What follows belongs to an exercise in optimizing a design on an open flow for a short achievable clock period and few clock cycles; a production flow would make more cautious choices.
Where RTL was checked, it was by simulation tests only, not by an equivalence proof against the original.
Some runs may be left out. An edit can pass the tests and still lose a function that they never use.
The RTL of runs 2, 3, 5 to 9 and 11 to 14 was laid out without a check of its function.
Power and IR drop assume default switching activity.

==> design/flow/design.v <==
module dff (q, d, clk, rst);
    output         q;
    input          d;
    input          clk;
    input          rst;
    reg            state;
    assign q = state;
    always @(posedge clk) begin
      state <= rst? 1'b0 : d;
    end
endmodule
module not1 (in1,out);
input in1;
output out;
assign out = ~in1;
endmodule
module nand2 (in1,in2,out);
input in1,in2;
output out;
assign out = ~(in1 & in2);
endmodule
module mux2_1(InA,InB,S,Out);
   input InA,InB,S;
   output Out;
   wire   a1,a2,n1;
   not1 n5(S,n1);
   nand2 n4(InA,n1,a1);
   nand2 n2(InB,S,a2);
   nand2 n3(a1,a2,Out);
endmodule
module register (q, d, clk, rst, we);
   parameter WIDTHreg = 16;
   input [WIDTHreg-1:0] d;
   input               clk, rst, we;
   output [WIDTHreg-1:0] q;
   wire [WIDTHreg-1:0]   enabledIn;
   mux2_1 mux[WIDTHreg-1:0] (.InA (q), .InB(d), .S({WIDTHreg{we}}), .Out(enabledIn));
   dff file[WIDTHreg-1:0] (.q(q), .d(enabledIn), .clk({WIDTHreg{clk}}), .rst({WIDTHreg{rst}}));
endmodule
module rf (
           read1data, read2data, err,
           clk, rst, read1regsel, read2regsel, writeregsel, writedata, write
           );
   parameter WIDTH = 16;
   input clk, rst;
   input [2:0] read1regsel;
   input [2:0] read2regsel;
   input [2:0] writeregsel;
   input [(WIDTH-1):0] writedata;
   input        write;
   output [(WIDTH-1):0] read1data;
   output [(WIDTH-1):0] read2data;
   output        err;
   wire [(WIDTH-1):0] readData0, readData1, readData2, readData3, readData4, readData5, readData6, readData7;
   wire [(WIDTH-1):0] writeData0, writeData1, writeData2, writeData3, writeData4, writeData5, writeData6, writeData7;
   reg [(WIDTH-1):0] outData1, outData2;
   assign read1data = outData1;
   assign read2data = outData2; 
   register my_regs0 (.d(writeData0), .q(readData0), .clk(clk), .rst(rst), .we(1'b1));
   register my_regs1 (.d(writeData1), .q(readData1), .clk(clk), .rst(rst), .we(1'b1));
   register my_regs2 (.d(writeData2), .q(readData2), .clk(clk), .rst(rst), .we(1'b1));
   register my_regs3 (.d(writeData3), .q(readData3), .clk(clk), .rst(rst), .we(1'b1));
   register my_regs4 (.d(writeData4), .q(readData4), .clk(clk), .rst(rst), .we(1'b1));
   register my_regs5 (.d(writeData5), .q(readData5), .clk(clk), .rst(rst), .we(1'b1));
   register my_regs6 (.d(writeData6), .q(readData6), .clk(clk), .rst(rst), .we(1'b1));
   register my_regs7 (.d(writeData7), .q(readData7), .clk(clk), .rst(rst), .we(1'b1));
   assign writeData0 = (write & (writeregsel == 3'b000)) ? writedata : readData0;
   assign writeData1 = (write & (writeregsel == 3'b001)) ? writedata : readData1;
   assign writeData2 = (write & (writeregsel == 3'b010)) ? writedata : readData2;
   assign writeData3 = (write & (writeregsel == 3'b011)) ? writedata : readData3;
   assign writeData4 = (write & (writeregsel == 3'b100)) ? writedata : readData4;
   assign writeData5 = (write & (writeregsel == 3'b101)) ? writedata : readData5;
   assign writeData6 = (write & (writeregsel == 3'b110)) ? writedata : readData6;
   assign writeData7 = (write & (writeregsel == 3'b111)) ? writedata : readData7; 
   always @ (read1regsel, readData0, readData1, readData2, readData3, readData4, readData5,
             readData6, readData7) begin
     case (read1regsel)
       3'b000: outData1 = readData0;
       3'b001: outData1 = readData1; 
       3'b010: outData1 = readData2;  	   
       3'b011: outData1 = readData3; 
       3'b100: outData1 = readData4;  
       3'b101: outData1 = readData5;
       3'b110: outData1 = readData6;
       3'b111: outData1 = readData7;
     endcase  
   end
   always @ (read2regsel, readData0, readData1, readData2, readData3, readData4, readData5,
             readData6, readData7) begin
     case (read2regsel)
       3'b000: outData2 = readData0;
       3'b001: outData2 = readData1; 
       3'b010: outData2 = readData2;  	   
       3'b011: outData2 = readData3; 
       3'b100: outData2 = readData4;  
       3'b101: outData2 = readData5;
       3'b110: outData2 = readData6;
       3'b111: outData2 = readData7;
     endcase  
   end
endmodule
module add1(
            A,
            B,
            CI,
            Sum,
            P,
            G
            );
   input A, B, CI;
   output Sum, G, P;
   assign Sum = A ^ B ^ CI;
   assign G   = A & B;
   assign P   = A | B;
endmodule  
module cla_logic(
                 CI,
                 P,
                 G,
                 C,
                 Ggroup,
                 Pgroup);
   input CI;
   input [3:0] P, G;
   output [4:1] C;
   output       Ggroup, Pgroup;
   assign C[1] = G[0] | P[0] & CI;
   assign C[2] = G[1] | P[1] & C[1];
   assign C[3] = G[2] | P[2] & C[2];
   assign C[4] = G[3] | P[3] & C[3];
   assign Ggroup = G[3] | P[3]&G[2] | P[3]&P[2]&G[1] | P[3]&P[2]&P[1]&G[0];
   assign Pgroup = P[3]&P[2]&P[1]&P[0];
endmodule  
module add4(
            A,                   
            B,                   
            CI,                  
            Sum,                 
            CO,                  
            Pgroup,              
            Ggroup               
            );
   input [3:0] A, B;
   input       CI;
   output [3:0] Sum;
   output       CO, Ggroup, Pgroup;
   wire [3:0]   G, P;
   wire [4:1]   C;
   add1 a0(A[0], B[0],   CI, Sum[0], P[0], G[0]);
   add1 a1(A[1], B[1], C[1], Sum[1], P[1], G[1]);
   add1 a2(A[2], B[2], C[2], Sum[2], P[2], G[2]);
   add1 a3(A[3], B[3], C[3], Sum[3], P[3], G[3]);   
   cla_logic clo (CI, P, G, C, Ggroup, Pgroup);
   assign CO = C[4];
endmodule  
module add16(
            A,                   
            B,                   
            CI,                  
            Sum,                 
            CO,                  
            Ggroup,              
            Pgroup               
            );
   input [15:0] A, B;
   input       CI;
   output [15:0] Sum;
   output       CO, Ggroup, Pgroup;
   wire [3:0]   G, P;
   wire [4:1]   C;
   wire [3:0]   COX;              
   add4 a0 (A[3:0],   B[3:0],     CI, Sum[3:0],   COX[0], P[0], G[0]);
   add4 a1 (A[7:4],   B[7:4],   C[1], Sum[7:4],   COX[1], P[1], G[1]);
   add4 a2 (A[11:8],  B[11:8],  C[2], Sum[11:8],  COX[2], P[2], G[2]);
   add4 a3 (A[15:12], B[15:12], C[3], Sum[15:12], COX[3], P[3], G[3]);   
   cla_logic clo (CI, P, G, C, Ggroup, Pgroup);
   assign CO = C[4];
endmodule  
module mux16_2_1(
                 in1,            
                 in2,            
                 s,              
                 out             
                 );
   input [15:0] in1, in2;
   input        s;
   output [15:0] out;
   assign out = s ? in2 : in1;
endmodule  
module shift1(
              in,                
              op,                
              out
              );
   input [15:0] in;
   input [1:0]  op;
   output reg [15:0] out;
   parameter OP_ROL = 0;             
   parameter OP_SLL = 1;             
   parameter OP_ROR = 2;             
   parameter OP_ASR = 3;             
   always @(*) begin
      case (op)
        OP_ROL: begin
           out[15:1] = in[14:0];
           out[0]    = in[15];
        end
        OP_SLL: begin
           out[15:1] = in[14:0];
           out[0]    = 0;
        end
        OP_ROR: begin
           out[14:0] = in[15:1];
           out[15]   = in[0];
        end
        OP_ASR: begin
           out[14:0] = in[15:1];
           out[15]   = in[15];
        end        
      endcase  
   end
endmodule  
module shift2(
              in,                
              op,                
              out
              );
   input [15:0] in;
   input [1:0]  op;
   output reg [15:0] out;
   parameter OP_ROL = 0;             
   parameter OP_SLL = 1;             
   parameter OP_ROR = 2;             
   parameter OP_ASR = 3;             
   always @(*) begin
      case (op)
        OP_ROL: begin
           out[15:2] = in[13:0];
           out[1:0]  = in[15:14];
        end
        OP_SLL: begin
           out[15:2] = in[13:0];
           out[1:0]  = 0;
        end
        OP_ROR: begin
           out[13:0]  = in[15:2];
           out[15:14] = in[1:0];
        end
        OP_ASR: begin
           out[13:0] = in[15:2];
           out[15]   = in[15];
           out[14]   = in[15];
        end        
      endcase  
   end
endmodule  
module shift4(
              in,                
              op,                
              out
              );
   input [15:0] in;
   input [1:0]  op;
   output reg [15:0] out;
   parameter OP_ROL = 0;             
   parameter OP_SLL = 1;             
   parameter OP_ROR = 2;             
   parameter OP_ASR = 3;             
   always @(*) begin
      case (op)
        OP_ROL: begin
           out[15:4] = in[11:0];
           out[3:0]  = in[15:12];
        end
        OP_SLL: begin
           out[15:4] = in[11:0];
           out[3:0]  = 0;
        end
        OP_ROR: begin
           out[11:0]  = in[15:4];
           out[15:12] = in[3:0];
        end
        OP_ASR: begin
           out[11:0] = in[15:4];
           out[15]   = in[15];
           out[14]   = in[15];
           out[13]   = in[15];
           out[12]   = in[15];
        end        
      endcase  
   end
endmodule  
module shift8(
              in,                
              op,                
              out
              );
   input [15:0] in;
   input [1:0]  op;
   output reg [15:0] out;
   parameter OP_ROL = 0;             
   parameter OP_SLL = 1;             
   parameter OP_ROR = 2;             
   parameter OP_ASR = 3;             
   always @(*) begin
      case (op)
        OP_ROL: begin
           out[15:8] = in[7:0];
           out[7:0]  = in[15:8];
        end
        OP_SLL: begin
           out[15:8] = in[7:0];
           out[7:0]  = 0;
        end
        OP_ROR: begin
           out[7:0]  = in[15:8];
           out[15:8] = in[7:0];
        end
        OP_ASR: begin
           out[7:0] = in[15:8];
           out[15]   = in[15];
           out[14]   = in[15];
           out[13]   = in[15];
           out[12]   = in[15];
           out[11]   = in[15];
           out[10]   = in[15];
           out[9]    = in[15];
           out[8]    = in[15];                                 
        end        
      endcase  
   end
endmodule  
module shift16(
               In,               
               Cnt,              
               Op,               
               Out               
               );
   input [15:0] In;
   input [3:0]  Cnt;
   input [1:0]  Op;
   output [15:0] Out;
   wire [15:0] l3, sl3,          
               l2, sl2,          
               l1, sl1,          
               l0, sl0;          
   shift8 s8 (l3, Op, sl3);
   shift4 s4 (l2, Op, sl2);
   shift2 s2 (l1, Op, sl1);
   shift1 s1 (l0, Op, sl0);
   assign l3 = In;
   mux16_2_1 m3 (l3, sl3, Cnt[3], l2);
   mux16_2_1 m2 (l2, sl2, Cnt[2], l1);
   mux16_2_1 m1 (l1, sl1, Cnt[1], l0);
   mux16_2_1 m0 (l0, sl0, Cnt[0], Out);   
endmodule  
module btr_calc(Rs, Rd);
input[15:0] Rs;
output[15:0] Rd;
assign Rd[15] = Rs[0];
assign Rd[14] = Rs[1];
assign Rd[13] = Rs[2];
assign Rd[12] = Rs[3];
assign Rd[11] = Rs[4];
assign Rd[10] = Rs[5];
assign Rd[9] = Rs[6];
assign Rd[8] = Rs[7];
assign Rd[7] = Rs[8];
assign Rd[6] = Rs[9];
assign Rd[5] = Rs[10];
assign Rd[4] = Rs[11];
assign Rd[3] = Rs[12];
assign Rd[2] = Rs[13];
assign Rd[1] = Rs[14];
assign Rd[0] = Rs[15];
endmodule
module ALU (
            A,                   
            B,                   
            Op,                  
            sign,                
            Out,                 
            OFL,                 
            Zero                 
            );
   input [15:0] A, B;
   input [4:0]  Op;
   input        sign;
   output reg [15:0] Out;
   output            OFL, Zero;
   parameter ADD   = 0;
   parameter SUB   = 1;
   parameter OR    = 2;
   parameter AND   = 3;
   parameter ROL   = 4;
   parameter SLL   = 5;
   parameter ROR   = 6;
   parameter SRA   = 7;
   parameter ST    = 8;
   parameter LD    = 9;
   parameter STU   = 10;
   parameter BTR   = 11;
   parameter SEQ   = 12;
   parameter SLT   = 13;
   parameter SLE   = 14;
   parameter SCO   = 15;
   parameter BEQZ  = 16;
   parameter BNEZ  = 17;
   parameter BLTZ  = 18;
   parameter LBI   = 19;
   parameter SLBI  = 20;
   parameter JINST = 21;
   parameter JAL   = 22;
   parameter JR    = 23;
   parameter JALR  = 24;
   parameter RET   = 25;
   parameter SIIC  = 26;
   parameter RTI   = 27;
   parameter NOP   = 28;
   parameter HALT  = 29;
   wire signed [15:0] opA;
   wire signed [15:0] opB;
   wire [15:0]        shifter_Out;
   reg [1:0]          shifter_op;
   wire [15:0]        add_Sum;
   wire               add_CO, add_P, add_G;
   wire [15:0]        btr_rd;              
   wire               OFL_signed, OFL_unsigned;
   shift16 shifter (opA, opB[3:0], shifter_op, shifter_Out); 
   add16   adder   (.A(opA),
                    .B(opB),
                    .CI(Cin),
                    .Sum(add_Sum), 
                    .CO(add_CO), 
                    .Ggroup(add_G),
                    .Pgroup(add_P));
   btr_calc btr(.Rs(opA), .Rd(btr_rd));
   wire               sub = (Op == SUB);
   assign opA = sub ? B     : A;
   assign opB = sub ? ~A    : B;
   assign Cin = sub ? 1'b1  : 1'b0;
   assign OFL_signed = ( opA[15] &  opB[15] & ~add_Sum[15]) |   
                       (~opA[15] & ~opB[15] &  add_Sum[15]);    
   assign OFL_unsigned = add_CO;
   assign OFL = sign ? OFL_signed : OFL_unsigned;
   assign Zero = (opA == 16'h0000) ? 1'b1 : 1'b0;		 
   always @ (Op, add_Sum, add_CO, shifter_Out, opA, opB, btr_rd) begin
      shifter_op = 2'b00;
      case (Op)
        ADD   : Out = add_Sum;
        SUB   : Out = add_Sum;
        ROR   : begin
	   shifter_op = 2'b10;
	   Out = shifter_Out;
	end	
        SRA   : begin
	   shifter_op = 2'b11;
	   Out = shifter_Out;
	end
	ROL   : begin
	   shifter_op = 2'b00;
	   Out = shifter_Out;
	end
	SLL   : begin
	   shifter_op = 2'b01;
	   Out = shifter_Out;
	end
	OR    : Out = opA | opB;
        AND   : Out = opA & opB;
	LD    : Out = add_Sum;
	ST    : Out = add_Sum; 
	STU   : Out = add_Sum;
	BTR   : Out = btr_rd;
	SEQ   : Out = (opA == opB) ? 16'h0001 : 16'h0000;
	SLT   : Out = opA < opB;
	SLE   : Out = opA <= opB;
	BLTZ  : Out = (opA[15]) ? 16'hFFFF : 16'h0000;	 
	SCO   : Out = add_CO;
	LBI   : Out = opB;
	SLBI  : Out = {opA[7:0], 8'b0} | opB;
	JR    : Out = add_Sum;
	JALR  : Out = add_Sum;
	RET   : Out = opB;		 
	SIIC  : Out = 16'b0; 	 
        RTI   : Out = 16'b0;		 
	NOP   : Out = 16'b0;		 
	HALT  : Out = 16'b0;		 
        default:
          Out = 16'hbada;
      endcase
   end
endmodule  
module alu_op_decode (instr, alu_op);
input [15:0] instr;
output [4:0] alu_op;
parameter ADD   = 0;
parameter SUB   = 1;
parameter OR    = 2;
parameter AND   = 3;
parameter ROL   = 4;
parameter SLL   = 5;
parameter ROR   = 6;
parameter SRA   = 7;
parameter ST    = 8;
parameter LD    = 9;
parameter STU   = 10;
parameter BTR   = 11;
parameter SEQ   = 12;
parameter SLT   = 13;
parameter SLE   = 14;
parameter SCO   = 15;
parameter BEQZ  = 16;
parameter BNEZ  = 17;
parameter BLTZ  = 18;
parameter LBI   = 19;
parameter SLBI  = 20;
parameter JINST = 21;
parameter JAL   = 22;
parameter JR    = 23;
parameter JALR  = 24;
parameter RET   = 25;
parameter SIIC  = 26;
parameter RTI   = 27;
parameter NOP   = 28;
parameter HALT  = 29;
reg [4:0] op;
wire [6:0] instr_op;
assign instr_op = {instr[15:11], instr[1:0]};
assign alu_op = op;
always @ (*) begin
	casex (instr_op)
	7'b1101100 : op = ADD;
	7'b1101101 : op = SUB;
	7'b1101110 : op = OR;
	7'b1101111 : op = AND;
	7'b1101000 : op = ROL;
	7'b1101001 : op = SLL;
	7'b1101010 : op = ROR;
	7'b1101011 : op = SRA;
	7'b00000xx : op = HALT;
	7'b00001xx : op = NOP;
	7'b01000xx : op = ADD;
	7'b01001xx : op = SUB;
	7'b01010xx : op = OR;
	7'b01011xx : op = AND;
	7'b10100xx : op = ROL;
	7'b10101xx : op = SLL;
	7'b10110xx : op = ROR;
	7'b10111xx : op = SRA;
	7'b10000xx : op = ST;
	7'b10001xx : op = LD;
	7'b10011xx : op = STU;
	7'b11001xx : op = BTR;
	7'b11100xx : op = SEQ;
	7'b11101xx : op = SLT;
	7'b11110xx : op = SLE;
	7'b11111xx : op = SCO;
	7'b01100xx : op = BEQZ;
	7'b01101xx : op = BNEZ;
	7'b01111xx : op = BLTZ;
	7'b11000xx : op = LBI;
	7'b10010xx : op = SLBI;
	7'b00100xx : op = JINST;
	7'b00101xx : op = JR;
	7'b00110xx : op = JAL;
	7'b00111xx : op = JALR;
	7'b01110xx : op = RET;
	7'b00010xx : op = SIIC;
	7'b00011xx : op = RTI;
	default	  : op = 5'b11111;
	endcase
end
endmodule
module alu_operand_decode (instr, rsVal, rtVal, opA, opB);
   input [15:0] instr;
   input [15:0] rsVal;
   input [15:0] rtVal;
   output [15:0] opA;
   output [15:0] opB;
   reg [15:0]    opBVal;
   wire [6:0]    op;
   assign opA = rsVal;
   assign opB = opBVal;
   assign op = {instr[15:11], instr[1:0]};
   always @ (*) begin
      casex (op)
	7'b1101100 :  
	  opBVal = rtVal;
	7'b1101101 :  
	  opBVal = rtVal;
	7'b1101110 :  
	  opBVal = rtVal;
	7'b1101111 :  
	  opBVal = rtVal;
	7'b1101000 :  
	  opBVal = rtVal;
	7'b1101001 :  
	  opBVal = rtVal;
	7'b1101010 :  
	  opBVal = rtVal;
	7'b1101011 :  
	  opBVal = rtVal;
	7'b00000xx :  
	  opBVal = 16'b0;	 
	7'b00001xx :  
	  opBVal = 16'b0;	 
	7'b01000xx :  
	  opBVal = {{11{instr[4]}}, instr[4:0]};  
	7'b01001xx :  
	  opBVal = {{11{instr[4]}}, instr[4:0]};  
	7'b01010xx :  
	  opBVal = {11'b0, instr[4:0]};		 
	7'b01011xx :  
	  opBVal = {11'b0, instr[4:0]};		 
	7'b10100xx :  
	  opBVal = {11'b0, instr[4:0]};		 
	7'b10101xx :  
	  opBVal = {11'b0, instr[4:0]};		 
	7'b10110xx :  
	  opBVal = {11'b0, instr[4:0]};		 
	7'b10111xx :  
	  opBVal = {11'b0, instr[4:0]};		 
	7'b10000xx :  
	  opBVal = {{11{instr[4]}}, instr[4:0]};  
	7'b10001xx :  
	  opBVal = {{11{instr[4]}}, instr[4:0]};  
	7'b10011xx :  
	  opBVal = {{11{instr[4]}}, instr[4:0]};  
	7'b11001xx :  
	  opBVal = 16'b1;	 
	7'b11100xx :  
	  opBVal = rtVal;
	7'b11101xx :  
	  opBVal = rtVal;
	7'b11110xx :  
	  opBVal = rtVal;
	7'b11111xx :  
	  opBVal = rtVal;
	7'b01100xx :  
	  opBVal = {{8{instr[7]}}, instr[7:0]};		 
	7'b01101xx :  
	  opBVal = {{8{instr[7]}}, instr[7:0]};		 
	7'b01111xx :  
	  opBVal = {{8{instr[7]}}, instr[7:0]};		 
	7'b11000xx :  
	  opBVal = {{8{instr[7]}}, instr[7:0]};		 
	7'b10010xx :  
	  opBVal = {8'b0, instr[7:0]};					 
	7'b00100xx :  
	  opBVal = {{5{instr[10]}}, instr[10:0]};	 
	7'b00101xx :  
	  opBVal = {{8{instr[7]}}, instr[7:0]};		 
	7'b00110xx :  
	  opBVal = {{5{instr[10]}}, instr [10:0]};  
	7'b00111xx :  
	  opBVal = {{8{instr[7]}}, instr[7:0]};		 
	7'b01110xx :  
	  opBVal = rtVal;
	7'b00010xx :  
	  opBVal = 16'b0;   
	7'b00011xx :  
	  opBVal = 16'b0;   
	default	  : opBVal = 16'b1;	
      endcase
   end
endmodule
module alu_destination_decode (instr, rd, we_reg);
   input [15:0] instr;
   output reg [2:0] rd;
   output reg       we_reg;
   wire [2:0]       rd_imm, rd_reg, rd_ld_imm;
   assign rd_imm = instr[7:5];
   assign rd_reg = instr[4:2];
   assign rd_ld_imm = instr[10:8];
   wire [6:0]       op;
   assign op = {instr[15:11], instr[1:0]};
   always @ (*) begin
      casex (op)
	7'b1101100 : begin  
	   rd = rd_reg;
	   we_reg = 1'b1;
	end
	7'b1101101 : begin  
	   rd = rd_reg;
	   we_reg = 1'b1;
	end
	7'b1101110 : begin  
	   rd = rd_reg;
	   we_reg = 1'b1;
	end
	7'b1101111 : begin 
	   rd = rd_reg;
	   we_reg = 1'b1;
	end
	7'b1101000 : begin  
	   rd = rd_reg;
	   we_reg = 1'b1;
	end
	7'b1101001 : begin  
	   rd = rd_reg;
	   we_reg = 1'b1;
        end
	7'b1101010 : begin  
	   rd = rd_reg;
	   we_reg = 1'b1;
	end
	7'b1101011 : begin 
	   rd = rd_reg;
	   we_reg = 1'b1;
        end
	7'b11100xx : begin  
	   rd = rd_reg;
	   we_reg = 1'b1;
        end
	7'b11101xx : begin 
	   rd = rd_reg;
	   we_reg = 1'b1;
        end
	7'b11110xx : begin 
	   rd = rd_reg;
           we_reg = 1'b1;
	end
	7'b11111xx : begin  
	   rd = rd_reg;
	   we_reg = 1'b1;
        end
	7'b11001xx : begin  
	   rd = rd_reg;
           we_reg = 1'b1;
	end
	7'b01000xx : begin  
	   rd = rd_imm;
	   we_reg = 1'b1;
        end
	7'b01001xx : begin 
	   rd = rd_imm;
           we_reg = 1'b1;
        end
	7'b01010xx : begin 
	   rd = rd_imm;
	   we_reg = 1'b1;
        end
	7'b01011xx : begin  
	   rd = rd_imm;
           we_reg = 1'b1;
        end
	7'b10100xx : begin  
	   rd = rd_imm;
           we_reg = 1'b1;
        end
	7'b10101xx : begin  
	   rd = rd_imm;
           we_reg = 1'b1;
        end
	7'b10110xx : begin  
	   rd = rd_imm;
           we_reg = 1'b1;
	end
	7'b10111xx : begin  
	   rd = rd_imm;
 	   we_reg = 1'b1;
        end
	7'b10001xx : begin  
	   rd = rd_imm;
	   we_reg = 1'b1;
        end
	7'b11000xx : begin  
	   rd = rd_ld_imm;
	   we_reg = 1'b1;
	end
	7'b10010xx : begin 
	   rd = rd_ld_imm;
	   we_reg = 1'b1;
	end
	7'b00110xx : begin  
	   rd = 3'd7;
	   we_reg = 1'b1;
	end
	7'b00111xx : begin  
	   rd = 3'd7;
	   we_reg = 1'b1;
	end
  	7'b10011xx : begin  
	   rd = rd_ld_imm;
	   we_reg = 1'b1;
	end
	7'b10000xx : begin  
           rd = 3'd0;
           we_reg = 1'b0;
        end
	7'b01100xx : begin  
           rd = 3'd0;
	   we_reg = 1'b0;
        end
	7'b01101xx : begin  
           rd = 3'd0;
	   we_reg = 1'b0;
        end
	7'b01111xx : begin  
           rd = 3'd0;
	   we_reg = 1'b0;
        end
	7'b00100xx : begin  
           rd = 3'd0;
	   we_reg = 1'b0;
        end
	7'b00101xx : begin  
           rd = 3'd0;
	   we_reg = 1'b0;
        end
	7'b01110xx : begin  
           rd = 3'd0;
	   we_reg = 1'b0;
        end
	7'b00010xx : begin  
           rd = 3'd0;
	   we_reg = 1'b0;
        end
	7'b00011xx : begin  
           rd = 3'd0;
	   we_reg = 1'b0;
        end
	7'b00000xx : begin  
           rd = 3'd0;
	   we_reg = 1'b0;
        end
	7'b00001xx : begin  
           rd = 3'd0;
	   we_reg = 1'b0;
        end
	default	  : begin
           rd = 3'd0;
           we_reg = 1'b0;
        end
      endcase
   end
endmodule
module branch_logic (op, zero, top_alu, bt);
   input [4:0] op;
   input       zero;
   input       top_alu;
   output reg  bt;
   parameter BEQZ = 5'b01100;
   parameter BNEZ = 5'b01101;
   parameter BLTZ = 5'b01111;
   parameter JUMP = 5'b00100;
   parameter JR   = 5'b00101;
   parameter JAL  = 5'b00110;
   parameter JALR = 5'b00111;
   parameter RET  = 5'b01110;
   always@(*) begin
      case (op)
	BEQZ : bt = (zero == 1'b1) ? 1'b1 : 1'b0;
	BNEZ : bt = (zero == 1'b1) ? 1'b0 : 1'b1;
	BLTZ : bt = (zero == 1'b0 && top_alu == 1'b1) ? 1'b1 : 1'b0;
        JUMP : bt = 1;
        JR   : bt = 1;
        JAL  : bt = 1;
        JALR : bt = 1;
        RET  : bt = 1;
        default : bt = 0;
      endcase
   end
endmodule
module brj_addr_calc (instr, next_pc, dest_addr);
   input [15:0] instr;
   input [15:0] next_pc;
   output [15:0] dest_addr;
   wire [4:0]    op;
   wire          co, G, P;
   reg [15:0]    sextVal;
   assign op = instr[15:11];
   add16 add (.A(sextVal), .B(next_pc), .CI(1'b0), .Sum(dest_addr), .CO(co), .Ggroup(G), .Pgroup (P));
   always @ (*) begin
      case (op)
	5'b01100 : begin   
	   sextVal = {{8{instr[7]}}, instr[7:0]};		
	end
	5'b01101 : begin   
	   sextVal = {{8{instr[7]}}, instr[7:0]}; 
	end
	5'b01111 : begin	 
	   sextVal = {{8{instr[7]}}, instr[7:0]};
	end
	5'b00100 : begin	 
	   sextVal = {{5{instr[10]}}, instr[10:0]};
	end
	5'b00110 : begin   
	   sextVal = {{5{instr[10]}}, instr[10:0]};
	end
	default :  begin
	   sextVal = 16'b0;
	end			
      endcase
   end
endmodule
module next_pc_addr (instr, pc_inc, alu_out, brj_dest, bt, stall, next_pc, pc);
   input [15:0] instr;
   input [15:0] pc_inc;
   input [15:0] pc;
   input [15:0] alu_out;
   input [15:0] brj_dest;
   input        bt;
   input        stall;
   output [15:0] next_pc;
   wire [4:0]        op;
   reg [15:0] br_pc;
   assign op = instr[15:11];
   assign next_pc = (stall & ~bt) ? pc : br_pc; 
   always @ (*) begin
         case (op)
	   5'b01100 : begin	 
	      br_pc = (bt == 1'b1) ? brj_dest : pc_inc;
	   end
	   5'b01101 : begin   
	      br_pc = (bt == 1'b1) ? brj_dest : pc_inc;
	   end
	   5'b01111 : begin   
	      br_pc = (bt == 1'b1) ? brj_dest : pc_inc;
	   end
	   5'b00100 : begin   
	      br_pc = brj_dest;	
	   end
	   5'b00101 : begin   
	      br_pc = alu_out;
	   end
	   5'b00110 : begin   
	      br_pc = brj_dest;
	   end
	   5'b00111 : begin   
	      br_pc = alu_out;
	   end
	   5'b01110 : begin   
	      br_pc = alu_out;
	   end
	   5'b00011 : begin   
	      br_pc = alu_out;
	   end
	   default : begin
	      br_pc = pc_inc;
	   end
         endcase  
   end
endmodule
module mem_decode_logic (instr, e_mem, wr_mem, halt);
   input [15:0] instr;
   output reg   halt;		 
   output reg   e_mem;
   output reg   wr_mem;
   wire [6:0]   op;
   assign op = {instr[15:11], instr[1:0]};
   always @ (*) begin
      casex (op)
	7'b10001xx : begin  
	   wr_mem = 1'b0;
	   e_mem = 1'b1;
	   halt = 1'b0;
        end
	7'b10011xx : begin 
	   wr_mem = 1'b1;
	   e_mem = 1'b1;
	   halt = 1'b0;
	end
	7'b10000xx : begin  
	   wr_mem = 1'b1;
           e_mem = 1'b1;
	   halt = 1'b0;
	end 
	7'b00000xx : begin  
	   wr_mem = 1'b0;
	   e_mem = 1'b0;
	   halt = 1'b1;
        end      
	default	  : begin
	   e_mem = 1'b0;
	   wr_mem = 1'b0;
	   halt = 1'b0;
        end
      endcase
   end
endmodule
module dest_data_decode (instr, next_pc, alu_out, mem_out, rdata);
   input [15:0] instr;
   input [15:0] next_pc;
   input [15:0] alu_out;
   input [15:0] mem_out;
   output reg [15:0] rdata;
   wire [6:0]        op; 
   assign op = {instr[15:11], instr[1:0]};
   always @ (*) begin
      casex (op)
	7'b1101100 :  
	  rdata = alu_out;
	7'b1101101 :  
	  rdata = alu_out;
	7'b1101110 :  
	  rdata = alu_out;
	7'b1101111 :  
	  rdata = alu_out;
	7'b1101000 :  
	  rdata = alu_out;
	7'b1101001 :  
	  rdata = alu_out;
	7'b1101010 :  
	  rdata = alu_out;
	7'b1101011 :  
	  rdata = alu_out;
	7'b11100xx :  
	  rdata = alu_out;
	7'b11101xx :  
	  rdata = alu_out;
	7'b11110xx :  
	  rdata = alu_out;
	7'b11111xx :  
	  rdata = alu_out;
	7'b11001xx :  
	  rdata = alu_out;
	7'b01000xx :  
	  rdata = alu_out;
	7'b01001xx :  
	  rdata = alu_out;
	7'b01010xx :  
	  rdata = alu_out;
	7'b01011xx :  
	  rdata = alu_out;
	7'b10100xx :  
	  rdata = alu_out;
	7'b10101xx :  
	  rdata = alu_out;
	7'b10110xx :  
	  rdata = alu_out;
	7'b10111xx :  
	  rdata = alu_out;
	7'b10001xx :  
	  rdata = mem_out;
	7'b11000xx :  
	  rdata = alu_out;
	7'b10010xx :  
	  rdata = alu_out;
	7'b00110xx :  
	  rdata = next_pc;
	7'b00111xx :  
	  rdata = next_pc;
	7'b10011xx :  
	  rdata = alu_out;   
	default	  : rdata = 16'b0;
      endcase
   end
endmodule
module proc(
	    clk,
	    rst,
	    imem_rdata,
	    dmem_rdata,
	    imem_addr,
	    dmem_addr,
	    dmem_wdata,
	    dmem_en,
	    dmem_wr,
	    halt
	    );
   input clk;
   input rst;
   input [15:0] imem_rdata;    
   input [15:0] dmem_rdata;    
   output [15:0] imem_addr;
   output [15:0] dmem_addr;
   output [15:0] dmem_wdata;
   output        dmem_en;
   output        dmem_wr;
   output        halt;
   wire          IF_mem_done, IF_mem_stall;
   assign IF_mem_done = 1'b1;
   assign IF_mem_stall = 1'b0;
   wire   stall;
   wire [15:0] IF_instr, IF_pc_inc;
   wire [15:0] IF_pc, IF_next_pc;  
   wire [15:0] ID_instr, ID_pc_inc;
   wire [15:0] ID_rf_rd1, ID_rf_rd2;
   wire [2:0]  ID_rf_ws;
   wire        ID_rf_wr;
   wire [2:0]  ID_rf_rs1, ID_rf_rs2;  
   wire [15:0] EX_instr, EX_pc_inc, EX_rf_rd2, EX_rf_rd1;
   wire [2:0]  EX_rf_ws;
   wire        EX_rf_wr;
   wire [15:0] EX_alu_out, EX_brj_dest_addr;
   wire        EX_bt;
   wire        EX_alu_ofl, EX_alu_zero;
   wire [15:0] EX_alu_op1, EX_alu_op2;
   wire [4:0]  EX_alu_op;
   wire [15:0] MEM_instr, MEM_pc_inc, MEM_alu_out, MEM_rf_rd2;
   wire [2:0]  MEM_rf_ws;
   wire        MEM_rf_wr;
   wire [15:0] MEM_mem_out;
   wire        MEM_we_mem, MEM_wr_mem, MEM_halt;
   wire [15:0] WB_instr, WB_pc_inc, WB_mem_out, WB_alu_out;
   wire [2:0]  WB_rf_ws;
   wire        WB_rf_wr;
   wire [15:0] WB_rf_wd;
   add16 incpc (.A(16'd2), 
		.B(IF_pc),
		.CI (1'b0), 
		.Sum(IF_pc_inc), 
		.CO(), 
		.Ggroup(), 
		.Pgroup()
		);
   next_pc_addr npca (
                      .instr(EX_instr),  
		      .pc_inc(IF_pc_inc),  
		      .alu_out(EX_alu_out),  
		      .brj_dest(EX_brj_dest_addr),  
		      .bt(EX_bt),                   
                      .stall(stall),
                      .pc(IF_pc),
                      .next_pc(IF_next_pc)
		      );
   assign imem_addr = IF_pc;
   assign IF_instr = imem_rdata;
   register pc_reg(.q(IF_pc), 
                   .d(IF_next_pc), 
                   .clk(clk),
                   .rst(rst),
                   .we(1'b1));
   wire [15:0] IF_instr_in;
   wire [15:0] ID_instr_out;
   wire [15:0] IF_pc_inc_in;
   assign stall = IF_mem_stall || !IF_mem_done || 
                  ((ID_rf_rs1 == EX_rf_ws) && EX_rf_wr && (EX_instr[15:11] == 5'b10001))  ||
                  ((ID_rf_rs2 == EX_rf_ws) && EX_rf_wr && (EX_instr[15:11] == 5'b10001));
   assign forwardExDecRs1 = ((ID_rf_rs1 == EX_rf_ws) && EX_rf_wr && (EX_instr != 5'b10001));   
   assign forwardExDecRs2 = ((ID_rf_rs2 == EX_rf_ws) && EX_rf_wr && (EX_instr != 5'b10001));
   assign forwardMemDecRs1 = ((ID_rf_rs1 == MEM_rf_ws) && MEM_rf_wr);
   assign forwardMemDecRs2 = ((ID_rf_rs2 == MEM_rf_ws) && MEM_rf_wr);
   assign forwardWbDecRs1 = ((ID_rf_rs1 == WB_rf_ws) && WB_rf_wr);
   assign forwardWbDecRs2 = ((ID_rf_rs2 == WB_rf_ws) && WB_rf_wr);
   assign IF_instr_in = (rst | EX_bt) ? 16'h0800 :           
                        stall ? ID_instr_out : IF_instr;   
   assign ID_instr = (stall | EX_bt) ? 16'h0800 : ID_instr_out;      
   assign IF_pc_inc_in = stall ? ID_pc_inc : IF_pc_inc;
   register IF_ID_instr  (.d(IF_instr_in),   .q(ID_instr_out), .clk(clk), .rst(1'b0), .we(1'b1));  
   register IF_ID_pc_inc (.d(IF_pc_inc_in),  .q(ID_pc_inc), .clk(clk), .rst(rst), .we(1'b1));   
   assign ID_rf_rs1 = ID_instr_out[10:8];   
   assign ID_rf_rs2 = (ID_instr_out[15:11] != 5'b01110) ? ID_instr_out[7:5] : 3'd7;  
   wire [15:0] ID_rf_rd1f, ID_rf_rd2f;  
   assign ID_rf_rd1f = forwardExDecRs1 ? EX_alu_out : 
                       (forwardMemDecRs1 && MEM_instr[15:11] == 5'b10001) ? MEM_mem_out :
                       forwardMemDecRs1 ? MEM_alu_out : 
                       forwardWbDecRs1 ? WB_rf_wd : ID_rf_rd1;
   assign ID_rf_rd2f = forwardExDecRs2 ? EX_alu_out :
                       (forwardMemDecRs2 && MEM_instr[15:11] == 5'b10001) ? MEM_mem_out : 
                       forwardMemDecRs2 ? MEM_alu_out : 
                       forwardWbDecRs2 ? WB_rf_wd : ID_rf_rd2;
   alu_destination_decode add(
                              .instr(ID_instr),
                              .rd(ID_rf_ws),
			      .we_reg (ID_rf_wr)
                              );
   wire [15:0] ID_instr_in;
   assign ID_instr_in = rst ? 16'h0800 : ID_instr;
   register #(.WIDTHreg(3)) ID_EX_rf_ws  (.d(ID_rf_ws),      .q(EX_rf_ws), .clk(clk), .rst(rst), .we(1'b1));
   register #(.WIDTHreg(1)) ID_EX_rf_wr  (.d(ID_rf_wr),      .q(EX_rf_wr), .clk(clk), .rst(rst), .we(1'b1));
   register ID_EX_instr  (.d(ID_instr_in),   .q(EX_instr), .clk(clk), .rst(1'b0), .we(1'b1));  
   register ID_EX_pc_inc (.d(ID_pc_inc),  .q(EX_pc_inc), .clk(clk), .rst(rst), .we(1'b1));
   register ID_EX_rf_rd1 (.d(ID_rf_rd1f), .q(EX_rf_rd1), .clk(clk), .rst(rst), .we(1'b1));      
   register ID_EX_rf_rd2 (.d(ID_rf_rd2f), .q(EX_rf_rd2), .clk(clk), .rst(rst), .we(1'b1));   
   alu_operand_decode aopd(
                           .instr(EX_instr),
                           .rsVal(EX_rf_rd1),
                           .rtVal(EX_rf_rd2),
                           .opA(EX_alu_op1),
                           .opB(EX_alu_op2)
                           );   
   alu_op_decode aod (
                      .instr(EX_instr),
                      .alu_op(EX_alu_op));
   ALU alu(
           .A(EX_alu_op1),
           .B(EX_alu_op2),
           .Op(EX_alu_op),
           .sign(1'b1),
           .Out(EX_alu_out),
           .OFL(EX_alu_ofl),
           .Zero(EX_alu_zero)
           );
   branch_logic bl (
                    .op(EX_instr[15:11]), 
		    .zero(EX_alu_zero), 
		    .top_alu(EX_alu_out[15]),
		    .bt(EX_bt));
   brj_addr_calc bac (
                      .instr(EX_instr), 
		      .next_pc(EX_pc_inc),
		      .dest_addr(EX_brj_dest_addr)); 
   wire        EX_rf_wr_in;
   wire [15:0] EX_instr_in;
   assign EX_rf_wr_in = rst ? 0 : EX_rf_wr;
   assign EX_instr_in = rst ? 16'h0800 : EX_instr;
   register EX_MEM_instr   (.d(EX_instr_in),   .q(MEM_instr), .clk(clk), .rst(1'b0), .we(1'b1));  
   register EX_MEM_pc_inc  (.d(EX_pc_inc),  .q(MEM_pc_inc), .clk(clk), .rst(rst), .we(1'b1));
   register EX_MEM_alu_out (.d(EX_alu_out), .q(MEM_alu_out), .clk(clk), .rst(rst), .we(1'b1));
   register #(.WIDTHreg(3)) EX_MEM_rf_ws  (.d(EX_rf_ws),   .q(MEM_rf_ws), .clk(clk), .rst(rst), .we(1'b1));
   register #(.WIDTHreg(1)) EX_MEM_rf_wr  (.d(EX_rf_wr_in),   .q(MEM_rf_wr), .clk(clk), .rst(1'b0), .we(1'b1));  
   register EX_MEM_rf_rd2  (.d(EX_rf_rd2), .q(MEM_rf_rd2), .clk(clk), .rst(rst), .we(1'b1));
   mem_decode_logic mdl (
                         .instr(MEM_instr),
			 .e_mem(MEM_we_mem),
			 .wr_mem(MEM_wr_mem),
			 .halt(MEM_halt)
			 );
   assign dmem_addr = MEM_alu_out;
   assign dmem_wdata = MEM_rf_rd2;
   assign dmem_en = MEM_we_mem;
   assign dmem_wr = MEM_wr_mem;
   assign MEM_mem_out = dmem_rdata;
   wire        MEM_rf_wr_in;
   assign MEM_rf_wr_in = rst ? 0 : MEM_rf_wr;
   assign halt = MEM_instr[15:11] == 5'b00000;
   register MEM_WB_instr  (.d(MEM_instr),   .q(WB_instr), .clk(clk), .rst(rst), .we(1'b1));
   register MEM_WB_pc_inc (.d(MEM_pc_inc),  .q(WB_pc_inc), .clk(clk), .rst(rst), .we(1'b1));
   register MEM_WB_alu_out(.d(MEM_alu_out), .q(WB_alu_out), .clk(clk), .rst(rst), .we(1'b1));
   register MEM_WB_mem_out(.d(MEM_mem_out), .q(WB_mem_out), .clk(clk), .rst(rst), .we(1'b1));
   register #(.WIDTHreg(3)) MEM_WB_rf_ws  (.d(MEM_rf_ws),   .q(WB_rf_ws), .clk(clk), .rst(rst), .we(1'b1));
   register #(.WIDTHreg(1)) MEM_WB_rf_wr  (.d(MEM_rf_wr_in),   .q(WB_rf_wr), .clk(clk), .rst(1'b0), .we(1'b1));  
   dest_data_decode ddd (
                         .instr(WB_instr), 
			 .next_pc(WB_pc_inc), 
			 .alu_out(WB_alu_out), 
			 .mem_out(WB_mem_out),
			 .rdata (WB_rf_wd)
                         );       
   rf rf(
         .err(),
         .clk(clk),
         .rst(rst),
         .read1regsel(ID_rf_rs1),   
         .read2regsel(ID_rf_rs2),   
         .writeregsel(WB_rf_ws),  
         .writedata(WB_rf_wd),    
         .write(WB_rf_wr),        
         .read1data(ID_rf_rd1),  
         .read2data(ID_rf_rd2)   
         );
endmodule  
==> design/flow/run.sh <==
#!/bin/bash
# synth_recipe.tcl (not shown) runs the flow's synth.tcl, then flattens the netlist and writes it again
# the make line also repeats each setting of config.mk as NAME=value (left out here)
make -C /OpenROAD-flow-scripts/flow DESIGN_CONFIG=/design/flow/config.mk WORK_HOME=/design/flow/orfs CLKGATE_MAP_FILE= SYNTH_SCRIPT=/design/flow/synth_recipe.tcl finish
==> design/flow/config.mk <==
export PLATFORM = sky130hd
export DESIGN_NAME = proc
export DESIGN_NICKNAME = proc
export VERILOG_FILES = /design/flow/design.v
export SDC_FILE = /design/flow/constraint.sdc
export NUM_CORES = 4
export LEC_CHECK = 0
export CAP_MARGIN = 20
export CORE_MARGIN = 2
export CORE_UTILIZATION = 40
export SLEW_MARGIN = 20
==> design/flow/constraint.sdc <==
create_clock -name core_clock -period 8.0 [get_ports {clk}]
set_input_delay 1.6000 -clock core_clock [delete_from_list [all_inputs] [get_ports {clk}]]
set_output_delay 1.6000 -clock core_clock [all_outputs]
set_load 0.01 [all_outputs]
run_1/gates.png
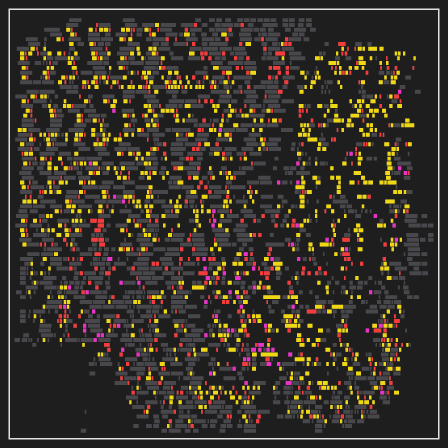
| colour | family | cells |
|---|---|---|
| red | nor cells | 543 |
| magenta | and/or cells | 75 |
| yellow | aoi and oai cells | 817 |
commonest non-fill, non-tap cell in the layout: dfxtp_1
fraction of area in multi-input gates: 55.3%
final cell count without fillers: 3581

run_1/class_map.png
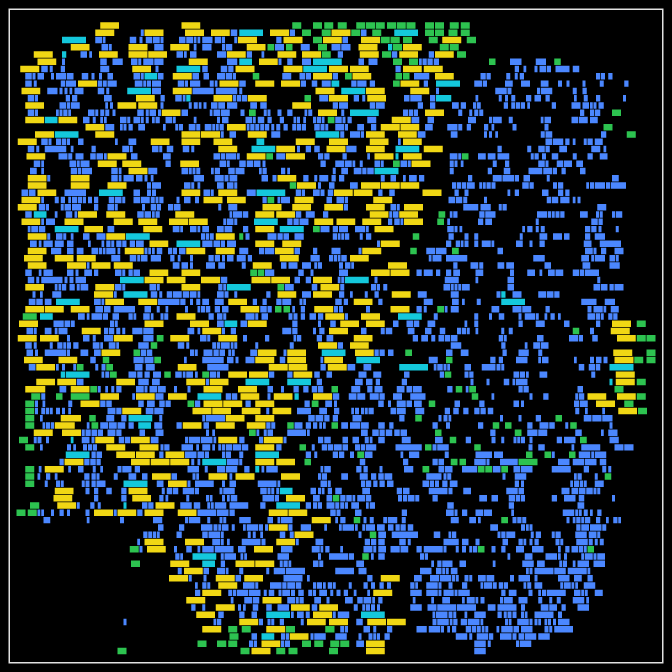
| colour | class | cells | share of their area |
|---|---|---|---|
| cyan | clock drivers and dummy loads | 70 | 5.7% |
| yellow | registers | 358 | 29% |
| green | remaining buffers and delay cells | 175 | 6.3% |
| blue | remaining logic cells | 2221 | 59% |
Post-Route Utilization: 45.2%
register share of the cell area: 28.0%
core area: 56600 um2
row cnt: 87

==> flow_metrics.py, run 1 <==
metrics = {
    "global_routing": {
        "grt_pass1_vias": 21500,
        "grt_pass1_wl_um": 145000,
        "antenna_found_initial": 0,
        "grt.total_usage_pct": 32.3,
        "grtUsageMet3_pct": 4.13,
        "grt_busiest_layer": "met2",
        "grt_overflow_total": 0,
        "grt_max_degree": 190,
        "grt_use_met1_pct": 41.2,
        "grtUsageMet2_pct": 51.1,
    },
    "setup_path": {
        "cp-end-kind": "register",
        "r2r_cells": 19,
        "crit_cells": 19,
        "rr_endpoint": "pc_reg.file[6].state",
        "path_class": "reg -> reg",
        "critPathTopFamily": "compound AO/OA/AOI/OAI gates",
        "path_cells": "nor2b_1, o2bb2ai_1, a211oi_1, a211o_1, buf_4, o31ai_1, and2_1, ha_1, or4_1, nor4_2, nor2_1, fa_1, fa_1, fa_1, o221ai_1, a221oi_1, nand2_1, nor4_2, o22ai_1",
        "worst_ep_arrival_time_ns": 7.88,
        "crit_path_frequent_cell": "fa_1",
        "critPathCapture": "pc_reg.file[6].state",
        "r2r_setup_slack_ns": 0.53,
        "cpPeakStageDelay_ns": 0.99,
        "crit_buf_inv": 1,
        "critPathRequiredTime_ns": 8.41,
        "slowest_stage": "dfxtp_1",
        "start_kind": "register",
        "startpoint": "ID_EX_instr.file[12].state",
        "cp_max_fo": 34,
        "rr_startpoint": "ID_EX_instr.file[12].state",
    },
    "power_and_ir_drop": {
        "top_power_group": "sequential cells",
        "pg_comb_uw": 948,
        "p_clk_share_pct": 40.1,
        "seq_cell_power_mw": 1.94,
        "p_int_mw": 3.32,
        "max-vdd-ir-drop_uv": 144,
        "pwr-share-seq_pct": 40.2,
        "powerDensity_nw_per_um2": 189,
        "p_leak_nw": 9.04,
        "swShare_pct": 31.3,
        "power.switching_mw": 1.51,
        "power.total_mw": 4.83,
        "combPwrFrac_pct": 19.6,
    },
    "clock_tree": {
        "cts_tree": "yes",
        "cts_buffers": 41,
        "cts_resized": 0,
        "cts_hold_buf": 0,
        "root_buffer": "clkbuf_16",
        "post_cts_buffers": 0,
        "cts.sinks": 358,
        "clk_pin_slew_ns": 0.06,
        "clockBufferDepth": 3,
        "htreeDepth": 2,
    },
    "placed_design": {
        "place_ws_ns": 0.771,
        "dpl.cell_count": 3510,
        "place_area_um2": 24200,
        "dp_hpwl_um": 72200,
        "port_buffers": 84,
        "place.gp.congestion": 1.03,
    },
    "yosys": {
        "postSynthCellCount": 2872,
        "ys.flop_type": "dfxtp_1",
        "yosysWarnings": 23,
        "ys_types": 105,
        "syn_nets": 3009,
        "synth-async-reset-ratio_pct": 0,
        "yosysSeqAreaShare_pct": 31.2,
        "ys_seq_elements": 358,
        "avgSynthCellArea_um2": 8.01,
        "synth_edf_count": 0,
        "syn_area_um2": 23000,
    },
    "final_layout": {
        "layout_common_cells": "dfxtp_1 (355), nor2_1 (330), nand2_1 (244)",
        "fillerInstances": 5725,
        "multi_input_area_um2": 14100,
        "final_area_um2": 25600,
        "nNetsFinal": 2934,
        "drive_gt1_share_pct": 10.2,
        "syn_to_final_growth_pct": 11.2,
        "regArea_um2": 7170,
    },
    "hold_path": {
        "hold_path_end": "MEM_WB_pc_inc.file[0].state",
        "hp-class": "reg -> reg",
        "min_from": "EX_MEM_pc_inc.file[0].state",
        "hold_path_depth": 1,
    },
    "run_status": {
        "status": "finished clean",
    },
    "timing": {
        "setup_viol": 0,
        "fin_crit_sh_pct": 93.4,
        "period_needed_ns": 7.47,
        "worstMarginPinSlew_ns": 1.25,
        "setup_ws_ns": 0.527,
        "max_slew_margin_pct": 16.6,
        "maxSlewViolCount": 0,
        "fin_hold_ws_ns": 0.437,
        "hold_viol": 0,
        "max_freq_mhz": 134,
        "skew_ns": 0.0284,
        "tns_ns": 0,
        "rsz0062_at_grt": "no",
    },
    "detailed_routing": {
        "wl_per_cell_um": 27.4,
        "maxUsedRoutingLayer": "met4",
        "vias_per_cell": 6.26,
        "met3RoutedLength_um": 6600,
        "ant_nets": 0,
        "detail_route.wirelength.met1_um": 39900,
        "drtIter0Drc": 2341,
        "dr.pass1.iters": 5,
        "wl_um": 98200,
        "num_vias": 22400,
        "wl_met2_um": 44100,
        "drc_errors": 0,
    },
    "floorplan": {
        "start_util_pct": 40.6,
        "die_w_um": 244,
        "dieArea_um2": 59400,
        "fp.dieH_um": 244,
        "io_pins": 85,
    },
    "flow_run": {
        "max_cap_viol_count": 0,
    },
}
Testbench counts for the RTL of run 1, summed over its fixed seeds: cycles 103,417.
run_1/clock_wires.png
Bar = 50 um.
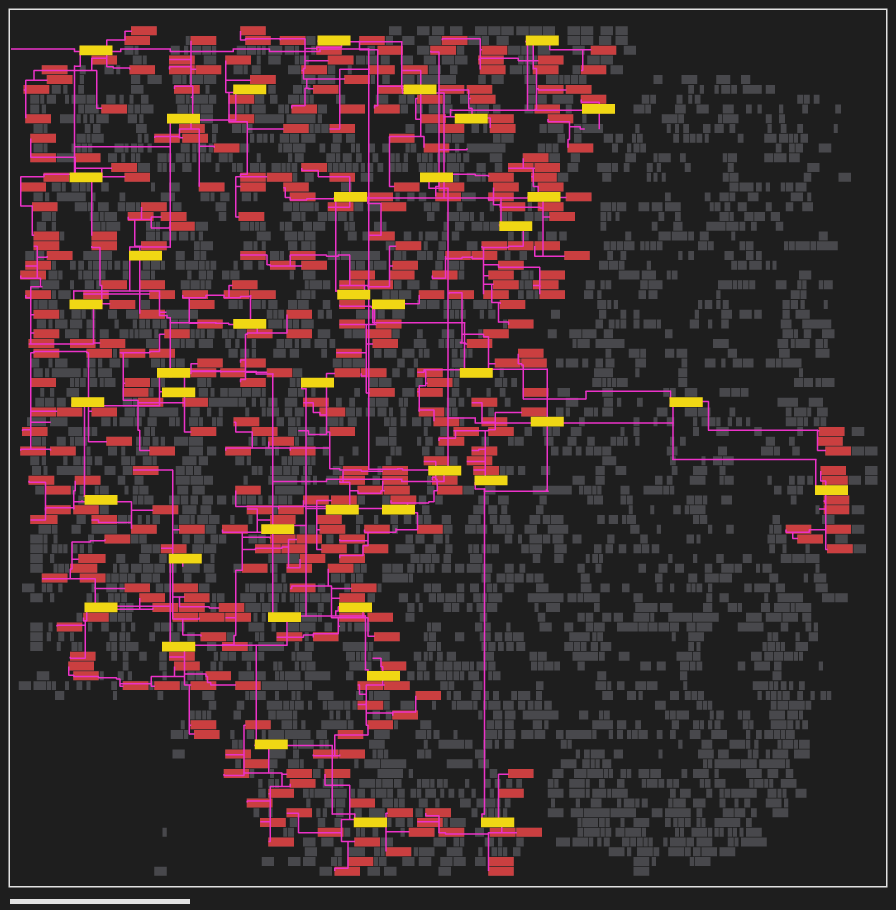
[magenta] clock wires | length: 4750 um
[yellow] clock-net drivers | count: 41
[red] flip-flops | count: 358
routed clock nets: 42
clock group total power: 1.94 mW
worst-skew pair later-pin latency: 0.58 ns

## run 1: cells in the mapped netlist (25+ instances only)
cell	count	share of area, %
a211oi_1	159	5.2
a21oi_1	187	4.1
a31oi_1	34	0.93
and2_1	27	0.73
buf_2	35	0.76
buf_4	62	2.0
clkbuf_1	177	2.9
dfxtp_1	358	31
ha_1	81	4.4
inv_1	96	1.6
mux2_2	35	1.7
mux2i_1	91	4.0
nand2_1	244	4.0
nand3_1	35	0.76
nor2_1	337	5.5
nor2b_1	123	3.3
nor3_1	42	0.91
nor4_1	25	0.68
o211ai_1	45	1.5
o21ai_0	154	3.4
o22ai_1	59	1.6
## run 1: layout make-up
type	instances	area share, %
multi-input cells	2121	55.3
diodes	1	0.00978
inverters	100	1.47
well taps	756	3.70
clock buffers	56	4.71
clock inverters	14	0.739
repair buffers	175	6.07
flip-flops and latches	358	28.0
## run 1: cells by family after synthesis
family	Yosys count	synth area share (%)
AOI/OAI and AO/OA	893	26.8
DFF	358	31.2
muxes	138	6.85
buffers and inverters	393	7.81
adders and majority gates	103	6.32
and+or+nand+nor	953	19.8
xor gates and xnor gates	34	1.30
run_1/top_view.png
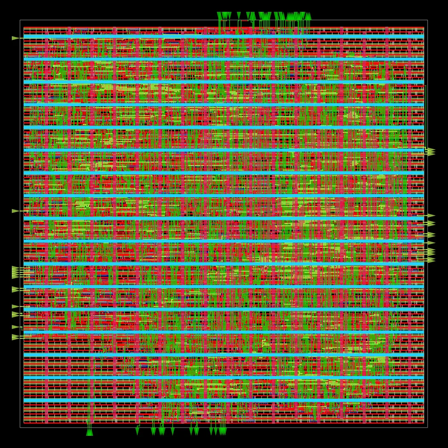

--- run 2 (diff from run 1) ---
--- a/design/flow/design.v
+++ b/design/flow/design.v
@@ -1062,6 +1062,6 @@
    input clk;
    input rst;
-   input [15:0] imem_rdata;    
-   input [15:0] dmem_rdata;    
+   input [15:0] imem_rdata;
+   input [15:0] dmem_rdata;
    output [15:0] imem_addr;
    output [15:0] dmem_addr;
@@ -1070,175 +1070,206 @@
    output        dmem_wr;
    output        halt;
-   wire          IF_mem_done, IF_mem_stall;
-   assign IF_mem_done = 1'b1;
-   assign IF_mem_stall = 1'b0;
-   wire   stall;
-   wire [15:0] IF_instr, IF_pc_inc;
-   wire [15:0] IF_pc, IF_next_pc;  
-   wire [15:0] ID_instr, ID_pc_inc;
-   wire [15:0] ID_rf_rd1, ID_rf_rd2;
-   wire [2:0]  ID_rf_ws;
-   wire        ID_rf_wr;
-   wire [2:0]  ID_rf_rs1, ID_rf_rs2;  
-   wire [15:0] EX_instr, EX_pc_inc, EX_rf_rd2, EX_rf_rd1;
-   wire [2:0]  EX_rf_ws;
-   wire        EX_rf_wr;
-   wire [15:0] EX_alu_out, EX_brj_dest_addr;
-   wire        EX_bt;
-   wire        EX_alu_ofl, EX_alu_zero;
-   wire [15:0] EX_alu_op1, EX_alu_op2;
-   wire [4:0]  EX_alu_op;
-   wire [15:0] MEM_instr, MEM_pc_inc, MEM_alu_out, MEM_rf_rd2;
-   wire [2:0]  MEM_rf_ws;
-   wire        MEM_rf_wr;
-   wire [15:0] MEM_mem_out;
-   wire        MEM_we_mem, MEM_wr_mem, MEM_halt;
-   wire [15:0] WB_instr, WB_pc_inc, WB_mem_out, WB_alu_out;
-   wire [2:0]  WB_rf_ws;
-   wire        WB_rf_wr;
-   wire [15:0] WB_rf_wd;
-   add16 incpc (.A(16'd2), 
-		.B(IF_pc),
-		.CI (1'b0), 
-		.Sum(IF_pc_inc), 
-		.CO(), 
-		.Ggroup(), 
-		.Pgroup()
-		);
-   next_pc_addr npca (
-                      .instr(EX_instr),  
-		      .pc_inc(IF_pc_inc),  
-		      .alu_out(EX_alu_out),  
-		      .brj_dest(EX_brj_dest_addr),  
-		      .bt(EX_bt),                   
-                      .stall(stall),
-                      .pc(IF_pc),
-                      .next_pc(IF_next_pc)
-		      );
-   assign imem_addr = IF_pc;
-   assign IF_instr = imem_rdata;
-   register pc_reg(.q(IF_pc), 
-                   .d(IF_next_pc), 
-                   .clk(clk),
-                   .rst(rst),
-                   .we(1'b1));
-   wire [15:0] IF_instr_in;
-   wire [15:0] ID_instr_out;
-   wire [15:0] IF_pc_inc_in;
-   assign stall = IF_mem_stall || !IF_mem_done || 
-                  ((ID_rf_rs1 == EX_rf_ws) && EX_rf_wr && (EX_instr[15:11] == 5'b10001))  ||
-                  ((ID_rf_rs2 == EX_rf_ws) && EX_rf_wr && (EX_instr[15:11] == 5'b10001));
-   assign forwardExDecRs1 = ((ID_rf_rs1 == EX_rf_ws) && EX_rf_wr && (EX_instr != 5'b10001));   
-   assign forwardExDecRs2 = ((ID_rf_rs2 == EX_rf_ws) && EX_rf_wr && (EX_instr != 5'b10001));
-   assign forwardMemDecRs1 = ((ID_rf_rs1 == MEM_rf_ws) && MEM_rf_wr);
-   assign forwardMemDecRs2 = ((ID_rf_rs2 == MEM_rf_ws) && MEM_rf_wr);
-   assign forwardWbDecRs1 = ((ID_rf_rs1 == WB_rf_ws) && WB_rf_wr);
-   assign forwardWbDecRs2 = ((ID_rf_rs2 == WB_rf_ws) && WB_rf_wr);
-   assign IF_instr_in = (rst | EX_bt) ? 16'h0800 :           
-                        stall ? ID_instr_out : IF_instr;   
-   assign ID_instr = (stall | EX_bt) ? 16'h0800 : ID_instr_out;      
-   assign IF_pc_inc_in = stall ? ID_pc_inc : IF_pc_inc;
-   register IF_ID_instr  (.d(IF_instr_in),   .q(ID_instr_out), .clk(clk), .rst(1'b0), .we(1'b1));  
-   register IF_ID_pc_inc (.d(IF_pc_inc_in),  .q(ID_pc_inc), .clk(clk), .rst(rst), .we(1'b1));   
-   assign ID_rf_rs1 = ID_instr_out[10:8];   
-   assign ID_rf_rs2 = (ID_instr_out[15:11] != 5'b01110) ? ID_instr_out[7:5] : 3'd7;  
-   wire [15:0] ID_rf_rd1f, ID_rf_rd2f;  
-   assign ID_rf_rd1f = forwardExDecRs1 ? EX_alu_out : 
-                       (forwardMemDecRs1 && MEM_instr[15:11] == 5'b10001) ? MEM_mem_out :
-                       forwardMemDecRs1 ? MEM_alu_out : 
-                       forwardWbDecRs1 ? WB_rf_wd : ID_rf_rd1;
-   assign ID_rf_rd2f = forwardExDecRs2 ? EX_alu_out :
-                       (forwardMemDecRs2 && MEM_instr[15:11] == 5'b10001) ? MEM_mem_out : 
-                       forwardMemDecRs2 ? MEM_alu_out : 
-                       forwardWbDecRs2 ? WB_rf_wd : ID_rf_rd2;
-   alu_destination_decode add(
-                              .instr(ID_instr),
-                              .rd(ID_rf_ws),
-			      .we_reg (ID_rf_wr)
-                              );
-   wire [15:0] ID_instr_in;
-   assign ID_instr_in = rst ? 16'h0800 : ID_instr;
-   register #(.WIDTHreg(3)) ID_EX_rf_ws  (.d(ID_rf_ws),      .q(EX_rf_ws), .clk(clk), .rst(rst), .we(1'b1));
-   register #(.WIDTHreg(1)) ID_EX_rf_wr  (.d(ID_rf_wr),      .q(EX_rf_wr), .clk(clk), .rst(rst), .we(1'b1));
-   register ID_EX_instr  (.d(ID_instr_in),   .q(EX_instr), .clk(clk), .rst(1'b0), .we(1'b1));  
-   register ID_EX_pc_inc (.d(ID_pc_inc),  .q(EX_pc_inc), .clk(clk), .rst(rst), .we(1'b1));
-   register ID_EX_rf_rd1 (.d(ID_rf_rd1f), .q(EX_rf_rd1), .clk(clk), .rst(rst), .we(1'b1));      
-   register ID_EX_rf_rd2 (.d(ID_rf_rd2f), .q(EX_rf_rd2), .clk(clk), .rst(rst), .we(1'b1));   
-   alu_operand_decode aopd(
-                           .instr(EX_instr),
-                           .rsVal(EX_rf_rd1),
-                           .rtVal(EX_rf_rd2),
-                           .opA(EX_alu_op1),
-                           .opB(EX_alu_op2)
-                           );   
-   alu_op_decode aod (
-                      .instr(EX_instr),
-                      .alu_op(EX_alu_op));
-   ALU alu(
-           .A(EX_alu_op1),
-           .B(EX_alu_op2),
-           .Op(EX_alu_op),
-           .sign(1'b1),
-           .Out(EX_alu_out),
-           .OFL(EX_alu_ofl),
-           .Zero(EX_alu_zero)
-           );
-   branch_logic bl (
-                    .op(EX_instr[15:11]), 
-		    .zero(EX_alu_zero), 
-		    .top_alu(EX_alu_out[15]),
-		    .bt(EX_bt));
-   brj_addr_calc bac (
-                      .instr(EX_instr), 
-		      .next_pc(EX_pc_inc),
-		      .dest_addr(EX_brj_dest_addr)); 
-   wire        EX_rf_wr_in;
-   wire [15:0] EX_instr_in;
-   assign EX_rf_wr_in = rst ? 0 : EX_rf_wr;
-   assign EX_instr_in = rst ? 16'h0800 : EX_instr;
-   register EX_MEM_instr   (.d(EX_instr_in),   .q(MEM_instr), .clk(clk), .rst(1'b0), .we(1'b1));  
-   register EX_MEM_pc_inc  (.d(EX_pc_inc),  .q(MEM_pc_inc), .clk(clk), .rst(rst), .we(1'b1));
-   register EX_MEM_alu_out (.d(EX_alu_out), .q(MEM_alu_out), .clk(clk), .rst(rst), .we(1'b1));
-   register #(.WIDTHreg(3)) EX_MEM_rf_ws  (.d(EX_rf_ws),   .q(MEM_rf_ws), .clk(clk), .rst(rst), .we(1'b1));
-   register #(.WIDTHreg(1)) EX_MEM_rf_wr  (.d(EX_rf_wr_in),   .q(MEM_rf_wr), .clk(clk), .rst(1'b0), .we(1'b1));  
-   register EX_MEM_rf_rd2  (.d(EX_rf_rd2), .q(MEM_rf_rd2), .clk(clk), .rst(rst), .we(1'b1));
-   mem_decode_logic mdl (
-                         .instr(MEM_instr),
-			 .e_mem(MEM_we_mem),
-			 .wr_mem(MEM_wr_mem),
-			 .halt(MEM_halt)
-			 );
-   assign dmem_addr = MEM_alu_out;
-   assign dmem_wdata = MEM_rf_rd2;
-   assign dmem_en = MEM_we_mem;
-   assign dmem_wr = MEM_wr_mem;
-   assign MEM_mem_out = dmem_rdata;
-   wire        MEM_rf_wr_in;
-   assign MEM_rf_wr_in = rst ? 0 : MEM_rf_wr;
-   assign halt = MEM_instr[15:11] == 5'b00000;
-   register MEM_WB_instr  (.d(MEM_instr),   .q(WB_instr), .clk(clk), .rst(rst), .we(1'b1));
-   register MEM_WB_pc_inc (.d(MEM_pc_inc),  .q(WB_pc_inc), .clk(clk), .rst(rst), .we(1'b1));
-   register MEM_WB_alu_out(.d(MEM_alu_out), .q(WB_alu_out), .clk(clk), .rst(rst), .we(1'b1));
-   register MEM_WB_mem_out(.d(MEM_mem_out), .q(WB_mem_out), .clk(clk), .rst(rst), .we(1'b1));
-   register #(.WIDTHreg(3)) MEM_WB_rf_ws  (.d(MEM_rf_ws),   .q(WB_rf_ws), .clk(clk), .rst(rst), .we(1'b1));
-   register #(.WIDTHreg(1)) MEM_WB_rf_wr  (.d(MEM_rf_wr_in),   .q(WB_rf_wr), .clk(clk), .rst(1'b0), .we(1'b1));  
-   dest_data_decode ddd (
-                         .instr(WB_instr), 
-			 .next_pc(WB_pc_inc), 
-			 .alu_out(WB_alu_out), 
-			 .mem_out(WB_mem_out),
-			 .rdata (WB_rf_wd)
-                         );       
-   rf rf(
-         .err(),
-         .clk(clk),
-         .rst(rst),
-         .read1regsel(ID_rf_rs1),   
-         .read2regsel(ID_rf_rs2),   
-         .writeregsel(WB_rf_ws),  
-         .writedata(WB_rf_wd),    
-         .write(WB_rf_wr),        
-         .read1data(ID_rf_rd1),  
-         .read2data(ID_rf_rd2)   
-         );
-endmodule  
+   localparam OP_HALT = 5'b00000, OP_J = 5'b00100, OP_JR = 5'b00101, OP_JAL = 5'b00110,
+              OP_JALR = 5'b00111, OP_BEQZ = 5'b01100, OP_BNEZ = 5'b01101, OP_RET = 5'b01110,
+              OP_BLTZ = 5'b01111, OP_ST = 5'b10000, OP_LD = 5'b10001, OP_SLBI = 5'b10010,
+              OP_STU = 5'b10011, OP_LBI = 5'b11000, OP_BTR = 5'b11001, OP_SHR = 5'b11010,
+              OP_ALR = 5'b11011, OP_SEQ = 5'b11100, OP_SLT = 5'b11101, OP_SLE = 5'b11110,
+              OP_SCO = 5'b11111;
+   reg [15:0] pc;
+   reg [15:0] ras;            
+   reg        ras_v;
+   reg        d_v;
+   reg [15:0] d_ins, d_pc2, d_tgt;
+   reg        d_pt;           
+   reg        e_wr, e_ld, e_st, e_halt, e_jr, e_ret, e_beqz, e_bnez, e_bltz, e_pt;
+   reg [2:0]  e_dst;
+   reg [15:0] e_A, e_B, e_S, e_C, e_tgt;
+   reg        e_inv, e_cin;
+   reg        e_s_sum, e_s_or, e_s_and, e_s_sh, e_s_btr, e_s_seq, e_s_lt, e_s_sco, e_s_imm, e_s_link;
+   reg        e_lbi;
+   reg [1:0]  e_shop;
+   reg        m_wr, m_ld, m_en, m_we, m_halt;
+   reg [2:0]  m_dst;
+   reg [15:0] m_res, m_S;
+   reg [15:0] rf [0:7];
+   wire       stall;
+   wire       e_redir;
+   wire [15:0] e_rtgt;
+   wire [15:0] e_res;
+   wire [15:0] fi = imem_rdata;
+   wire [4:0]  fop = fi[15:11];
+   wire [15:0] pc2 = pc + 16'd2;
+   wire [15:0] t11 = pc2 + {{5{fi[10]}}, fi[10:0]};
+   wire [15:0] t8  = pc2 + {{8{fi[7]}}, fi[7:0]};
+   wire        f_isj   = (fop == OP_J) | (fop == OP_JAL);
+   wire        f_isbr  = (fop == OP_BEQZ) | (fop == OP_BNEZ) | (fop == OP_BLTZ);
+   wire        f_isret = (fop == OP_RET);
+   wire        f_iscall = (fop == OP_JAL) | (fop == OP_JALR);
+   wire        f_brt   = f_isbr & (fi[7] | (fop == OP_BNEZ));
+   wire [15:0] f_next  = f_isj ? t11 : f_brt ? t8 : (f_isret & ras_v) ? ras : pc2;
+   always @(posedge clk) begin
+      if (rst)
+        pc <= 16'd0;
+      else if (e_redir)
+        pc <= e_rtgt;
+      else if (!stall)
+        pc <= f_next;
+   end
+   always @(posedge clk) begin
+      if (rst)
+        ras_v <= 1'b0;
+      else if (f_iscall) begin
+         ras_v <= 1'b1;
+         ras <= pc2;
+      end
+   end
+   always @(posedge clk) begin
+      if (rst | e_redir)
+        d_v <= 1'b0;
+      else if (!stall)
+        d_v <= 1'b1;
+      if (!stall) begin
+         d_ins <= fi;
+         d_pc2 <= pc2;
+         d_tgt <= f_isret ? ras : t8;
+         d_pt  <= f_isret ? ras_v : f_brt;
+      end
+   end
+   assign imem_addr = pc;
+   wire [4:0] dop = d_ins[15:11];
+   wire [2:0] rs = d_ins[10:8];
+   wire [2:0] rt = d_ins[7:5];
+   wire [2:0] rd = d_ins[4:2];
+   wire d_rfmt = (dop == OP_BTR) | (dop == OP_SHR) | (dop == OP_ALR) | (dop[4:2] == 3'b111);
+   wire d_ifmt = (dop[4:2] == 3'b010) | (dop[4:2] == 3'b101) | (dop == OP_LD);
+   wire d_sfmt = (dop == OP_LBI) | (dop == OP_SLBI) | (dop == OP_STU);
+   wire d_call = (dop == OP_JAL) | (dop == OP_JALR);
+   wire d_wr   = d_rfmt | d_ifmt | d_sfmt | d_call;
+   wire [2:0] d_dst = d_call ? 3'd7 : d_sfmt ? rs : d_ifmt ? rt : rd;
+   wire d_isret = (dop == OP_RET);
+   wire d_st    = (dop == OP_ST) | (dop == OP_STU);
+   wire d_ld    = (dop == OP_LD);
+   wire d_jr    = (dop == OP_JR) | (dop == OP_JALR);
+   wire d_br    = (dop == OP_BEQZ) | (dop == OP_BNEZ) | (dop == OP_BLTZ);
+   wire d_lbi   = (dop == OP_LBI);
+   wire d_usea  = d_isret | d_jr | d_br | d_st | d_ld | (dop == OP_SLBI) |
+                  (dop[4:2] == 3'b010) | (dop[4:2] == 3'b101) | d_rfmt;
+   wire d_uset  = (dop == OP_SHR) | (dop == OP_ALR) | (dop[4:2] == 3'b111) | d_st;
+   wire d_immb  = ~((dop == OP_SHR) | (dop == OP_ALR) | (dop[4:2] == 3'b111));
+   wire [2:0] asel = d_isret ? 3'd7 : rs;
+   assign stall = d_v & e_ld & ((d_usea & (asel == e_dst)) | (d_uset & (rt == e_dst)));
+   wire [15:0] sx5 = {{11{d_ins[4]}}, d_ins[4:0]};
+   wire [15:0] zx5 = {11'd0, d_ins[4:0]};
+   wire [15:0] sx8 = {{8{d_ins[7]}}, d_ins[7:0]};
+   wire [15:0] zx8 = {8'd0, d_ins[7:0]};
+   reg  [15:0] d_imm;
+   always @(*) begin
+      case (dop)
+        5'b01000, 5'b01001, OP_ST, OP_LD, OP_STU: d_imm = sx5;
+        OP_LBI, OP_JR, OP_JALR:                   d_imm = sx8;
+        OP_SLBI:                                  d_imm = zx8;
+        OP_RET:                                   d_imm = 16'd0;
+        default:                                  d_imm = zx5;
+      endcase
+   end
+   wire [15:0] m_val = m_ld ? dmem_rdata : m_res;
+   wire a_fe = e_wr & (e_dst == asel);
+   wire a_fm = m_wr & (m_dst == asel);
+   wire t_fe = e_wr & (e_dst == rt);
+   wire t_fm = m_wr & (m_dst == rt);
+   wire [15:0] a_val = a_fe ? e_res : a_fm ? m_val : rf[asel];
+   wire [15:0] t_val = t_fe ? e_res : t_fm ? m_val : rf[rt];
+   wire d_addi = (dop == 5'b01000);
+   wire d_subi = (dop == 5'b01001);
+   wire d_alr  = (dop == OP_ALR);
+   wire d_sub  = d_subi | (d_alr & (d_ins[1:0] == 2'b01));
+   wire d_cmp  = (dop == OP_SLT) | (dop == OP_SLE);
+   wire d_sum  = d_addi | d_sub | (d_alr & (d_ins[1:0] == 2'b00)) | d_ld | d_st;
+   wire d_or   = (dop == 5'b01010) | (d_alr & (d_ins[1:0] == 2'b10));
+   wire d_and  = (dop == 5'b01011) | (d_alr & (d_ins[1:0] == 2'b11));
+   wire d_sh   = (dop[4:2] == 3'b101) | (dop == OP_SHR);
+   wire [1:0] d_shop = (dop == OP_SHR) ? d_ins[1:0] : dop[1:0];
+   wire d_go = d_v & ~stall & ~e_redir;
+   always @(posedge clk) begin
+      if (rst | ~d_go) begin
+         e_wr <= 1'b0; e_ld <= 1'b0; e_st <= 1'b0; e_halt <= 1'b0; e_jr <= 1'b0; e_ret <= 1'b0;
+         e_beqz <= 1'b0; e_bnez <= 1'b0; e_bltz <= 1'b0;
+      end else begin
+         e_wr <= d_wr; e_ld <= d_ld; e_st <= d_st; e_halt <= (dop == OP_HALT);
+         e_jr <= d_jr; e_ret <= d_isret;
+         e_beqz <= (dop == OP_BEQZ); e_bnez <= (dop == OP_BNEZ); e_bltz <= (dop == OP_BLTZ);
+      end
+      e_dst <= d_dst;
+      e_A <= a_val;
+      e_B <= d_immb ? d_imm : t_val;
+      e_S <= t_val;
+      e_C <= d_pc2;
+      e_tgt <= d_tgt;
+      e_pt <= d_pt;
+      e_inv <= d_sub | d_cmp;
+      e_cin <= d_sub | (dop == OP_SLE);
+      e_s_sum <= d_sum; e_s_or <= d_or; e_s_and <= d_and; e_s_sh <= d_sh;
+      e_s_btr <= (dop == OP_BTR); e_s_seq <= (dop == OP_SEQ); e_s_lt <= d_cmp;
+      e_s_sco <= (dop == OP_SCO); e_s_imm <= d_lbi | (dop == OP_SLBI); e_s_link <= d_call;
+      e_lbi <= d_lbi;
+      e_shop <= d_shop;
+   end
+   wire [15:0] ax = e_A ^ {16{e_inv}};
+   wire [16:0] s17 = {1'b0, e_B} + {1'b0, ax} + {16'd0, e_cin};
+   wire [15:0] sum = s17[15:0];
+   wire        c16 = s17[16];
+   wire        c15 = sum[15] ^ e_B[15] ^ ax[15];
+   wire        lx = ~e_B[15];
+   wire        ly = ~ax[15];
+   wire        lt = (lx & ly) | ((lx ^ ly) & c15);
+   wire        eq = (e_A == e_B);
+   wire [3:0]  n = e_B[3:0];
+   wire [31:0] rl = {e_A, e_A} << n;
+   wire [31:0] rr = {e_A, e_A} >> n;
+   wire [15:0] sll = e_A << n;
+   wire [15:0] sra = $signed(e_A) >>> n;
+   reg  [15:0] shv;
+   always @(*) begin
+      case (e_shop)
+        2'b00: shv = rl[31:16];
+        2'b01: shv = sll;
+        2'b10: shv = rr[15:0];
+        default: shv = sra;
+      endcase
+   end
+   wire [15:0] btr;
+   genvar gi;
+   generate for (gi = 0; gi < 16; gi = gi + 1) begin : g_btr
+      assign btr[gi] = e_A[15-gi];
+   end endgenerate
+   wire [15:0] immv = {e_lbi ? e_B[15:8] : e_A[7:0], e_B[7:0]};
+   assign e_res = ({16{e_s_sum}} & sum) | ({16{e_s_or}} & (e_A | e_B)) | ({16{e_s_and}} & (e_A & e_B)) |
+                  ({16{e_s_sh}} & shv) | ({16{e_s_btr}} & btr) | ({16{e_s_imm}} & immv) |
+                  ({16{e_s_link}} & e_C) |
+                  {15'd0, (e_s_seq & eq) | (e_s_lt & lt) | (e_s_sco & c16)};
+   wire a_zero = (e_A == 16'd0);
+   wire taken  = (e_beqz & a_zero) | (e_bnez & ~a_zero) | (e_bltz & e_A[15]);
+   wire br_mis = (e_beqz | e_bnez | e_bltz) & (taken ^ e_pt);
+   wire ret_mis = e_ret & ~(e_pt & (e_A == e_tgt));
+   assign e_redir = br_mis | e_jr | ret_mis;
+   assign e_rtgt = (e_jr | e_ret) ? sum : taken ? e_tgt : e_C;
+   always @(posedge clk) begin
+      if (rst) begin
+         m_wr <= 1'b0; m_ld <= 1'b0; m_en <= 1'b0; m_we <= 1'b0; m_halt <= 1'b0;
+      end else begin
+         m_wr <= e_wr; m_ld <= e_ld; m_en <= e_ld | e_st; m_we <= e_st; m_halt <= e_halt;
+      end
+      m_dst <= e_dst;
+      m_res <= e_res;
+      m_S <= e_S;
+   end
+   always @(posedge clk) begin
+      if (m_wr)
+        rf[m_dst] <= m_val;
+   end
+   assign dmem_addr = m_res;
+   assign dmem_wdata = m_S;
+   assign dmem_en = m_en;
+   assign dmem_wr = m_we;
+   assign halt = m_halt;
+endmodule
--- a/design/flow/config.mk
+++ b/design/flow/config.mk
@@ -6,6 +6,9 @@
 export NUM_CORES = 4
 export LEC_CHECK = 0
+export ABC_CLOCK_PERIOD_IN_PS = 2500
 export CAP_MARGIN = 20
 export CORE_MARGIN = 2
 export CORE_UTILIZATION = 40
+export SETUP_SLACK_MARGIN = 5.0
 export SLEW_MARGIN = 20
+export TNS_END_PERCENT = 100
run_2/top_view.png
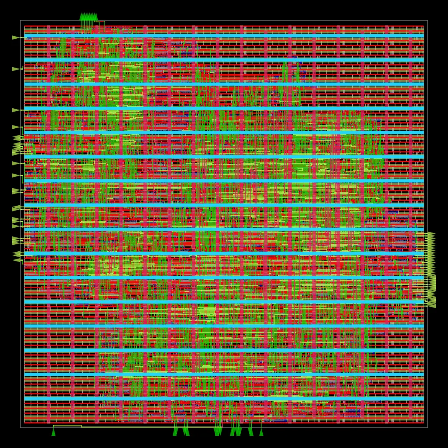
final instance area: 25900 um2
final wirelength: 70000 um
final cell count without fillers: 2783
io pins: 85
DIE AREA: 52400 um2

run_2/gates.png
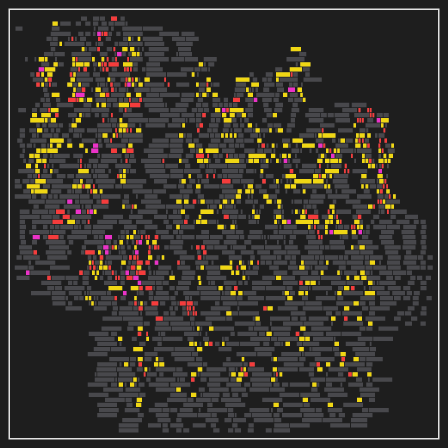
| colour | family | cells |
|---|---|---|
| red | nor cells | 209 |
| yellow | aoi and oai cells | 395 |
| magenta | and/or cells | 33 |
commonest non-fill, non-tap cell in the layout: edfxtp_1
fraction of area in multi-input gates: 44.8%

==> run 2 against run 1 <==
  * Sequential cell count rose by 4
  * Combinational power rose by 71%
  * Critical path type is now in -> reg
  * Largest power group unchanged
  * Synthesized cell count fell by 34%
  * Critical endpoint is now pc[12]
==> flow_metrics.py, run 2 <==
metrics = {
    "run_status": {
        "status": "finished clean",
    },
    "yosys": {
        "synth_top_area_share_pct": 28.6,
        "avgSynthCellArea_um2": 10.7,
        "synthMuxAreaShare_pct": 15.1,
        "syn_area_um2": 20200,
        "yosys.area_share.simple_pct": 11.0,
        "synth-xor-area-share_pct": 3.93,
        "synth-compound-area-share_pct": 15.8,
        "synthAdderAreaFrac_pct": 4.73,
        "ys_seq_elements": 362,
        "yosysWarnings": 1,
        "postSynthCellCount": 1899,
        "synth_area_leaders": "edfxtp_1 (29%), dfxtp_1 (17%), mux4_2 (7.8%), mux2i_1 (5.1%), ha_1 (4.4%)",
        "yosysSeqAreaShare_pct": 45.3,
        "synth_edf_count": 193,
        "synth_top_cell_by_area": "edfxtp_1",
        "synth-async-reset-ratio_pct": 0,
        "syn_nets": 2007,
        "synth_common_cells": "edfxtp_1 (193), nand2_1 (181), dfxtp_1 (169), nor2_1 (124), mux2i_1 (104)",
    },
    "floorplan": {
        "die_w_um": 229,
        "core-area_um2": 50100,
        "start_util_pct": 40.4,
        "rows": 82,
    },
    "detailed_routing": {
        "met3RoutedLength_um": 6840,
        "vias_per_cell": 6.11,
        "wl_met2_um": 30500,
        "wl_per_cell_um": 25.1,
        "ant_nets": 0,
        "drtIter0Drc": 1990,
        "num_vias": 17000,
    },
    "setup_path": {
        "cp-end-kind": "register",
        "rr_startpoint": "pc[4]",
        "crit_path_frequent_cell": "a21oi_2",
        "path_class": "in -> reg",
        "critPathRequiredTime_ns": 8.47,
        "worst_ep_arrival_time_ns": 3.88,
        "path_cells": "buf_8, ha_4, fa_2, a211oi_4, o21ai_2, a31oi_4, nand2b_4, a21oi_2, or4b_4, a21oi_2, nor4_2, o31ai_1",
        "cp_max_fo": 3,
    },
    "power_and_ir_drop": {
        "p_int_mw": 3.92,
        "pwr-share-seq_pct": 39.8,
        "pg_comb_mw": 1.62,
        "max-vdd-ir-drop_uv": 190,
        "powerDensity_nw_per_um2": 221,
        "swShare_pct": 31.3,
        "p_leak_nw": 10.3,
    },
    "global_routing": {
        "antenna_found_initial": 0,
        "grt_overflow_total": 0,
        "grt_use_met1_pct": 36.5,
        "grt_busiest_layer": "met2",
        "grt_pass1_wl_um": 102000,
        "grtUsageMet2_pct": 38.5,
        "grtUsageMet3_pct": 5.00,
        "grt_max_degree": 57,
    },
    "placed_design": {
        "dpl.cell_count": 2557,
        "dp_hpwl_um": 44500,
        "place.gp.congestion": 0.929,
        "place_area_um2": 21900,
        "place_ws_ns": 3.23,
    },
    "final_layout": {
        "regArea_um2": 9230,
        "fillerInstances": 4447,
        "drive_gt1_share_pct": 28.1,
        "multi_input_area_um2": 11600,
        "diodes": 0,
        "nNetsFinal": 2189,
        "syn_to_final_growth_pct": 27.8,
        "layout_common_cells": "edfxtp_1 (193), nand2_1 (171), buf_4 (151)",
    },
    "clock_tree": {
        "cts.sinks": 362,
        "htreeDepth": 2,
        "cts_tree": "yes",
        "cts_buffers": 39,
        "clk_pin_slew_ns": 0.07,
        "clkLatencyLatePin_ns": 0.57,
    },
    "hold_path": {
        "hp-class": "reg -> reg",
        "hold_path_depth": 0,
        "min_from": "e_S[3]",
    },
    "timing": {
        "tns_ns": 0,
        "max_slew_margin_pct": 24.4,
        "max_freq_mhz": 293,
        "fin_hold_ws_ns": 0.320,
        "skew_ns": 0.0269,
        "worstMarginPinSlew_ns": 1.13,
        "hold_viol": 0,
        "maxSlewViolCount": 0,
        "fin_crit_sh_pct": 42.7,
        "setup_ws_ns": 4.59,
    },
}
run_2/ff_map.png
Other sequential cells in the stronger grey, the rest of the logic in the fainter grey.
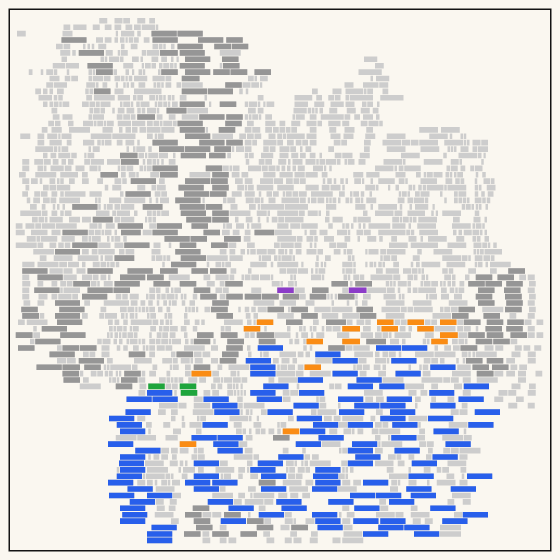
| colour | netlist name | sequential cells |
|---|---|---|
| blue | rf | 128 |
| orange | e_A | 16 |
| purple | e_shop | 2 |
| green | m_dst | 3 |
Seq. pwr: 2.27 mW
register share of the cell area: 35.7%

## run 2: layout make-up
| cell class | instances | area share [%] |
|---|---|---|
| Timing Repair Buffer | 280 | 10.1 |
| Tap cell | 672 | 3.25 |
| Inverter | 74 | 1.15 |
| Sequential cell | 362 | 35.7 |
| Clock inverter | 12 | 0.469 |
| Clock buffer | 59 | 4.51 |
| Multi-Input combinational cell | 1324 | 44.8 |
## run 2: timing repair
item                                    4_1_cts  5_1_grt
gates cloned                                  4        0
gates resized for setup                     296      120
pin swaps                                    82       75
endpoints found under the setup margin      221       89
hold buffers                                  0        0
buffers inserted                             90       61
## run 2: worst max path at each step
stage                        startpoint  endpoint  depth (start not counted)
after CTS                 imem_rdata[0]    pc[14]                         12
after floorplan           imem_rdata[0]    pc[12]                         11
after global routing      imem_rdata[0]    pc[12]                         12
after detailed placement  imem_rdata[7]    pc[14]                         11
final                     imem_rdata[0]    pc[12]                         12
after global placement    imem_rdata[7]    pc[14]                         11
## run 2: worst max-delay path, delay by kind of cell
| kind | cells | cell delay (ns) |
|---|---|---|
| buf+inv | 1 | 0.10 |
| fa+ha+maj | 2 | 0.52 |
| compound gates | 6 | 0.95 |
| simple gates | 3 | 0.70 |
run_2/clock_wires.png
Bar = 50 um.
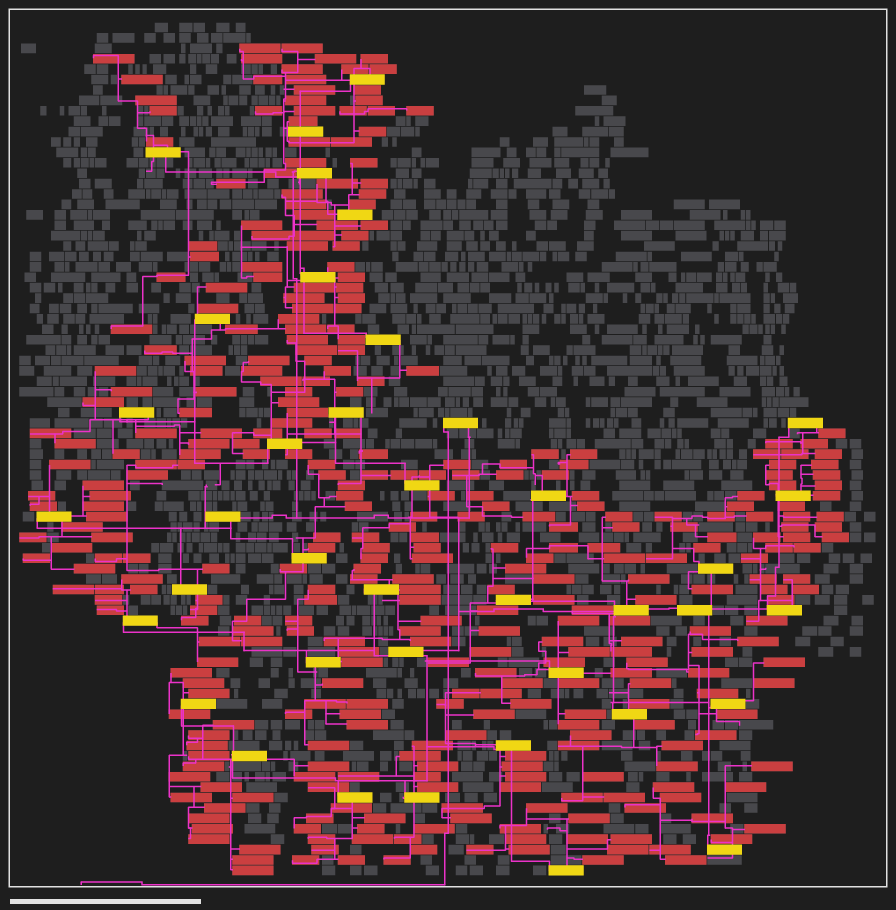

--- run 3 (diff from run 2) ---
--- a/design/flow/config.mk
+++ b/design/flow/config.mk
@@ -6,9 +6,9 @@
 export NUM_CORES = 4
 export LEC_CHECK = 0
-export ABC_CLOCK_PERIOD_IN_PS = 2500
+export ABC_CLOCK_PERIOD_IN_PS = 3000
 export CAP_MARGIN = 20
 export CORE_MARGIN = 2
 export CORE_UTILIZATION = 40
-export SETUP_SLACK_MARGIN = 5.0
+export SETUP_SLACK_MARGIN = 4.0
 export SLEW_MARGIN = 20
 export TNS_END_PERCENT = 100
run_3/clock_wires.png
Bar = 50 um.
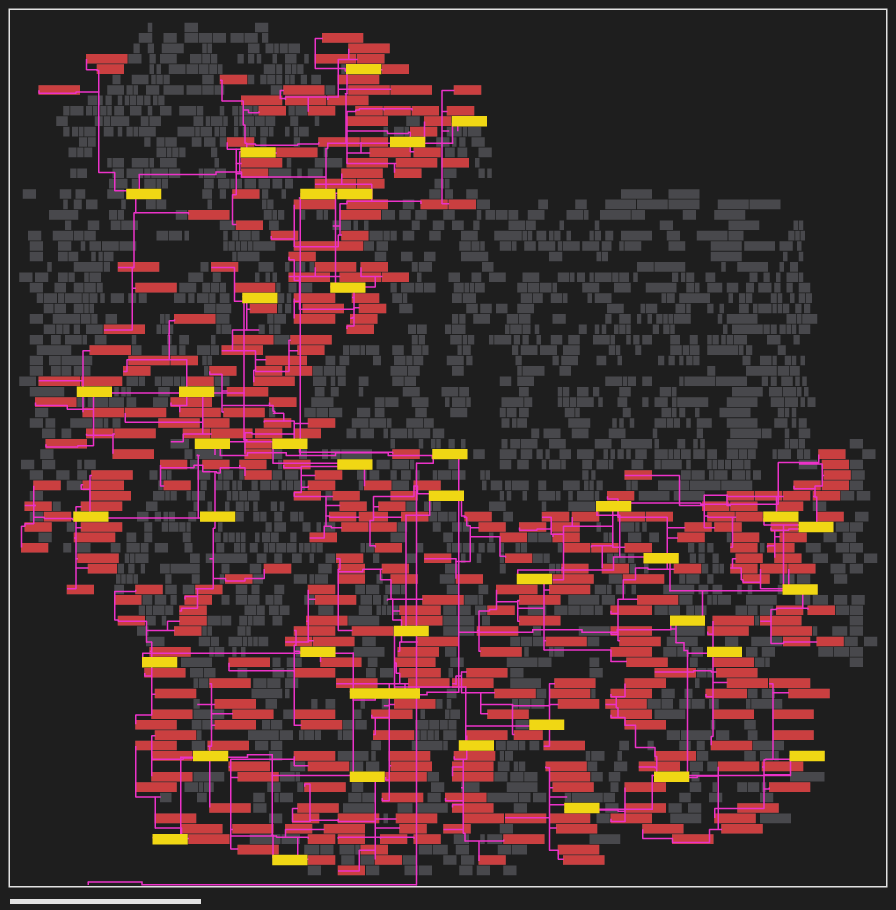
[red] flip-flops | count: 362
[magenta] clock wires | length: 4410 um
[yellow] clock-net drivers | count: 40
flops lie: widely spread
clk_skew: 0.0313 ns
clock power share: 34.4%
clock group total power: 1.85 mW

run_3/top_view.png
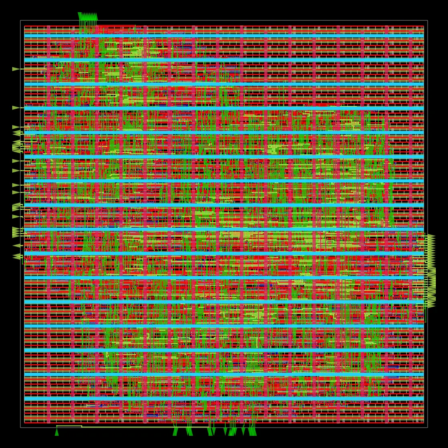
final cell count without fillers: 2639
final instance area: 23300 um2

==> run 3 against run 2 <==
  * Still clean on timing, DRC and antenna
  * Combinational power is 25% lower
  * Via count fell by 5.3%
  * Synthesized cell count is the same
  * Setup slack lost 0.53 ns
  * Critical endpoint is now e_B[5]
  * Largest cell class unchanged
  * Highest routed layer unchanged
==> flow_metrics.py, run 3 <==
metrics = {
    "run_status": {
        "status": "finished clean",
    },
    "setup_path": {
        "worst_ep_arrival_time_ns": 4.40,
        "r2r_cells": 10,
        "cp_max_fo": 47,
        "cpPeakStageDelay_ns": 0.76,
        "critPathRequiredTime_ns": 8.45,
        "cp-end-kind": "register",
        "path_class": "reg -> reg",
        "slowest_stage": "o31ai_1",
        "start_kind": "register",
        "path_cells": "buf_4, clkinv_2, mux2_2, nand2_1, o31a_1, nor2_1, o31ai_1, nand2_1, mux2_2, a221o_1",
    },
    "yosys": {
        "yosysMostFrequentCell": "edfxtp_1",
        "synthMuxAreaShare_pct": 15.1,
        "synth_area_leaders": "edfxtp_1 (29%), dfxtp_1 (17%), mux4_2 (7.8%), mux2i_1 (5.1%), ha_1 (4.4%)",
        "synth-async-reset-ratio_pct": 0,
        "avgSynthCellArea_um2": 10.7,
        "synth_edf_count": 193,
        "synthAdderAreaFrac_pct": 4.73,
        "synth-xor-area-share_pct": 3.93,
        "synth_top_area_share_pct": 28.6,
        "ys.flop_type": "edfxtp_1",
        "synth_common_cells": "edfxtp_1 (193), nand2_1 (181), dfxtp_1 (169), nor2_1 (124), mux2i_1 (104)",
        "yosysSeqAreaShare_pct": 45.3,
        "yosysWarnings": 1,
        "yosys.area_share.simple_pct": 11.0,
        "postSynthCellCount": 1899,
        "synth_top_cell_by_area": "edfxtp_1",
        "syn_nets": 2007,
        "synth_top_family_by_area": "compound AO/OA/AOI/OAI gates",
        "syn_area_um2": 20200,
        "ys_types": 82,
        "ys_seq_elements": 362,
        "synth-compound-area-share_pct": 15.8,
    },
    "clock_tree": {
        "cts_resized": 15,
        "root_buffer": "clkbuf_16",
        "htreeDepth": 2,
        "post_cts_buffers": 3,
        "cts.sinks": 362,
        "cts_buffers": 40,
        "cts_tree": "yes",
        "cts_hold_buf": 0,
        "clockBufferDepth": 3,
        "clkLatencyLatePin_ns": 0.58,
        "clk_pin_slew_ns": 0.06,
    },
    "global_routing": {
        "grt_busiest_layer": "met1",
        "grt_max_degree": 61,
        "grt_overflow_total": 0,
        "grt_use_met1_pct": 37.0,
        "grtUsageMet3_pct": 3.97,
        "grt_pass1_wl_um": 99000,
        "antenna_found_initial": 1,
        "grt_pass1_vias": 15400,
        "grt.total_usage_pct": 24.8,
        "grtUsageMet2_pct": 36.8,
    },
    "detailed_routing": {
        "drc_errors": 0,
        "detail_route.wirelength.met1_um": 30100,
        "ant_nets": 0,
        "wl_um": 66200,
        "wl_per_cell_um": 25.1,
        "vias_per_cell": 6.10,
        "num_vias": 16100,
        "maxUsedRoutingLayer": "met4",
        "wl_met2_um": 28600,
        "drtIter0Drc": 1904,
        "dr.pass1.iters": 5,
        "met3RoutedLength_um": 5590,
    },
    "power_and_ir_drop": {
        "power.switching_mw": 1.64,
        "pg_comb_mw": 1.22,
        "p_int_mw": 3.73,
        "combPwrFrac_pct": 22.8,
        "max-vdd-ir-drop_uv": 152,
        "powerDensity_nw_per_um2": 230,
        "pwr-share-seq_pct": 42.8,
        "power.total_mw": 5.36,
        "seq_cell_power_mw": 2.29,
        "swShare_pct": 30.5,
        "top_power_group": "sequential cells",
        "p_leak_nw": 9.01,
    },
    "flow_run": {
        "max_cap_viol_count": 0,
    },
    "placed_design": {
        "place_area_um2": 21800,
        "place.gp.congestion": 0.922,
        "dpl.cell_count": 2560,
        "port_buffers": 84,
        "dp_hpwl_um": 45300,
        "place_ws_ns": 3.09,
    },
    "final_layout": {
        "layout_commonest_cell": "edfxtp_1",
        "nNetsFinal": 2043,
        "fillerInstances": 4646,
        "diodes": 0,
        "top_register": "rf",
        "largest_register_ffs": 128,
        "drive_gt1_share_pct": 14.7,
        "layout_common_cells": "edfxtp_1 (193), nand2_1 (180), dfxtp_1 (165)",
        "syn_to_final_growth_pct": 15.3,
        "final_core_util_pct": 46.6,
    },
    "floorplan": {
        "fp.dieH_um": 229,
        "io_pins": 85,
        "dieArea_um2": 52400,
        "start_util_pct": 40.4,
        "die_w_um": 229,
        "rows": 82,
        "core-area_um2": 50100,
    },
    "hold_path": {
        "hp-class": "reg -> reg",
        "hold_path_depth": 0,
    },
    "timing": {
        "setup_viol": 0,
        "hold_viol": 0,
        "rsz0062_at_grt": "yes",
        "max_slew_margin_pct": 23.1,
        "fin_hold_ws_ns": 0.327,
        "max_freq_mhz": 254,
        "fin_crit_sh_pct": 49.3,
        "maxSlewViolCount": 0,
        "worstMarginPinSlew_ns": 1.15,
        "period_needed_ns": 3.94,
        "setup_ws_ns": 4.06,
        "tns_ns": 0,
    },
}
run_3/gates.png
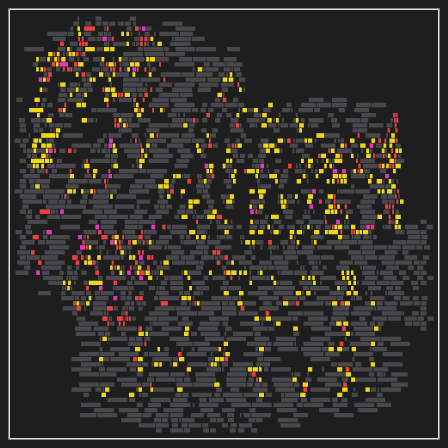
| colour | family | cells |
|---|---|---|
| yellow | aoi and oai cells | 394 |
| magenta | and/or cells | 33 |
| red | nor cells | 209 |
fraction of area in multi-input gates: 44.9%

-- run 3: changes by cell type in the layout (fill, tap and decap cells not counted), moves of 18 or more --
cell / previous run / this run
buf_4: 151 / 47
clkdlybuf4s50_1: 19 / 82
dlygate4sd2_1: 54 / 0
buf_6: 28 / 1
o21ai_0: 67 / 94
dfxtp_1: 145 / 165
a21oi_1: 64 / 82
-- run 3: final cells by class --
cell class                      count  area (um2)  share of cell area [%]
Clock buffer                       60        1190                    5.11
Inverter                           74         282                    1.21
Timing Repair Buffer              134        1240                    5.30
Tap cell                          672         841                    3.60
Clock inverter                     14         140                   0.600
Multi-Input combinational cell   1323       10500                    44.9
Sequential cell                   362        9180                    39.3
-- run 3: critical path, delay by kind of cell, from the launching register on --
family | cells | cell delay (ns)
flip-flops | 1 | 0.31
AO/OA/AOI/OAI | 3 | 1.20
buffers and inverters | 2 | 1.00
AND/OR/NAND/NOR | 3 | 0.43
multiplexers | 2 | 0.83
-- run 3: path summary, 6_finish.rpt --
kind / startpoint / to / slack [ns]
max: e_B[2] / e_B[5] / 4.06
min: e_S[15] / m_S[15] / 0.33
max reg2reg: e_B[2] / e_B[5] / 4.06
min reg2reg: e_S[15] / m_S[15] / 0.33
run_3/cts.png
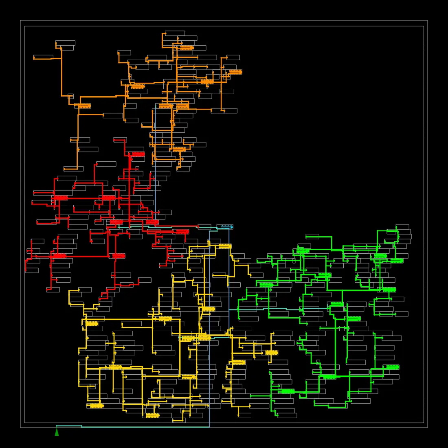

--- run 4 (diff from run 3) ---
--- a/design/flow/design.v
+++ b/design/flow/design.v
@@ -1228,5 +1228,6 @@
    wire [31:0] rr = {e_A, e_A} >> n;
    wire [15:0] sll = e_A << n;
-   wire [15:0] sra = $signed(e_A) >>> n;
+   wire [31:0] sra32 = {{16{e_A[15]}}, e_A} >> n;
+   wire [15:0] sra = sra32[15:0];
    reg  [15:0] shv;
    always @(*) begin
--- a/design/flow/config.mk
+++ b/design/flow/config.mk
@@ -6,9 +6,9 @@
 export NUM_CORES = 4
 export LEC_CHECK = 0
-export ABC_CLOCK_PERIOD_IN_PS = 3000
+export ABC_CLOCK_PERIOD_IN_PS = 2500
 export CAP_MARGIN = 20
 export CORE_MARGIN = 2
 export CORE_UTILIZATION = 40
-export SETUP_SLACK_MARGIN = 4.0
+export SETUP_SLACK_MARGIN = 5.0
 export SLEW_MARGIN = 20
 export TNS_END_PERCENT = 100
run_4/cts.png
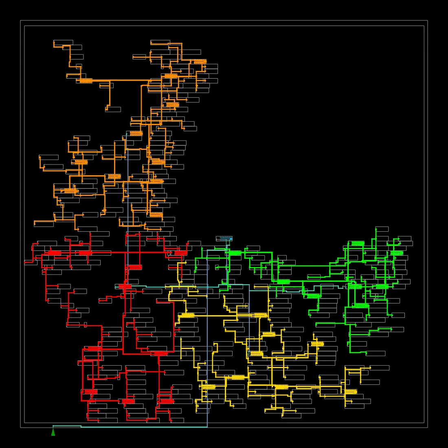
CTS Buf Count: 39
clk sinks: 362
H-tree Lvls: 2

run_4/ff_map.png
Other sequential cells in the stronger grey, the rest of the logic in the fainter grey.
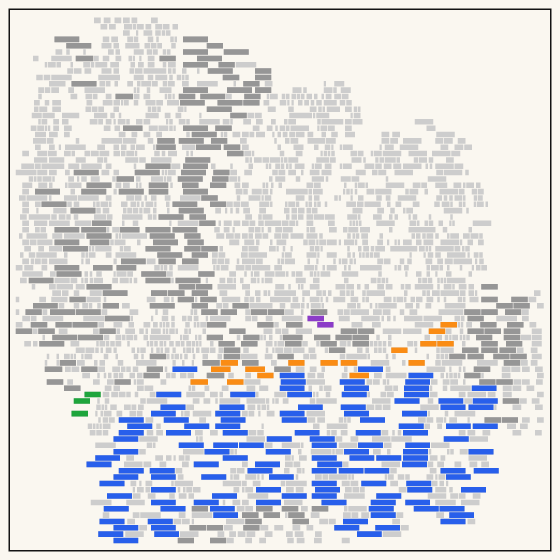
| colour | netlist name | sequential cells |
|---|---|---|
| blue | rf | 128 |
| green | m_dst | 3 |
| purple | e_shop | 2 |
| orange | e_A | 16 |
not coloured: 213
Seq. pwr: 2.28 mW
Post-Route Utilization: 49.4%
Reg area: 9250 um2

run_4/class_map.png
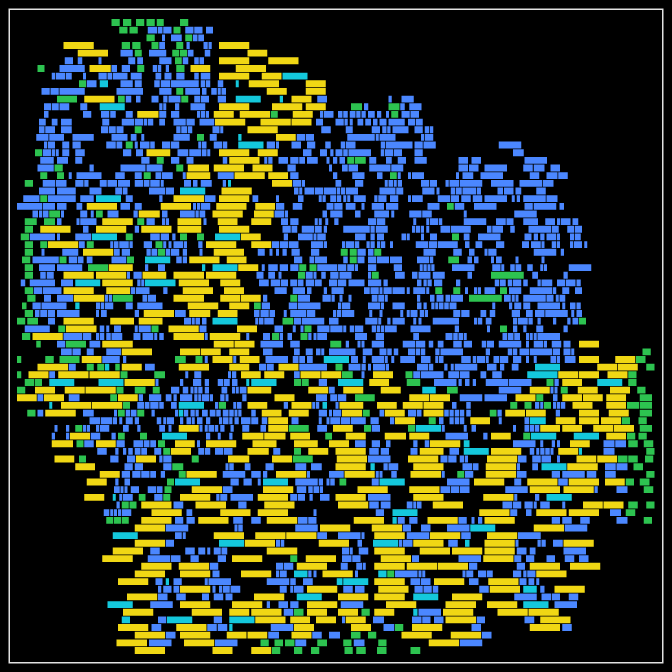
| colour | class | cells | share of their area |
|---|---|---|---|
| green | remaining buffers and delay cells | 223 | 8.2% |
| cyan | clock drivers and dummy loads | 72 | 5.3% |
| blue | remaining logic cells | 1455 | 49% |
| yellow | registers | 362 | 38% |
row cnt: 83
final instance area: 25400 um2

==> run 4 against run 3 <==
  * Largest cell class unchanged
  * Synthesized area up 2.3%
  * Cell area up 8.6%
  * Highest routed layer unchanged
  * Critical path depth up 1
  * Critical endpoint is now pc[12]
  * Die area up 2.3%
  * Register-to-register slack better by 0.53 ns
  * Still clean
  * Setup slack better by 0.42 ns
==> flow_metrics.py, run 4 <==
metrics = {
    "run_status": {
        "status": "finished clean",
    },
    "setup_path": {
        "rr_endpoint": "pc[15]",
        "critPathRequiredTime_ns": 8.43,
        "r2r_setup_slack_ns": 4.59,
        "slowest_stage": "a2111oi_0",
        "r2r_cells": 12,
        "cp_max_fo": 3,
        "path_cells": "buf_6, ha_4, fa_2, a21o_1, a221oi_4, a21oi_4, buf_12, a311oi_4, xnor2_1, a2111oi_2, a2111oi_0",
        "worst_ep_arrival_time_ns": 3.96,
        "start_kind": "input pin",
        "cpPeakStageDelay_ns": 0.39,
    },
    "timing": {
        "skew_ns": 0.0155,
        "period_needed_ns": 3.53,
        "worstMarginPinSlew_ns": 1.13,
        "fin_crit_sh_pct": 44.1,
        "max_slew_margin_pct": 24.3,
        "maxSlewViolCount": 0,
        "max_freq_mhz": 284,
    },
    "yosys": {
        "yosysSeqAreaShare_pct": 44.3,
        "synthAdderAreaFrac_pct": 4.58,
        "syn_nets": 2060,
        "synth_common_cells": "edfxtp_1 (193), nand2_1 (171), dfxtp_1 (169), mux2i_1 (124), nor2_1 (112)",
        "synth-async-reset-ratio_pct": 0,
        "postSynthCellCount": 1952,
        "yosysWarnings": 1,
        "yosysMostFrequentCell": "edfxtp_1",
        "synth_edf_count": 193,
        "ys_seq_elements": 362,
        "ys_types": 85,
        "synthMuxAreaShare_pct": 15.7,
        "avgSynthCellArea_um2": 10.6,
    },
    "detailed_routing": {
        "ant_nets": 0,
        "wl_per_cell_um": 25.9,
        "num_vias": 17400,
        "wl_um": 72300,
        "vias_per_cell": 6.24,
        "dr.pass1.iters": 6,
    },
    "power_and_ir_drop": {
        "p_int_mw": 3.83,
        "combPwrFrac_pct": 26.7,
        "top_power_group": "sequential cells",
        "p_leak_nw": 10.1,
        "max-vdd-ir-drop_uv": 171,
        "powerDensity_nw_per_um2": 220,
        "powerClk_mw": 1.81,
    },
    "global_routing": {
        "grt_pass1_wl_um": 107000,
        "grt_max_degree": 49,
        "grt_busiest_layer": "met2",
        "grt_overflow_total": 0,
        "grt_pass1_vias": 16700,
        "grtUsageMet2_pct": 39.5,
    },
    "flow_run": {
        "max_cap_viol_count": 0,
    },
    "clock_tree": {
        "clkLatencyLatePin_ns": 0.56,
        "root_buffer": "clkbuf_16",
        "clk_pin_slew_ns": 0.06,
        "cts_tree": "yes",
    },
    "floorplan": {
        "io_pins": 85,
        "tap_cells": 680,
        "die_w_um": 232,
        "start_util_pct": 40.4,
        "fp.dieH_um": 232,
    },
    "final_layout": {
        "nNetsFinal": 2189,
        "clock_cell_area_share_pct": 5.08,
        "layout_commonest_cell": "edfxtp_1",
        "buf_share_pct": 7.96,
        "largest_register_ffs": 128,
        "nClkBuffers": 54,
        "top_register": "rf",
        "design.seq.count": 362,
        "layout_common_cells": "edfxtp_1 (193), nand2_1 (170), dfxtp_1 (144)",
        "n_all_buffers": 223,
    },
    "placed_design": {
        "place.gp.congestion": 0.961,
        "place_area_um2": 22400,
    },
    "hold_path": {
        "hp-class": "reg -> reg",
    },
}
Testbench counts for the RTL of run 4, summed over its fixed seeds: cycles 93,145.
run 4: cell count changes in the layout (fill, tap and decap cells not counted), sizes merged, moves of 13 or more:
cell / delta
nor2: -14
clkdlybuf4s50: -64
dlygate4sd2: +54
o211ai: -16
nand2b: +14
a21oi: +17
xor2: -17
nand3: +13
mux2i: +20
buf: +89
run 4: critical path: cells and delay by family:
kind	cells	cell delay, ns
buf+inv	2	0.25
xor+xnor	1	0.17
compound gates	6	1.45
fa+ha+maj	2	0.49
run 4: timing repair:
action / in CTS / in global routing
setup endpoints to repair: 216 / 122
hold endpoints to repair: 0 / 0
resized for setup: 219 / 79
buffers inserted: 49 / 39
pin swaps: 32 / 53
hold buffers: 0 / 0
gates cloned: 3 / 0
run 4: stage by stage:
step	power (mW)	hold slack, ns	setup slack, ns	cells
6_report	5.58	0.327	4.47	2792
5_1_grt	5.77	0.331	4.41	2792
3_5_place_dp	3.58	0.313	3.26	2629
3_3_place_gp	3.57	0.312	3.29	2629
4_1_cts	5.47	0.326	4.52	2753
2_1_floorplan	3.10	0.310	4.11	1952
run 4: routing by layer:
metal  vias up  part of all wire (%)
met5         -                     0
met4         0                   3.9
met3       176                   9.6
met2       995                    44
met1      8617                    43
li1       7648                     -
run_4/clock_wires.png
Bar = 50 um.
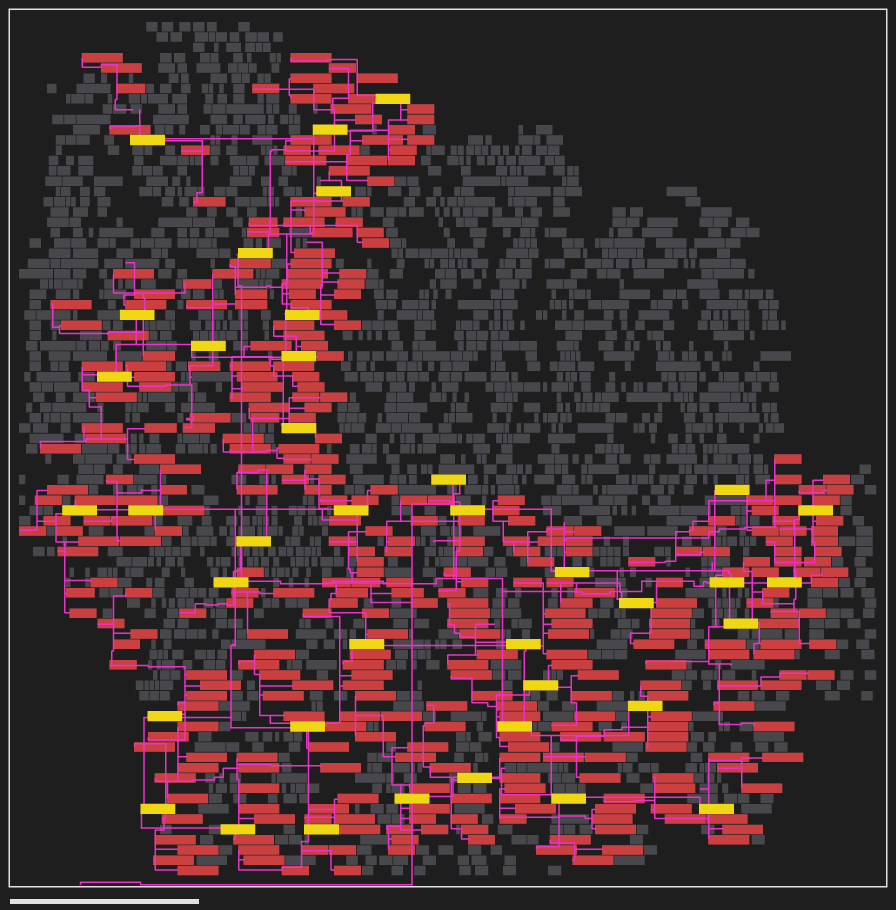

--- run 5 (diff from run 4) ---
--- a/design/flow/design.v
+++ b/design/flow/design.v
@@ -1082,37 +1082,40 @@
    reg [15:0] d_ins, d_pc2, d_tgt;
    reg        d_pt;           
-   reg        e_wr, e_ld, e_st, e_halt, e_jr, e_ret, e_beqz, e_bnez, e_bltz, e_pt;
-   reg [2:0]  e_dst;
-   reg [15:0] e_A, e_B, e_S, e_C, e_tgt;
-   reg        e_inv, e_cin;
-   reg        e_s_sum, e_s_or, e_s_and, e_s_sh, e_s_btr, e_s_seq, e_s_lt, e_s_sco, e_s_imm, e_s_link;
-   reg        e_lbi;
-   reg [1:0]  e_shop;
-   reg        m_wr, m_ld, m_en, m_we, m_halt;
-   reg [2:0]  m_dst;
-   reg [15:0] m_res, m_S;
+   reg        x_wr, x_ld, x_en, x_we, x_halt, x_beqz, x_bnez, x_bltz, x_pt, x_ev;
+   reg [2:0]  x_dst;
+   reg [15:0] x_A, x_B, x_S, x_addr, x_early, x_ebyp, x_pc2, x_tgt;
+   reg        x_inv, x_cin;
+   reg        x_s_sum, x_s_or, x_s_and, x_s_sh, x_s_btr, x_s_seq, x_s_lt, x_s_sco, x_s_imm,
+              x_s_early;
+   reg        x_lbi;
+   reg [1:0]  x_shop;
    reg [15:0] rf [0:7];
-   wire       stall;
-   wire       e_redir;
-   wire [15:0] e_rtgt;
-   wire [15:0] e_res;
+   wire        stall, x_redir, d_redir;
+   wire [15:0] x_rtgt, agu, x_res;
    wire [15:0] fi = imem_rdata;
    wire [4:0]  fop = fi[15:11];
    wire [15:0] pc2 = pc + 16'd2;
-   wire [15:0] t11 = pc2 + {{5{fi[10]}}, fi[10:0]};
-   wire [15:0] t8  = pc2 + {{8{fi[7]}}, fi[7:0]};
-   wire        f_isj   = (fop == OP_J) | (fop == OP_JAL);
-   wire        f_isbr  = (fop == OP_BEQZ) | (fop == OP_BNEZ) | (fop == OP_BLTZ);
-   wire        f_isret = (fop == OP_RET);
+   wire [8:0]  lo8 = {1'b0, pc2[7:0]} + {1'b0, fi[7:0]};
+   wire [7:0]  h8p = pc2[15:8] + 8'd1;
+   wire [7:0]  h8m = pc2[15:8] - 8'd1;
+   wire [15:0] t8 = {(lo8[8] & ~fi[7]) ? h8p : (~lo8[8] & fi[7]) ? h8m : pc2[15:8], lo8[7:0]};
+   wire [11:0] lo11 = {1'b0, pc2[10:0]} + {1'b0, fi[10:0]};
+   wire [4:0]  h5p = pc2[15:11] + 5'd1;
+   wire [4:0]  h5m = pc2[15:11] - 5'd1;
+   wire [15:0] t11 = {(lo11[11] & ~fi[10]) ? h5p : (~lo11[11] & fi[10]) ? h5m : pc2[15:11], lo11[10:0]};
+   wire        f_isj    = (fop == OP_J) | (fop == OP_JAL);
+   wire        f_isbr   = (fop == OP_BEQZ) | (fop == OP_BNEZ) | (fop == OP_BLTZ);
+   wire        f_isret  = (fop == OP_RET);
    wire        f_iscall = (fop == OP_JAL) | (fop == OP_JALR);
-   wire        f_brt   = f_isbr & (fi[7] | (fop == OP_BNEZ));
-   wire [15:0] f_next  = f_isj ? t11 : f_brt ? t8 : (f_isret & ras_v) ? ras : pc2;
+   wire        f_brt    = f_isbr & (fi[7] | (fop == OP_BNEZ));
+   wire        f_take   = f_isj | f_brt;
+   wire [15:0] f_tt     = f_isj ? t11 : t8;
+   wire [15:0] p_other  = x_redir ? x_rtgt : d_redir ? agu : stall ? pc : (f_isret & ras_v) ? ras : pc2;
+   wire        p_usef   = f_take & ~x_redir & ~d_redir & ~stall;
    always @(posedge clk) begin
       if (rst)
         pc <= 16'd0;
-      else if (e_redir)
-        pc <= e_rtgt;
-      else if (!stall)
-        pc <= f_next;
+      else
+        pc <= p_usef ? f_tt : p_other;
    end
    always @(posedge clk) begin
@@ -1125,5 +1128,5 @@
    end
    always @(posedge clk) begin
-      if (rst | e_redir)
+      if (rst | x_redir | d_redir)
         d_v <= 1'b0;
       else if (!stall)
@@ -1149,14 +1152,12 @@
    wire d_isret = (dop == OP_RET);
    wire d_st    = (dop == OP_ST) | (dop == OP_STU);
+   wire d_stu   = (dop == OP_STU);
    wire d_ld    = (dop == OP_LD);
    wire d_jr    = (dop == OP_JR) | (dop == OP_JALR);
-   wire d_br    = (dop == OP_BEQZ) | (dop == OP_BNEZ) | (dop == OP_BLTZ);
    wire d_lbi   = (dop == OP_LBI);
-   wire d_usea  = d_isret | d_jr | d_br | d_st | d_ld | (dop == OP_SLBI) |
-                  (dop[4:2] == 3'b010) | (dop[4:2] == 3'b101) | d_rfmt;
-   wire d_uset  = (dop == OP_SHR) | (dop == OP_ALR) | (dop[4:2] == 3'b111) | d_st;
-   wire d_immb  = ~((dop == OP_SHR) | (dop == OP_ALR) | (dop[4:2] == 3'b111));
+   wire d_slbi  = (dop == OP_SLBI);
+   wire d_rrr   = (dop == OP_SHR) | (dop == OP_ALR) | (dop[4:2] == 3'b111);
+   wire d_agu   = d_ld | d_st | d_jr;
    wire [2:0] asel = d_isret ? 3'd7 : rs;
-   assign stall = d_v & e_ld & ((d_usea & (asel == e_dst)) | (d_uset & (rt == e_dst)));
    wire [15:0] sx5 = {{11{d_ins[4]}}, d_ins[4:0]};
    wire [15:0] zx5 = {11'd0, d_ins[4:0]};
@@ -1169,68 +1170,76 @@
         OP_LBI, OP_JR, OP_JALR:                   d_imm = sx8;
         OP_SLBI:                                  d_imm = zx8;
-        OP_RET:                                   d_imm = 16'd0;
         default:                                  d_imm = zx5;
       endcase
    end
-   wire [15:0] m_val = m_ld ? dmem_rdata : m_res;
-   wire a_fe = e_wr & (e_dst == asel);
-   wire a_fm = m_wr & (m_dst == asel);
-   wire t_fe = e_wr & (e_dst == rt);
-   wire t_fm = m_wr & (m_dst == rt);
-   wire [15:0] a_val = a_fe ? e_res : a_fm ? m_val : rf[asel];
-   wire [15:0] t_val = t_fe ? e_res : t_fm ? m_val : rf[rt];
-   wire d_addi = (dop == 5'b01000);
-   wire d_subi = (dop == 5'b01001);
-   wire d_alr  = (dop == OP_ALR);
-   wire d_sub  = d_subi | (d_alr & (d_ins[1:0] == 2'b01));
+   wire a_fx = x_wr & (x_dst == asel);
+   wire t_fx = x_wr & (x_dst == rt);
+   wire [15:0] a_rf = rf[asel];
+   wire [15:0] t_rf = rf[rt];
+   wire [15:0] a_val = a_fx ? x_res : a_rf;
+   wire [15:0] t_val = t_fx ? x_res : t_rf;
+   wire b_fx = x_wr & (x_dst == rs);
+   wire [15:0] base = b_fx ? x_ebyp : rf[rs];
+   wire        base_ok = ~b_fx | x_ev;
+   wire [15:0] sum_b = base + d_imm;
+   wire r7_fx = x_wr & (x_dst == 3'd7);
+   wire [15:0] r7 = r7_fx ? x_ebyp : rf[7];
+   wire        r7_ok = ~r7_fx | x_ev;
+   assign agu = d_isret ? r7 : sum_b;
+   assign stall = d_v & ((d_agu & ~base_ok) | (d_isret & ~r7_ok));
+   wire ret_hit = d_pt & (r7 == d_tgt);
+   assign d_redir = d_v & ~stall & ~x_redir & (d_jr | (d_isret & ~ret_hit));
+   wire d_sub  = (dop == 5'b01001) | ((dop == OP_ALR) & (d_ins[1:0] == 2'b01));
    wire d_cmp  = (dop == OP_SLT) | (dop == OP_SLE);
-   wire d_sum  = d_addi | d_sub | (d_alr & (d_ins[1:0] == 2'b00)) | d_ld | d_st;
-   wire d_or   = (dop == 5'b01010) | (d_alr & (d_ins[1:0] == 2'b10));
-   wire d_and  = (dop == 5'b01011) | (d_alr & (d_ins[1:0] == 2'b11));
+   wire d_sum  = (dop == 5'b01000) | d_sub | ((dop == OP_ALR) & (d_ins[1:0] == 2'b00));
+   wire d_or   = (dop == 5'b01010) | ((dop == OP_ALR) & (d_ins[1:0] == 2'b10));
+   wire d_and  = (dop == 5'b01011) | ((dop == OP_ALR) & (d_ins[1:0] == 2'b11));
    wire d_sh   = (dop[4:2] == 3'b101) | (dop == OP_SHR);
    wire [1:0] d_shop = (dop == OP_SHR) ? d_ins[1:0] : dop[1:0];
-   wire d_go = d_v & ~stall & ~e_redir;
+   wire d_go = d_v & ~stall & ~x_redir;
    always @(posedge clk) begin
       if (rst | ~d_go) begin
-         e_wr <= 1'b0; e_ld <= 1'b0; e_st <= 1'b0; e_halt <= 1'b0; e_jr <= 1'b0; e_ret <= 1'b0;
-         e_beqz <= 1'b0; e_bnez <= 1'b0; e_bltz <= 1'b0;
+         x_wr <= 1'b0; x_ld <= 1'b0; x_en <= 1'b0; x_we <= 1'b0; x_halt <= 1'b0;
+         x_beqz <= 1'b0; x_bnez <= 1'b0; x_bltz <= 1'b0;
       end else begin
-         e_wr <= d_wr; e_ld <= d_ld; e_st <= d_st; e_halt <= (dop == OP_HALT);
-         e_jr <= d_jr; e_ret <= d_isret;
-         e_beqz <= (dop == OP_BEQZ); e_bnez <= (dop == OP_BNEZ); e_bltz <= (dop == OP_BLTZ);
+         x_wr <= d_wr; x_ld <= d_ld; x_en <= d_ld | d_st; x_we <= d_st; x_halt <= (dop == OP_HALT);
+         x_beqz <= (dop == OP_BEQZ); x_bnez <= (dop == OP_BNEZ); x_bltz <= (dop == OP_BLTZ);
       end
-      e_dst <= d_dst;
-      e_A <= a_val;
-      e_B <= d_immb ? d_imm : t_val;
-      e_S <= t_val;
-      e_C <= d_pc2;
-      e_tgt <= d_tgt;
-      e_pt <= d_pt;
-      e_inv <= d_sub | d_cmp;
-      e_cin <= d_sub | (dop == OP_SLE);
-      e_s_sum <= d_sum; e_s_or <= d_or; e_s_and <= d_and; e_s_sh <= d_sh;
-      e_s_btr <= (dop == OP_BTR); e_s_seq <= (dop == OP_SEQ); e_s_lt <= d_cmp;
-      e_s_sco <= (dop == OP_SCO); e_s_imm <= d_lbi | (dop == OP_SLBI); e_s_link <= d_call;
-      e_lbi <= d_lbi;
-      e_shop <= d_shop;
+      x_dst <= d_dst;
+      x_A <= a_val;
+      x_B <= d_rrr ? t_val : d_imm;
+      x_S <= t_val;
+      x_addr <= sum_b;
+      x_early <= d_stu ? sum_b : d_call ? d_pc2 : sx8;
+      x_ebyp <= d_stu ? sum_b : d_call ? d_pc2 : d_lbi ? sx8 : {base[7:0], d_ins[7:0]};
+      x_ev <= d_stu | d_call | d_lbi | (d_slbi & base_ok);
+      x_pc2 <= d_pc2;
+      x_tgt <= d_tgt;
+      x_pt <= d_pt;
+      x_inv <= d_sub | d_cmp;
+      x_cin <= d_sub | (dop == OP_SLE);
+      x_s_sum <= d_sum; x_s_or <= d_or; x_s_and <= d_and; x_s_sh <= d_sh;
+      x_s_btr <= (dop == OP_BTR); x_s_seq <= (dop == OP_SEQ); x_s_lt <= d_cmp;
+      x_s_sco <= (dop == OP_SCO); x_s_imm <= d_slbi; x_s_early <= d_stu | d_call | d_lbi;
+      x_lbi <= d_lbi;
+      x_shop <= d_shop;
    end
-   wire [15:0] ax = e_A ^ {16{e_inv}};
-   wire [16:0] s17 = {1'b0, e_B} + {1'b0, ax} + {16'd0, e_cin};
+   wire [15:0] ax = x_A ^ {16{x_inv}};
+   wire [16:0] s17 = {1'b0, x_B} + {1'b0, ax} + {16'd0, x_cin};
    wire [15:0] sum = s17[15:0];
    wire        c16 = s17[16];
-   wire        c15 = sum[15] ^ e_B[15] ^ ax[15];
-   wire        lx = ~e_B[15];
+   wire        c15 = sum[15] ^ x_B[15] ^ ax[15];
+   wire        lx = ~x_B[15];
    wire        ly = ~ax[15];
    wire        lt = (lx & ly) | ((lx ^ ly) & c15);
-   wire        eq = (e_A == e_B);
-   wire [3:0]  n = e_B[3:0];
-   wire [31:0] rl = {e_A, e_A} << n;
-   wire [31:0] rr = {e_A, e_A} >> n;
-   wire [15:0] sll = e_A << n;
-   wire [31:0] sra32 = {{16{e_A[15]}}, e_A} >> n;
-   wire [15:0] sra = sra32[15:0];
+   wire        eq = (x_A == x_B);
+   wire [3:0]  n = x_B[3:0];
+   wire [31:0] rl = {x_A, x_A} << n;
+   wire [31:0] rr = {x_A, x_A} >> n;
+   wire [15:0] sll = x_A << n;
+   wire [15:0] sra = $signed(x_A) >>> n;
    reg  [15:0] shv;
    always @(*) begin
-      case (e_shop)
+      case (x_shop)
         2'b00: shv = rl[31:16];
         2'b01: shv = sll;
@@ -1242,35 +1251,22 @@
    genvar gi;
    generate for (gi = 0; gi < 16; gi = gi + 1) begin : g_btr
-      assign btr[gi] = e_A[15-gi];
+      assign btr[gi] = x_A[15-gi];
    end endgenerate
-   wire [15:0] immv = {e_lbi ? e_B[15:8] : e_A[7:0], e_B[7:0]};
-   assign e_res = ({16{e_s_sum}} & sum) | ({16{e_s_or}} & (e_A | e_B)) | ({16{e_s_and}} & (e_A & e_B)) |
-                  ({16{e_s_sh}} & shv) | ({16{e_s_btr}} & btr) | ({16{e_s_imm}} & immv) |
-                  ({16{e_s_link}} & e_C) |
-                  {15'd0, (e_s_seq & eq) | (e_s_lt & lt) | (e_s_sco & c16)};
-   wire a_zero = (e_A == 16'd0);
-   wire taken  = (e_beqz & a_zero) | (e_bnez & ~a_zero) | (e_bltz & e_A[15]);
-   wire br_mis = (e_beqz | e_bnez | e_bltz) & (taken ^ e_pt);
-   wire ret_mis = e_ret & ~(e_pt & (e_A == e_tgt));
-   assign e_redir = br_mis | e_jr | ret_mis;
-   assign e_rtgt = (e_jr | e_ret) ? sum : taken ? e_tgt : e_C;
-   always @(posedge clk) begin
-      if (rst) begin
-         m_wr <= 1'b0; m_ld <= 1'b0; m_en <= 1'b0; m_we <= 1'b0; m_halt <= 1'b0;
-      end else begin
-         m_wr <= e_wr; m_ld <= e_ld; m_en <= e_ld | e_st; m_we <= e_st; m_halt <= e_halt;
-      end
-      m_dst <= e_dst;
-      m_res <= e_res;
-      m_S <= e_S;
-   end
-   always @(posedge clk) begin
-      if (m_wr)
-        rf[m_dst] <= m_val;
-   end
-   assign dmem_addr = m_res;
-   assign dmem_wdata = m_S;
-   assign dmem_en = m_en;
-   assign dmem_wr = m_we;
-   assign halt = m_halt;
+   assign x_res = ({16{x_s_sum}} & sum) | ({16{x_s_or}} & (x_A | x_B)) | ({16{x_s_and}} & (x_A & x_B)) |
+                  ({16{x_s_sh}} & shv) | ({16{x_s_btr}} & btr) | ({16{x_s_imm}} & {x_A[7:0], x_B[7:0]}) |
+                  ({16{x_s_early}} & x_early) | ({16{x_ld}} & dmem_rdata) |
+                  {15'd0, (x_s_seq & eq) | (x_s_lt & lt) | (x_s_sco & c16)};
+   wire a_zero = (x_A == 16'd0);
+   wire taken  = (x_beqz & a_zero) | (x_bnez & ~a_zero) | (x_bltz & x_A[15]);
+   assign x_redir = (x_beqz | x_bnez | x_bltz) & (taken ^ x_pt);
+   assign x_rtgt = taken ? x_tgt : x_pc2;
+   always @(posedge clk) begin
+      if (x_wr)
+        rf[x_dst] <= x_res;
+   end
+   assign dmem_addr = x_addr;
+   assign dmem_wdata = x_S;
+   assign dmem_en = x_en;
+   assign dmem_wr = x_we;
+   assign halt = x_halt;
 endmodule
run_5/clock_wires.png
Bar = 50 um.
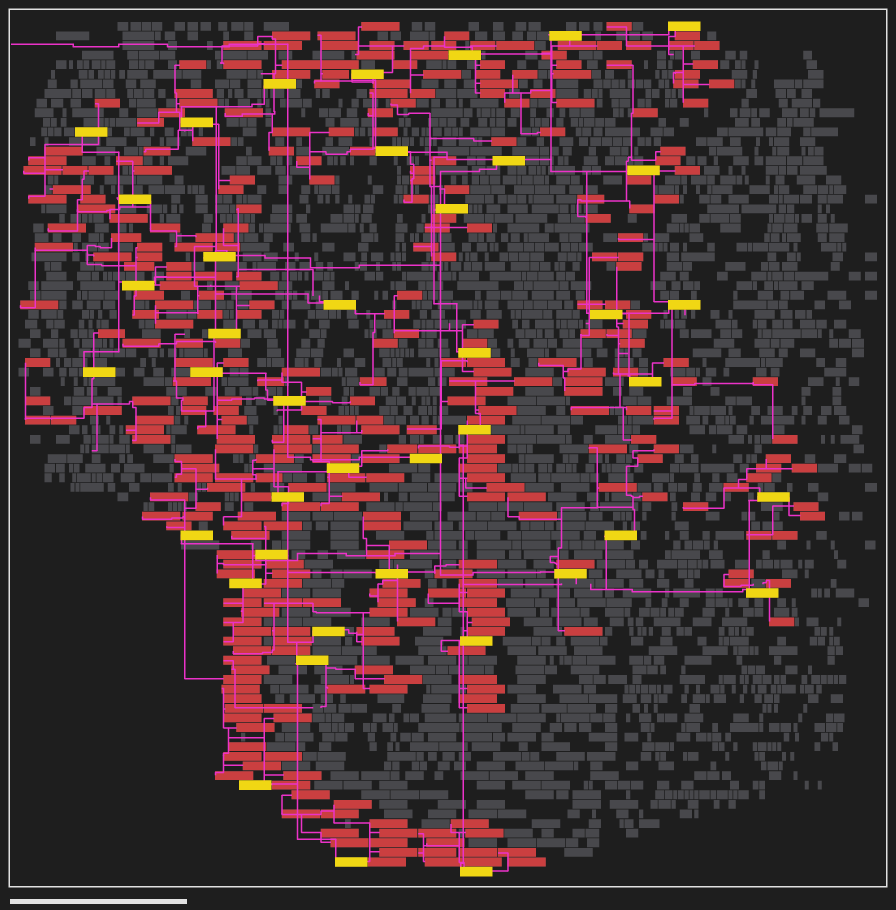
[red] flip-flops | count: 351
[yellow] clock-net drivers | count: 41
[magenta] clock wires | length: 4860 um
routed clock nets: 42
worst-skew pair later-pin latency: 0.59 ns
clock power share: 30.3%
clk_skew: 0.0326 ns

run_5/class_map.png
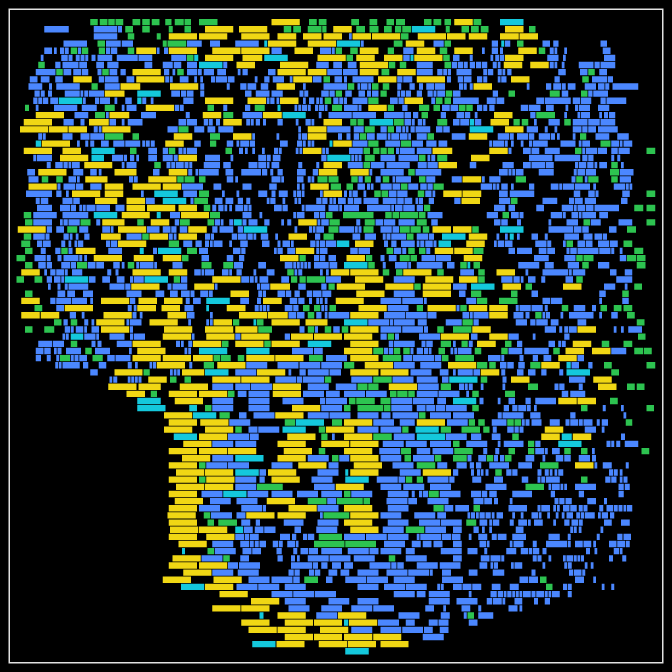
| colour | class | cells | share of their area |
|---|---|---|---|
| yellow | registers | 351 | 29% |
| blue | remaining logic cells | 1789 | 54% |
| cyan | clock drivers and dummy loads | 76 | 4.5% |
| green | remaining buffers and delay cells | 413 | 13% |
register share of the cell area: 28.0%
final instance area: 32200 um2
Post-Route Utilization: 54.6%

run_5/ff_map.png
Other sequential cells in the stronger grey, the rest of the logic in the fainter grey.
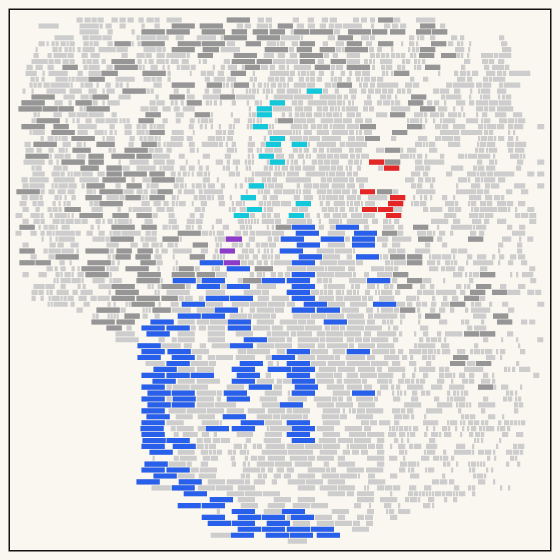
| colour | netlist name | sequential cells |
|---|---|---|
| purple | x_dst | 3 |
| blue | rf | 128 |
| cyan | x_ebyp | 16 |
| red | x_early | 8 |
Reg area: 9010 um2
Seq. pwr: 2.30 mW

==> run 5 against run 4 <==
  * Still clean
  * Hold slack improved by 0.059 ns
  * Clock skew rose by 0.017 ns
  * Non-clock buffer count rose by 190
  * Count of clock-buffer cells in the layout is the same
  * Sequential share of layout area down 8.5 points
  * Via count grew 29%
  * Critical path type is now reg -> reg
  * Critical endpoint is now x_B[0]
  * Largest cell class unchanged
==> flow_metrics.py, run 5 <==
metrics = {
    "run_status": {
        "status": "finished clean",
    },
    "timing": {
        "maxSlewViolCount": 0,
        "setup_viol": 0,
        "rsz0062_at_grt": "yes",
        "hold_viol": 0,
        "max_slew_margin_pct": 23.0,
        "worstMarginPinSlew_ns": 1.15,
        "period_needed_ns": 4.12,
        "max_freq_mhz": 243,
        "fin_crit_sh_pct": 51.5,
        "fin_hold_ws_ns": 0.386,
        "tns_ns": 0,
        "setup_ws_ns": 3.88,
    },
    "setup_path": {
        "critPathTopFamily": "multiplexers",
        "worst_ep_arrival_time_ns": 4.59,
        "start_kind": "register",
        "critPathRequiredTime_ns": 8.47,
        "cp-end-kind": "register",
        "path_cells": "buf_12, buf_6, mux4_2, buf_4, mux4_2, mux2i_1, mux2i_1, a21bo_2, o2bb2ai_1, a21oi_1, nand4_1, buf_6, a21o_1, mux2_4",
        "path_class": "reg -> reg",
        "slowest_stage": "mux4_2",
        "crit_buf_inv": 4,
        "cpPeakStageDelay_ns": 0.55,
        "cp_max_fo": 8,
    },
    "placed_design": {
        "port_buffers": 84,
        "place_area_um2": 25800,
        "place.gp.congestion": 0.994,
        "place_ws_ns": 2.49,
        "dp_hpwl_um": 72900,
        "dpl.cell_count": 3042,
    },
    "power_and_ir_drop": {
        "p_leak_nw": 12.4,
        "powerDensity_nw_per_um2": 203,
        "combPwrFrac_pct": 34.5,
        "swShare_pct": 34.1,
        "power.total_mw": 6.52,
        "pwr-share-seq_pct": 35.2,
        "power.switching_mw": 2.22,
        "p_int_mw": 4.30,
        "max-vdd-ir-drop_uv": 132,
    },
    "yosys": {
        "postSynthCellCount": 2284,
        "synth-xor-area-share_pct": 3.49,
        "ys.flop_type": "edfxtp_1",
        "synth-async-reset-ratio_pct": 0,
        "synth_area_leaders": "edfxtp_1 (24%), mux4_2 (16%), dfxtp_1 (13%), mux2i_1 (4.6%), ha_1 (4.1%)",
        "synth-compound-area-share_pct": 15.4,
        "yosys.area_share.simple_pct": 12.8,
        "yosysSeqAreaShare_pct": 37.6,
        "ys_seq_elements": 351,
        "synthMuxAreaShare_pct": 22.1,
        "synthAdderAreaFrac_pct": 4.57,
        "synth_common_cells": "nand2_1 (251), edfxtp_1 (193), mux4_2 (166), nor2_1 (163), dfxtp_1 (158)",
        "synth_top_area_share_pct": 24.3,
        "syn_nets": 2401,
        "syn_area_um2": 23800,
        "yosysWarnings": 1,
        "yosysMostFrequentCell": "nand2_1",
        "avgSynthCellArea_um2": 10.4,
        "synth_top_family_by_area": "multiplexers",
        "ys_types": 87,
        "synth_edf_count": 193,
        "synth_top_cell_by_area": "edfxtp_1",
    },
    "floorplan": {
        "rows": 89,
        "dieArea_um2": 61500,
        "io_pins": 85,
        "fp.dieH_um": 248,
        "die_w_um": 248,
        "start_util_pct": 40.4,
        "core-area_um2": 58900,
    },
    "final_layout": {
        "stdcell_count": 3403,
        "top_register": "rf",
        "layout_common_cells": "nand2_1 (228), buf_4 (221), edfxtp_1 (193)",
        "nNetsFinal": 2713,
        "largest_register_ffs": 128,
        "syn_to_final_growth_pct": 35.0,
        "layout_commonest_cell": "nand2_1",
        "drive_gt1_share_pct": 37.5,
    },
    "detailed_routing": {
        "wl_um": 106000,
        "ant_nets": 0,
        "drtIter0Drc": 3147,
        "num_vias": 22500,
        "drc_errors": 0,
        "wl_per_cell_um": 31.2,
        "vias_per_cell": 6.62,
        "dr.pass1.iters": 6,
    },
    "clock_tree": {
        "cts.sinks": 351,
        "clockBufferDepth": 3,
        "post_cts_buffers": 218,
        "clk_pin_slew_ns": 0.06,
        "cts_resized": 447,
        "cts_tree": "yes",
        "root_buffer": "clkbuf_16",
        "cts_buffers": 41,
        "cts_hold_buf": 0,
        "htreeDepth": 2,
    },
    "global_routing": {
        "grt_pass1_vias": 21800,
        "grt_max_degree": 60,
        "grt_pass1_wl_um": 152000,
        "grt.total_usage_pct": 33.9,
        "grt_overflow_total": 0,
        "antenna_found_initial": 3,
    },
    "hold_path": {
        "hp-class": "reg -> reg",
    },
    "flow_run": {
        "max_cap_viol_count": 0,
    },
}
==> run 5: power by group through the flow <==
stage	Sequential (mW)	Clock [mW]	Combinational [mW]
4_1_cts	2.28	1.99	1.98
2_1_floorplan	2.25	0	1.03
6_report	2.30	1.98	2.25
3_5_place_dp	2.33	0	1.57
3_3_place_gp	2.33	0	1.57
5_1_grt	2.30	2.06	2.35
==> run 5: final timing paths <==
check	from	endpoint	slack, ns	depth (start not counted)
setup / recovery	register	x_B[0]	3.88	14
hold / removal	d_pc2[0]	x_pc2[0]	0.39	0
setup reg to reg	register	x_B[0]	3.88	14
hold reg to reg	d_pc2[0]	x_pc2[0]	0.39	0
==> run 5: cell type report <==
class | count | area, um2
fillers | 4946 | 26700
multi-input cells | 1698 | 16400
flip-flops and latches | 351 | 9010
repair buffers | 413 | 3970
clock buffers | 54 | 1140
well taps | 773 | 967
inverters | 91 | 390
clock inverters | 22 | 277
diodes | 1 | 2.50
==> run 5: routing by layer <==
metal | wire length [um] | vias to the layer above | global-route usage (%)
li1 | - | 9418 | -
met2 | 47000 | 1562 | 52.4
met4 | 7810 | 0 | 20.0
met5 | 0 | - | 0
met3 | 11400 | 377 | 7.41
met1 | 40000 | 11200 | 43.9
run_5/cts.png
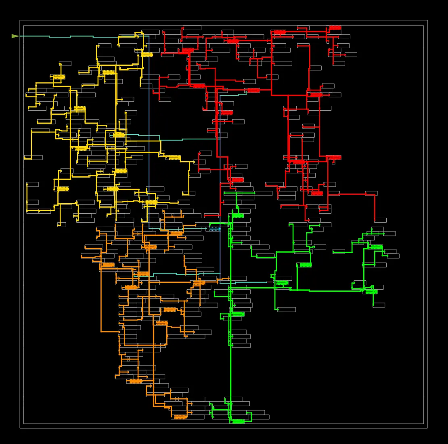

--- run 6 (diff from run 5) ---
--- a/design/flow/design.v
+++ b/design/flow/design.v
@@ -1071,5 +1071,6 @@
    output        halt;
    localparam OP_HALT = 5'b00000, OP_J = 5'b00100, OP_JR = 5'b00101, OP_JAL = 5'b00110,
-              OP_JALR = 5'b00111, OP_BEQZ = 5'b01100, OP_BNEZ = 5'b01101, OP_RET = 5'b01110,
+              OP_JALR = 5'b00111, OP_ADDI = 5'b01000, OP_SUBI = 5'b01001, OP_ORI = 5'b01010,
+              OP_ANDI = 5'b01011, OP_BEQZ = 5'b01100, OP_BNEZ = 5'b01101, OP_RET = 5'b01110,
               OP_BLTZ = 5'b01111, OP_ST = 5'b10000, OP_LD = 5'b10001, OP_SLBI = 5'b10010,
               OP_STU = 5'b10011, OP_LBI = 5'b11000, OP_BTR = 5'b11001, OP_SHR = 5'b11010,
@@ -1080,14 +1081,17 @@
    reg        ras_v;
    reg        d_v;
-   reg [15:0] d_ins, d_pc2, d_tgt;
+   reg [2:0]  d_rs, d_rt, d_dst;
+   reg [7:0]  d_i8;
+   reg [15:0] d_imm, d_pc2, d_tgt;
    reg        d_pt;           
+   reg        d_wr, d_rrr, d_agu, d_ret, d_jr, d_ld, d_st, d_stu, d_lbi, d_slbi, d_call, d_halt;
+   reg        d_beqz, d_bnez, d_bltz;
+   reg        d_sum, d_sub, d_or, d_and, d_shl, d_shr, d_rot, d_btr, d_seq, d_slt, d_sle, d_sco;
    reg        x_wr, x_ld, x_en, x_we, x_halt, x_beqz, x_bnez, x_bltz, x_pt, x_ev;
    reg [2:0]  x_dst;
    reg [15:0] x_A, x_B, x_S, x_addr, x_early, x_ebyp, x_pc2, x_tgt;
-   reg        x_inv, x_cin;
-   reg        x_s_sum, x_s_or, x_s_and, x_s_sh, x_s_btr, x_s_seq, x_s_lt, x_s_sco, x_s_imm,
-              x_s_early;
-   reg        x_lbi;
-   reg [1:0]  x_shop;
+   reg        x_sub;
+   reg        x_s_sum, x_s_or, x_s_and, x_s_shl, x_s_shr, x_s_btr, x_s_seq, x_s_slt, x_s_sle,
+              x_s_sco, x_s_slbi, x_s_early, x_rot;
    reg [15:0] rf [0:7];
    wire        stall, x_redir, d_redir;
@@ -1127,4 +1131,22 @@
       end
    end
+   assign imem_addr = pc;
+   wire f_alr  = (fop == OP_ALR);
+   wire f_rfmt = (fop == OP_BTR) | (fop == OP_SHR) | f_alr | (fop[4:2] == 3'b111);
+   wire f_ifmt = (fop[4:2] == 3'b010) | (fop[4:2] == 3'b101) | (fop == OP_LD);
+   wire f_sfmt = (fop == OP_LBI) | (fop == OP_SLBI) | (fop == OP_STU);
+   wire [2:0] f_dst = f_iscall ? 3'd7 : f_sfmt ? fi[10:8] : f_ifmt ? fi[7:5] : fi[4:2];
+   wire f_shi  = (fop[4:2] == 3'b101);
+   wire f_shr_r = (fop == OP_SHR);
+   wire [1:0] f_shop = f_shr_r ? fi[1:0] : fop[1:0];
+   reg  [15:0] f_imm;
+   always @(*) begin
+      case (fop)
+        OP_ADDI, OP_SUBI, OP_ST, OP_LD, OP_STU: f_imm = {{11{fi[4]}}, fi[4:0]};
+        OP_LBI, OP_JR, OP_JALR:                 f_imm = {{8{fi[7]}}, fi[7:0]};
+        OP_SLBI:                                f_imm = {8'd0, fi[7:0]};
+        default:                                f_imm = {11'd0, fi[4:0]};
+      endcase
+   end
    always @(posedge clk) begin
       if (rst | x_redir | d_redir)
@@ -1133,68 +1155,59 @@
         d_v <= 1'b1;
       if (!stall) begin
-         d_ins <= fi;
-         d_pc2 <= pc2;
-         d_tgt <= f_isret ? ras : t8;
-         d_pt  <= f_isret ? ras_v : f_brt;
+         d_rs   <= fi[10:8];
+         d_rt   <= fi[7:5];
+         d_i8   <= fi[7:0];
+         d_dst  <= f_dst;
+         d_imm  <= f_imm;
+         d_pc2  <= pc2;
+         d_tgt  <= f_isret ? ras : t8;
+         d_pt   <= f_isret ? ras_v : f_brt;
+         d_wr   <= f_rfmt | f_ifmt | f_sfmt | f_iscall;
+         d_rrr  <= f_shr_r | f_alr | (fop[4:2] == 3'b111);
+         d_agu  <= (fop == OP_LD) | (fop == OP_ST) | (fop == OP_STU) | (fop == OP_JR) | (fop == OP_JALR);
+         d_ret  <= f_isret;
+         d_jr   <= (fop == OP_JR) | (fop == OP_JALR);
+         d_ld   <= (fop == OP_LD);
+         d_st   <= (fop == OP_ST) | (fop == OP_STU);
+         d_stu  <= (fop == OP_STU);
+         d_lbi  <= (fop == OP_LBI);
+         d_slbi <= (fop == OP_SLBI);
+         d_call <= f_iscall;
+         d_halt <= (fop == OP_HALT);
+         d_beqz <= (fop == OP_BEQZ);
+         d_bnez <= (fop == OP_BNEZ);
+         d_bltz <= (fop == OP_BLTZ);
+         d_sub  <= (fop == OP_SUBI) | (f_alr & (fi[1:0] == 2'b01));
+         d_sum  <= (fop == OP_ADDI) | (fop == OP_SUBI) | (f_alr & ~fi[1]);
+         d_or   <= (fop == OP_ORI) | (f_alr & (fi[1:0] == 2'b10));
+         d_and  <= (fop == OP_ANDI) | (f_alr & (fi[1:0] == 2'b11));
+         d_shl  <= (f_shi | f_shr_r) & ~f_shop[1];
+         d_shr  <= (f_shi | f_shr_r) & f_shop[1];
+         d_rot  <= ~f_shop[0];
+         d_btr  <= (fop == OP_BTR);
+         d_seq  <= (fop == OP_SEQ);
+         d_slt  <= (fop == OP_SLT);
+         d_sle  <= (fop == OP_SLE);
+         d_sco  <= (fop == OP_SCO);
       end
    end
-   assign imem_addr = pc;
-   wire [4:0] dop = d_ins[15:11];
-   wire [2:0] rs = d_ins[10:8];
-   wire [2:0] rt = d_ins[7:5];
-   wire [2:0] rd = d_ins[4:2];
-   wire d_rfmt = (dop == OP_BTR) | (dop == OP_SHR) | (dop == OP_ALR) | (dop[4:2] == 3'b111);
-   wire d_ifmt = (dop[4:2] == 3'b010) | (dop[4:2] == 3'b101) | (dop == OP_LD);
-   wire d_sfmt = (dop == OP_LBI) | (dop == OP_SLBI) | (dop == OP_STU);
-   wire d_call = (dop == OP_JAL) | (dop == OP_JALR);
-   wire d_wr   = d_rfmt | d_ifmt | d_sfmt | d_call;
-   wire [2:0] d_dst = d_call ? 3'd7 : d_sfmt ? rs : d_ifmt ? rt : rd;
-   wire d_isret = (dop == OP_RET);
-   wire d_st    = (dop == OP_ST) | (dop == OP_STU);
-   wire d_stu   = (dop == OP_STU);
-   wire d_ld    = (dop == OP_LD);
-   wire d_jr    = (dop == OP_JR) | (dop == OP_JALR);
-   wire d_lbi   = (dop == OP_LBI);
-   wire d_slbi  = (dop == OP_SLBI);
-   wire d_rrr   = (dop == OP_SHR) | (dop == OP_ALR) | (dop[4:2] == 3'b111);
-   wire d_agu   = d_ld | d_st | d_jr;
-   wire [2:0] asel = d_isret ? 3'd7 : rs;
-   wire [15:0] sx5 = {{11{d_ins[4]}}, d_ins[4:0]};
-   wire [15:0] zx5 = {11'd0, d_ins[4:0]};
-   wire [15:0] sx8 = {{8{d_ins[7]}}, d_ins[7:0]};
-   wire [15:0] zx8 = {8'd0, d_ins[7:0]};
-   reg  [15:0] d_imm;
-   always @(*) begin
-      case (dop)
-        5'b01000, 5'b01001, OP_ST, OP_LD, OP_STU: d_imm = sx5;
-        OP_LBI, OP_JR, OP_JALR:                   d_imm = sx8;
-        OP_SLBI:                                  d_imm = zx8;
-        default:                                  d_imm = zx5;
-      endcase
-   end
-   wire a_fx = x_wr & (x_dst == asel);
-   wire t_fx = x_wr & (x_dst == rt);
-   wire [15:0] a_rf = rf[asel];
-   wire [15:0] t_rf = rf[rt];
+   wire        a_fx = x_wr & (x_dst == d_rs);
+   wire        t_fx = x_wr & (x_dst == d_rt);
+   wire [15:0] a_rf = rf[d_rs];
+   wire [15:0] t_rf = rf[d_rt];
    wire [15:0] a_val = a_fx ? x_res : a_rf;
    wire [15:0] t_val = t_fx ? x_res : t_rf;
-   wire b_fx = x_wr & (x_dst == rs);
-   wire [15:0] base = b_fx ? x_ebyp : rf[rs];
-   wire        base_ok = ~b_fx | x_ev;
+   wire        b_fx = d_rrr & t_fx;
+   wire [15:0] b_oth = d_rrr ? t_rf : d_imm;
+   wire [15:0] base = a_fx ? x_ebyp : a_rf;
+   wire        base_ok = ~a_fx | x_ev;
    wire [15:0] sum_b = base + d_imm;
-   wire r7_fx = x_wr & (x_dst == 3'd7);
+   wire        r7_fx = x_wr & (x_dst == 3'd7);
    wire [15:0] r7 = r7_fx ? x_ebyp : rf[7];
    wire        r7_ok = ~r7_fx | x_ev;
-   assign agu = d_isret ? r7 : sum_b;
-   assign stall = d_v & ((d_agu & ~base_ok) | (d_isret & ~r7_ok));
+   assign agu = d_ret ? r7 : sum_b;
+   assign stall = d_v & ((d_agu & ~base_ok) | (d_ret & ~r7_ok));
    wire ret_hit = d_pt & (r7 == d_tgt);
-   assign d_redir = d_v & ~stall & ~x_redir & (d_jr | (d_isret & ~ret_hit));
-   wire d_sub  = (dop == 5'b01001) | ((dop == OP_ALR) & (d_ins[1:0] == 2'b01));
-   wire d_cmp  = (dop == OP_SLT) | (dop == OP_SLE);
-   wire d_sum  = (dop == 5'b01000) | d_sub | ((dop == OP_ALR) & (d_ins[1:0] == 2'b00));
-   wire d_or   = (dop == 5'b01010) | ((dop == OP_ALR) & (d_ins[1:0] == 2'b10));
-   wire d_and  = (dop == 5'b01011) | ((dop == OP_ALR) & (d_ins[1:0] == 2'b11));
-   wire d_sh   = (dop[4:2] == 3'b101) | (dop == OP_SHR);
-   wire [1:0] d_shop = (dop == OP_SHR) ? d_ins[1:0] : dop[1:0];
+   assign d_redir = d_v & ~stall & ~x_redir & (d_jr | (d_ret & ~ret_hit));
    wire d_go = d_v & ~stall & ~x_redir;
    always @(posedge clk) begin
@@ -1203,49 +1216,41 @@
          x_beqz <= 1'b0; x_bnez <= 1'b0; x_bltz <= 1'b0;
       end else begin
-         x_wr <= d_wr; x_ld <= d_ld; x_en <= d_ld | d_st; x_we <= d_st; x_halt <= (dop == OP_HALT);
-         x_beqz <= (dop == OP_BEQZ); x_bnez <= (dop == OP_BNEZ); x_bltz <= (dop == OP_BLTZ);
+         x_wr <= d_wr; x_ld <= d_ld; x_en <= d_ld | d_st; x_we <= d_st; x_halt <= d_halt;
+         x_beqz <= d_beqz; x_bnez <= d_bnez; x_bltz <= d_bltz;
       end
       x_dst <= d_dst;
       x_A <= a_val;
-      x_B <= d_rrr ? t_val : d_imm;
+      x_B <= b_fx ? x_res : b_oth;
       x_S <= t_val;
       x_addr <= sum_b;
-      x_early <= d_stu ? sum_b : d_call ? d_pc2 : sx8;
-      x_ebyp <= d_stu ? sum_b : d_call ? d_pc2 : d_lbi ? sx8 : {base[7:0], d_ins[7:0]};
+      x_early <= d_stu ? sum_b : d_call ? d_pc2 : d_imm;
+      x_ebyp <= d_stu ? sum_b : d_call ? d_pc2 : d_lbi ? d_imm : {base[7:0], d_i8};
       x_ev <= d_stu | d_call | d_lbi | (d_slbi & base_ok);
       x_pc2 <= d_pc2;
       x_tgt <= d_tgt;
       x_pt <= d_pt;
-      x_inv <= d_sub | d_cmp;
-      x_cin <= d_sub | (dop == OP_SLE);
-      x_s_sum <= d_sum; x_s_or <= d_or; x_s_and <= d_and; x_s_sh <= d_sh;
-      x_s_btr <= (dop == OP_BTR); x_s_seq <= (dop == OP_SEQ); x_s_lt <= d_cmp;
-      x_s_sco <= (dop == OP_SCO); x_s_imm <= d_slbi; x_s_early <= d_stu | d_call | d_lbi;
-      x_lbi <= d_lbi;
-      x_shop <= d_shop;
+      x_sub <= d_sub;
+      x_s_sum <= d_sum | d_sco; x_s_or <= d_or; x_s_and <= d_and;
+      x_s_shl <= d_shl; x_s_shr <= d_shr; x_rot <= d_rot;
+      x_s_btr <= d_btr; x_s_seq <= d_seq; x_s_slt <= d_slt; x_s_sle <= d_sle;
+      x_s_sco <= d_sco; x_s_slbi <= d_slbi; x_s_early <= d_stu | d_call | d_lbi;
    end
-   wire [15:0] ax = x_A ^ {16{x_inv}};
-   wire [16:0] s17 = {1'b0, x_B} + {1'b0, ax} + {16'd0, x_cin};
+   wire [15:0] ax = x_A ^ {16{x_sub}};
+   wire [16:0] s17 = {1'b0, x_B} + {1'b0, ax} + {16'd0, x_sub};
    wire [15:0] sum = s17[15:0];
    wire        c16 = s17[16];
-   wire        c15 = sum[15] ^ x_B[15] ^ ax[15];
-   wire        lx = ~x_B[15];
-   wire        ly = ~ax[15];
-   wire        lt = (lx & ly) | ((lx ^ ly) & c15);
-   wire        eq = (x_A == x_B);
+   wire        ult = (x_A[14:0] < x_B[14:0]);
+   wire        eq  = (x_A == x_B);
+   wire        slt = (x_A[15] & ~x_B[15]) | (~(x_A[15] ^ x_B[15]) & ult);
    wire [3:0]  n = x_B[3:0];
-   wire [31:0] rl = {x_A, x_A} << n;
-   wire [31:0] rr = {x_A, x_A} >> n;
-   wire [15:0] sll = x_A << n;
-   wire [15:0] sra = $signed(x_A) >>> n;
-   reg  [15:0] shv;
-   always @(*) begin
-      case (x_shop)
-        2'b00: shv = rl[31:16];
-        2'b01: shv = sll;
-        2'b10: shv = rr[15:0];
-        default: shv = sra;
-      endcase
-   end
+   wire [15:0] l0 = n[0] ? {x_A[14:0], x_rot ? x_A[15]    : 1'b0}  : x_A;
+   wire [15:0] l1 = n[1] ? {l0[13:0],  x_rot ? l0[15:14]  : 2'b0}  : l0;
+   wire [15:0] l2 = n[2] ? {l1[11:0],  x_rot ? l1[15:12]  : 4'b0}  : l1;
+   wire [15:0] l3 = n[3] ? {l2[7:0],   x_rot ? l2[15:8]   : 8'b0}  : l2;
+   wire        sg = x_A[15];
+   wire [15:0] r0 = n[0] ? {x_rot ? x_A[0]   : sg,       x_A[15:1]} : x_A;
+   wire [15:0] r1 = n[1] ? {x_rot ? r0[1:0]  : {2{sg}},  r0[15:2]}  : r0;
+   wire [15:0] r2 = n[2] ? {x_rot ? r1[3:0]  : {4{sg}},  r1[15:4]}  : r1;
+   wire [15:0] r3 = n[3] ? {x_rot ? r2[7:0]  : {8{sg}},  r2[15:8]}  : r2;
    wire [15:0] btr;
    genvar gi;
@@ -1253,8 +1258,10 @@
       assign btr[gi] = x_A[15-gi];
    end endgenerate
-   assign x_res = ({16{x_s_sum}} & sum) | ({16{x_s_or}} & (x_A | x_B)) | ({16{x_s_and}} & (x_A & x_B)) |
-                  ({16{x_s_sh}} & shv) | ({16{x_s_btr}} & btr) | ({16{x_s_imm}} & {x_A[7:0], x_B[7:0]}) |
+   wire [15:0] sum_m = x_s_sco ? {15'd0, c16} : sum;
+   assign x_res = ({16{x_s_sum}} & sum_m) | ({16{x_s_or}} & (x_A | x_B)) | ({16{x_s_and}} & (x_A & x_B)) |
+                  ({16{x_s_shl}} & l3) | ({16{x_s_shr}} & r3) | ({16{x_s_btr}} & btr) |
+                  ({16{x_s_slbi}} & {x_A[7:0], x_B[7:0]}) |
                   ({16{x_s_early}} & x_early) | ({16{x_ld}} & dmem_rdata) |
-                  {15'd0, (x_s_seq & eq) | (x_s_lt & lt) | (x_s_sco & c16)};
+                  {15'd0, (x_s_seq & eq) | (x_s_slt & slt) | (x_s_sle & (slt | eq))};
    wire a_zero = (x_A == 16'd0);
    wire taken  = (x_beqz & a_zero) | (x_bnez & ~a_zero) | (x_bltz & x_A[15]);
run_6/cts.png
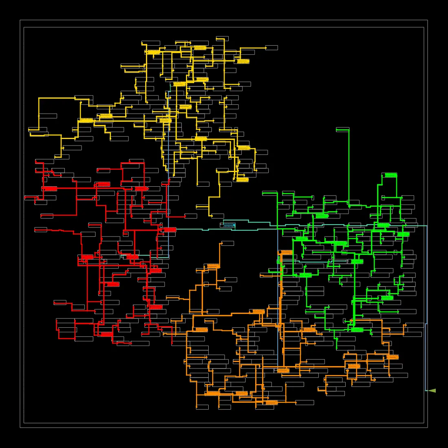
clk sinks: 398
FFs & Latches: 398

run_6/class_map.png
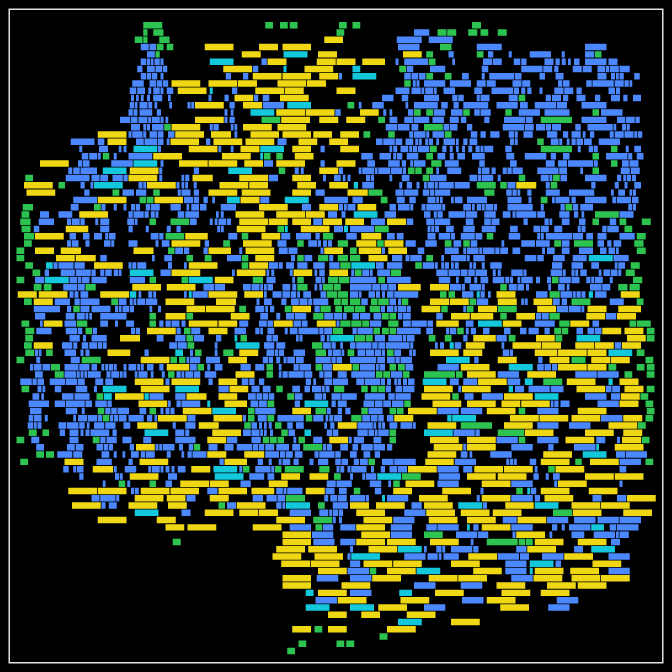
| colour | class | cells | share of their area |
|---|---|---|---|
| cyan | clock drivers and dummy loads | 82 | 5.1% |
| blue | remaining logic cells | 1576 | 48% |
| green | remaining buffers and delay cells | 337 | 11% |
| yellow | registers | 398 | 36% |
Post-Route Utilization: 52.6%
register share of the cell area: 34.5%
row cnt: 87
final instance area: 29800 um2

==> run 6 against run 5 <==
  * Still clean on timing, DRC and antenna
  * Hold slack worse by 0.048 ns
  * Global-route usage shrank 6.0 points
  * First-iteration DRC count fell by 21%
  * Via count shrank 14%
  * Cell area fell by 7.3%
==> flow_metrics.py, run 6 <==
metrics = {
    "run_status": {
        "status": "finished clean",
    },
    "yosys": {
        "yosys.area_share.simple_pct": 11.3,
        "ys_types": 106,
        "yosysSeqAreaShare_pct": 44.3,
        "synth_common_cells": "edfxtp_1 (222), nand2_1 (185), dfxtp_1 (176), nor2_1 (137), o21ai_0 (120)",
        "syn_nets": 2239,
        "synth_edf_count": 222,
        "synth_top_family_by_area": "multiplexers",
        "synth_top_cell_by_area": "edfxtp_1",
        "ys.flop_type": "edfxtp_1",
        "synthAdderAreaFrac_pct": 5.42,
        "synth-xor-area-share_pct": 3.58,
        "avgSynthCellArea_um2": 10.9,
        "yosysMostFrequentCell": "edfxtp_1",
        "synth-async-reset-ratio_pct": 0,
        "ys_seq_elements": 398,
        "synth_area_leaders": "edfxtp_1 (29%), dfxtp_1 (15%), mux4_2 (8.0%), ha_1 (5.1%), mux2i_1 (4.8%)",
        "synth-compound-area-share_pct": 15.1,
        "postSynthCellCount": 2108,
        "yosysWarnings": 1,
        "syn_area_um2": 23000,
    },
    "clock_tree": {
        "root_buffer": "clkbuf_16",
        "clockBufferDepth": 3,
        "cts_buffers": 44,
        "cts_hold_buf": 0,
        "cts_tree": "yes",
        "clkLatencyLatePin_ns": 0.59,
    },
    "global_routing": {
        "grt.total_usage_pct": 27.9,
        "grt_use_met1_pct": 38.4,
        "grt_max_degree": 70,
        "grt_overflow_total": 0,
        "grtUsageMet2_pct": 43.9,
        "grt_busiest_layer": "met2",
        "antenna_found_initial": 2,
        "grtUsageMet3_pct": 4.27,
        "grt_pass1_vias": 18500,
        "grt_pass1_wl_um": 124000,
    },
    "setup_path": {
        "critPathRequiredTime_ns": 8.48,
        "cp_max_fo": 6,
        "path_class": "reg -> reg",
        "start_kind": "register",
        "cpPeakStageDelay_ns": 0.54,
        "crit_cells": 16,
        "cp-end-kind": "register",
        "slowest_stage": "mux4_2",
        "crit_buf_inv": 2,
        "worst_ep_arrival_time_ns": 4.39,
        "r2r_cells": 16,
        "critPathTopFamily": "compound AO/OA/AOI/OAI gates",
    },
    "final_layout": {
        "largest_register_ffs": 128,
        "syn_to_final_growth_pct": 29.6,
        "nClkBuffers": 58,
        "n_all_buffers": 337,
        "drive_gt1_share_pct": 32.9,
        "multi_input_gates": 1472,
        "largest_cell_class": "multi-input combinational cells",
        "fillerInstances": 4910,
        "regArea_um2": 10300,
        "inverters": 104,
        "nNetsFinal": 2488,
        "layout_common_cells": "edfxtp_1 (222), buf_4 (184), nand2_1 (160)",
        "multi_input_area_share_pct": 45.1,
        "layout_commonest_cell": "edfxtp_1",
        "buf_share_pct": 10.8,
        "multi_input_area_um2": 13400,
        "clock_cell_area_share_pct": 4.93,
        "top_register": "rf",
    },
    "floorplan": {
        "dieArea_um2": 59400,
        "start_util_pct": 40.6,
        "io_pins": 85,
        "tap_cells": 756,
        "core-area_um2": 56600,
        "die_w_um": 244,
    },
    "timing": {
        "tns_ns": 0,
        "worstMarginPinSlew_ns": 1.05,
        "setup_ws_ns": 4.08,
        "max_freq_mhz": 255,
        "maxSlewViolCount": 0,
        "fin_hold_ws_ns": 0.338,
        "period_needed_ns": 3.92,
        "rsz0062_at_grt": "yes",
        "max_slew_margin_pct": 29.7,
        "fin_crit_sh_pct": 49.0,
        "setup_viol": 0,
    },
    "detailed_routing": {
        "ant_nets": 0,
        "dr.pass1.iters": 6,
        "wl_um": 86300,
        "vias_per_cell": 6.18,
        "met3RoutedLength_um": 7770,
        "drc_errors": 0,
        "detail_route.wirelength.met1_um": 35200,
        "drtIter0Drc": 2482,
        "wl_per_cell_um": 27.4,
        "wl_met2_um": 39600,
        "num_vias": 19500,
    },
    "power_and_ir_drop": {
        "combPwrFrac_pct": 28.8,
        "pg_comb_mw": 1.88,
        "power.switching_mw": 2.08,
        "max-vdd-ir-drop_uv": 149,
        "swShare_pct": 31.9,
        "p_int_mw": 4.44,
        "seq_cell_power_mw": 2.56,
        "top_power_group": "sequential cells",
        "p_leak_nw": 12.0,
        "powerDensity_nw_per_um2": 219,
        "pwr-share-seq_pct": 39.3,
    },
    "flow_run": {
        "max_cap_viol_count": 0,
    },
    "placed_design": {
        "place.gp.congestion": 0.949,
        "dp_hpwl_um": 57400,
        "port_buffers": 84,
    },
    "hold_path": {
        "hold_path_depth": 0,
        "hp-class": "reg -> reg",
    },
}
run_6/clock_wires.png
Bar = 50 um.
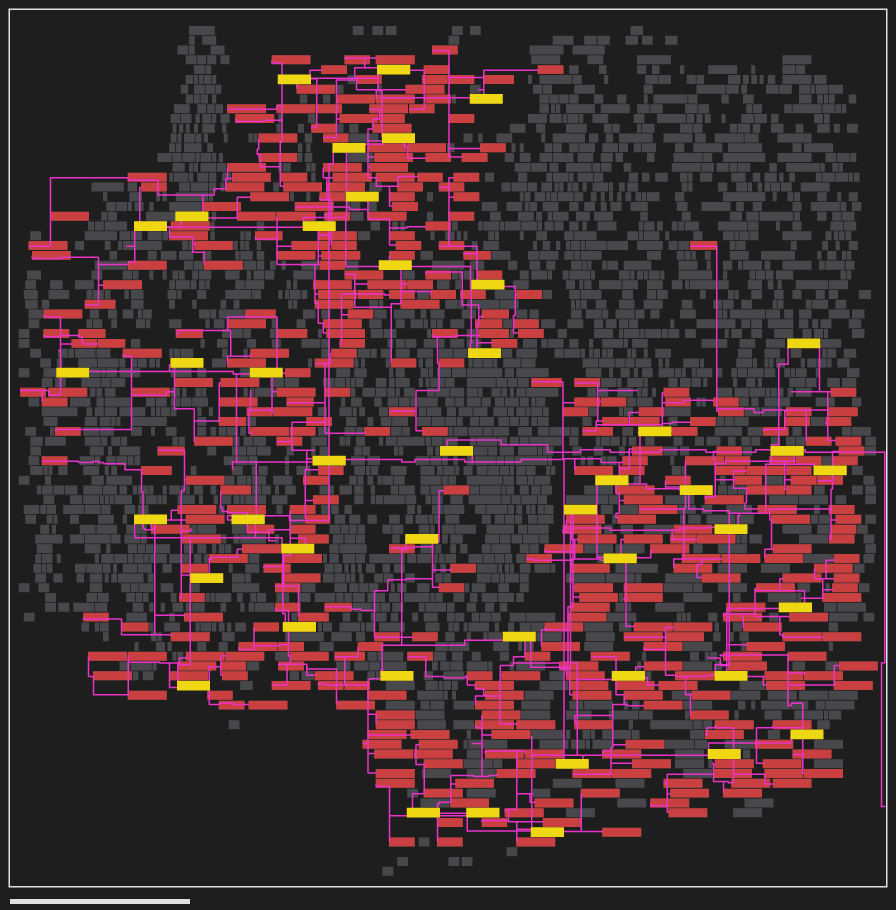
[red] flip-flops | count: 398
[yellow] clock-net drivers | count: 44
[magenta] clock wires | length: 5290 um
flops lie: widely spread
routed clock nets: 45
clk_skew: 0.0215 ns
clock power share: 31.9%

## run 6: cell types whose count changed after synthesis, sizes merged, moves of 15 or more
cell	change
mux4	-76
nand2	-66
edfxtp	+29
o21ai	+25
nor2	-24
o21a	+24
xnor2	-24
a31oi	-22
xor2	+20
dfxtp	+18
nand3	-18
a21oi	-17
ha	+15
## run 6: timing repair
action | in CTS | in global routing
gates cloned | 10 | 2
buffers inserted | 110 | 95
setup endpoints to repair | 396 | 170
gates resized for setup | 412 | 182
pin swaps | 76 | 89
hold endpoints to repair | 0 | 0
## run 6: path summary, 6_finish.rpt
check,endpoint,startpoint,slack [ns]
worst min-delay path,x_s_and,d_and,0.34
worst min register to register,x_s_and,d_and,0.34
worst max-delay path,pc[14],register,4.08
worst max register to register,pc[14],register,4.08
## run 6: metrics by stage
| stage | cells | total power [mW] | area (um2) |
|---|---|---|---|
| finish | 3152 | 6.51 | 29800 |
| global placement | 2850 | 3.93 | 24500 |
| global route | 3149 | 6.73 | 29800 |
| floorplan | 2108 | 3.41 | 23200 |
| detailed placement | 2850 | 3.95 | 24500 |
| CTS | 3052 | 6.27 | 28300 |
--- run 7 (diff from run 6) ---
--- a/design/flow/config.mk
+++ b/design/flow/config.mk
@@ -6,5 +6,5 @@
 export NUM_CORES = 4
 export LEC_CHECK = 0
-export ABC_CLOCK_PERIOD_IN_PS = 2500
+export ABC_CLOCK_PERIOD_IN_PS = 1500
 export CAP_MARGIN = 20
 export CORE_MARGIN = 2
run_7/gates.png
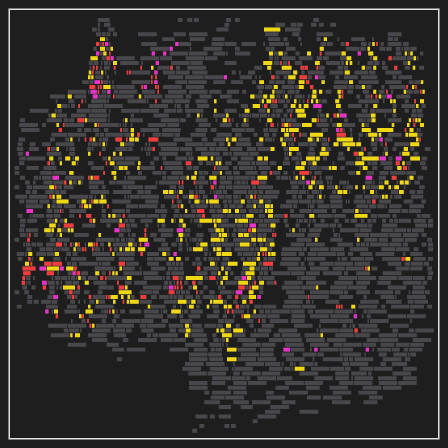
| colour | family | cells |
|---|---|---|
| yellow | aoi and oai cells | 413 |
| red | nor cells | 212 |
| magenta | and/or cells | 51 |
fraction of area in multi-input gates: 45.1%
final cell count without fillers: 3152

run_7/top_view.png
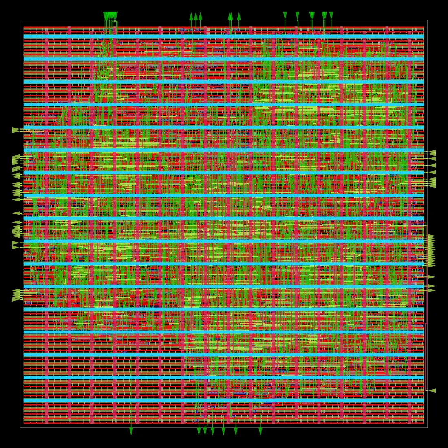
die width: 244 um
final wirelength: 86300 um
Die H: 244 um
DIE AREA: 59400 um2

==> run 7 against run 6 <==
  * Sequential cell count stayed put
  * Hold slack unchanged
  * Synthesized area unchanged
  * Cell count is the same
  * Clock power is essentially flat
  * Combinational power is essentially flat
  * Clock skew unchanged
  * Routed wire length unchanged
  * Count of clock-buffer cells in the layout is the same
  * First-iteration DRC count is the same
  * Die area unchanged
  * Critical endpoint unchanged
  * Largest cell class unchanged
==> flow_metrics.py, run 7 <==
metrics = {
    "setup_path": {
        "critPathTopFamily": "compound AO/OA/AOI/OAI gates",
        "crit_buf_inv": 2,
        "worst_ep_arrival_time_ns": 4.39,
        "start_kind": "register",
        "critPathRequiredTime_ns": 8.48,
        "cpPeakStageDelay_ns": 0.54,
        "path_class": "reg -> reg",
        "cp-end-kind": "register",
        "slowest_stage": "mux4_2",
        "path_cells": "mux4_2, mux2i_4, nand2_4, o21ai_4, inv_2, ha_4, inv_2, fa_2, nor2b_4, o31a_1, o2111a_1, or3_4, a211o_1, nor3_2, a22oi_2, o211a_1",
        "cp_max_fo": 6,
    },
    "global_routing": {
        "grt_pass1_vias": 18500,
        "antenna_found_initial": 2,
        "grt.total_usage_pct": 27.9,
        "grt_max_degree": 70,
        "grt_overflow_total": 0,
        "grt_pass1_wl_um": 124000,
        "grt_busiest_layer": "met2",
        "grtUsageMet3_pct": 4.27,
        "grt_use_met1_pct": 38.4,
        "grtUsageMet2_pct": 43.9,
    },
    "floorplan": {
        "core-area_um2": 56600,
        "rows": 87,
        "start_util_pct": 40.6,
        "io_pins": 85,
    },
    "yosys": {
        "syn_area_um2": 23000,
        "yosysWarnings": 1,
        "postSynthCellCount": 2108,
        "syn_nets": 2239,
        "synth_edf_count": 222,
        "ys_types": 106,
        "synth_common_cells": "edfxtp_1 (222), nand2_1 (185), dfxtp_1 (176), nor2_1 (137), o21ai_0 (120)",
        "synth_area_leaders": "edfxtp_1 (29%), dfxtp_1 (15%), mux4_2 (8.0%), ha_1 (5.1%), mux2i_1 (4.8%)",
        "yosysSeqAreaShare_pct": 44.3,
        "ys.flop_type": "edfxtp_1",
        "synth-async-reset-ratio_pct": 0,
        "synth_top_cell_by_area": "edfxtp_1",
        "ys_seq_elements": 398,
        "yosysMostFrequentCell": "edfxtp_1",
        "avgSynthCellArea_um2": 10.9,
    },
    "clock_tree": {
        "cts_buffers": 44,
        "cts_hold_buf": 0,
        "cts.sinks": 398,
        "clockBufferDepth": 3,
        "cts_tree": "yes",
        "root_buffer": "clkbuf_16",
        "clkLatencyLatePin_ns": 0.59,
        "cts_resized": 412,
        "post_cts_buffers": 110,
    },
    "power_and_ir_drop": {
        "p_leak_nw": 12.0,
        "powerDensity_nw_per_um2": 219,
        "max-vdd-ir-drop_uv": 149,
        "power.total_mw": 6.51,
    },
    "timing": {
        "max_freq_mhz": 255,
        "worstMarginPinSlew_ns": 1.05,
        "setup_viol": 0,
        "hold_viol": 0,
        "max_slew_margin_pct": 29.7,
        "maxSlewViolCount": 0,
        "fin_hold_ws_ns": 0.338,
        "tns_ns": 0,
        "rsz0062_at_grt": "yes",
        "period_needed_ns": 3.92,
        "skew_ns": 0.0215,
        "fin_crit_sh_pct": 49.0,
        "setup_ws_ns": 4.08,
    },
    "hold_path": {
        "hp-class": "reg -> reg",
    },
    "flow_run": {
        "max_cap_viol_count": 0,
    },
    "detailed_routing": {
        "dr.pass1.iters": 6,
        "detail_route.wirelength.met1_um": 35200,
        "vias_per_cell": 6.18,
        "drc_errors": 0,
        "wl_met2_um": 39600,
        "ant_nets": 0,
        "num_vias": 19500,
        "met3RoutedLength_um": 7770,
        "drtIter0Drc": 2482,
        "wl_per_cell_um": 27.4,
    },
    "final_layout": {
        "final_area_um2": 29800,
        "syn_to_final_growth_pct": 29.6,
        "layout_common_cells": "edfxtp_1 (222), buf_4 (184), nand2_1 (160)",
        "largest_register_ffs": 128,
        "nNetsFinal": 2488,
        "drive_gt1_share_pct": 32.9,
        "final_core_util_pct": 52.6,
        "multi_input_area_um2": 13400,
        "fillerInstances": 4910,
        "top_register": "rf",
        "layout_commonest_cell": "edfxtp_1",
    },
    "placed_design": {
        "dpl.cell_count": 2850,
        "place.gp.congestion": 0.949,
        "place_area_um2": 24500,
        "port_buffers": 84,
        "dp_hpwl_um": 57400,
    },
    "run_status": {
        "status": "finished clean",
    },
}
run_7/ff_map.png
Other sequential cells in the stronger grey, the rest of the logic in the fainter grey.
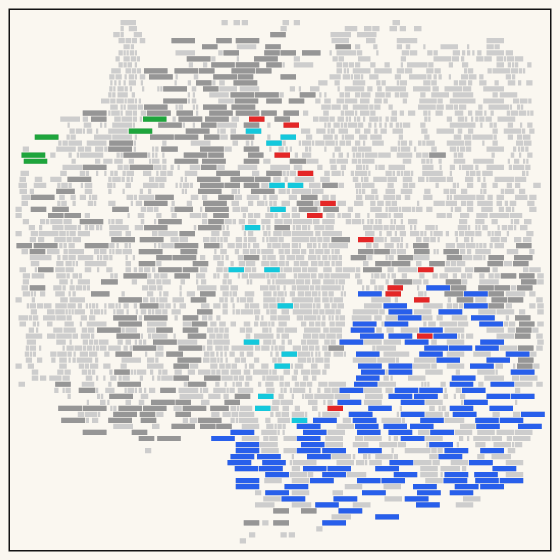
| colour | netlist name | sequential cells |
|---|---|---|
| red | x_early | 13 |
| cyan | x_ebyp | 16 |
| blue | rf | 128 |
| green | d_i8 | 5 |
not coloured: 236
Reg area: 10300 um2
Seq. pwr: 2.56 mW

## run 7: cell counts in the layout (fill, tap and decap cells not counted)
Identical to the previous run, type by type.
## run 7: logic make-up after synthesis
family | synth area share [%]
simple gates | 11.3
compound gates | 15.1
flops | 44.3
buf+inv | 4.84
mux | 15.4
fa+ha+maj | 5.42
xor+xnor | 3.58
## run 7: path summary, 6_finish.rpt
check / from / end / slack, ns / depth (start not counted)
max reg2reg: register / pc[14] / 4.08 / 16
min: d_and / x_s_and / 0.34 / 0
min reg2reg: d_and / x_s_and / 0.34 / 0
max: register / pc[14] / 4.08 / 16
## run 7: final cells by class
| type | instances | share of cell area, % |
|---|---|---|
| multi-input combinational | 1472 | 45.1 |
| sequential | 398 | 34.5 |
| timing repair buffer | 337 | 10.8 |
| clock buffer | 58 | 4.12 |
| tap | 756 | 3.17 |
| inverter | 102 | 1.41 |
| clock inverter | 24 | 0.810 |
| timing repair inverter | 2 | 0.0420 |
| antenna | 3 | 0.0252 |
## run 7: power by group
group          switching, mW  leakage (nW)  internal, mW
clock network          0.861         0.715          1.22
logic                   1.03          7.60         0.841
registers              0.183          3.70          2.38
--- run 8 (diff from run 7) ---
--- a/design/flow/design.v
+++ b/design/flow/design.v
@@ -1095,4 +1095,8 @@
               x_s_sco, x_s_slbi, x_s_early, x_rot;
    reg [15:0] rf [0:7];
+   reg [15:0] d_rfa, d_rft;   
+   reg        w_wr;           
+   reg [2:0]  w_dst;
+   reg [15:0] w_res;
    wire        stall, x_redir, d_redir;
    wire [15:0] x_rtgt, agu, x_res;
@@ -1115,11 +1119,16 @@
    wire        f_take   = f_isj | f_brt;
    wire [15:0] f_tt     = f_isj ? t11 : t8;
-   wire [15:0] p_other  = x_redir ? x_rtgt : d_redir ? agu : stall ? pc : (f_isret & ras_v) ? ras : pc2;
-   wire        p_usef   = f_take & ~x_redir & ~d_redir & ~stall;
+   wire [15:0] f_seq    = (f_isret & ras_v) ? ras : pc2;
+   wire        s_x = x_redir;
+   wire        s_d = d_redir & ~x_redir;
+   wire        s_h = stall & ~x_redir;
+   wire        s_n = ~x_redir & ~d_redir & ~stall;
+   wire [15:0] pc_next = ({16{s_x}} & x_rtgt) | ({16{s_d}} & agu) | ({16{s_h}} & pc) |
+                         ({16{s_n & f_take}} & f_tt) | ({16{s_n & ~f_take}} & f_seq);
    always @(posedge clk) begin
       if (rst)
         pc <= 16'd0;
       else
-        pc <= p_usef ? f_tt : p_other;
+        pc <= pc_next;
    end
    always @(posedge clk) begin
@@ -1150,4 +1159,8 @@
    end
    always @(posedge clk) begin
+      d_rfa <= rf[stall ? d_rs : fi[10:8]];
+      d_rft <= rf[stall ? d_rt : fi[7:5]];
+   end
+   always @(posedge clk) begin
       if (rst | x_redir | d_redir)
         d_v <= 1'b0;
@@ -1194,6 +1207,6 @@
    wire        a_fx = x_wr & (x_dst == d_rs);
    wire        t_fx = x_wr & (x_dst == d_rt);
-   wire [15:0] a_rf = rf[d_rs];
-   wire [15:0] t_rf = rf[d_rt];
+   wire [15:0] a_rf = (w_wr & (w_dst == d_rs)) ? w_res : d_rfa;
+   wire [15:0] t_rf = (w_wr & (w_dst == d_rt)) ? w_res : d_rft;
    wire [15:0] a_val = a_fx ? x_res : a_rf;
    wire [15:0] t_val = t_fx ? x_res : t_rf;
@@ -1202,5 +1215,8 @@
    wire [15:0] base = a_fx ? x_ebyp : a_rf;
    wire        base_ok = ~a_fx | x_ev;
-   wire [15:0] sum_b = base + d_imm;
+   wire [8:0]  alo = {1'b0, base[7:0]} + {1'b0, d_imm[7:0]};
+   wire [7:0]  ahp = base[15:8] + 8'd1;
+   wire [7:0]  ahm = base[15:8] - 8'd1;
+   wire [15:0] sum_b = {(alo[8] & ~d_imm[15]) ? ahp : (~alo[8] & d_imm[15]) ? ahm : base[15:8], alo[7:0]};
    wire        r7_fx = x_wr & (x_dst == 3'd7);
    wire [15:0] r7 = r7_fx ? x_ebyp : rf[7];
@@ -1272,4 +1288,12 @@
         rf[x_dst] <= x_res;
    end
+   always @(posedge clk) begin
+      if (rst)
+        w_wr <= 1'b0;
+      else
+        w_wr <= x_wr;
+      w_dst <= x_dst;
+      w_res <= x_res;
+   end
    assign dmem_addr = x_addr;
    assign dmem_wdata = x_S;
--- a/design/flow/config.mk
+++ b/design/flow/config.mk
@@ -6,5 +6,5 @@
 export NUM_CORES = 4
 export LEC_CHECK = 0
-export ABC_CLOCK_PERIOD_IN_PS = 1500
+export ABC_CLOCK_PERIOD_IN_PS = 2500
 export CAP_MARGIN = 20
 export CORE_MARGIN = 2
run_8/class_map.png
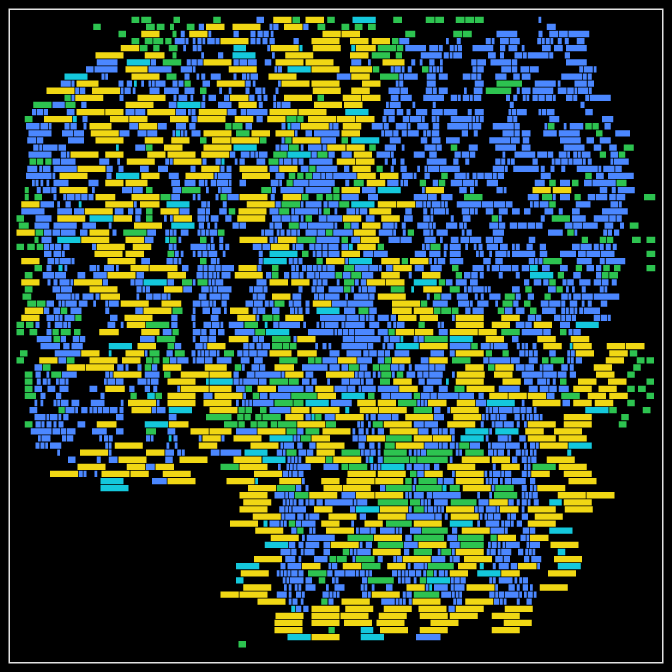
| colour | class | cells | share of their area |
|---|---|---|---|
| green | remaining buffers and delay cells | 370 | 13% |
| yellow | registers | 448 | 35% |
| cyan | clock drivers and dummy loads | 93 | 5.1% |
| blue | remaining logic cells | 1887 | 47% |
core area: 60000 um2
row cnt: 90
Post-Route Utilization: 54.8%
register share of the cell area: 34.2%

run_8/cts.png
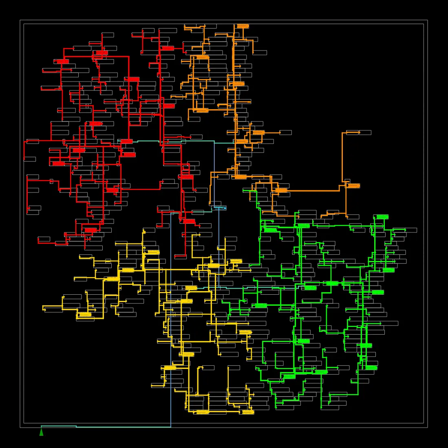
FFs & Latches: 448
CTS root buf: clkbuf_16
clk sinks: 448
CTS Buf Count: 50

==> run 8 against run 7 <==
  * Sequential share of layout area down 0.31 points
  * Sequential power is 12% higher
  * Sequential cell count up 50
  * Combinational power rose by 12%
  * Critical path type unchanged
  * Setup slack worse by 0.19 ns
  * Clock power is 11% higher
  * Critical path depth grew 1
  * Core utilization rose by 2.2 points
  * Count of clock-buffer cells in the layout up 9
  * Register-to-register slack lost 0.19 ns
  * Maximum frequency shrank 4.6%
  * Largest cell class unchanged
==> flow_metrics.py, run 8 <==
metrics = {
    "run_status": {
        "status": "finished clean",
    },
    "flow_run": {
        "max_cap_viol_count": 0,
    },
    "setup_path": {
        "worst_ep_arrival_time_ns": 4.58,
        "crit_path_frequent_cell": "buf_6",
        "critPathRequiredTime_ns": 8.47,
        "cpPeakStageDelay_ns": 0.55,
        "critPathTopFamily": "compound AO/OA/AOI/OAI gates",
        "path_class": "reg -> reg",
        "crit_buf_inv": 4,
        "slowest_stage": "or4_4",
        "cp_max_fo": 5,
        "start_kind": "register",
        "cp-end-kind": "register",
        "path_cells": "xor2_1, or4_4, buf_6, buf_6, mux2i_4, a21oi_4, fa_2, a21oi_4, o21bai_4, nor4_4, buf_4, buf_6, o21ai_4, o31ai_4, xor2_2, o211ai_1, o21ai_1",
        "r2r_setup_slack_ns": 3.89,
    },
    "placed_design": {
        "port_buffers": 84,
        "place_ws_ns": 2.78,
        "dp_hpwl_um": 58500,
        "place.gp.congestion": 0.974,
        "place_area_um2": 26000,
        "dpl.cell_count": 3234,
    },
    "timing": {
        "max_slew_margin_pct": 26.4,
        "setup_ws_ns": 3.89,
        "skew_ns": 0.0387,
        "maxSlewViolCount": 0,
        "max_freq_mhz": 243,
        "hold_viol": 0,
        "fin_hold_ws_ns": 0.339,
        "period_needed_ns": 4.11,
        "worstMarginPinSlew_ns": 1.10,
        "tns_ns": 0,
        "rsz0062_at_grt": "yes",
        "fin_crit_sh_pct": 51.3,
        "setup_viol": 0,
    },
    "detailed_routing": {
        "wl_um": 98600,
        "drc_errors": 0,
        "wl_per_cell_um": 27.6,
        "dr.pass1.iters": 9,
        "drtIter0Drc": 3131,
        "ant_nets": 0,
        "vias_per_cell": 6.31,
        "num_vias": 22600,
    },
    "power_and_ir_drop": {
        "power.total_mw": 7.28,
        "p_int_mw": 4.93,
        "powerDensity_nw_per_um2": 221,
        "max-vdd-ir-drop_uv": 195,
        "top_power_group": "sequential cells",
        "pwr-share-seq_pct": 39.6,
        "power.switching_mw": 2.35,
        "pg_comb_mw": 2.10,
        "swShare_pct": 32.3,
        "powerClk_mw": 2.30,
        "combPwrFrac_pct": 28.8,
        "p_leak_nw": 13.5,
        "p_clk_share_pct": 31.5,
    },
    "clock_tree": {
        "clk_pin_slew_ns": 0.06,
        "cts_resized": 533,
        "clkLatencyLatePin_ns": 0.61,
        "clockBufferDepth": 3,
        "cts_tree": "yes",
        "cts_hold_buf": 0,
        "post_cts_buffers": 159,
        "htreeDepth": 2,
    },
    "global_routing": {
        "grt_pass1_vias": 21300,
        "grt.total_usage_pct": 29.4,
        "grt_pass1_wl_um": 138000,
        "antenna_found_initial": 0,
        "grt_overflow_total": 0,
        "grt_max_degree": 55,
    },
    "final_layout": {
        "syn_to_final_growth_pct": 36.0,
        "largest_register_ffs": 128,
        "stdcell_count": 3580,
        "buf_share_pct": 12.6,
        "diodes": 0,
        "multi_input_area_share_pct": 43.2,
        "multi_input_gates": 1774,
        "n_all_buffers": 370,
        "layout_common_cells": "nand2_1 (364), edfxtp_1 (219), dfxtp_1 (197)",
        "nNetsFinal": 2883,
        "final_area_um2": 32900,
        "inverters": 113,
        "multi_input_area_um2": 14200,
        "layout_commonest_cell": "nand2_1",
        "nClkBuffers": 67,
        "top_register": "rf",
        "drive_gt1_share_pct": 30.6,
        "largest_cell_class": "multi-input combinational cells",
        "fillerInstances": 4933,
        "clock_cell_area_share_pct": 4.95,
    },
    "floorplan": {
        "io_pins": 85,
        "die_w_um": 250,
        "start_util_pct": 40.3,
        "dieArea_um2": 62500,
        "tap_cells": 782,
        "fp.dieH_um": 250,
    },
    "yosys": {
        "yosysSeqAreaShare_pct": 46.1,
        "avgSynthCellArea_um2": 9.73,
        "synth-async-reset-ratio_pct": 0,
        "yosysWarnings": 1,
        "ys_types": 84,
        "postSynthCellCount": 2486,
        "synth_area_leaders": "edfxtp_1 (27%), dfxtp_1 (19%), nand2_1 (6.4%), ha_1 (4.6%), mux2i_1 (4.4%)",
        "ys_seq_elements": 448,
        "yosysMostFrequentCell": "nand2_1",
        "syn_nets": 2612,
        "syn_area_um2": 24200,
        "ys.flop_type": "dfxtp_1",
        "synth_common_cells": "nand2_1 (414), dfxtp_1 (229), edfxtp_1 (219), nor2_1 (139), o21ai_0 (113)",
        "synth_edf_count": 219,
        "synth_top_area_share_pct": 27.2,
        "synth_top_cell_by_area": "edfxtp_1",
    },
    "hold_path": {
        "hp-class": "reg -> reg",
    },
}
run_8/ff_map.png
Other sequential cells in the stronger grey, the rest of the logic in the fainter grey.
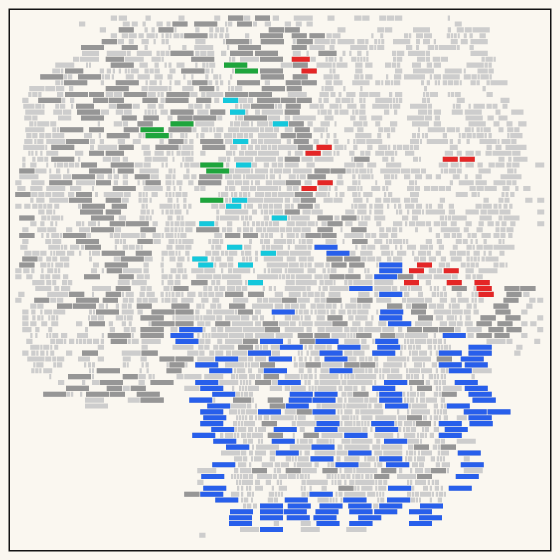
| colour | netlist name | sequential cells |
|---|---|---|
| blue | rf | 128 |
| cyan | x_ebyp | 15 |
| green | d_i8 | 8 |
| red | x_B | 16 |
not coloured: 281
Reg area: 11200 um2
Seq. pwr: 2.88 mW

## run 8: cell types whose count changed in the layout (fill, tap and decap cells not counted), moves of 17 or more
| cell | delta |
|---|---|
| o21a_1 | -22 |
| buf_4 | -24 |
| buf_6 | +19 |
| xnor2_1 | +17 |
| a311oi_2 | +24 |
| a21o_1 | +30 |
| mux4_2 | -59 |
| and3_1 | +43 |
| a31oi_1 | +51 |
| buf_16 | +17 |
| dfxtp_1 | +55 |
| and3_4 | +24 |
| nand2_1 | +204 |
| nand2_2 | +25 |
## run 8: worst paths after layout
check	from	to	cells after the start
max reg2reg	d_rs[0]	pc[11]	17
max	d_rs[0]	pc[11]	17
min reg2reg	d_dst[1]	x_dst[1]	0
min	d_dst[1]	x_dst[1]	0
## run 8: cell families (layout without fill, tap and decap cells)
kind of cell	Yosys count	after routing	synth area share, %
simple gates	826	829	15.6
compound gates	576	576	16.2
flops	448	448	46.1
buf+inv	268	576	4.77
mux	172	173	8.62
xor+xnor	104	104	3.83
fa+ha+maj	92	92	4.85
## run 8: layer usage
metal	vias up	wire, um	global-route usage (%)
met3	352	10000	4.65
met1	11000	39000	39.8
met4	0	5550	13.0
li1	9598	-	-
met5	-	0	0
met2	1618	44100	46.5
run_8/top_view.png
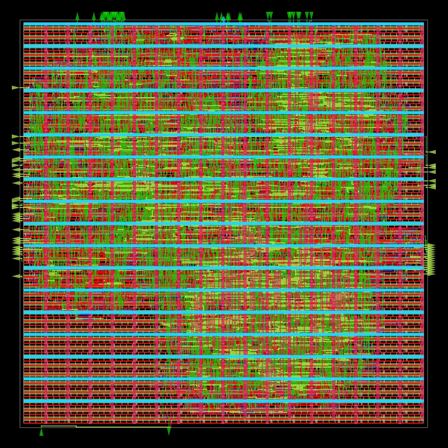

--- run 9 (diff from run 8) ---
--- a/design/flow/config.mk
+++ b/design/flow/config.mk
@@ -10,5 +10,5 @@
 export CORE_MARGIN = 2
 export CORE_UTILIZATION = 40
-export SETUP_SLACK_MARGIN = 5.0
+export SETUP_SLACK_MARGIN = 4.6
 export SLEW_MARGIN = 20
 export TNS_END_PERCENT = 100
run_9/top_view.png
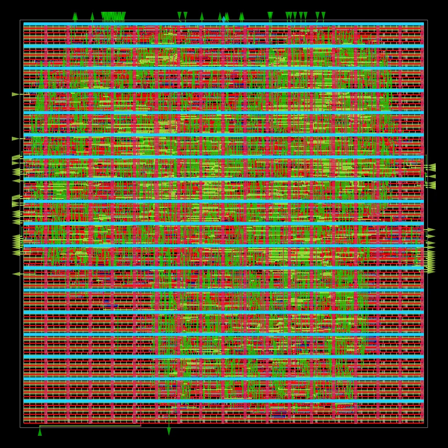
final wirelength: 86800 um
final cell count without fillers: 3406
final instance area: 29300 um2
DIE AREA: 62500 um2
Post-Route Utilization: 48.8%

run_9/gates.png
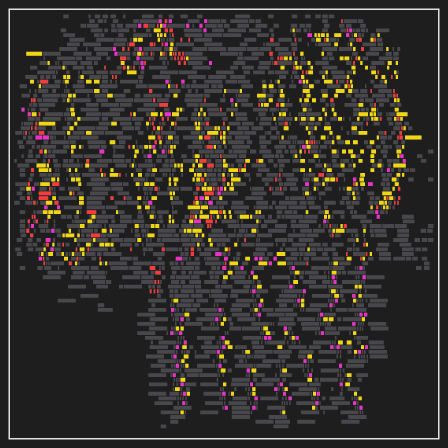
| colour | family | cells |
|---|---|---|
| yellow | aoi and oai cells | 489 |
| magenta | and/or cells | 129 |
| red | nor cells | 207 |
fraction of area in multi-input gates: 44.5%
commonest non-fill, non-tap cell in the layout: nand2_1

run_9/ff_map.png
Other sequential cells in the stronger grey, the rest of the logic in the fainter grey.
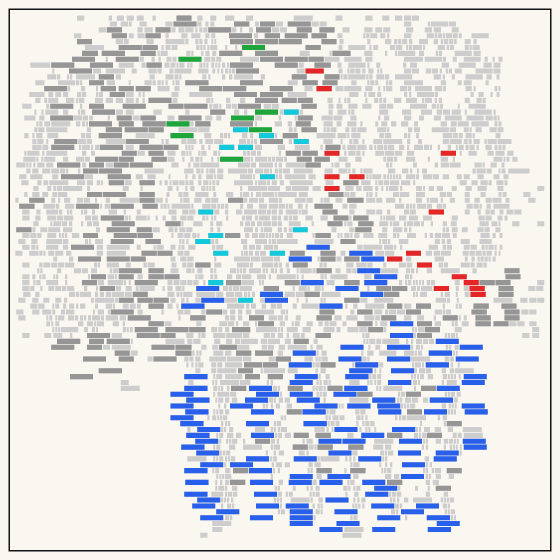
| colour | netlist name | sequential cells |
|---|---|---|
| blue | rf | 128 |
| red | x_B | 16 |
| cyan | x_ebyp | 15 |
| green | d_i8 | 8 |
Reg area: 11200 um2
register share of the cell area: 38.3%

==> run 9 against run 8 <==
  * Core utilization fell by 6.0 points
  * Routed wire length fell by 12%
  * Synthesized area did not move
  * Clock power rose by 4%
  * Die area did not move
==> flow_metrics.py, run 9 <==
metrics = {
    "detailed_routing": {
        "vias_per_cell": 6.13,
        "maxUsedRoutingLayer": "met4",
        "dr.pass1.iters": 8,
        "ant_nets": 0,
        "num_vias": 20900,
        "wl_met2_um": 39500,
        "detail_route.wirelength.met1_um": 35900,
        "wl_per_cell_um": 25.5,
        "drc_errors": 0,
        "met3RoutedLength_um": 7520,
        "drtIter0Drc": 2661,
    },
    "setup_path": {
        "start_kind": "register",
        "rr_startpoint": "d_rs[2]",
        "cp_max_fo": 7,
        "rr_endpoint": "pc[12]",
        "slowest_stage": "or4_4",
        "r2r_setup_slack_ns": 3.98,
        "r2r_cells": 16,
        "worst_ep_arrival_time_ns": 4.49,
        "crit_buf_inv": 1,
        "crit_path_frequent_cell": "o211ai_1",
        "path_cells": "xor2_4, or4_4, mux2i_4, a21oi_2, ha_2, fa_2, a21oi_4, o21bai_4, nor4_2, buf_4, o211ai_1, nor2_1, a31oi_4, xnor2_2, o211ai_1, o221ai_1",
        "cp-end-kind": "register",
        "path_class": "reg -> reg",
        "critPathTopFamily": "compound AO/OA/AOI/OAI gates",
        "critPathRequiredTime_ns": 8.47,
        "cpPeakStageDelay_ns": 0.63,
    },
    "timing": {
        "setup_ws_ns": 3.98,
        "max_slew_margin_pct": 25.8,
        "fin_hold_ws_ns": 0.338,
        "maxSlewViolCount": 0,
        "period_needed_ns": 4.02,
        "tns_ns": 0,
        "setup_viol": 0,
        "max_freq_mhz": 249,
        "rsz0062_at_grt": "yes",
        "fin_crit_sh_pct": 50.3,
        "skew_ns": 0.0348,
        "hold_viol": 0,
        "worstMarginPinSlew_ns": 1.11,
    },
    "final_layout": {
        "layout_common_cells": "nand2_1 (406), edfxtp_1 (219), dfxtp_1 (212)",
        "syn_to_final_growth_pct": 21.0,
        "largest_register_ffs": 128,
        "drive_gt1_share_pct": 18.7,
        "nNetsFinal": 2709,
        "diodes": 0,
        "top_register": "rf",
    },
    "floorplan": {
        "fp.dieH_um": 250,
        "start_util_pct": 40.3,
        "rows": 90,
        "die_w_um": 250,
        "io_pins": 85,
        "core-area_um2": 60000,
    },
    "power_and_ir_drop": {
        "power.switching_mw": 2.16,
        "power.total_mw": 6.94,
        "swShare_pct": 31.1,
        "seq_cell_power_mw": 2.88,
        "p_leak_nw": 11.9,
        "p_clk_share_pct": 34.5,
        "top_power_group": "sequential cells",
        "powerDensity_nw_per_um2": 237,
        "combPwrFrac_pct": 24.0,
        "p_int_mw": 4.78,
        "pg_comb_mw": 1.66,
        "max-vdd-ir-drop_uv": 151,
        "pwr-share-seq_pct": 41.5,
        "powerClk_mw": 2.40,
    },
    "clock_tree": {
        "cts.sinks": 448,
        "clockBufferDepth": 3,
        "cts_buffers": 49,
        "clkLatencyLatePin_ns": 0.61,
        "cts_tree": "yes",
        "cts_hold_buf": 0,
        "root_buffer": "clkbuf_16",
        "clk_pin_slew_ns": 0.06,
        "htreeDepth": 2,
    },
    "yosys": {
        "yosysWarnings": 1,
        "ys.flop_type": "dfxtp_1",
        "syn_area_um2": 24200,
        "yosys.area_share.simple_pct": 15.6,
        "synth_common_cells": "nand2_1 (414), dfxtp_1 (229), edfxtp_1 (219), nor2_1 (139), o21ai_0 (113)",
        "ys_seq_elements": 448,
        "yosysMostFrequentCell": "nand2_1",
        "avgSynthCellArea_um2": 9.73,
        "synth_top_family_by_area": "compound AO/OA/AOI/OAI gates",
        "synthMuxAreaShare_pct": 8.62,
        "synthAdderAreaFrac_pct": 4.85,
        "synth_top_area_share_pct": 27.2,
        "synth-xor-area-share_pct": 3.83,
        "synth_area_leaders": "edfxtp_1 (27%), dfxtp_1 (19%), nand2_1 (6.4%), ha_1 (4.6%), mux2i_1 (4.4%)",
        "ys_types": 84,
        "synth-compound-area-share_pct": 16.2,
        "yosysSeqAreaShare_pct": 46.1,
        "synth_edf_count": 219,
        "synth_top_cell_by_area": "edfxtp_1",
        "synth-async-reset-ratio_pct": 0,
        "postSynthCellCount": 2486,
        "syn_nets": 2612,
    },
    "placed_design": {
        "place_area_um2": 25800,
        "place.gp.congestion": 0.954,
        "place_ws_ns": 2.68,
        "dp_hpwl_um": 58000,
        "port_buffers": 84,
    },
    "global_routing": {
        "grt_overflow_total": 0,
        "antenna_found_initial": 3,
        "grtUsageMet3_pct": 4.23,
        "grt_max_degree": 66,
        "grt_pass1_vias": 19600,
        "grt.total_usage_pct": 26.6,
        "grt_use_met1_pct": 36.3,
        "grt_busiest_layer": "met2",
        "grt_pass1_wl_um": 126000,
        "grtUsageMet2_pct": 42.1,
    },
    "hold_path": {
        "min_from": "d_dst[2]",
        "hp-class": "reg -> reg",
        "hold_path_end": "x_dst[2]",
        "hold_path_depth": 0,
    },
    "flow_run": {
        "max_cap_viol_count": 0,
    },
    "run_status": {
        "status": "finished clean",
    },
}
## run 9: worst max path at each step
stage / startpoint / end / slack, ns / depth (start not counted)
4_1_cts: w_dst[1] / pc[12] / 4.02 / 16
3_5_place_dp: x_dst[1] / d_rfa[0] / 2.68 / 11
6_report: d_rs[2] / pc[12] / 3.98 / 16
5_1_grt: d_rs[2] / pc[12] / 3.88 / 18
2_1_floorplan: d_rs[2] / pc[9] / 4.27 / 17
3_3_place_gp: x_dst[0] / d_rfa[12] / 2.93 / 11
## run 9: final cells by class
cell class	count	area (um2)
clock buffer	76	1530
clock inverter	16	191
fill	5478	30800
inverter	101	415
multi-input combinational	1774	13000
sequential	448	11200
tap	782	978
timing repair buffer	209	1930
## run 9: what timing repair did
| action | 4_1_cts | 5_1_grt |
|---|---|---|
| gates cloned | 4 | 2 |
| setup buffers | 40 | 36 |
| endpoints found under the setup margin | 326 | 150 |
| gates resized for setup | 147 | 132 |
| pin swaps | 37 | 42 |
## run 9: per-stage QoR
stage	std cells	util (%)
floorplan	2486	-
global placement	3232	43.0
detailed placement	3232	43.0
CTS	3368	47.4
global route	3406	48.8
finish	3406	48.8
run_9/cts.png
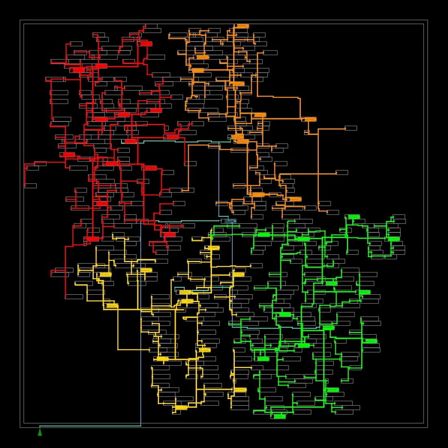

--- run 10 (diff from run 9) ---
--- a/design/flow/design.v
+++ b/design/flow/design.v
@@ -1096,8 +1096,10 @@
    reg [15:0] rf [0:7];
    reg [15:0] d_rfa, d_rft;   
+   reg        fa_x, ft_x, fa_w, ft_w, f7_x;  
    reg        w_wr;           
    reg [2:0]  w_dst;
    reg [15:0] w_res;
    wire        stall, x_redir, d_redir;
+   wire        d_go = d_v & ~stall & ~x_redir;
    wire [15:0] x_rtgt, agu, x_res;
    wire [15:0] fi = imem_rdata;
@@ -1158,7 +1160,15 @@
       endcase
    end
+   wire [2:0] n_rs = stall ? d_rs : fi[10:8];
+   wire [2:0] n_rt = stall ? d_rt : fi[7:5];
+   wire       n_xw = d_go & d_wr;
    always @(posedge clk) begin
-      d_rfa <= rf[stall ? d_rs : fi[10:8]];
-      d_rft <= rf[stall ? d_rt : fi[7:5]];
+      d_rfa <= rf[n_rs];
+      d_rft <= rf[n_rt];
+      fa_x <= n_xw & (d_dst == n_rs);
+      ft_x <= n_xw & (d_dst == n_rt);
+      f7_x <= n_xw & (d_dst == 3'd7);
+      fa_w <= x_wr & (x_dst == n_rs);
+      ft_w <= x_wr & (x_dst == n_rt);
    end
    always @(posedge clk) begin
@@ -1205,8 +1215,8 @@
       end
    end
-   wire        a_fx = x_wr & (x_dst == d_rs);
-   wire        t_fx = x_wr & (x_dst == d_rt);
-   wire [15:0] a_rf = (w_wr & (w_dst == d_rs)) ? w_res : d_rfa;
-   wire [15:0] t_rf = (w_wr & (w_dst == d_rt)) ? w_res : d_rft;
+   wire        a_fx = fa_x;
+   wire        t_fx = ft_x;
+   wire [15:0] a_rf = fa_w ? w_res : d_rfa;
+   wire [15:0] t_rf = ft_w ? w_res : d_rft;
    wire [15:0] a_val = a_fx ? x_res : a_rf;
    wire [15:0] t_val = t_fx ? x_res : t_rf;
@@ -1215,9 +1225,6 @@
    wire [15:0] base = a_fx ? x_ebyp : a_rf;
    wire        base_ok = ~a_fx | x_ev;
-   wire [8:0]  alo = {1'b0, base[7:0]} + {1'b0, d_imm[7:0]};
-   wire [7:0]  ahp = base[15:8] + 8'd1;
-   wire [7:0]  ahm = base[15:8] - 8'd1;
-   wire [15:0] sum_b = {(alo[8] & ~d_imm[15]) ? ahp : (~alo[8] & d_imm[15]) ? ahm : base[15:8], alo[7:0]};
-   wire        r7_fx = x_wr & (x_dst == 3'd7);
+   wire [15:0] sum_b = base + d_imm;
+   wire        r7_fx = f7_x;
    wire [15:0] r7 = r7_fx ? x_ebyp : rf[7];
    wire        r7_ok = ~r7_fx | x_ev;
@@ -1226,5 +1233,4 @@
    wire ret_hit = d_pt & (r7 == d_tgt);
    assign d_redir = d_v & ~stall & ~x_redir & (d_jr | (d_ret & ~ret_hit));
-   wire d_go = d_v & ~stall & ~x_redir;
    always @(posedge clk) begin
       if (rst | ~d_go) begin
--- a/design/flow/config.mk
+++ b/design/flow/config.mk
@@ -10,5 +10,5 @@
 export CORE_MARGIN = 2
 export CORE_UTILIZATION = 40
-export SETUP_SLACK_MARGIN = 4.6
+export SETUP_SLACK_MARGIN = 5.0
 export SLEW_MARGIN = 20
 export TNS_END_PERCENT = 100
run_10/cts.png
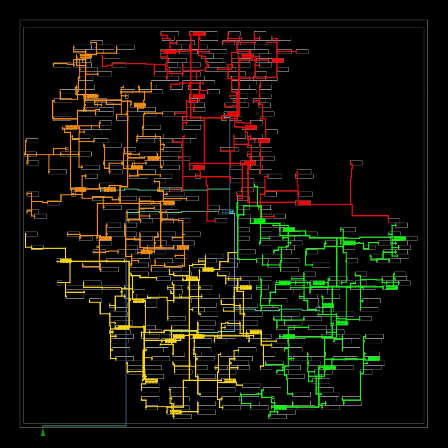
clk sinks: 449
FFs & Latches: 449

run_10/top_view.png
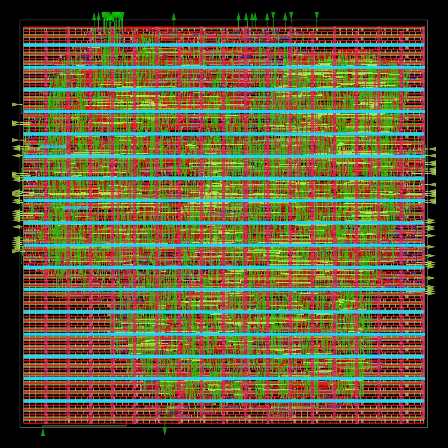
Post-Route Utilization: 51.9%
final cell count without fillers: 3534

run_10/class_map.png
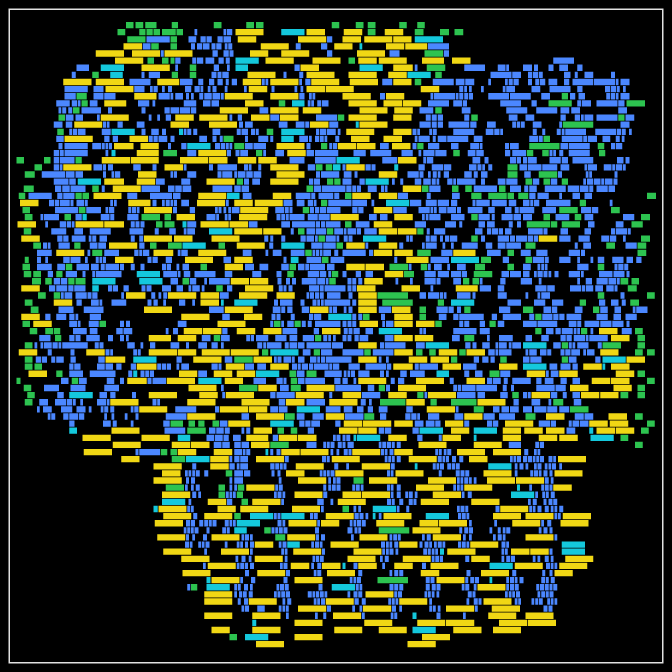
| colour | class | cells | share of their area |
|---|---|---|---|
| yellow | registers | 449 | 38% |
| blue | remaining logic cells | 1931 | 47% |
| cyan | clock drivers and dummy loads | 93 | 5.6% |
| green | remaining buffers and delay cells | 288 | 9.6% |
final instance area: 30800 um2
register share of the cell area: 36.5%
row cnt: 89

==> run 10 against run 9 <==
  * Synthesized cell count is 2.1% higher
  * Clock skew is 0.013 ns lower
  * Sequential share of layout area is 1.7 points lower
  * Sequential cell count is 1 higher
  * Global-route usage is 1.2 points higher
  * Maximum frequency is 21% higher
  * Sequential power hardly changed
==> flow_metrics.py, run 10 <==
metrics = {
    "run_status": {
        "status": "finished clean",
    },
    "final_layout": {
        "regArea_um2": 11200,
        "drive_gt1_share_pct": 23.3,
        "multi_input_area_um2": 13500,
        "fillerInstances": 5288,
        "syn_to_final_growth_pct": 27.9,
        "top_register": "rf",
        "largest_register_ffs": 128,
        "nNetsFinal": 2851,
        "layout_commonest_cell": "nand2_1",
        "diodes": 0,
        "layout_common_cells": "nand2_1 (409), edfxtp_1 (219), dfxtp_1 (207)",
    },
    "global_routing": {
        "grt.total_usage_pct": 27.8,
        "grt_pass1_vias": 20400,
        "grt_use_met1_pct": 38.0,
        "grt_pass1_wl_um": 131000,
        "antenna_found_initial": 5,
        "grt_max_degree": 78,
        "grtUsageMet2_pct": 44.9,
        "grtUsageMet3_pct": 4.24,
        "grt_busiest_layer": "met2",
        "grt_overflow_total": 0,
    },
    "floorplan": {
        "fp.dieH_um": 249,
        "io_pins": 85,
        "die_w_um": 249,
        "start_util_pct": 40.6,
        "dieArea_um2": 62100,
        "core-area_um2": 59200,
    },
    "placed_design": {
        "place.gp.congestion": 0.963,
        "place_area_um2": 25900,
        "dp_hpwl_um": 58500,
        "place_ws_ns": 2.98,
        "port_buffers": 84,
        "dpl.cell_count": 3285,
    },
    "yosys": {
        "avgSynthCellArea_um2": 9.48,
        "ys.flop_type": "dfxtp_1",
        "ys_types": 80,
        "synth_top_family_by_area": "simple AND/OR/NAND/NOR gates",
        "syn_nets": 2668,
        "synth_common_cells": "nand2_1 (414), dfxtp_1 (230), edfxtp_1 (219), nand3_1 (195), a21oi_1 (150)",
        "yosysSeqAreaShare_pct": 46.5,
        "synthAdderAreaFrac_pct": 5.14,
        "syn_area_um2": 24000,
        "synth_area_leaders": "edfxtp_1 (27%), dfxtp_1 (19%), nand2_1 (6.5%), ha_1 (4.9%), mux2i_1 (4.8%)",
        "synth-compound-area-share_pct": 14.5,
        "yosysMostFrequentCell": "nand2_1",
        "ys_seq_elements": 449,
        "yosysWarnings": 1,
        "synth-xor-area-share_pct": 3.49,
        "synth_edf_count": 219,
        "synth_top_area_share_pct": 27.3,
        "yosys.area_share.simple_pct": 17.7,
        "synth_top_cell_by_area": "edfxtp_1",
        "synth-async-reset-ratio_pct": 0,
        "postSynthCellCount": 2537,
        "synthMuxAreaShare_pct": 8.23,
    },
    "clock_tree": {
        "post_cts_buffers": 69,
        "cts_resized": 371,
        "cts_hold_buf": 0,
        "cts_tree": "yes",
        "root_buffer": "clkbuf_16",
        "clockBufferDepth": 3,
        "cts_buffers": 50,
        "htreeDepth": 2,
        "clk_pin_slew_ns": 0.06,
        "clkLatencyLatePin_ns": 0.60,
    },
    "setup_path": {
        "critPathTopFamily": "compound AO/OA/AOI/OAI gates",
        "start_kind": "input pin",
        "path_class": "in -> reg",
        "critPathRequiredTime_ns": 8.47,
        "cp-end-kind": "register",
        "crit_path_frequent_cell": "buf_4",
        "r2r_cells": 15,
        "cpPeakStageDelay_ns": 0.37,
        "worst_ep_arrival_time_ns": 3.79,
        "crit_buf_inv": 4,
        "slowest_stage": "fa_2",
        "crit_cells": 14,
        "cp_max_fo": 4,
        "path_cells": "buf_8, ha_4, inv_2, fa_2, nor2b_4, buf_4, o31ai_4, a211oi_2, buf_4, nand3_1, a221oi_2, a21o_1, xnor2_1, o22ai_1",
    },
    "power_and_ir_drop": {
        "power.total_mw": 7.21,
        "p_leak_nw": 12.4,
        "combPwrFrac_pct": 27.6,
        "max-vdd-ir-drop_uv": 192,
        "power.switching_mw": 2.30,
        "p_int_mw": 4.91,
        "p_clk_share_pct": 32.8,
        "powerDensity_nw_per_um2": 234,
        "swShare_pct": 31.9,
        "pwr-share-seq_pct": 39.6,
    },
    "detailed_routing": {
        "met3RoutedLength_um": 7990,
        "wl_per_cell_um": 25.4,
        "num_vias": 21400,
        "wl_met2_um": 41400,
        "wl_um": 89800,
        "maxUsedRoutingLayer": "met5",
        "vias_per_cell": 6.05,
        "ant_nets": 0,
        "drc_errors": 0,
        "detail_route.wirelength.met1_um": 37000,
        "dr.pass1.iters": 5,
        "drtIter0Drc": 2149,
    },
    "timing": {
        "setup_viol": 0,
        "max_slew_margin_pct": 29.2,
        "maxSlewViolCount": 0,
        "tns_ns": 0,
        "worstMarginPinSlew_ns": 1.06,
        "fin_hold_ws_ns": 0.345,
        "setup_ws_ns": 4.68,
        "hold_viol": 0,
        "max_freq_mhz": 301,
        "rsz0062_at_grt": "yes",
        "period_needed_ns": 3.32,
        "skew_ns": 0.0213,
        "fin_crit_sh_pct": 41.5,
    },
    "hold_path": {
        "hold_path_depth": 0,
        "hp-class": "reg -> reg",
    },
    "flow_run": {
        "max_cap_viol_count": 0,
    },
}
Testbench counts for the RTL of run 10, summed over its fixed seeds: cycles 87,344.
## run 10: cell families after synthesis
family,Yosys count
AND/OR/NAND/NOR,921
AO/OA/AOI/OAI,542
flip-flops,449
buffers and inverters,272
multiplexers,161
adder cells (fa/ha/maj),97
XOR/XNOR,95
## run 10: final cells by class
class                           count  area share (%)
Clock inverter                     19           0.598
Timing Repair inverter              7           0.159
Clock buffer                       74            4.86
Inverter                          105            1.44
Sequential cell                   449            36.5
Multi-Input combinational cell   1819            43.9
Timing Repair Buffer              288            9.31
Tap cell                          773            3.14
## run 10: worst paths after layout
path,startpoint,end,slack [ns]
worst max-delay path,imem_rdata[0],pc[14],4.68
worst min-delay path,d_sub,x_sub,0.35
worst max register to register,pc[1],pc[14],4.75
worst min register to register,d_sub,x_sub,0.35
## run 10: power by group through the flow
stage | clock network, mW | logic, mW | registers, mW
3_5_place_dp | 0 | 1.53 | 2.89
4_1_cts | 2.38 | 1.73 | 2.85
2_1_floorplan | 0 | 0.965 | 2.84
5_1_grt | 2.47 | 2.10 | 2.88
6_report | 2.36 | 1.99 | 2.86
3_3_place_gp | 0 | 1.51 | 2.88
run_10/clock_wires.png
Bar = 50 um.
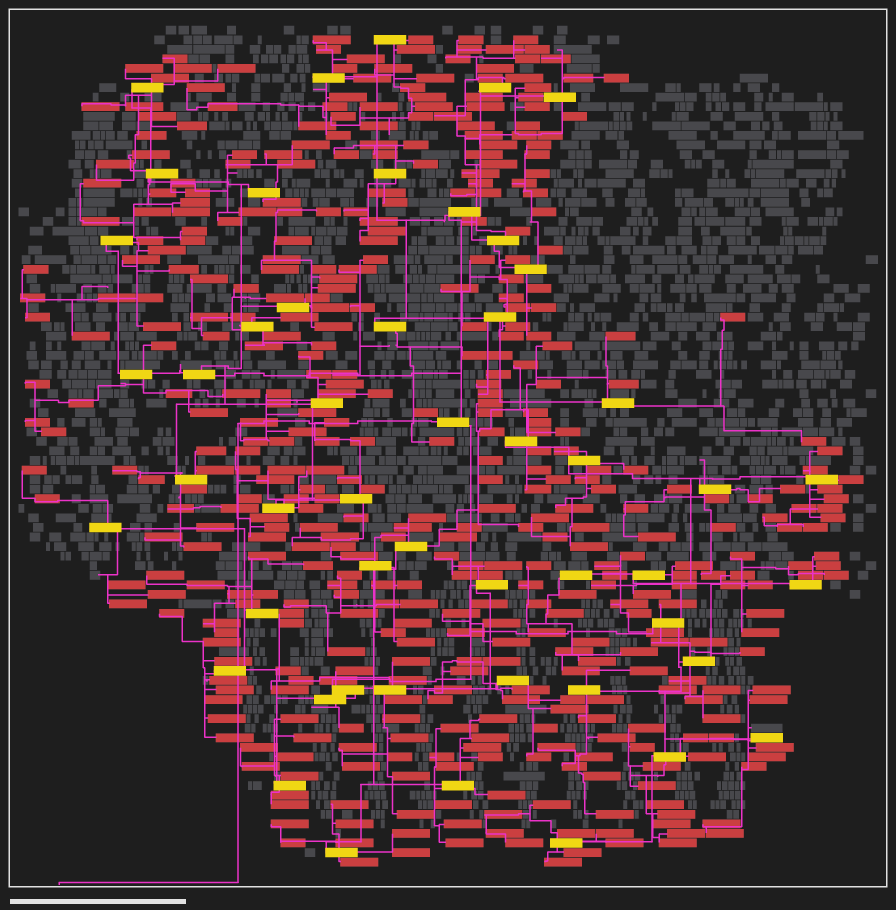

--- run 11 (diff from run 10) ---
--- a/design/flow/design.v
+++ b/design/flow/design.v
@@ -1091,5 +1091,5 @@
    reg [2:0]  x_dst;
    reg [15:0] x_A, x_B, x_S, x_addr, x_early, x_ebyp, x_pc2, x_tgt;
-   reg        x_sub;
+   reg        x_sub, x_isadd;
    reg        x_s_sum, x_s_or, x_s_and, x_s_shl, x_s_shr, x_s_btr, x_s_seq, x_s_slt, x_s_sle,
               x_s_sco, x_s_slbi, x_s_early, x_rot;
@@ -1102,4 +1102,6 @@
    wire        stall, x_redir, d_redir;
    wire        d_go = d_v & ~stall & ~x_redir;
+   wire        d_bres, d_bmis, d_jrr;
+   wire [15:0] d_btgt;
    wire [15:0] x_rtgt, agu, x_res;
    wire [15:0] fi = imem_rdata;
@@ -1123,8 +1125,9 @@
    wire [15:0] f_seq    = (f_isret & ras_v) ? ras : pc2;
    wire        s_x = x_redir;
-   wire        s_d = d_redir & ~x_redir;
+   wire        s_d = d_v & ~stall & ~x_redir & d_jrr;
+   wire        s_b = d_v & ~stall & ~x_redir & d_bmis;
    wire        s_h = stall & ~x_redir;
    wire        s_n = ~x_redir & ~d_redir & ~stall;
-   wire [15:0] pc_next = ({16{s_x}} & x_rtgt) | ({16{s_d}} & agu) | ({16{s_h}} & pc) |
+   wire [15:0] pc_next = ({16{s_x}} & x_rtgt) | ({16{s_d}} & agu) | ({16{s_b}} & d_btgt) | ({16{s_h}} & pc) |
                          ({16{s_n & f_take}} & f_tt) | ({16{s_n & ~f_take}} & f_seq);
    always @(posedge clk) begin
@@ -1232,5 +1235,4 @@
    assign stall = d_v & ((d_agu & ~base_ok) | (d_ret & ~r7_ok));
    wire ret_hit = d_pt & (r7 == d_tgt);
-   assign d_redir = d_v & ~stall & ~x_redir & (d_jr | (d_ret & ~ret_hit));
    always @(posedge clk) begin
       if (rst | ~d_go) begin
@@ -1239,5 +1241,5 @@
       end else begin
          x_wr <= d_wr; x_ld <= d_ld; x_en <= d_ld | d_st; x_we <= d_st; x_halt <= d_halt;
-         x_beqz <= d_beqz; x_bnez <= d_bnez; x_bltz <= d_bltz;
+         x_beqz <= d_beqz & ~d_bres; x_bnez <= d_bnez & ~d_bres; x_bltz <= d_bltz & ~d_bres;
       end
       x_dst <= d_dst;
@@ -1253,4 +1255,5 @@
       x_pt <= d_pt;
       x_sub <= d_sub;
+      x_isadd <= d_sum;
       x_s_sum <= d_sum | d_sco; x_s_or <= d_or; x_s_and <= d_and;
       x_s_shl <= d_shl; x_s_shr <= d_shr; x_rot <= d_rot;
@@ -1302,4 +1305,17 @@
       w_res <= x_res;
    end
+   wire [15:0] zx_p = x_B ^ ax;
+   wire [15:0] zx_o = x_B | ax;
+   wire        zx_add = (zx_p == {zx_o[14:0], x_sub});
+   wire        d_zero = base_ok ? (base == 16'd0) : zx_add;
+   wire        d_neg  = base_ok & base[15];
+   wire        d_rok  = base_ok | (x_isadd & ~d_bltz);
+   wire        d_isbr = d_beqz | d_bnez | d_bltz;
+   wire        d_tk   = (d_beqz & d_zero) | (d_bnez & ~d_zero) | (d_bltz & d_neg);
+   assign d_bres = d_isbr & d_rok;
+   assign d_bmis = d_bres & (d_tk ^ d_pt);
+   assign d_btgt = d_tk ? d_tgt : d_pc2;
+   assign d_jrr  = d_jr | (d_ret & ~ret_hit);
+   assign d_redir = d_v & ~stall & ~x_redir & (d_jrr | d_bmis);
    assign dmem_addr = x_addr;
    assign dmem_wdata = x_S;
run_11/clock_wires.png
Bar = 100 um.
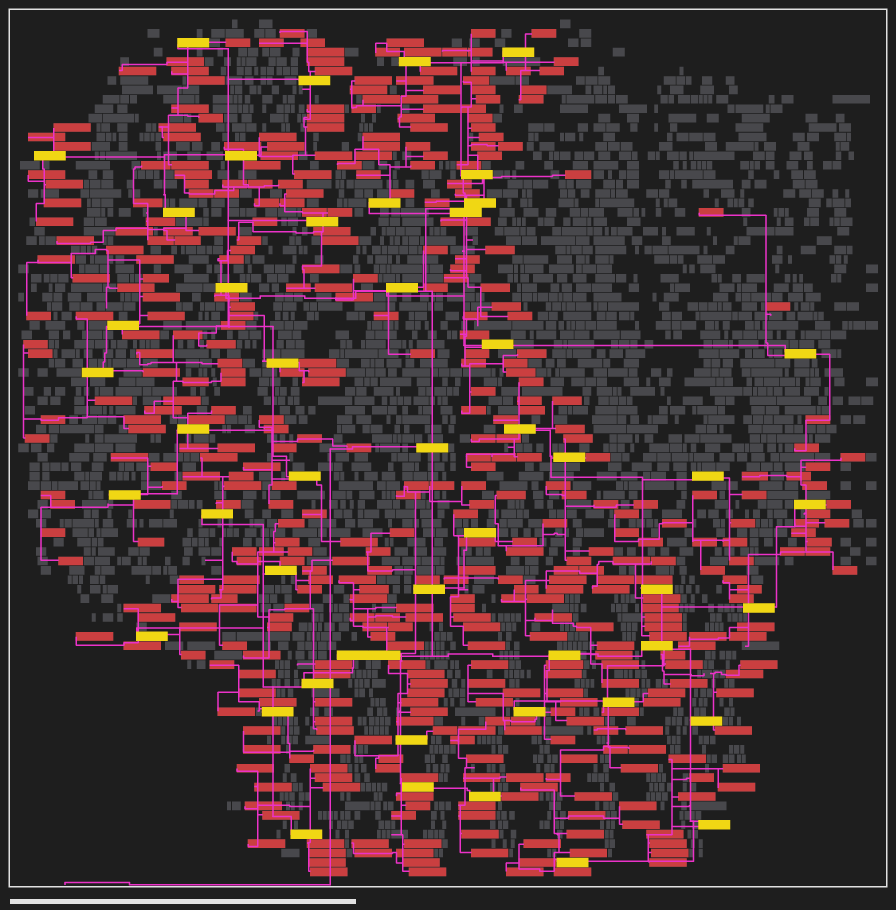
[yellow] clock-net drivers | count: 49
[red] flip-flops | count: 451
[magenta] clock wires | length: 5810 um
routed clock nets: 50
clock group total power: 2.27 mW
worst-skew pair later-pin latency: 0.60 ns
clock power share: 30.5%
clk_skew: 0.0273 ns

run_11/cts.png
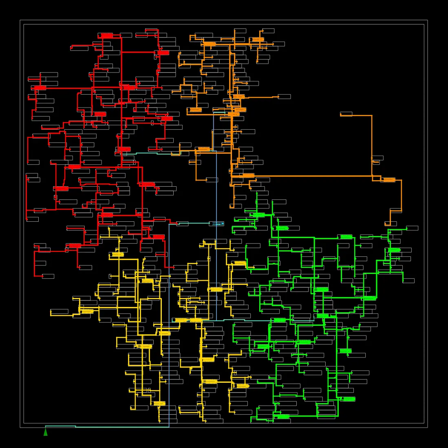
FFs & Latches: 451
CTS Buf Count: 49

==> run 11 against run 10 <==
  * Still clean on timing, DRC and antenna
  * Largest power group unchanged
  * Die area up 3.0%
  * Via count up 3.8%
  * Global-route usage is 1.0 points higher
  * Cell count is 3.9% higher
  * Register-to-register slack got worse by 0.28 ns
  * Power up 3.1%
  * Count of clock-buffer cells in the layout fell by 9
  * Critical endpoint unchanged
  * Synthesized cell count is 4.5% higher
==> flow_metrics.py, run 11 <==
metrics = {
    "final_layout": {
        "seq_area_share_pct": 35.1,
        "largest_register_ffs": 128,
        "syn_to_final_growth_pct": 29.9,
        "final_area_um2": 32200,
        "clock_cell_area_share_pct": 4.91,
        "largest_cell_class": "multi-input combinational cells",
        "regArea_um2": 11300,
        "final_core_util_pct": 52.4,
        "diodes": 0,
        "layout_common_cells": "nand2_1 (434), edfxtp_1 (219), dfxtp_1 (201)",
        "n_all_buffers": 309,
        "layout_commonest_cell": "nand2_1",
        "nNetsFinal": 2991,
        "drive_gt1_share_pct": 24.4,
    },
    "setup_path": {
        "cp-end-kind": "register",
        "cpPeakStageDelay_ns": 0.38,
        "cp_max_fo": 6,
        "worst_ep_arrival_time_ns": 4.00,
        "path_cells": "buf_8, ha_4, inv_4, fa_2, nor2b_4, o2111ai_2, and4_4, nor3_4, buf_4, mux2i_1, o21ai_1, and3_1, o21ai_1, a41oi_1",
        "start_kind": "input pin",
    },
    "floorplan": {
        "fp.dieH_um": 253,
        "core-area_um2": 61500,
        "dieArea_um2": 64000,
    },
    "yosys": {
        "synth_top_cell_by_area": "edfxtp_1",
        "synth-async-reset-ratio_pct": 0,
        "synthAdderAreaFrac_pct": 5.83,
        "synth_top_area_share_pct": 26.5,
        "yosysSeqAreaShare_pct": 45.3,
        "synth_top_family_by_area": "simple AND/OR/NAND/NOR gates",
        "syn_area_um2": 24800,
        "synth-xor-area-share_pct": 3.82,
        "synthMuxAreaShare_pct": 8.69,
        "yosysWarnings": 1,
        "yosys.area_share.simple_pct": 17.7,
        "ys_types": 82,
        "synth_edf_count": 219,
        "synth_common_cells": "nand2_1 (445), dfxtp_1 (232), edfxtp_1 (219), nand3_1 (202), o21ai_0 (159)",
    },
    "timing": {
        "rsz0062_at_grt": "yes",
        "max_freq_mhz": 283,
        "period_needed_ns": 3.53,
        "fin_hold_ws_ns": 0.345,
        "setup_viol": 0,
    },
    "power_and_ir_drop": {
        "swShare_pct": 32.9,
        "powerDensity_nw_per_um2": 231,
        "p_int_mw": 4.99,
        "seq_cell_power_mw": 2.93,
        "max-vdd-ir-drop_uv": 178,
        "p_leak_nw": 13.1,
        "pwr-share-seq_pct": 39.5,
        "combPwrFrac_pct": 30.0,
        "power.total_mw": 7.43,
    },
    "detailed_routing": {
        "num_vias": 22200,
        "maxUsedRoutingLayer": "met5",
        "drc_errors": 0,
        "dr.pass1.iters": 6,
        "met3RoutedLength_um": 7430,
    },
    "global_routing": {
        "grt_pass1_wl_um": 138000,
        "grt_overflow_total": 0,
        "grtUsageMet3_pct": 4.21,
        "grt_use_met1_pct": 38.8,
        "grt_busiest_layer": "met2",
        "antenna_found_initial": 4,
    },
    "clock_tree": {
        "cts_resized": 472,
        "clockBufferDepth": 3,
        "cts_tree": "yes",
        "root_buffer": "clkbuf_16",
        "cts.sinks": 451,
    },
    "placed_design": {
        "place_area_um2": 26600,
        "port_buffers": 84,
        "place_ws_ns": 3.10,
    },
    "run_status": {
        "status": "finished clean",
    },
    "hold_path": {
        "hp-class": "reg -> reg",
    },
    "flow_run": {
        "max_cap_viol_count": 0,
    },
}
run_11/gates.png
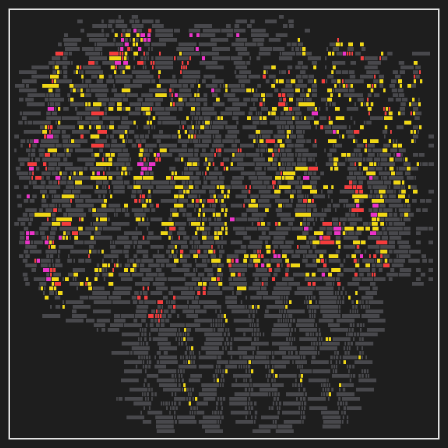
| colour | family | cells |
|---|---|---|
| magenta | and/or cells | 61 |
| yellow | aoi and oai cells | 460 |
| red | nor cells | 208 |
fraction of area in multi-input gates: 45.4%
final cell count without fillers: 3672

-- run 11: changes by cell type in the layout (fill, tap and decap cells not counted), moves of 12 or more --
cell,previous run,this run
buf_6,28,46
buf_4,152,140
mux4_2,26,12
mux2i_1,94,121
o21ai_0,103,124
a21oi_1,122,71
xor2_1,34,20
xnor2_1,33,50
nand2_1,409,434
ha_4,14,26
-- run 11: final timing paths --
| check | slack (ns) | end | start | cells after the start |
|---|---|---|---|---|
| setup reg to reg | 4.47 | pc[7] | fa_w | 13 |
| setup / recovery | 4.47 | pc[14] | imem_rdata[0] | 14 |
| hold reg to reg | 0.35 | x_s_sle | d_sle | 0 |
| hold / removal | 0.35 | x_s_sle | d_sle | 0 |
-- run 11: critical path: cells and delay by family --
family / cells / cell delay (ns)
compound gates: 4 / 0.49
fa+ha+maj: 2 / 0.53
buf+inv: 3 / 0.29
mux: 1 / 0.23
simple gates: 4 / 0.85
-- run 11: cells by family after synthesis --
logic type,Yosys count
DFF,451
AOI/OAI and AO/OA,528
and+or+nand+nor,962
muxes,194
xor gates and xnor gates,108
adders and majority gates,114
buffers and inverters,294
run_11/ff_map.png
Other sequential cells in the stronger grey, the rest of the logic in the fainter grey.
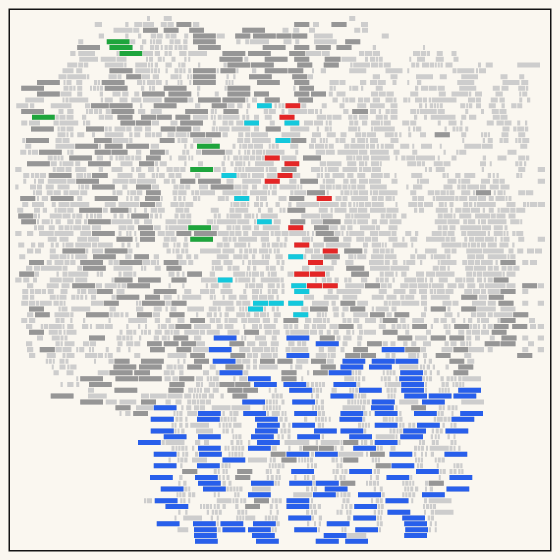

--- run 12 (diff from run 11) ---
--- a/design/flow/design.v
+++ b/design/flow/design.v
@@ -1091,9 +1091,11 @@
    reg [2:0]  x_dst;
    reg [15:0] x_A, x_B, x_S, x_addr, x_early, x_ebyp, x_pc2, x_tgt;
-   reg        x_sub, x_isadd;
+   reg        x_sub;
    reg        x_s_sum, x_s_or, x_s_and, x_s_shl, x_s_shr, x_s_btr, x_s_seq, x_s_slt, x_s_sle,
               x_s_sco, x_s_slbi, x_s_early, x_rot;
    reg [15:0] rf [0:7];
    reg [15:0] d_rfa, d_rft;   
+   reg        d_rfa_z;        
+   reg        x_zok, x_ebyp_z, x_ebyp_n;  
    reg        fa_x, ft_x, fa_w, ft_w, f7_x;  
    reg        w_wr;           
@@ -1168,4 +1170,5 @@
    always @(posedge clk) begin
       d_rfa <= rf[n_rs];
+      d_rfa_z <= (rf[n_rs] == 16'd0);
       d_rft <= rf[n_rt];
       fa_x <= n_xw & (d_dst == n_rs);
@@ -1251,9 +1254,11 @@
       x_ebyp <= d_stu ? sum_b : d_call ? d_pc2 : d_lbi ? d_imm : {base[7:0], d_i8};
       x_ev <= d_stu | d_call | d_lbi | (d_slbi & base_ok);
+      x_zok <= d_call | d_lbi | (d_slbi & base_ok);
+      x_ebyp_z <= d_call ? (d_pc2 == 16'd0) : d_lbi ? (d_imm == 16'd0) : ({base[7:0], d_i8} == 16'd0);
+      x_ebyp_n <= d_call ? d_pc2[15] : d_lbi ? d_imm[15] : base[7];
       x_pc2 <= d_pc2;
       x_tgt <= d_tgt;
       x_pt <= d_pt;
       x_sub <= d_sub;
-      x_isadd <= d_sum;
       x_s_sum <= d_sum | d_sco; x_s_or <= d_or; x_s_and <= d_and;
       x_s_shl <= d_shl; x_s_shr <= d_shr; x_rot <= d_rot;
@@ -1305,10 +1310,7 @@
       w_res <= x_res;
    end
-   wire [15:0] zx_p = x_B ^ ax;
-   wire [15:0] zx_o = x_B | ax;
-   wire        zx_add = (zx_p == {zx_o[14:0], x_sub});
-   wire        d_zero = base_ok ? (base == 16'd0) : zx_add;
-   wire        d_neg  = base_ok & base[15];
-   wire        d_rok  = base_ok | (x_isadd & ~d_bltz);
+   wire        d_zero = a_fx ? x_ebyp_z : fa_w ? (w_res == 16'd0) : d_rfa_z;
+   wire        d_neg  = a_fx ? x_ebyp_n : fa_w ? w_res[15] : d_rfa[15];
+   wire        d_rok  = ~a_fx | x_zok;
    wire        d_isbr = d_beqz | d_bnez | d_bltz;
    wire        d_tk   = (d_beqz & d_zero) | (d_bnez & ~d_zero) | (d_bltz & d_neg);
run_12/ff_map.png
Other sequential cells in the stronger grey, the rest of the logic in the fainter grey.
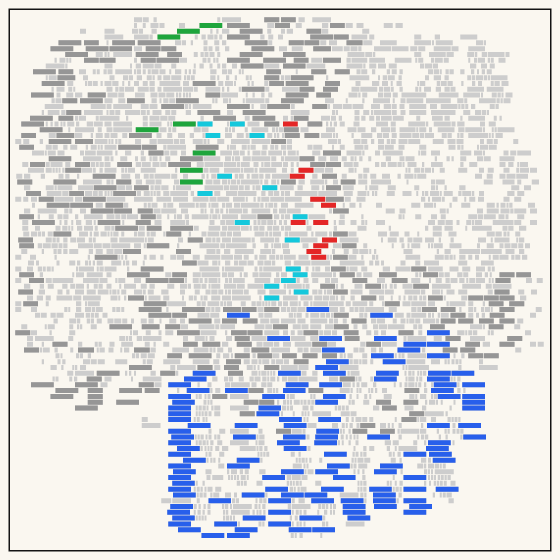
| colour | netlist name | sequential cells |
|---|---|---|
| blue | rf | 128 |
| cyan | x_ebyp | 16 |
| green | d_i8 | 8 |
| red | x_early | 11 |
not coloured: 287
Reg area: 11300 um2
Seq. pwr: 2.93 mW

run_12/clock_wires.png
Bar = 100 um.
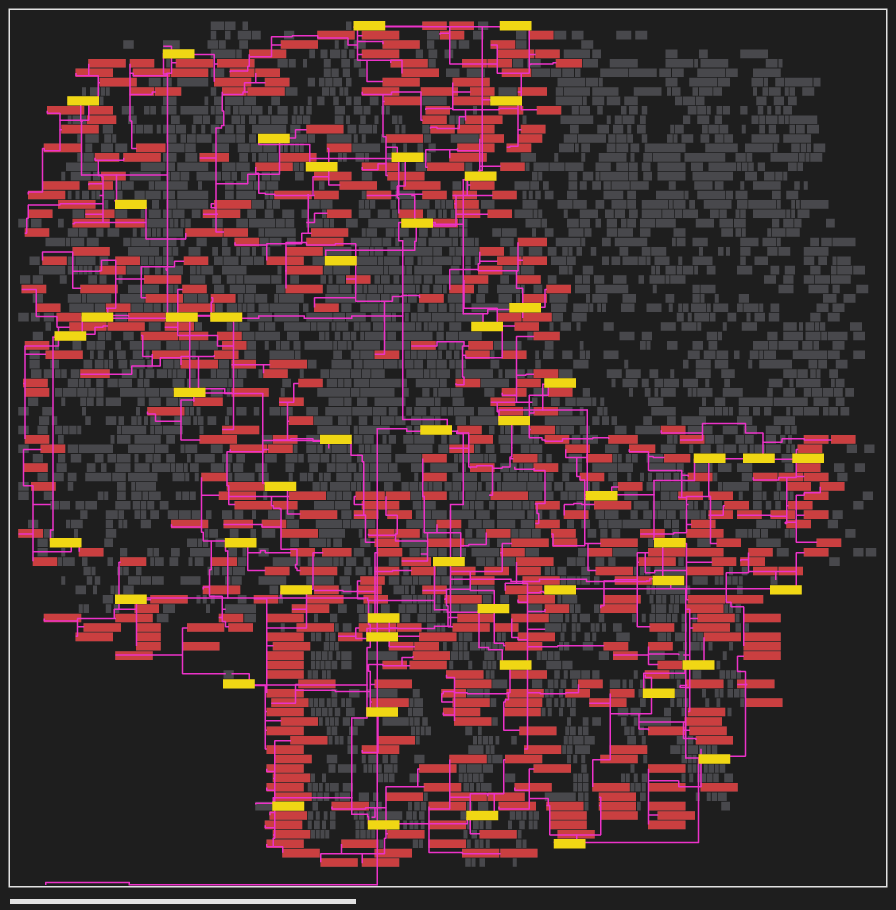
[red] flip-flops | count: 450
[magenta] clock wires | length: 6020 um
[yellow] clock-net drivers | count: 50
routed clock nets: 51
clock group total power: 2.44 mW
clk_skew: 0.0361 ns

run_12/cts.png
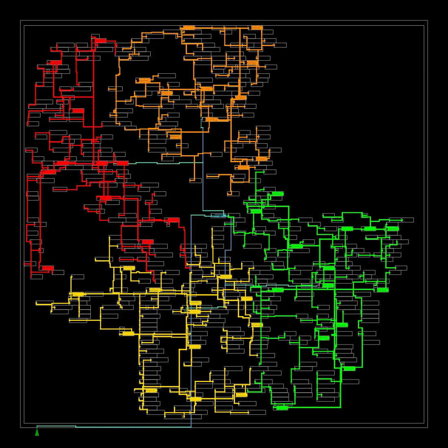
FFs & Latches: 450
CTS Buf Count: 50
clk sinks: 450

==> run 12 against run 11 <==
  * Critical path type unchanged
  * Largest power group unchanged
  * Cell count is 1.4% higher
  * Sequential cell count fell by 1
  * Sequential power about the same
==> flow_metrics.py, run 12 <==
metrics = {
    "run_status": {
        "status": "finished clean",
    },
    "setup_path": {
        "cp_max_fo": 4,
        "startpoint": "imem_rdata[0]",
        "worst_ep_arrival_time_ns": 3.97,
        "cp-end-kind": "register",
        "crit_buf_inv": 4,
        "cpPeakStageDelay_ns": 0.36,
        "rr_startpoint": "fa_w",
        "critPathTopFamily": "compound AO/OA/AOI/OAI gates",
        "crit_cells": 14,
        "r2r_setup_slack_ns": 4.55,
        "path_cells": "buf_12, ha_4, inv_2, fa_2, nor2b_4, o2111ai_4, buf_12, a31oi_4, buf_6, nand4_1, a2bb2oi_2, mux2i_1, and3_1, o41a_1",
        "critPathCapture": "pc[15]",
        "r2r_cells": 15,
    },
    "power_and_ir_drop": {
        "max-vdd-ir-drop_uv": 174,
        "power.total_mw": 7.57,
        "p_clk_share_pct": 32.2,
        "powerDensity_nw_per_um2": 229,
        "p_leak_nw": 13.4,
        "swShare_pct": 32.8,
        "p_int_mw": 5.09,
        "combPwrFrac_pct": 29.1,
        "pwr-share-seq_pct": 38.6,
    },
    "global_routing": {
        "grt_busiest_layer": "met2",
        "grt_pass1_wl_um": 141000,
        "grt_pass1_vias": 21700,
        "grt_overflow_total": 0,
        "grt_use_met1_pct": 39.9,
        "antenna_found_initial": 1,
        "grtUsageMet3_pct": 4.65,
    },
    "yosys": {
        "syn_area_um2": 24900,
        "synth_top_area_share_pct": 26.4,
        "ys_types": 98,
        "synth_top_cell_by_area": "edfxtp_1",
        "synth_edf_count": 219,
        "yosysMostFrequentCell": "nand2_1",
        "synth_common_cells": "nand2_1 (381), dfxtp_1 (231), edfxtp_1 (219), nand3_1 (152), nor2_1 (139)",
        "synth_area_leaders": "edfxtp_1 (26%), dfxtp_1 (19%), nand2_1 (5.7%), mux2i_1 (5.1%), ha_1 (4.7%)",
        "yosysWarnings": 1,
    },
    "clock_tree": {
        "clockBufferDepth": 3,
        "clkLatencyLatePin_ns": 0.62,
        "cts_resized": 476,
        "cts_tree": "yes",
        "root_buffer": "clkbuf_16",
    },
    "final_layout": {
        "layout_common_cells": "nand2_1 (369), edfxtp_1 (219), dfxtp_1 (202)",
        "stdcell_count": 3722,
        "drive_gt1_share_pct": 27.5,
        "syn_to_final_growth_pct": 32.8,
        "top_register": "rf",
        "final_core_util_pct": 53.7,
        "largest_register_ffs": 128,
        "layout_commonest_cell": "nand2_1",
        "final_area_um2": 33100,
        "nNetsFinal": 2974,
    },
    "detailed_routing": {
        "dr.pass1.iters": 6,
        "wl_per_cell_um": 26.3,
        "drc_errors": 0,
    },
    "timing": {
        "rsz0062_at_grt": "yes",
        "period_needed_ns": 3.48,
        "fin_hold_ws_ns": 0.350,
        "setup_viol": 0,
    },
    "placed_design": {
        "place_ws_ns": 2.91,
        "port_buffers": 84,
        "place_area_um2": 26700,
    },
    "floorplan": {
        "fp.dieH_um": 253,
        "core-area_um2": 61600,
        "dieArea_um2": 64200,
    },
    "hold_path": {
        "hold_path_end": "x_s_sle",
        "hold_path_depth": 0,
    },
    "flow_run": {
        "max_cap_viol_count": 0,
    },
}
[run 12: cell count changes in the layout (fill, tap and decap cells not counted), sizes merged, moves of 21 or more]
cell / before / now
a21oi: 99 / 123
o21ai: 160 / 120
a211oi: 34 / 61
mux2: 38 / 17
buf: 224 / 278
nand3: 203 / 152
nand2: 445 / 382
[run 12: final cells by class]
class	count	area share [%]
tap	837	3.17
clock inverter	16	0.439
sequential	450	34.1
inverter	109	1.48
clock buffer	78	4.92
timing repair inverter	2	0.0454
multi-input combinational	1870	44.9
timing repair buffer	360	10.9
[run 12: kinds of logic (layout without fill, tap and decap cells)]
group | count (synthesis) | after routing | share of synthesized area [%]
flops | 450 | 450 | 45.0
mux | 173 | 173 | 8.52
buf+inv | 282 | 565 | 4.56
fa+ha+maj | 97 | 97 | 4.97
compound gates | 602 | 603 | 16.6
xor+xnor | 91 | 91 | 3.28
simple gates | 902 | 906 | 17.0
[run 12: per-layer routing]
layer	up-vias	part of all wire, %
met1	11100	40
li1	10000	-
met2	1344	45
met5	-	0
met3	289	8.8
met4	0	5.8
run_12/gates.png
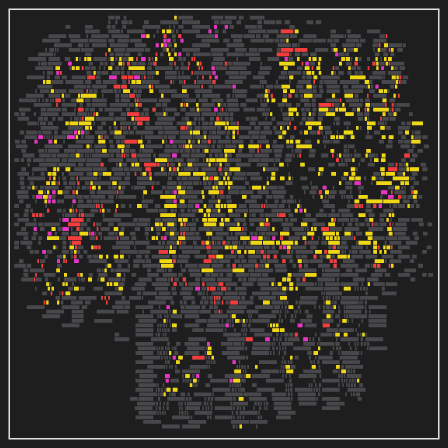

--- run 13 (diff from run 12) ---
--- a/design/flow/design.v
+++ b/design/flow/design.v
@@ -1091,11 +1091,9 @@
    reg [2:0]  x_dst;
    reg [15:0] x_A, x_B, x_S, x_addr, x_early, x_ebyp, x_pc2, x_tgt;
-   reg        x_sub;
+   reg        x_sub, x_isadd;
    reg        x_s_sum, x_s_or, x_s_and, x_s_shl, x_s_shr, x_s_btr, x_s_seq, x_s_slt, x_s_sle,
               x_s_sco, x_s_slbi, x_s_early, x_rot;
    reg [15:0] rf [0:7];
    reg [15:0] d_rfa, d_rft;   
-   reg        d_rfa_z;        
-   reg        x_zok, x_ebyp_z, x_ebyp_n;  
    reg        fa_x, ft_x, fa_w, ft_w, f7_x;  
    reg        w_wr;           
@@ -1110,12 +1108,6 @@
    wire [4:0]  fop = fi[15:11];
    wire [15:0] pc2 = pc + 16'd2;
-   wire [8:0]  lo8 = {1'b0, pc2[7:0]} + {1'b0, fi[7:0]};
-   wire [7:0]  h8p = pc2[15:8] + 8'd1;
-   wire [7:0]  h8m = pc2[15:8] - 8'd1;
-   wire [15:0] t8 = {(lo8[8] & ~fi[7]) ? h8p : (~lo8[8] & fi[7]) ? h8m : pc2[15:8], lo8[7:0]};
-   wire [11:0] lo11 = {1'b0, pc2[10:0]} + {1'b0, fi[10:0]};
-   wire [4:0]  h5p = pc2[15:11] + 5'd1;
-   wire [4:0]  h5m = pc2[15:11] - 5'd1;
-   wire [15:0] t11 = {(lo11[11] & ~fi[10]) ? h5p : (~lo11[11] & fi[10]) ? h5m : pc2[15:11], lo11[10:0]};
+   wire [15:0] f_tt;          
+   wisc_ftgt ftgt (.pc2(pc2), .fi(fi), .tgt(f_tt));
    wire        f_isj    = (fop == OP_J) | (fop == OP_JAL);
    wire        f_isbr   = (fop == OP_BEQZ) | (fop == OP_BNEZ) | (fop == OP_BLTZ);
@@ -1124,5 +1116,4 @@
    wire        f_brt    = f_isbr & (fi[7] | (fop == OP_BNEZ));
    wire        f_take   = f_isj | f_brt;
-   wire [15:0] f_tt     = f_isj ? t11 : t8;
    wire [15:0] f_seq    = (f_isret & ras_v) ? ras : pc2;
    wire        s_x = x_redir;
@@ -1131,6 +1122,8 @@
    wire        s_h = stall & ~x_redir;
    wire        s_n = ~x_redir & ~d_redir & ~stall;
-   wire [15:0] pc_next = ({16{s_x}} & x_rtgt) | ({16{s_d}} & agu) | ({16{s_b}} & d_btgt) | ({16{s_h}} & pc) |
-                         ({16{s_n & f_take}} & f_tt) | ({16{s_n & ~f_take}} & f_seq);
+   wire [15:0] pc_rest = ({16{s_x}} & x_rtgt) | ({16{s_d}} & agu) | ({16{s_b}} & d_btgt) | ({16{s_h}} & pc) |
+                         ({16{s_n}} & f_seq);
+   wire [15:0] pc_next;
+   wisc_mux16 pcmux (.s(s_n & f_take), .a(f_tt), .b(pc_rest), .y(pc_next));
    always @(posedge clk) begin
       if (rst)
@@ -1170,5 +1163,4 @@
    always @(posedge clk) begin
       d_rfa <= rf[n_rs];
-      d_rfa_z <= (rf[n_rs] == 16'd0);
       d_rft <= rf[n_rt];
       fa_x <= n_xw & (d_dst == n_rs);
@@ -1190,5 +1182,5 @@
          d_imm  <= f_imm;
          d_pc2  <= pc2;
-         d_tgt  <= f_isret ? ras : t8;
+         d_tgt  <= f_isret ? ras : f_tt;
          d_pt   <= f_isret ? ras_v : f_brt;
          d_wr   <= f_rfmt | f_ifmt | f_sfmt | f_iscall;
@@ -1225,11 +1217,14 @@
    wire [15:0] a_rf = fa_w ? w_res : d_rfa;
    wire [15:0] t_rf = ft_w ? w_res : d_rft;
-   wire [15:0] a_val = a_fx ? x_res : a_rf;
-   wire [15:0] t_val = t_fx ? x_res : t_rf;
+   wire [15:0] a_val, t_val, b_val;
+   wisc_mux16 amux (.s(a_fx), .a(x_res), .b(a_rf), .y(a_val));
+   wisc_mux16 tmux (.s(t_fx), .a(x_res), .b(t_rf), .y(t_val));
    wire        b_fx = d_rrr & t_fx;
    wire [15:0] b_oth = d_rrr ? t_rf : d_imm;
+   wisc_mux16 bmux (.s(b_fx), .a(x_res), .b(b_oth), .y(b_val));
    wire [15:0] base = a_fx ? x_ebyp : a_rf;
    wire        base_ok = ~a_fx | x_ev;
-   wire [15:0] sum_b = base + d_imm;
+   wire [15:0] sum_b;
+   wisc_add16 aadd (.a(base), .b(d_imm), .ci(1'b0), .s(sum_b), .co());
    wire        r7_fx = f7_x;
    wire [15:0] r7 = r7_fx ? x_ebyp : rf[7];
@@ -1248,5 +1243,5 @@
       x_dst <= d_dst;
       x_A <= a_val;
-      x_B <= b_fx ? x_res : b_oth;
+      x_B <= b_val;
       x_S <= t_val;
       x_addr <= sum_b;
@@ -1254,11 +1249,9 @@
       x_ebyp <= d_stu ? sum_b : d_call ? d_pc2 : d_lbi ? d_imm : {base[7:0], d_i8};
       x_ev <= d_stu | d_call | d_lbi | (d_slbi & base_ok);
-      x_zok <= d_call | d_lbi | (d_slbi & base_ok);
-      x_ebyp_z <= d_call ? (d_pc2 == 16'd0) : d_lbi ? (d_imm == 16'd0) : ({base[7:0], d_i8} == 16'd0);
-      x_ebyp_n <= d_call ? d_pc2[15] : d_lbi ? d_imm[15] : base[7];
       x_pc2 <= d_pc2;
       x_tgt <= d_tgt;
       x_pt <= d_pt;
       x_sub <= d_sub;
+      x_isadd <= d_sum;
       x_s_sum <= d_sum | d_sco; x_s_or <= d_or; x_s_and <= d_and;
       x_s_shl <= d_shl; x_s_shr <= d_shr; x_rot <= d_rot;
@@ -1267,7 +1260,7 @@
    end
    wire [15:0] ax = x_A ^ {16{x_sub}};
-   wire [16:0] s17 = {1'b0, x_B} + {1'b0, ax} + {16'd0, x_sub};
-   wire [15:0] sum = s17[15:0];
-   wire        c16 = s17[16];
+   wire [15:0] sum;
+   wire        c16;
+   wisc_add16 xadd (.a(x_B), .b(ax), .ci(x_sub), .s(sum), .co(c16));
    wire        ult = (x_A[14:0] < x_B[14:0]);
    wire        eq  = (x_A == x_B);
@@ -1310,7 +1303,10 @@
       w_res <= x_res;
    end
-   wire        d_zero = a_fx ? x_ebyp_z : fa_w ? (w_res == 16'd0) : d_rfa_z;
-   wire        d_neg  = a_fx ? x_ebyp_n : fa_w ? w_res[15] : d_rfa[15];
-   wire        d_rok  = ~a_fx | x_zok;
+   wire [15:0] zx_p = x_B ^ ax;
+   wire [15:0] zx_o = x_B | ax;
+   wire        zx_add = (zx_p == {zx_o[14:0], x_sub});
+   wire        d_zero = base_ok ? (base == 16'd0) : zx_add;
+   wire        d_neg  = base_ok & base[15];
+   wire        d_rok  = base_ok | (x_isadd & ~d_bltz);
    wire        d_isbr = d_beqz | d_bnez | d_bltz;
    wire        d_tk   = (d_beqz & d_zero) | (d_bnez & ~d_zero) | (d_bltz & d_neg);
@@ -1326,2 +1322,29 @@
    assign halt = x_halt;
 endmodule
+module wisc_add16 (a, b, ci, s, co);
+   input [15:0] a, b;
+   input        ci;
+   output [15:0] s;
+   output        co;
+   assign {co, s} = {1'b0, a} + {1'b0, b} + {16'd0, ci};
+endmodule
+module wisc_mux16 (s, a, b, y);
+   input        s;
+   input [15:0] a, b;
+   output [15:0] y;
+   assign y = s ? a : b;
+endmodule
+module wisc_ftgt (pc2, fi, tgt);
+   input [15:0] pc2, fi;
+   output [15:0] tgt;
+   wire        isj = (fi[15:13] == 3'b001) & ~fi[11];
+   wire [8:0]  lo8 = {1'b0, pc2[7:0]} + {1'b0, fi[7:0]};
+   wire [7:0]  h8p = pc2[15:8] + 8'd1;
+   wire [7:0]  h8m = pc2[15:8] - 8'd1;
+   wire [15:0] t8 = {(lo8[8] & ~fi[7]) ? h8p : (~lo8[8] & fi[7]) ? h8m : pc2[15:8], lo8[7:0]};
+   wire [11:0] lo11 = {1'b0, pc2[10:0]} + {1'b0, fi[10:0]};
+   wire [4:0]  h5p = pc2[15:11] + 5'd1;
+   wire [4:0]  h5m = pc2[15:11] - 5'd1;
+   wire [15:0] t11 = {(lo11[11] & ~fi[10]) ? h5p : (~lo11[11] & fi[10]) ? h5m : pc2[15:11], lo11[10:0]};
+   assign tgt = isj ? t11 : t8;
+endmodule
--- a/design/flow/config.mk
+++ b/design/flow/config.mk
@@ -6,5 +6,5 @@
 export NUM_CORES = 4
 export LEC_CHECK = 0
-export ABC_CLOCK_PERIOD_IN_PS = 2500
+export ABC_CLOCK_PERIOD_IN_PS = 10
 export CAP_MARGIN = 20
 export CORE_MARGIN = 2
@@ -12,3 +12,4 @@
 export SETUP_SLACK_MARGIN = 5.0
 export SLEW_MARGIN = 20
+export SYNTH_HIERARCHICAL = 1
 export TNS_END_PERCENT = 100
run_13/gates.png
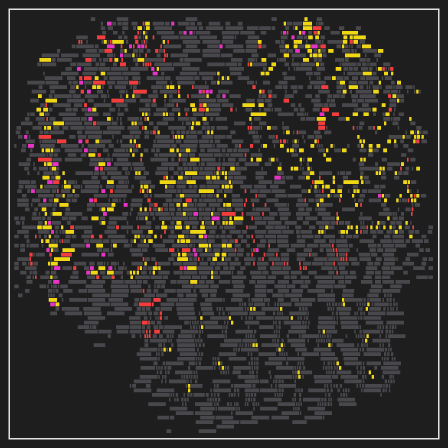
| colour | family | cells |
|---|---|---|
| magenta | and/or cells | 61 |
| red | nor cells | 207 |
| yellow | aoi and oai cells | 418 |
final cell count without fillers: 3689
fraction of area in multi-input gates: 47.1%

run_13/top_view.png
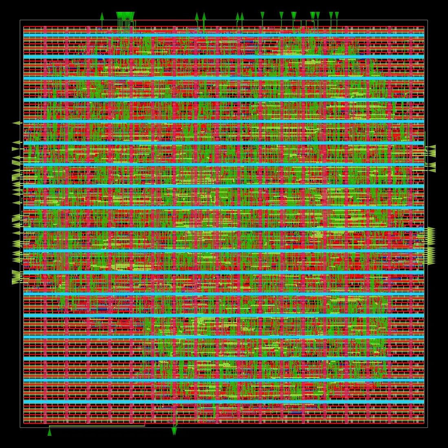
Die H: 257 um
Post-Route Utilization: 51.8%
final instance area: 32800 um2

run_13/class_map.png
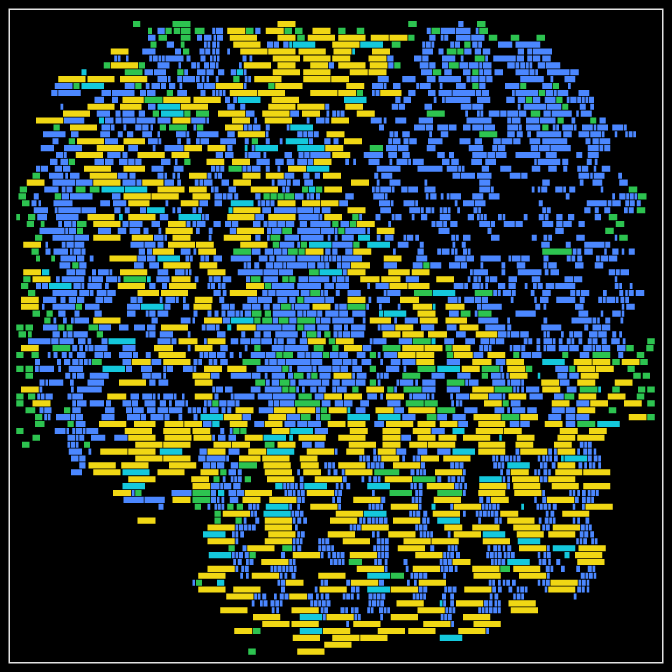
| colour | class | cells | share of their area |
|---|---|---|---|
| cyan | clock drivers and dummy loads | 92 | 5.5% |
| yellow | registers | 452 | 36% |
| blue | remaining logic cells | 2029 | 50% |
| green | remaining buffers and delay cells | 270 | 8.9% |
core area: 63200 um2
row cnt: 92
register share of the cell area: 34.6%

==> run 13 against run 12 <==
  * Global-route usage decreased by 1.9 points
  * Die area increased by 2.9%
  * Routed wire length decreased by 2.6%
  * Maximum frequency decreased by 14%
  * Largest cell class unchanged
==> flow_metrics.py, run 13 <==
metrics = {
    "run_status": {
        "status": "finished clean",
    },
    "clock_tree": {
        "cts_hold_buf": 0,
        "cts_tree": "yes",
        "htreeDepth": 2,
        "clk_pin_slew_ns": 0.06,
        "clockBufferDepth": 3,
        "post_cts_buffers": 91,
        "cts.sinks": 452,
        "cts_resized": 448,
        "root_buffer": "clkbuf_16",
        "clkLatencyLatePin_ns": 0.61,
        "cts_buffers": 49,
    },
    "timing": {
        "setup_viol": 0,
        "maxSlewViolCount": 0,
        "rsz0062_at_grt": "yes",
        "setup_ws_ns": 3.96,
        "skew_ns": 0.0440,
        "fin_crit_sh_pct": 50.5,
        "fin_hold_ws_ns": 0.339,
        "max_slew_margin_pct": 24.4,
        "worstMarginPinSlew_ns": 1.13,
        "hold_viol": 0,
        "tns_ns": 0,
        "max_freq_mhz": 248,
        "period_needed_ns": 4.04,
    },
    "setup_path": {
        "cp-end-kind": "register",
        "r2r_setup_slack_ns": 3.96,
        "rr_startpoint": "fa_w",
        "cp_max_fo": 3,
        "start_kind": "register",
        "worst_ep_arrival_time_ns": 4.52,
        "path_class": "reg -> reg",
        "startpoint": "fa_w",
        "critPathRequiredTime_ns": 8.48,
    },
    "power_and_ir_drop": {
        "powerDensity_nw_per_um2": 236,
        "power.switching_mw": 2.52,
        "powerClk_mw": 2.41,
        "top_power_group": "sequential cells",
        "power.total_mw": 7.72,
        "swShare_pct": 32.6,
        "pg_comb_mw": 2.33,
        "p_int_mw": 5.20,
        "pwr-share-seq_pct": 38.7,
        "p_clk_share_pct": 31.1,
        "seq_cell_power_mw": 2.99,
        "p_leak_nw": 13.2,
        "max-vdd-ir-drop_uv": 155,
        "combPwrFrac_pct": 30.2,
    },
    "detailed_routing": {
        "wl_um": 95400,
        "num_vias": 21800,
        "drtIter0Drc": 2411,
        "wl_per_cell_um": 25.9,
        "vias_per_cell": 5.91,
        "ant_nets": 0,
        "dr.pass1.iters": 6,
        "drc_errors": 0,
    },
    "placed_design": {
        "place.gp.congestion": 0.964,
        "port_buffers": 84,
        "dpl.cell_count": 3449,
        "place_ws_ns": 3.09,
        "place_area_um2": 27400,
        "dp_hpwl_um": 64200,
    },
    "final_layout": {
        "nNetsFinal": 2950,
        "diodes": 0,
        "syn_to_final_growth_pct": 27.9,
        "layout_commonest_cell": "nand2_1",
        "largest_register_ffs": 128,
        "top_register": "rf",
        "fillerInstances": 5441,
        "layout_common_cells": "nand2_1 (409), edfxtp_1 (219), nand3_1 (204)",
        "drive_gt1_share_pct": 27.8,
    },
    "flow_run": {
        "max_cap_viol_count": 0,
    },
    "yosys": {
        "syn_nets": 2802,
        "postSynthCellCount": 2654,
        "avgSynthCellArea_um2": 9.66,
        "syn_area_um2": 25600,
        "yosysWarnings": 7,
    },
    "global_routing": {
        "grt_use_met1_pct": 37.7,
        "grt_pass1_wl_um": 139000,
        "grt_busiest_layer": "met2",
        "grt_pass1_vias": 21200,
        "grtUsageMet2_pct": 45.5,
        "grt_max_degree": 76,
        "grt.total_usage_pct": 27.7,
        "grtUsageMet3_pct": 3.17,
        "grt_overflow_total": 0,
        "antenna_found_initial": 3,
    },
    "floorplan": {
        "die_w_um": 257,
        "io_pins": 85,
        "start_util_pct": 40.5,
        "dieArea_um2": 66100,
    },
    "hold_path": {
        "min_from": "d_or",
        "hp-class": "reg -> reg",
    },
}
==> run 13: path summary, 6_finish.rpt <==
path | end | cells after the start
worst max register to register | pc[12] | 17
worst min-delay path | x_s_or | 0
worst max-delay path | pc[12] | 17
worst min register to register | x_s_or | 0
==> run 13: cell type report <==
class	count	area (um2)	share of cell area (%)
clock buffer	66	1440	4.40
clock inverter	26	290	0.886
inverter	93	374	1.14
multi-input combinational	1936	15400	47.1
sequential	452	11300	34.6
tap	846	1060	3.23
timing repair buffer	270	2840	8.66
==> run 13: routing by layer <==
layer  share of wire, %  up-vias
met4                3.8        0
met5                  0        -
met2                 47     1031
li1                   -     9778
met3                6.7      189
met1                 43    10800
==> run 13: critical path, stage by stage, from the launching register on <==
cell and delay (ns):
dfxtp_4 0.40, buf_6 0.11, mux2_4 0.33, mux2i_2 0.18
inv_1 0.08, fa_2 0.36, fa_2 0.37, a21o_4 0.25
a311oi_4 0.38, nor3_2 0.12, or2_4 0.29, xor2_4 0.17
nor2_1 0.10, a21oi_1 0.06, a21oi_2 0.21, o211ai_2 0.11
mux2_4 0.27, nor2b_1 0.12
run_13/clock_wires.png
Bar = 100 um.
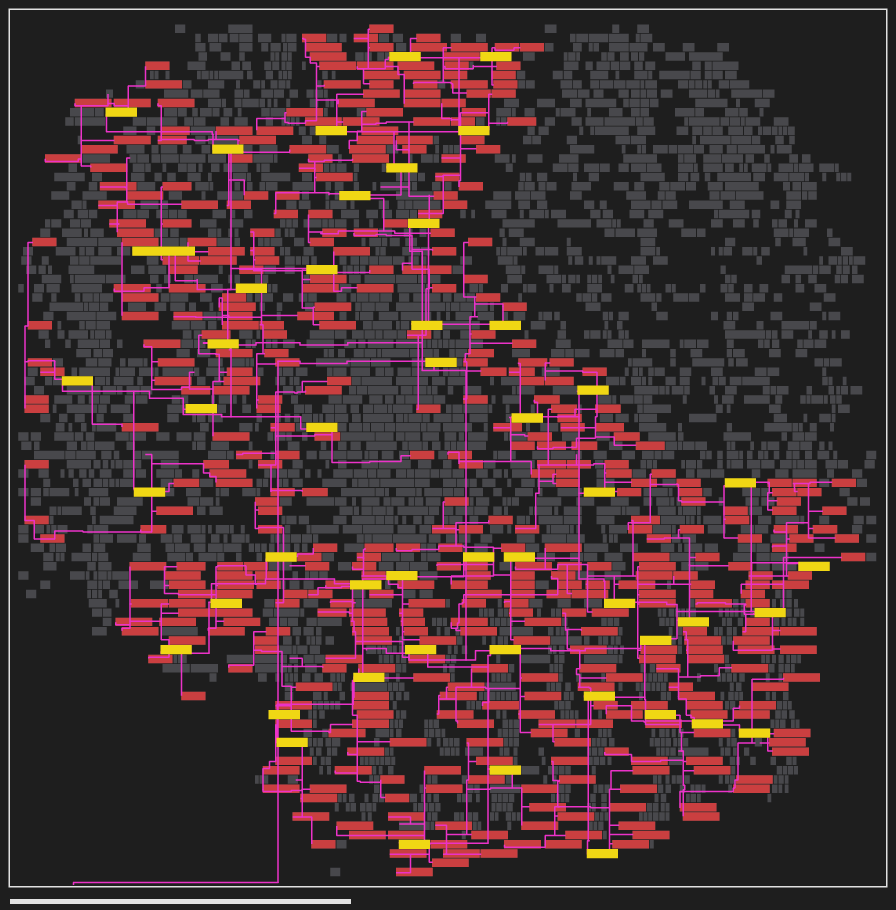

--- run 14 (diff from run 13) ---
--- a/design/flow/design.v
+++ b/design/flow/design.v
@@ -1091,9 +1091,11 @@
    reg [2:0]  x_dst;
    reg [15:0] x_A, x_B, x_S, x_addr, x_early, x_ebyp, x_pc2, x_tgt;
-   reg        x_sub, x_isadd;
+   reg        x_sub;
    reg        x_s_sum, x_s_or, x_s_and, x_s_shl, x_s_shr, x_s_btr, x_s_seq, x_s_slt, x_s_sle,
               x_s_sco, x_s_slbi, x_s_early, x_rot;
    reg [15:0] rf [0:7];
    reg [15:0] d_rfa, d_rft;   
+   reg        d_rfa_z;        
+   reg        x_zok, x_ebyp_z, x_ebyp_n;  
    reg        fa_x, ft_x, fa_w, ft_w, f7_x;  
    reg        w_wr;           
@@ -1109,5 +1111,14 @@
    wire [15:0] pc2 = pc + 16'd2;
    wire [15:0] f_tt;          
-   wisc_ftgt ftgt (.pc2(pc2), .fi(fi), .tgt(f_tt));
+   wire [8:0]  lo8;
+   wire [11:0] lo11;
+   wire [7:0]  h8p, h8m;
+   wire [4:0]  h5p, h5m;
+   wisc_addlo8  a8  (.a(pc2[7:0]),  .b(fi[7:0]),  .s(lo8));
+   wisc_addlo11 a11 (.a(pc2[10:0]), .b(fi[10:0]), .s(lo11));
+   wisc_incdec8 i8  (.a(pc2[15:8]),  .p(h8p), .m(h8m));
+   wisc_incdec5 i5  (.a(pc2[15:11]), .p(h5p), .m(h5m));
+   wisc_tsel tsel (.fi(fi), .lo8(lo8), .lo11(lo11), .h8(pc2[15:8]), .h8p(h8p), .h8m(h8m),
+                   .h5(pc2[15:11]), .h5p(h5p), .h5m(h5m), .tgt(f_tt));
    wire        f_isj    = (fop == OP_J) | (fop == OP_JAL);
    wire        f_isbr   = (fop == OP_BEQZ) | (fop == OP_BNEZ) | (fop == OP_BLTZ);
@@ -1163,4 +1174,5 @@
    always @(posedge clk) begin
       d_rfa <= rf[n_rs];
+      d_rfa_z <= (rf[n_rs] == 16'd0);
       d_rft <= rf[n_rt];
       fa_x <= n_xw & (d_dst == n_rs);
@@ -1217,14 +1229,11 @@
    wire [15:0] a_rf = fa_w ? w_res : d_rfa;
    wire [15:0] t_rf = ft_w ? w_res : d_rft;
-   wire [15:0] a_val, t_val, b_val;
-   wisc_mux16 amux (.s(a_fx), .a(x_res), .b(a_rf), .y(a_val));
-   wisc_mux16 tmux (.s(t_fx), .a(x_res), .b(t_rf), .y(t_val));
+   wire [15:0] a_val = a_fx ? x_res : a_rf;
+   wire [15:0] t_val = t_fx ? x_res : t_rf;
    wire        b_fx = d_rrr & t_fx;
    wire [15:0] b_oth = d_rrr ? t_rf : d_imm;
-   wisc_mux16 bmux (.s(b_fx), .a(x_res), .b(b_oth), .y(b_val));
    wire [15:0] base = a_fx ? x_ebyp : a_rf;
    wire        base_ok = ~a_fx | x_ev;
-   wire [15:0] sum_b;
-   wisc_add16 aadd (.a(base), .b(d_imm), .ci(1'b0), .s(sum_b), .co());
+   wire [15:0] sum_b = base + d_imm;
    wire        r7_fx = f7_x;
    wire [15:0] r7 = r7_fx ? x_ebyp : rf[7];
@@ -1243,5 +1252,5 @@
       x_dst <= d_dst;
       x_A <= a_val;
-      x_B <= b_val;
+      x_B <= b_fx ? x_res : b_oth;
       x_S <= t_val;
       x_addr <= sum_b;
@@ -1249,9 +1258,11 @@
       x_ebyp <= d_stu ? sum_b : d_call ? d_pc2 : d_lbi ? d_imm : {base[7:0], d_i8};
       x_ev <= d_stu | d_call | d_lbi | (d_slbi & base_ok);
+      x_zok <= d_call | d_lbi | (d_slbi & base_ok);
+      x_ebyp_z <= d_call ? (d_pc2 == 16'd0) : d_lbi ? (d_imm == 16'd0) : ({base[7:0], d_i8} == 16'd0);
+      x_ebyp_n <= d_call ? d_pc2[15] : d_lbi ? d_imm[15] : base[7];
       x_pc2 <= d_pc2;
       x_tgt <= d_tgt;
       x_pt <= d_pt;
       x_sub <= d_sub;
-      x_isadd <= d_sum;
       x_s_sum <= d_sum | d_sco; x_s_or <= d_or; x_s_and <= d_and;
       x_s_shl <= d_shl; x_s_shr <= d_shr; x_rot <= d_rot;
@@ -1260,7 +1271,7 @@
    end
    wire [15:0] ax = x_A ^ {16{x_sub}};
-   wire [15:0] sum;
-   wire        c16;
-   wisc_add16 xadd (.a(x_B), .b(ax), .ci(x_sub), .s(sum), .co(c16));
+   wire [16:0] s17 = {1'b0, x_B} + {1'b0, ax} + {16'd0, x_sub};
+   wire [15:0] sum = s17[15:0];
+   wire        c16 = s17[16];
    wire        ult = (x_A[14:0] < x_B[14:0]);
    wire        eq  = (x_A == x_B);
@@ -1303,10 +1314,7 @@
       w_res <= x_res;
    end
-   wire [15:0] zx_p = x_B ^ ax;
-   wire [15:0] zx_o = x_B | ax;
-   wire        zx_add = (zx_p == {zx_o[14:0], x_sub});
-   wire        d_zero = base_ok ? (base == 16'd0) : zx_add;
-   wire        d_neg  = base_ok & base[15];
-   wire        d_rok  = base_ok | (x_isadd & ~d_bltz);
+   wire        d_zero = a_fx ? x_ebyp_z : fa_w ? (w_res == 16'd0) : d_rfa_z;
+   wire        d_neg  = a_fx ? x_ebyp_n : fa_w ? w_res[15] : d_rfa[15];
+   wire        d_rok  = ~a_fx | x_zok;
    wire        d_isbr = d_beqz | d_bnez | d_bltz;
    wire        d_tk   = (d_beqz & d_zero) | (d_bnez & ~d_zero) | (d_bltz & d_neg);
@@ -1322,11 +1330,4 @@
    assign halt = x_halt;
 endmodule
-module wisc_add16 (a, b, ci, s, co);
-   input [15:0] a, b;
-   input        ci;
-   output [15:0] s;
-   output        co;
-   assign {co, s} = {1'b0, a} + {1'b0, b} + {16'd0, ci};
-endmodule
 module wisc_mux16 (s, a, b, y);
    input        s;
@@ -1335,16 +1336,36 @@
    assign y = s ? a : b;
 endmodule
-module wisc_ftgt (pc2, fi, tgt);
-   input [15:0] pc2, fi;
+module wisc_addlo8 (a, b, s);
+   input [7:0] a, b;
+   output [8:0] s;
+   assign s = {1'b0, a} + {1'b0, b};
+endmodule
+module wisc_addlo11 (a, b, s);
+   input [10:0] a, b;
+   output [11:0] s;
+   assign s = {1'b0, a} + {1'b0, b};
+endmodule
+module wisc_incdec8 (a, p, m);
+   input [7:0] a;
+   output [7:0] p, m;
+   assign p = a + 1'b1;
+   assign m = a - 1'b1;
+endmodule
+module wisc_incdec5 (a, p, m);
+   input [4:0] a;
+   output [4:0] p, m;
+   assign p = a + 1'b1;
+   assign m = a - 1'b1;
+endmodule
+module wisc_tsel (fi, lo8, lo11, h8, h8p, h8m, h5, h5p, h5m, tgt);
+   input [15:0] fi;
+   input [8:0]  lo8;
+   input [11:0] lo11;
+   input [7:0]  h8, h8p, h8m;
+   input [4:0]  h5, h5p, h5m;
    output [15:0] tgt;
    wire        isj = (fi[15:13] == 3'b001) & ~fi[11];
-   wire [8:0]  lo8 = {1'b0, pc2[7:0]} + {1'b0, fi[7:0]};
-   wire [7:0]  h8p = pc2[15:8] + 8'd1;
-   wire [7:0]  h8m = pc2[15:8] - 8'd1;
-   wire [15:0] t8 = {(lo8[8] & ~fi[7]) ? h8p : (~lo8[8] & fi[7]) ? h8m : pc2[15:8], lo8[7:0]};
-   wire [11:0] lo11 = {1'b0, pc2[10:0]} + {1'b0, fi[10:0]};
-   wire [4:0]  h5p = pc2[15:11] + 5'd1;
-   wire [4:0]  h5m = pc2[15:11] - 5'd1;
-   wire [15:0] t11 = {(lo11[11] & ~fi[10]) ? h5p : (~lo11[11] & fi[10]) ? h5m : pc2[15:11], lo11[10:0]};
+   wire [15:0] t8  = {(lo8[8] & ~fi[7]) ? h8p : (~lo8[8] & fi[7]) ? h8m : h8, lo8[7:0]};
+   wire [15:0] t11 = {(lo11[11] & ~fi[10]) ? h5p : (~lo11[11] & fi[10]) ? h5m : h5, lo11[10:0]};
    assign tgt = isj ? t11 : t8;
 endmodule
--- a/design/flow/config.mk
+++ b/design/flow/config.mk
@@ -6,5 +6,5 @@
 export NUM_CORES = 4
 export LEC_CHECK = 0
-export ABC_CLOCK_PERIOD_IN_PS = 10
+export ABC_CLOCK_PERIOD_IN_PS = 2500
 export CAP_MARGIN = 20
 export CORE_MARGIN = 2
run_14/clock_wires.png
Bar = 100 um.
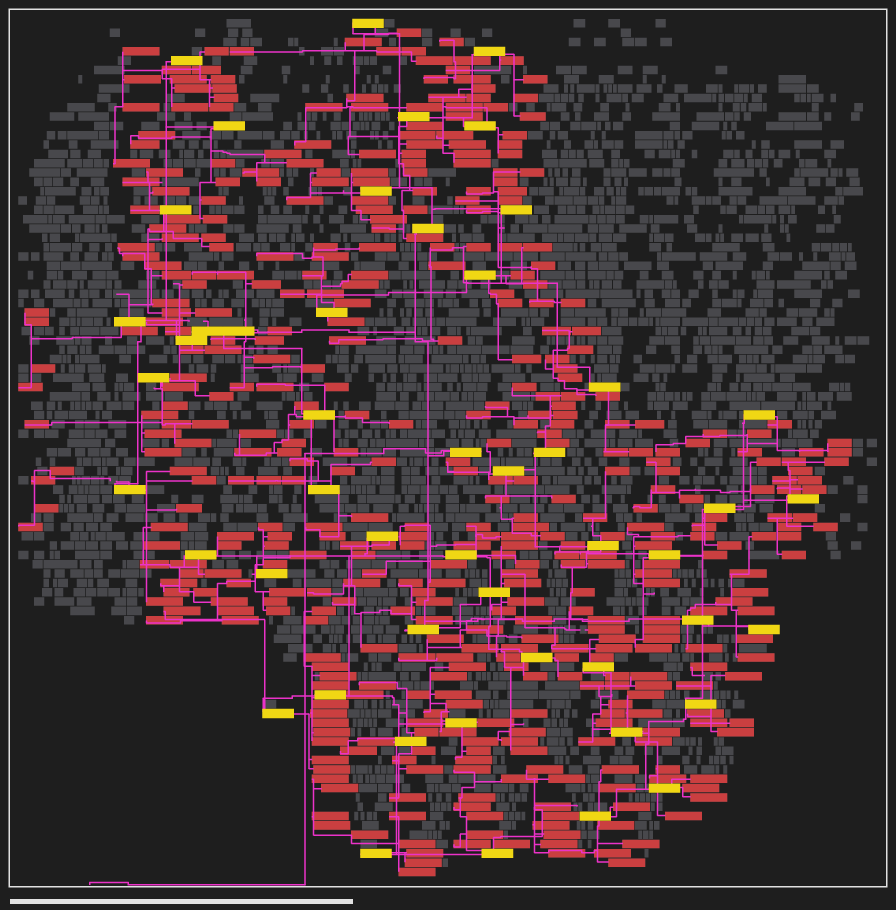
[magenta] clock wires | length: 5750 um
[red] flip-flops | count: 450
[yellow] clock-net drivers | count: 49
routed clock nets: 50
clock power share: 29.8%
clock group total power: 2.37 mW

run_14/top_view.png
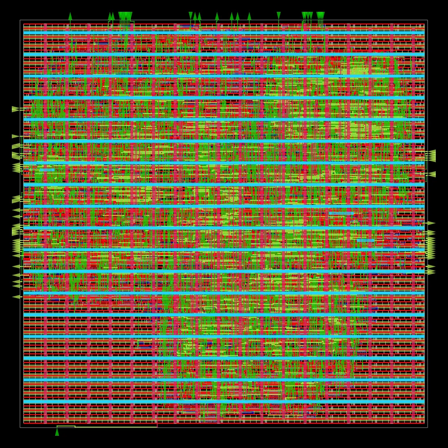
die width: 255 um
Die H: 255 um
final instance area: 33900 um2
DIE AREA: 65300 um2
final cell count without fillers: 3658

==> run 14 against run 13 <==
  * Largest cell class unchanged
  * Synthesized cell count is 6.0% lower
  * Non-clock buffer count grew 113
  * Critical path type unchanged
  * Via count grew 1.9%
  * Sequential cell count shrank 2
==> flow_metrics.py, run 14 <==
metrics = {
    "yosys": {
        "synth_top_family_by_area": "multiplexers",
        "synth-xor-area-share_pct": 3.81,
        "synth_edf_count": 219,
        "syn_area_um2": 25300,
        "synth_top_area_share_pct": 26.0,
        "synth_area_leaders": "edfxtp_1 (26%), dfxtp_1 (18%), mux2i_1 (7.3%), ha_1 (5.0%), nand2_1 (3.8%)",
        "ys_seq_elements": 450,
        "synth_top_cell_by_area": "edfxtp_1",
        "syn_nets": 2634,
        "yosysMostFrequentCell": "nand2_1",
        "synth_common_cells": "nand2_1 (258), dfxtp_1 (231), edfxtp_1 (219), mux2i_1 (185), nand3_1 (131)",
        "ys_types": 87,
        "yosysSeqAreaShare_pct": 44.3,
        "synth-async-reset-ratio_pct": 0,
        "postSynthCellCount": 2494,
        "yosys.area_share.simple_pct": 13.8,
        "synth-compound-area-share_pct": 14.0,
        "yosysWarnings": 7,
        "ys.flop_type": "dfxtp_1",
        "synthMuxAreaShare_pct": 14.2,
        "avgSynthCellArea_um2": 10.1,
        "synthAdderAreaFrac_pct": 5.36,
    },
    "flow_run": {
        "max_cap_viol_count": 0,
    },
    "final_layout": {
        "layout_common_cells": "nand2_1 (243), edfxtp_1 (219), dfxtp_1 (205)",
        "layout_commonest_cell": "nand2_1",
        "drive_gt1_share_pct": 32.2,
        "syn_to_final_growth_pct": 34.0,
        "fillerInstances": 5315,
        "nNetsFinal": 2911,
        "largest_register_ffs": 128,
        "top_register": "rf",
    },
    "power_and_ir_drop": {
        "pwr-share-seq_pct": 37.2,
        "top_power_group": "sequential cells",
        "swShare_pct": 33.2,
        "powerDensity_nw_per_um2": 235,
        "power.switching_mw": 2.65,
        "max-vdd-ir-drop_uv": 156,
        "power.total_mw": 7.97,
        "p_leak_nw": 13.6,
        "p_int_mw": 5.32,
        "seq_cell_power_mw": 2.96,
        "pg_comb_mw": 2.64,
        "combPwrFrac_pct": 33.1,
    },
    "floorplan": {
        "rows": 92,
        "start_util_pct": 40.3,
        "io_pins": 85,
    },
    "detailed_routing": {
        "wl_um": 95100,
        "maxUsedRoutingLayer": "met5",
        "wl_met2_um": 43300,
        "dr.pass1.iters": 6,
        "drc_errors": 0,
        "met3RoutedLength_um": 9190,
        "vias_per_cell": 6.07,
        "num_vias": 22200,
        "drtIter0Drc": 2350,
        "wl_per_cell_um": 26.0,
        "ant_nets": 0,
        "detail_route.wirelength.met1_um": 38100,
    },
    "clock_tree": {
        "root_buffer": "clkbuf_16",
        "cts_hold_buf": 0,
        "clockBufferDepth": 3,
        "clkLatencyLatePin_ns": 0.61,
        "cts_buffers": 49,
        "cts.sinks": 450,
        "cts_resized": 524,
        "htreeDepth": 2,
        "post_cts_buffers": 118,
        "cts_tree": "yes",
        "clk_pin_slew_ns": 0.07,
    },
    "setup_path": {
        "worst_ep_arrival_time_ns": 4.12,
        "cp-end-kind": "register",
        "startpoint": "fa_w",
        "cp_max_fo": 8,
        "critPathCapture": "pc[12]",
        "slowest_stage": "dfxtp_4",
        "critPathRequiredTime_ns": 8.48,
        "rr_startpoint": "fa_w",
        "r2r_cells": 17,
        "path_class": "reg -> reg",
        "crit_cells": 17,
        "r2r_setup_slack_ns": 4.36,
        "start_kind": "register",
        "rr_endpoint": "pc[12]",
        "crit_buf_inv": 4,
        "critPathTopFamily": "compound AO/OA/AOI/OAI gates",
        "cpPeakStageDelay_ns": 0.39,
        "crit_path_frequent_cell": "o211ai_1",
        "path_cells": "buf_12, buf_4, a211oi_4, o21bai_4, inv_2, ha_4, o211ai_1, o211ai_1, o221ai_2, o21bai_1, a21oi_2, xnor2_1, buf_4, o211ai_1, nand3b_1, mux2_4, nor2b_4",
    },
    "timing": {
        "skew_ns": 0.0253,
        "rsz0062_at_grt": "yes",
        "maxSlewViolCount": 0,
        "period_needed_ns": 3.64,
        "fin_hold_ws_ns": 0.344,
        "fin_crit_sh_pct": 45.5,
        "setup_viol": 0,
        "worstMarginPinSlew_ns": 1.04,
        "max_freq_mhz": 274,
        "hold_viol": 0,
        "max_slew_margin_pct": 31.0,
        "setup_ws_ns": 4.36,
        "tns_ns": 0,
    },
    "global_routing": {
        "grt_pass1_wl_um": 136000,
        "grt_pass1_vias": 21100,
        "antenna_found_initial": 6,
        "grt_max_degree": 76,
        "grt_overflow_total": 0,
        "grt.total_usage_pct": 27.3,
    },
    "placed_design": {
        "place_area_um2": 27200,
        "dpl.cell_count": 3321,
        "port_buffers": 84,
        "place_ws_ns": 2.73,
        "dp_hpwl_um": 60000,
        "place.gp.congestion": 0.986,
    },
    "hold_path": {
        "hold_path_end": "x_s_btr",
        "hp-class": "reg -> reg",
        "hold_path_depth": 0,
        "min_from": "d_btr",
    },
    "run_status": {
        "status": "finished clean",
    },
}
run_14/class_map.png
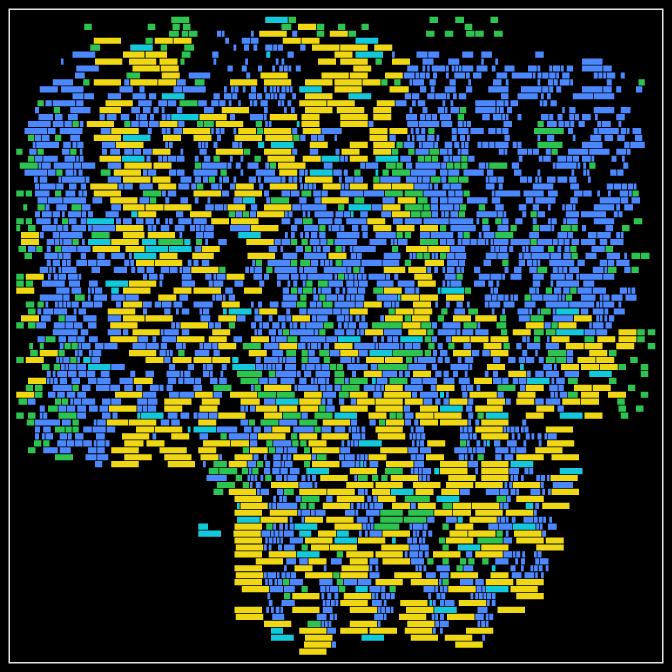
| colour | class | cells | share of their area |
|---|---|---|---|
| yellow | registers | 450 | 34% |
| cyan | clock drivers and dummy loads | 91 | 5.1% |
| green | remaining buffers and delay cells | 383 | 12% |
| blue | remaining logic cells | 1887 | 49% |
Post-Route Utilization: 53.9%
register share of the cell area: 33.3%
core area: 62900 um2

run 14: modules after synthesis (local to each module, per instance):
module,flip-flops and latches,times used,cells inside
wisc_incdec5,0,1,17
proc,450,1,2248
wisc_mux16,0,1,18
wisc_addlo11,0,1,68
wisc_addlo8,0,1,39
wisc_tsel,0,1,66
wisc_incdec8,0,1,38
run 14: cell type report:
cell class	instances	area, um2	area share [%]
clock inverters	26	309	0.912
multi-input cells	1780	15500	45.6
inverters	99	429	1.27
flip-flops and latches	450	11300	33.3
repair buffers	383	3920	11.6
clock buffers	65	1380	4.07
diodes	1	2.50	0.00738
well taps	846	1060	3.12
repair inverters	8	60.1	0.177
run 14: kinds of logic after synthesis:
group	after synthesis
DFF	450
muxes	307
buffers and inverters	266
AOI/OAI and AO/OA	527
xor gates and xnor gates	110
adders and majority gates	106
and+or+nand+nor	728
run 14: layer usage:
layer | GRT usage (%) | up-vias
met4 | 10.7 | 6
met2 | 43.7 | 1325
met5 | 0 | -
met1 | 36.6 | 10900
met3 | 4.94 | 257
li1 | - | 9727

what the ideal ports hide:
Ports are ideal in the flow. The routed layouts listed here were re-timed in OpenROAD. Step 1 assumes that a clkbuf_16 drives the clock port and a buf_2 every other input. Step 2 times the ports against the registers' clock, not the clock port: input delays grow and output delays shrink by t, the midpoint of the rising clock arrivals with the driver on. a / b / c = no drivers / after step 1 / after step 2; a / b = the first two.
run	t, ns	slack for setup (ns)
run 1	0.633	0.527 / 0.527 / 0.527
run 2	0.610	4.586 / 4.602 / 3.992
run 3	0.611	4.057 / 4.057 / 3.535
run 4	0.605	4.474 / 4.496 / 3.891
run 5	0.639	3.883 / 3.883 / 3.566
run 6	0.635	4.082 / 4.082 / 3.547
run 7	0.635	4.082 / 4.082 / 3.547
run 8	0.647	3.893 / 3.893 / 3.339
run 9	0.651	3.980 / 3.980 / 3.725
run 10	0.651	4.678 / 4.684 / 4.032
run 11	0.647	4.466 / 4.470 / 3.824
run 12	0.663	4.517 / 4.510 / 3.847
run 13	0.655	3.960 / 3.960 / 3.950
run 14	0.653	4.357 / 4.357 / 4.131
After both steps every run listed still meets setup and hold.
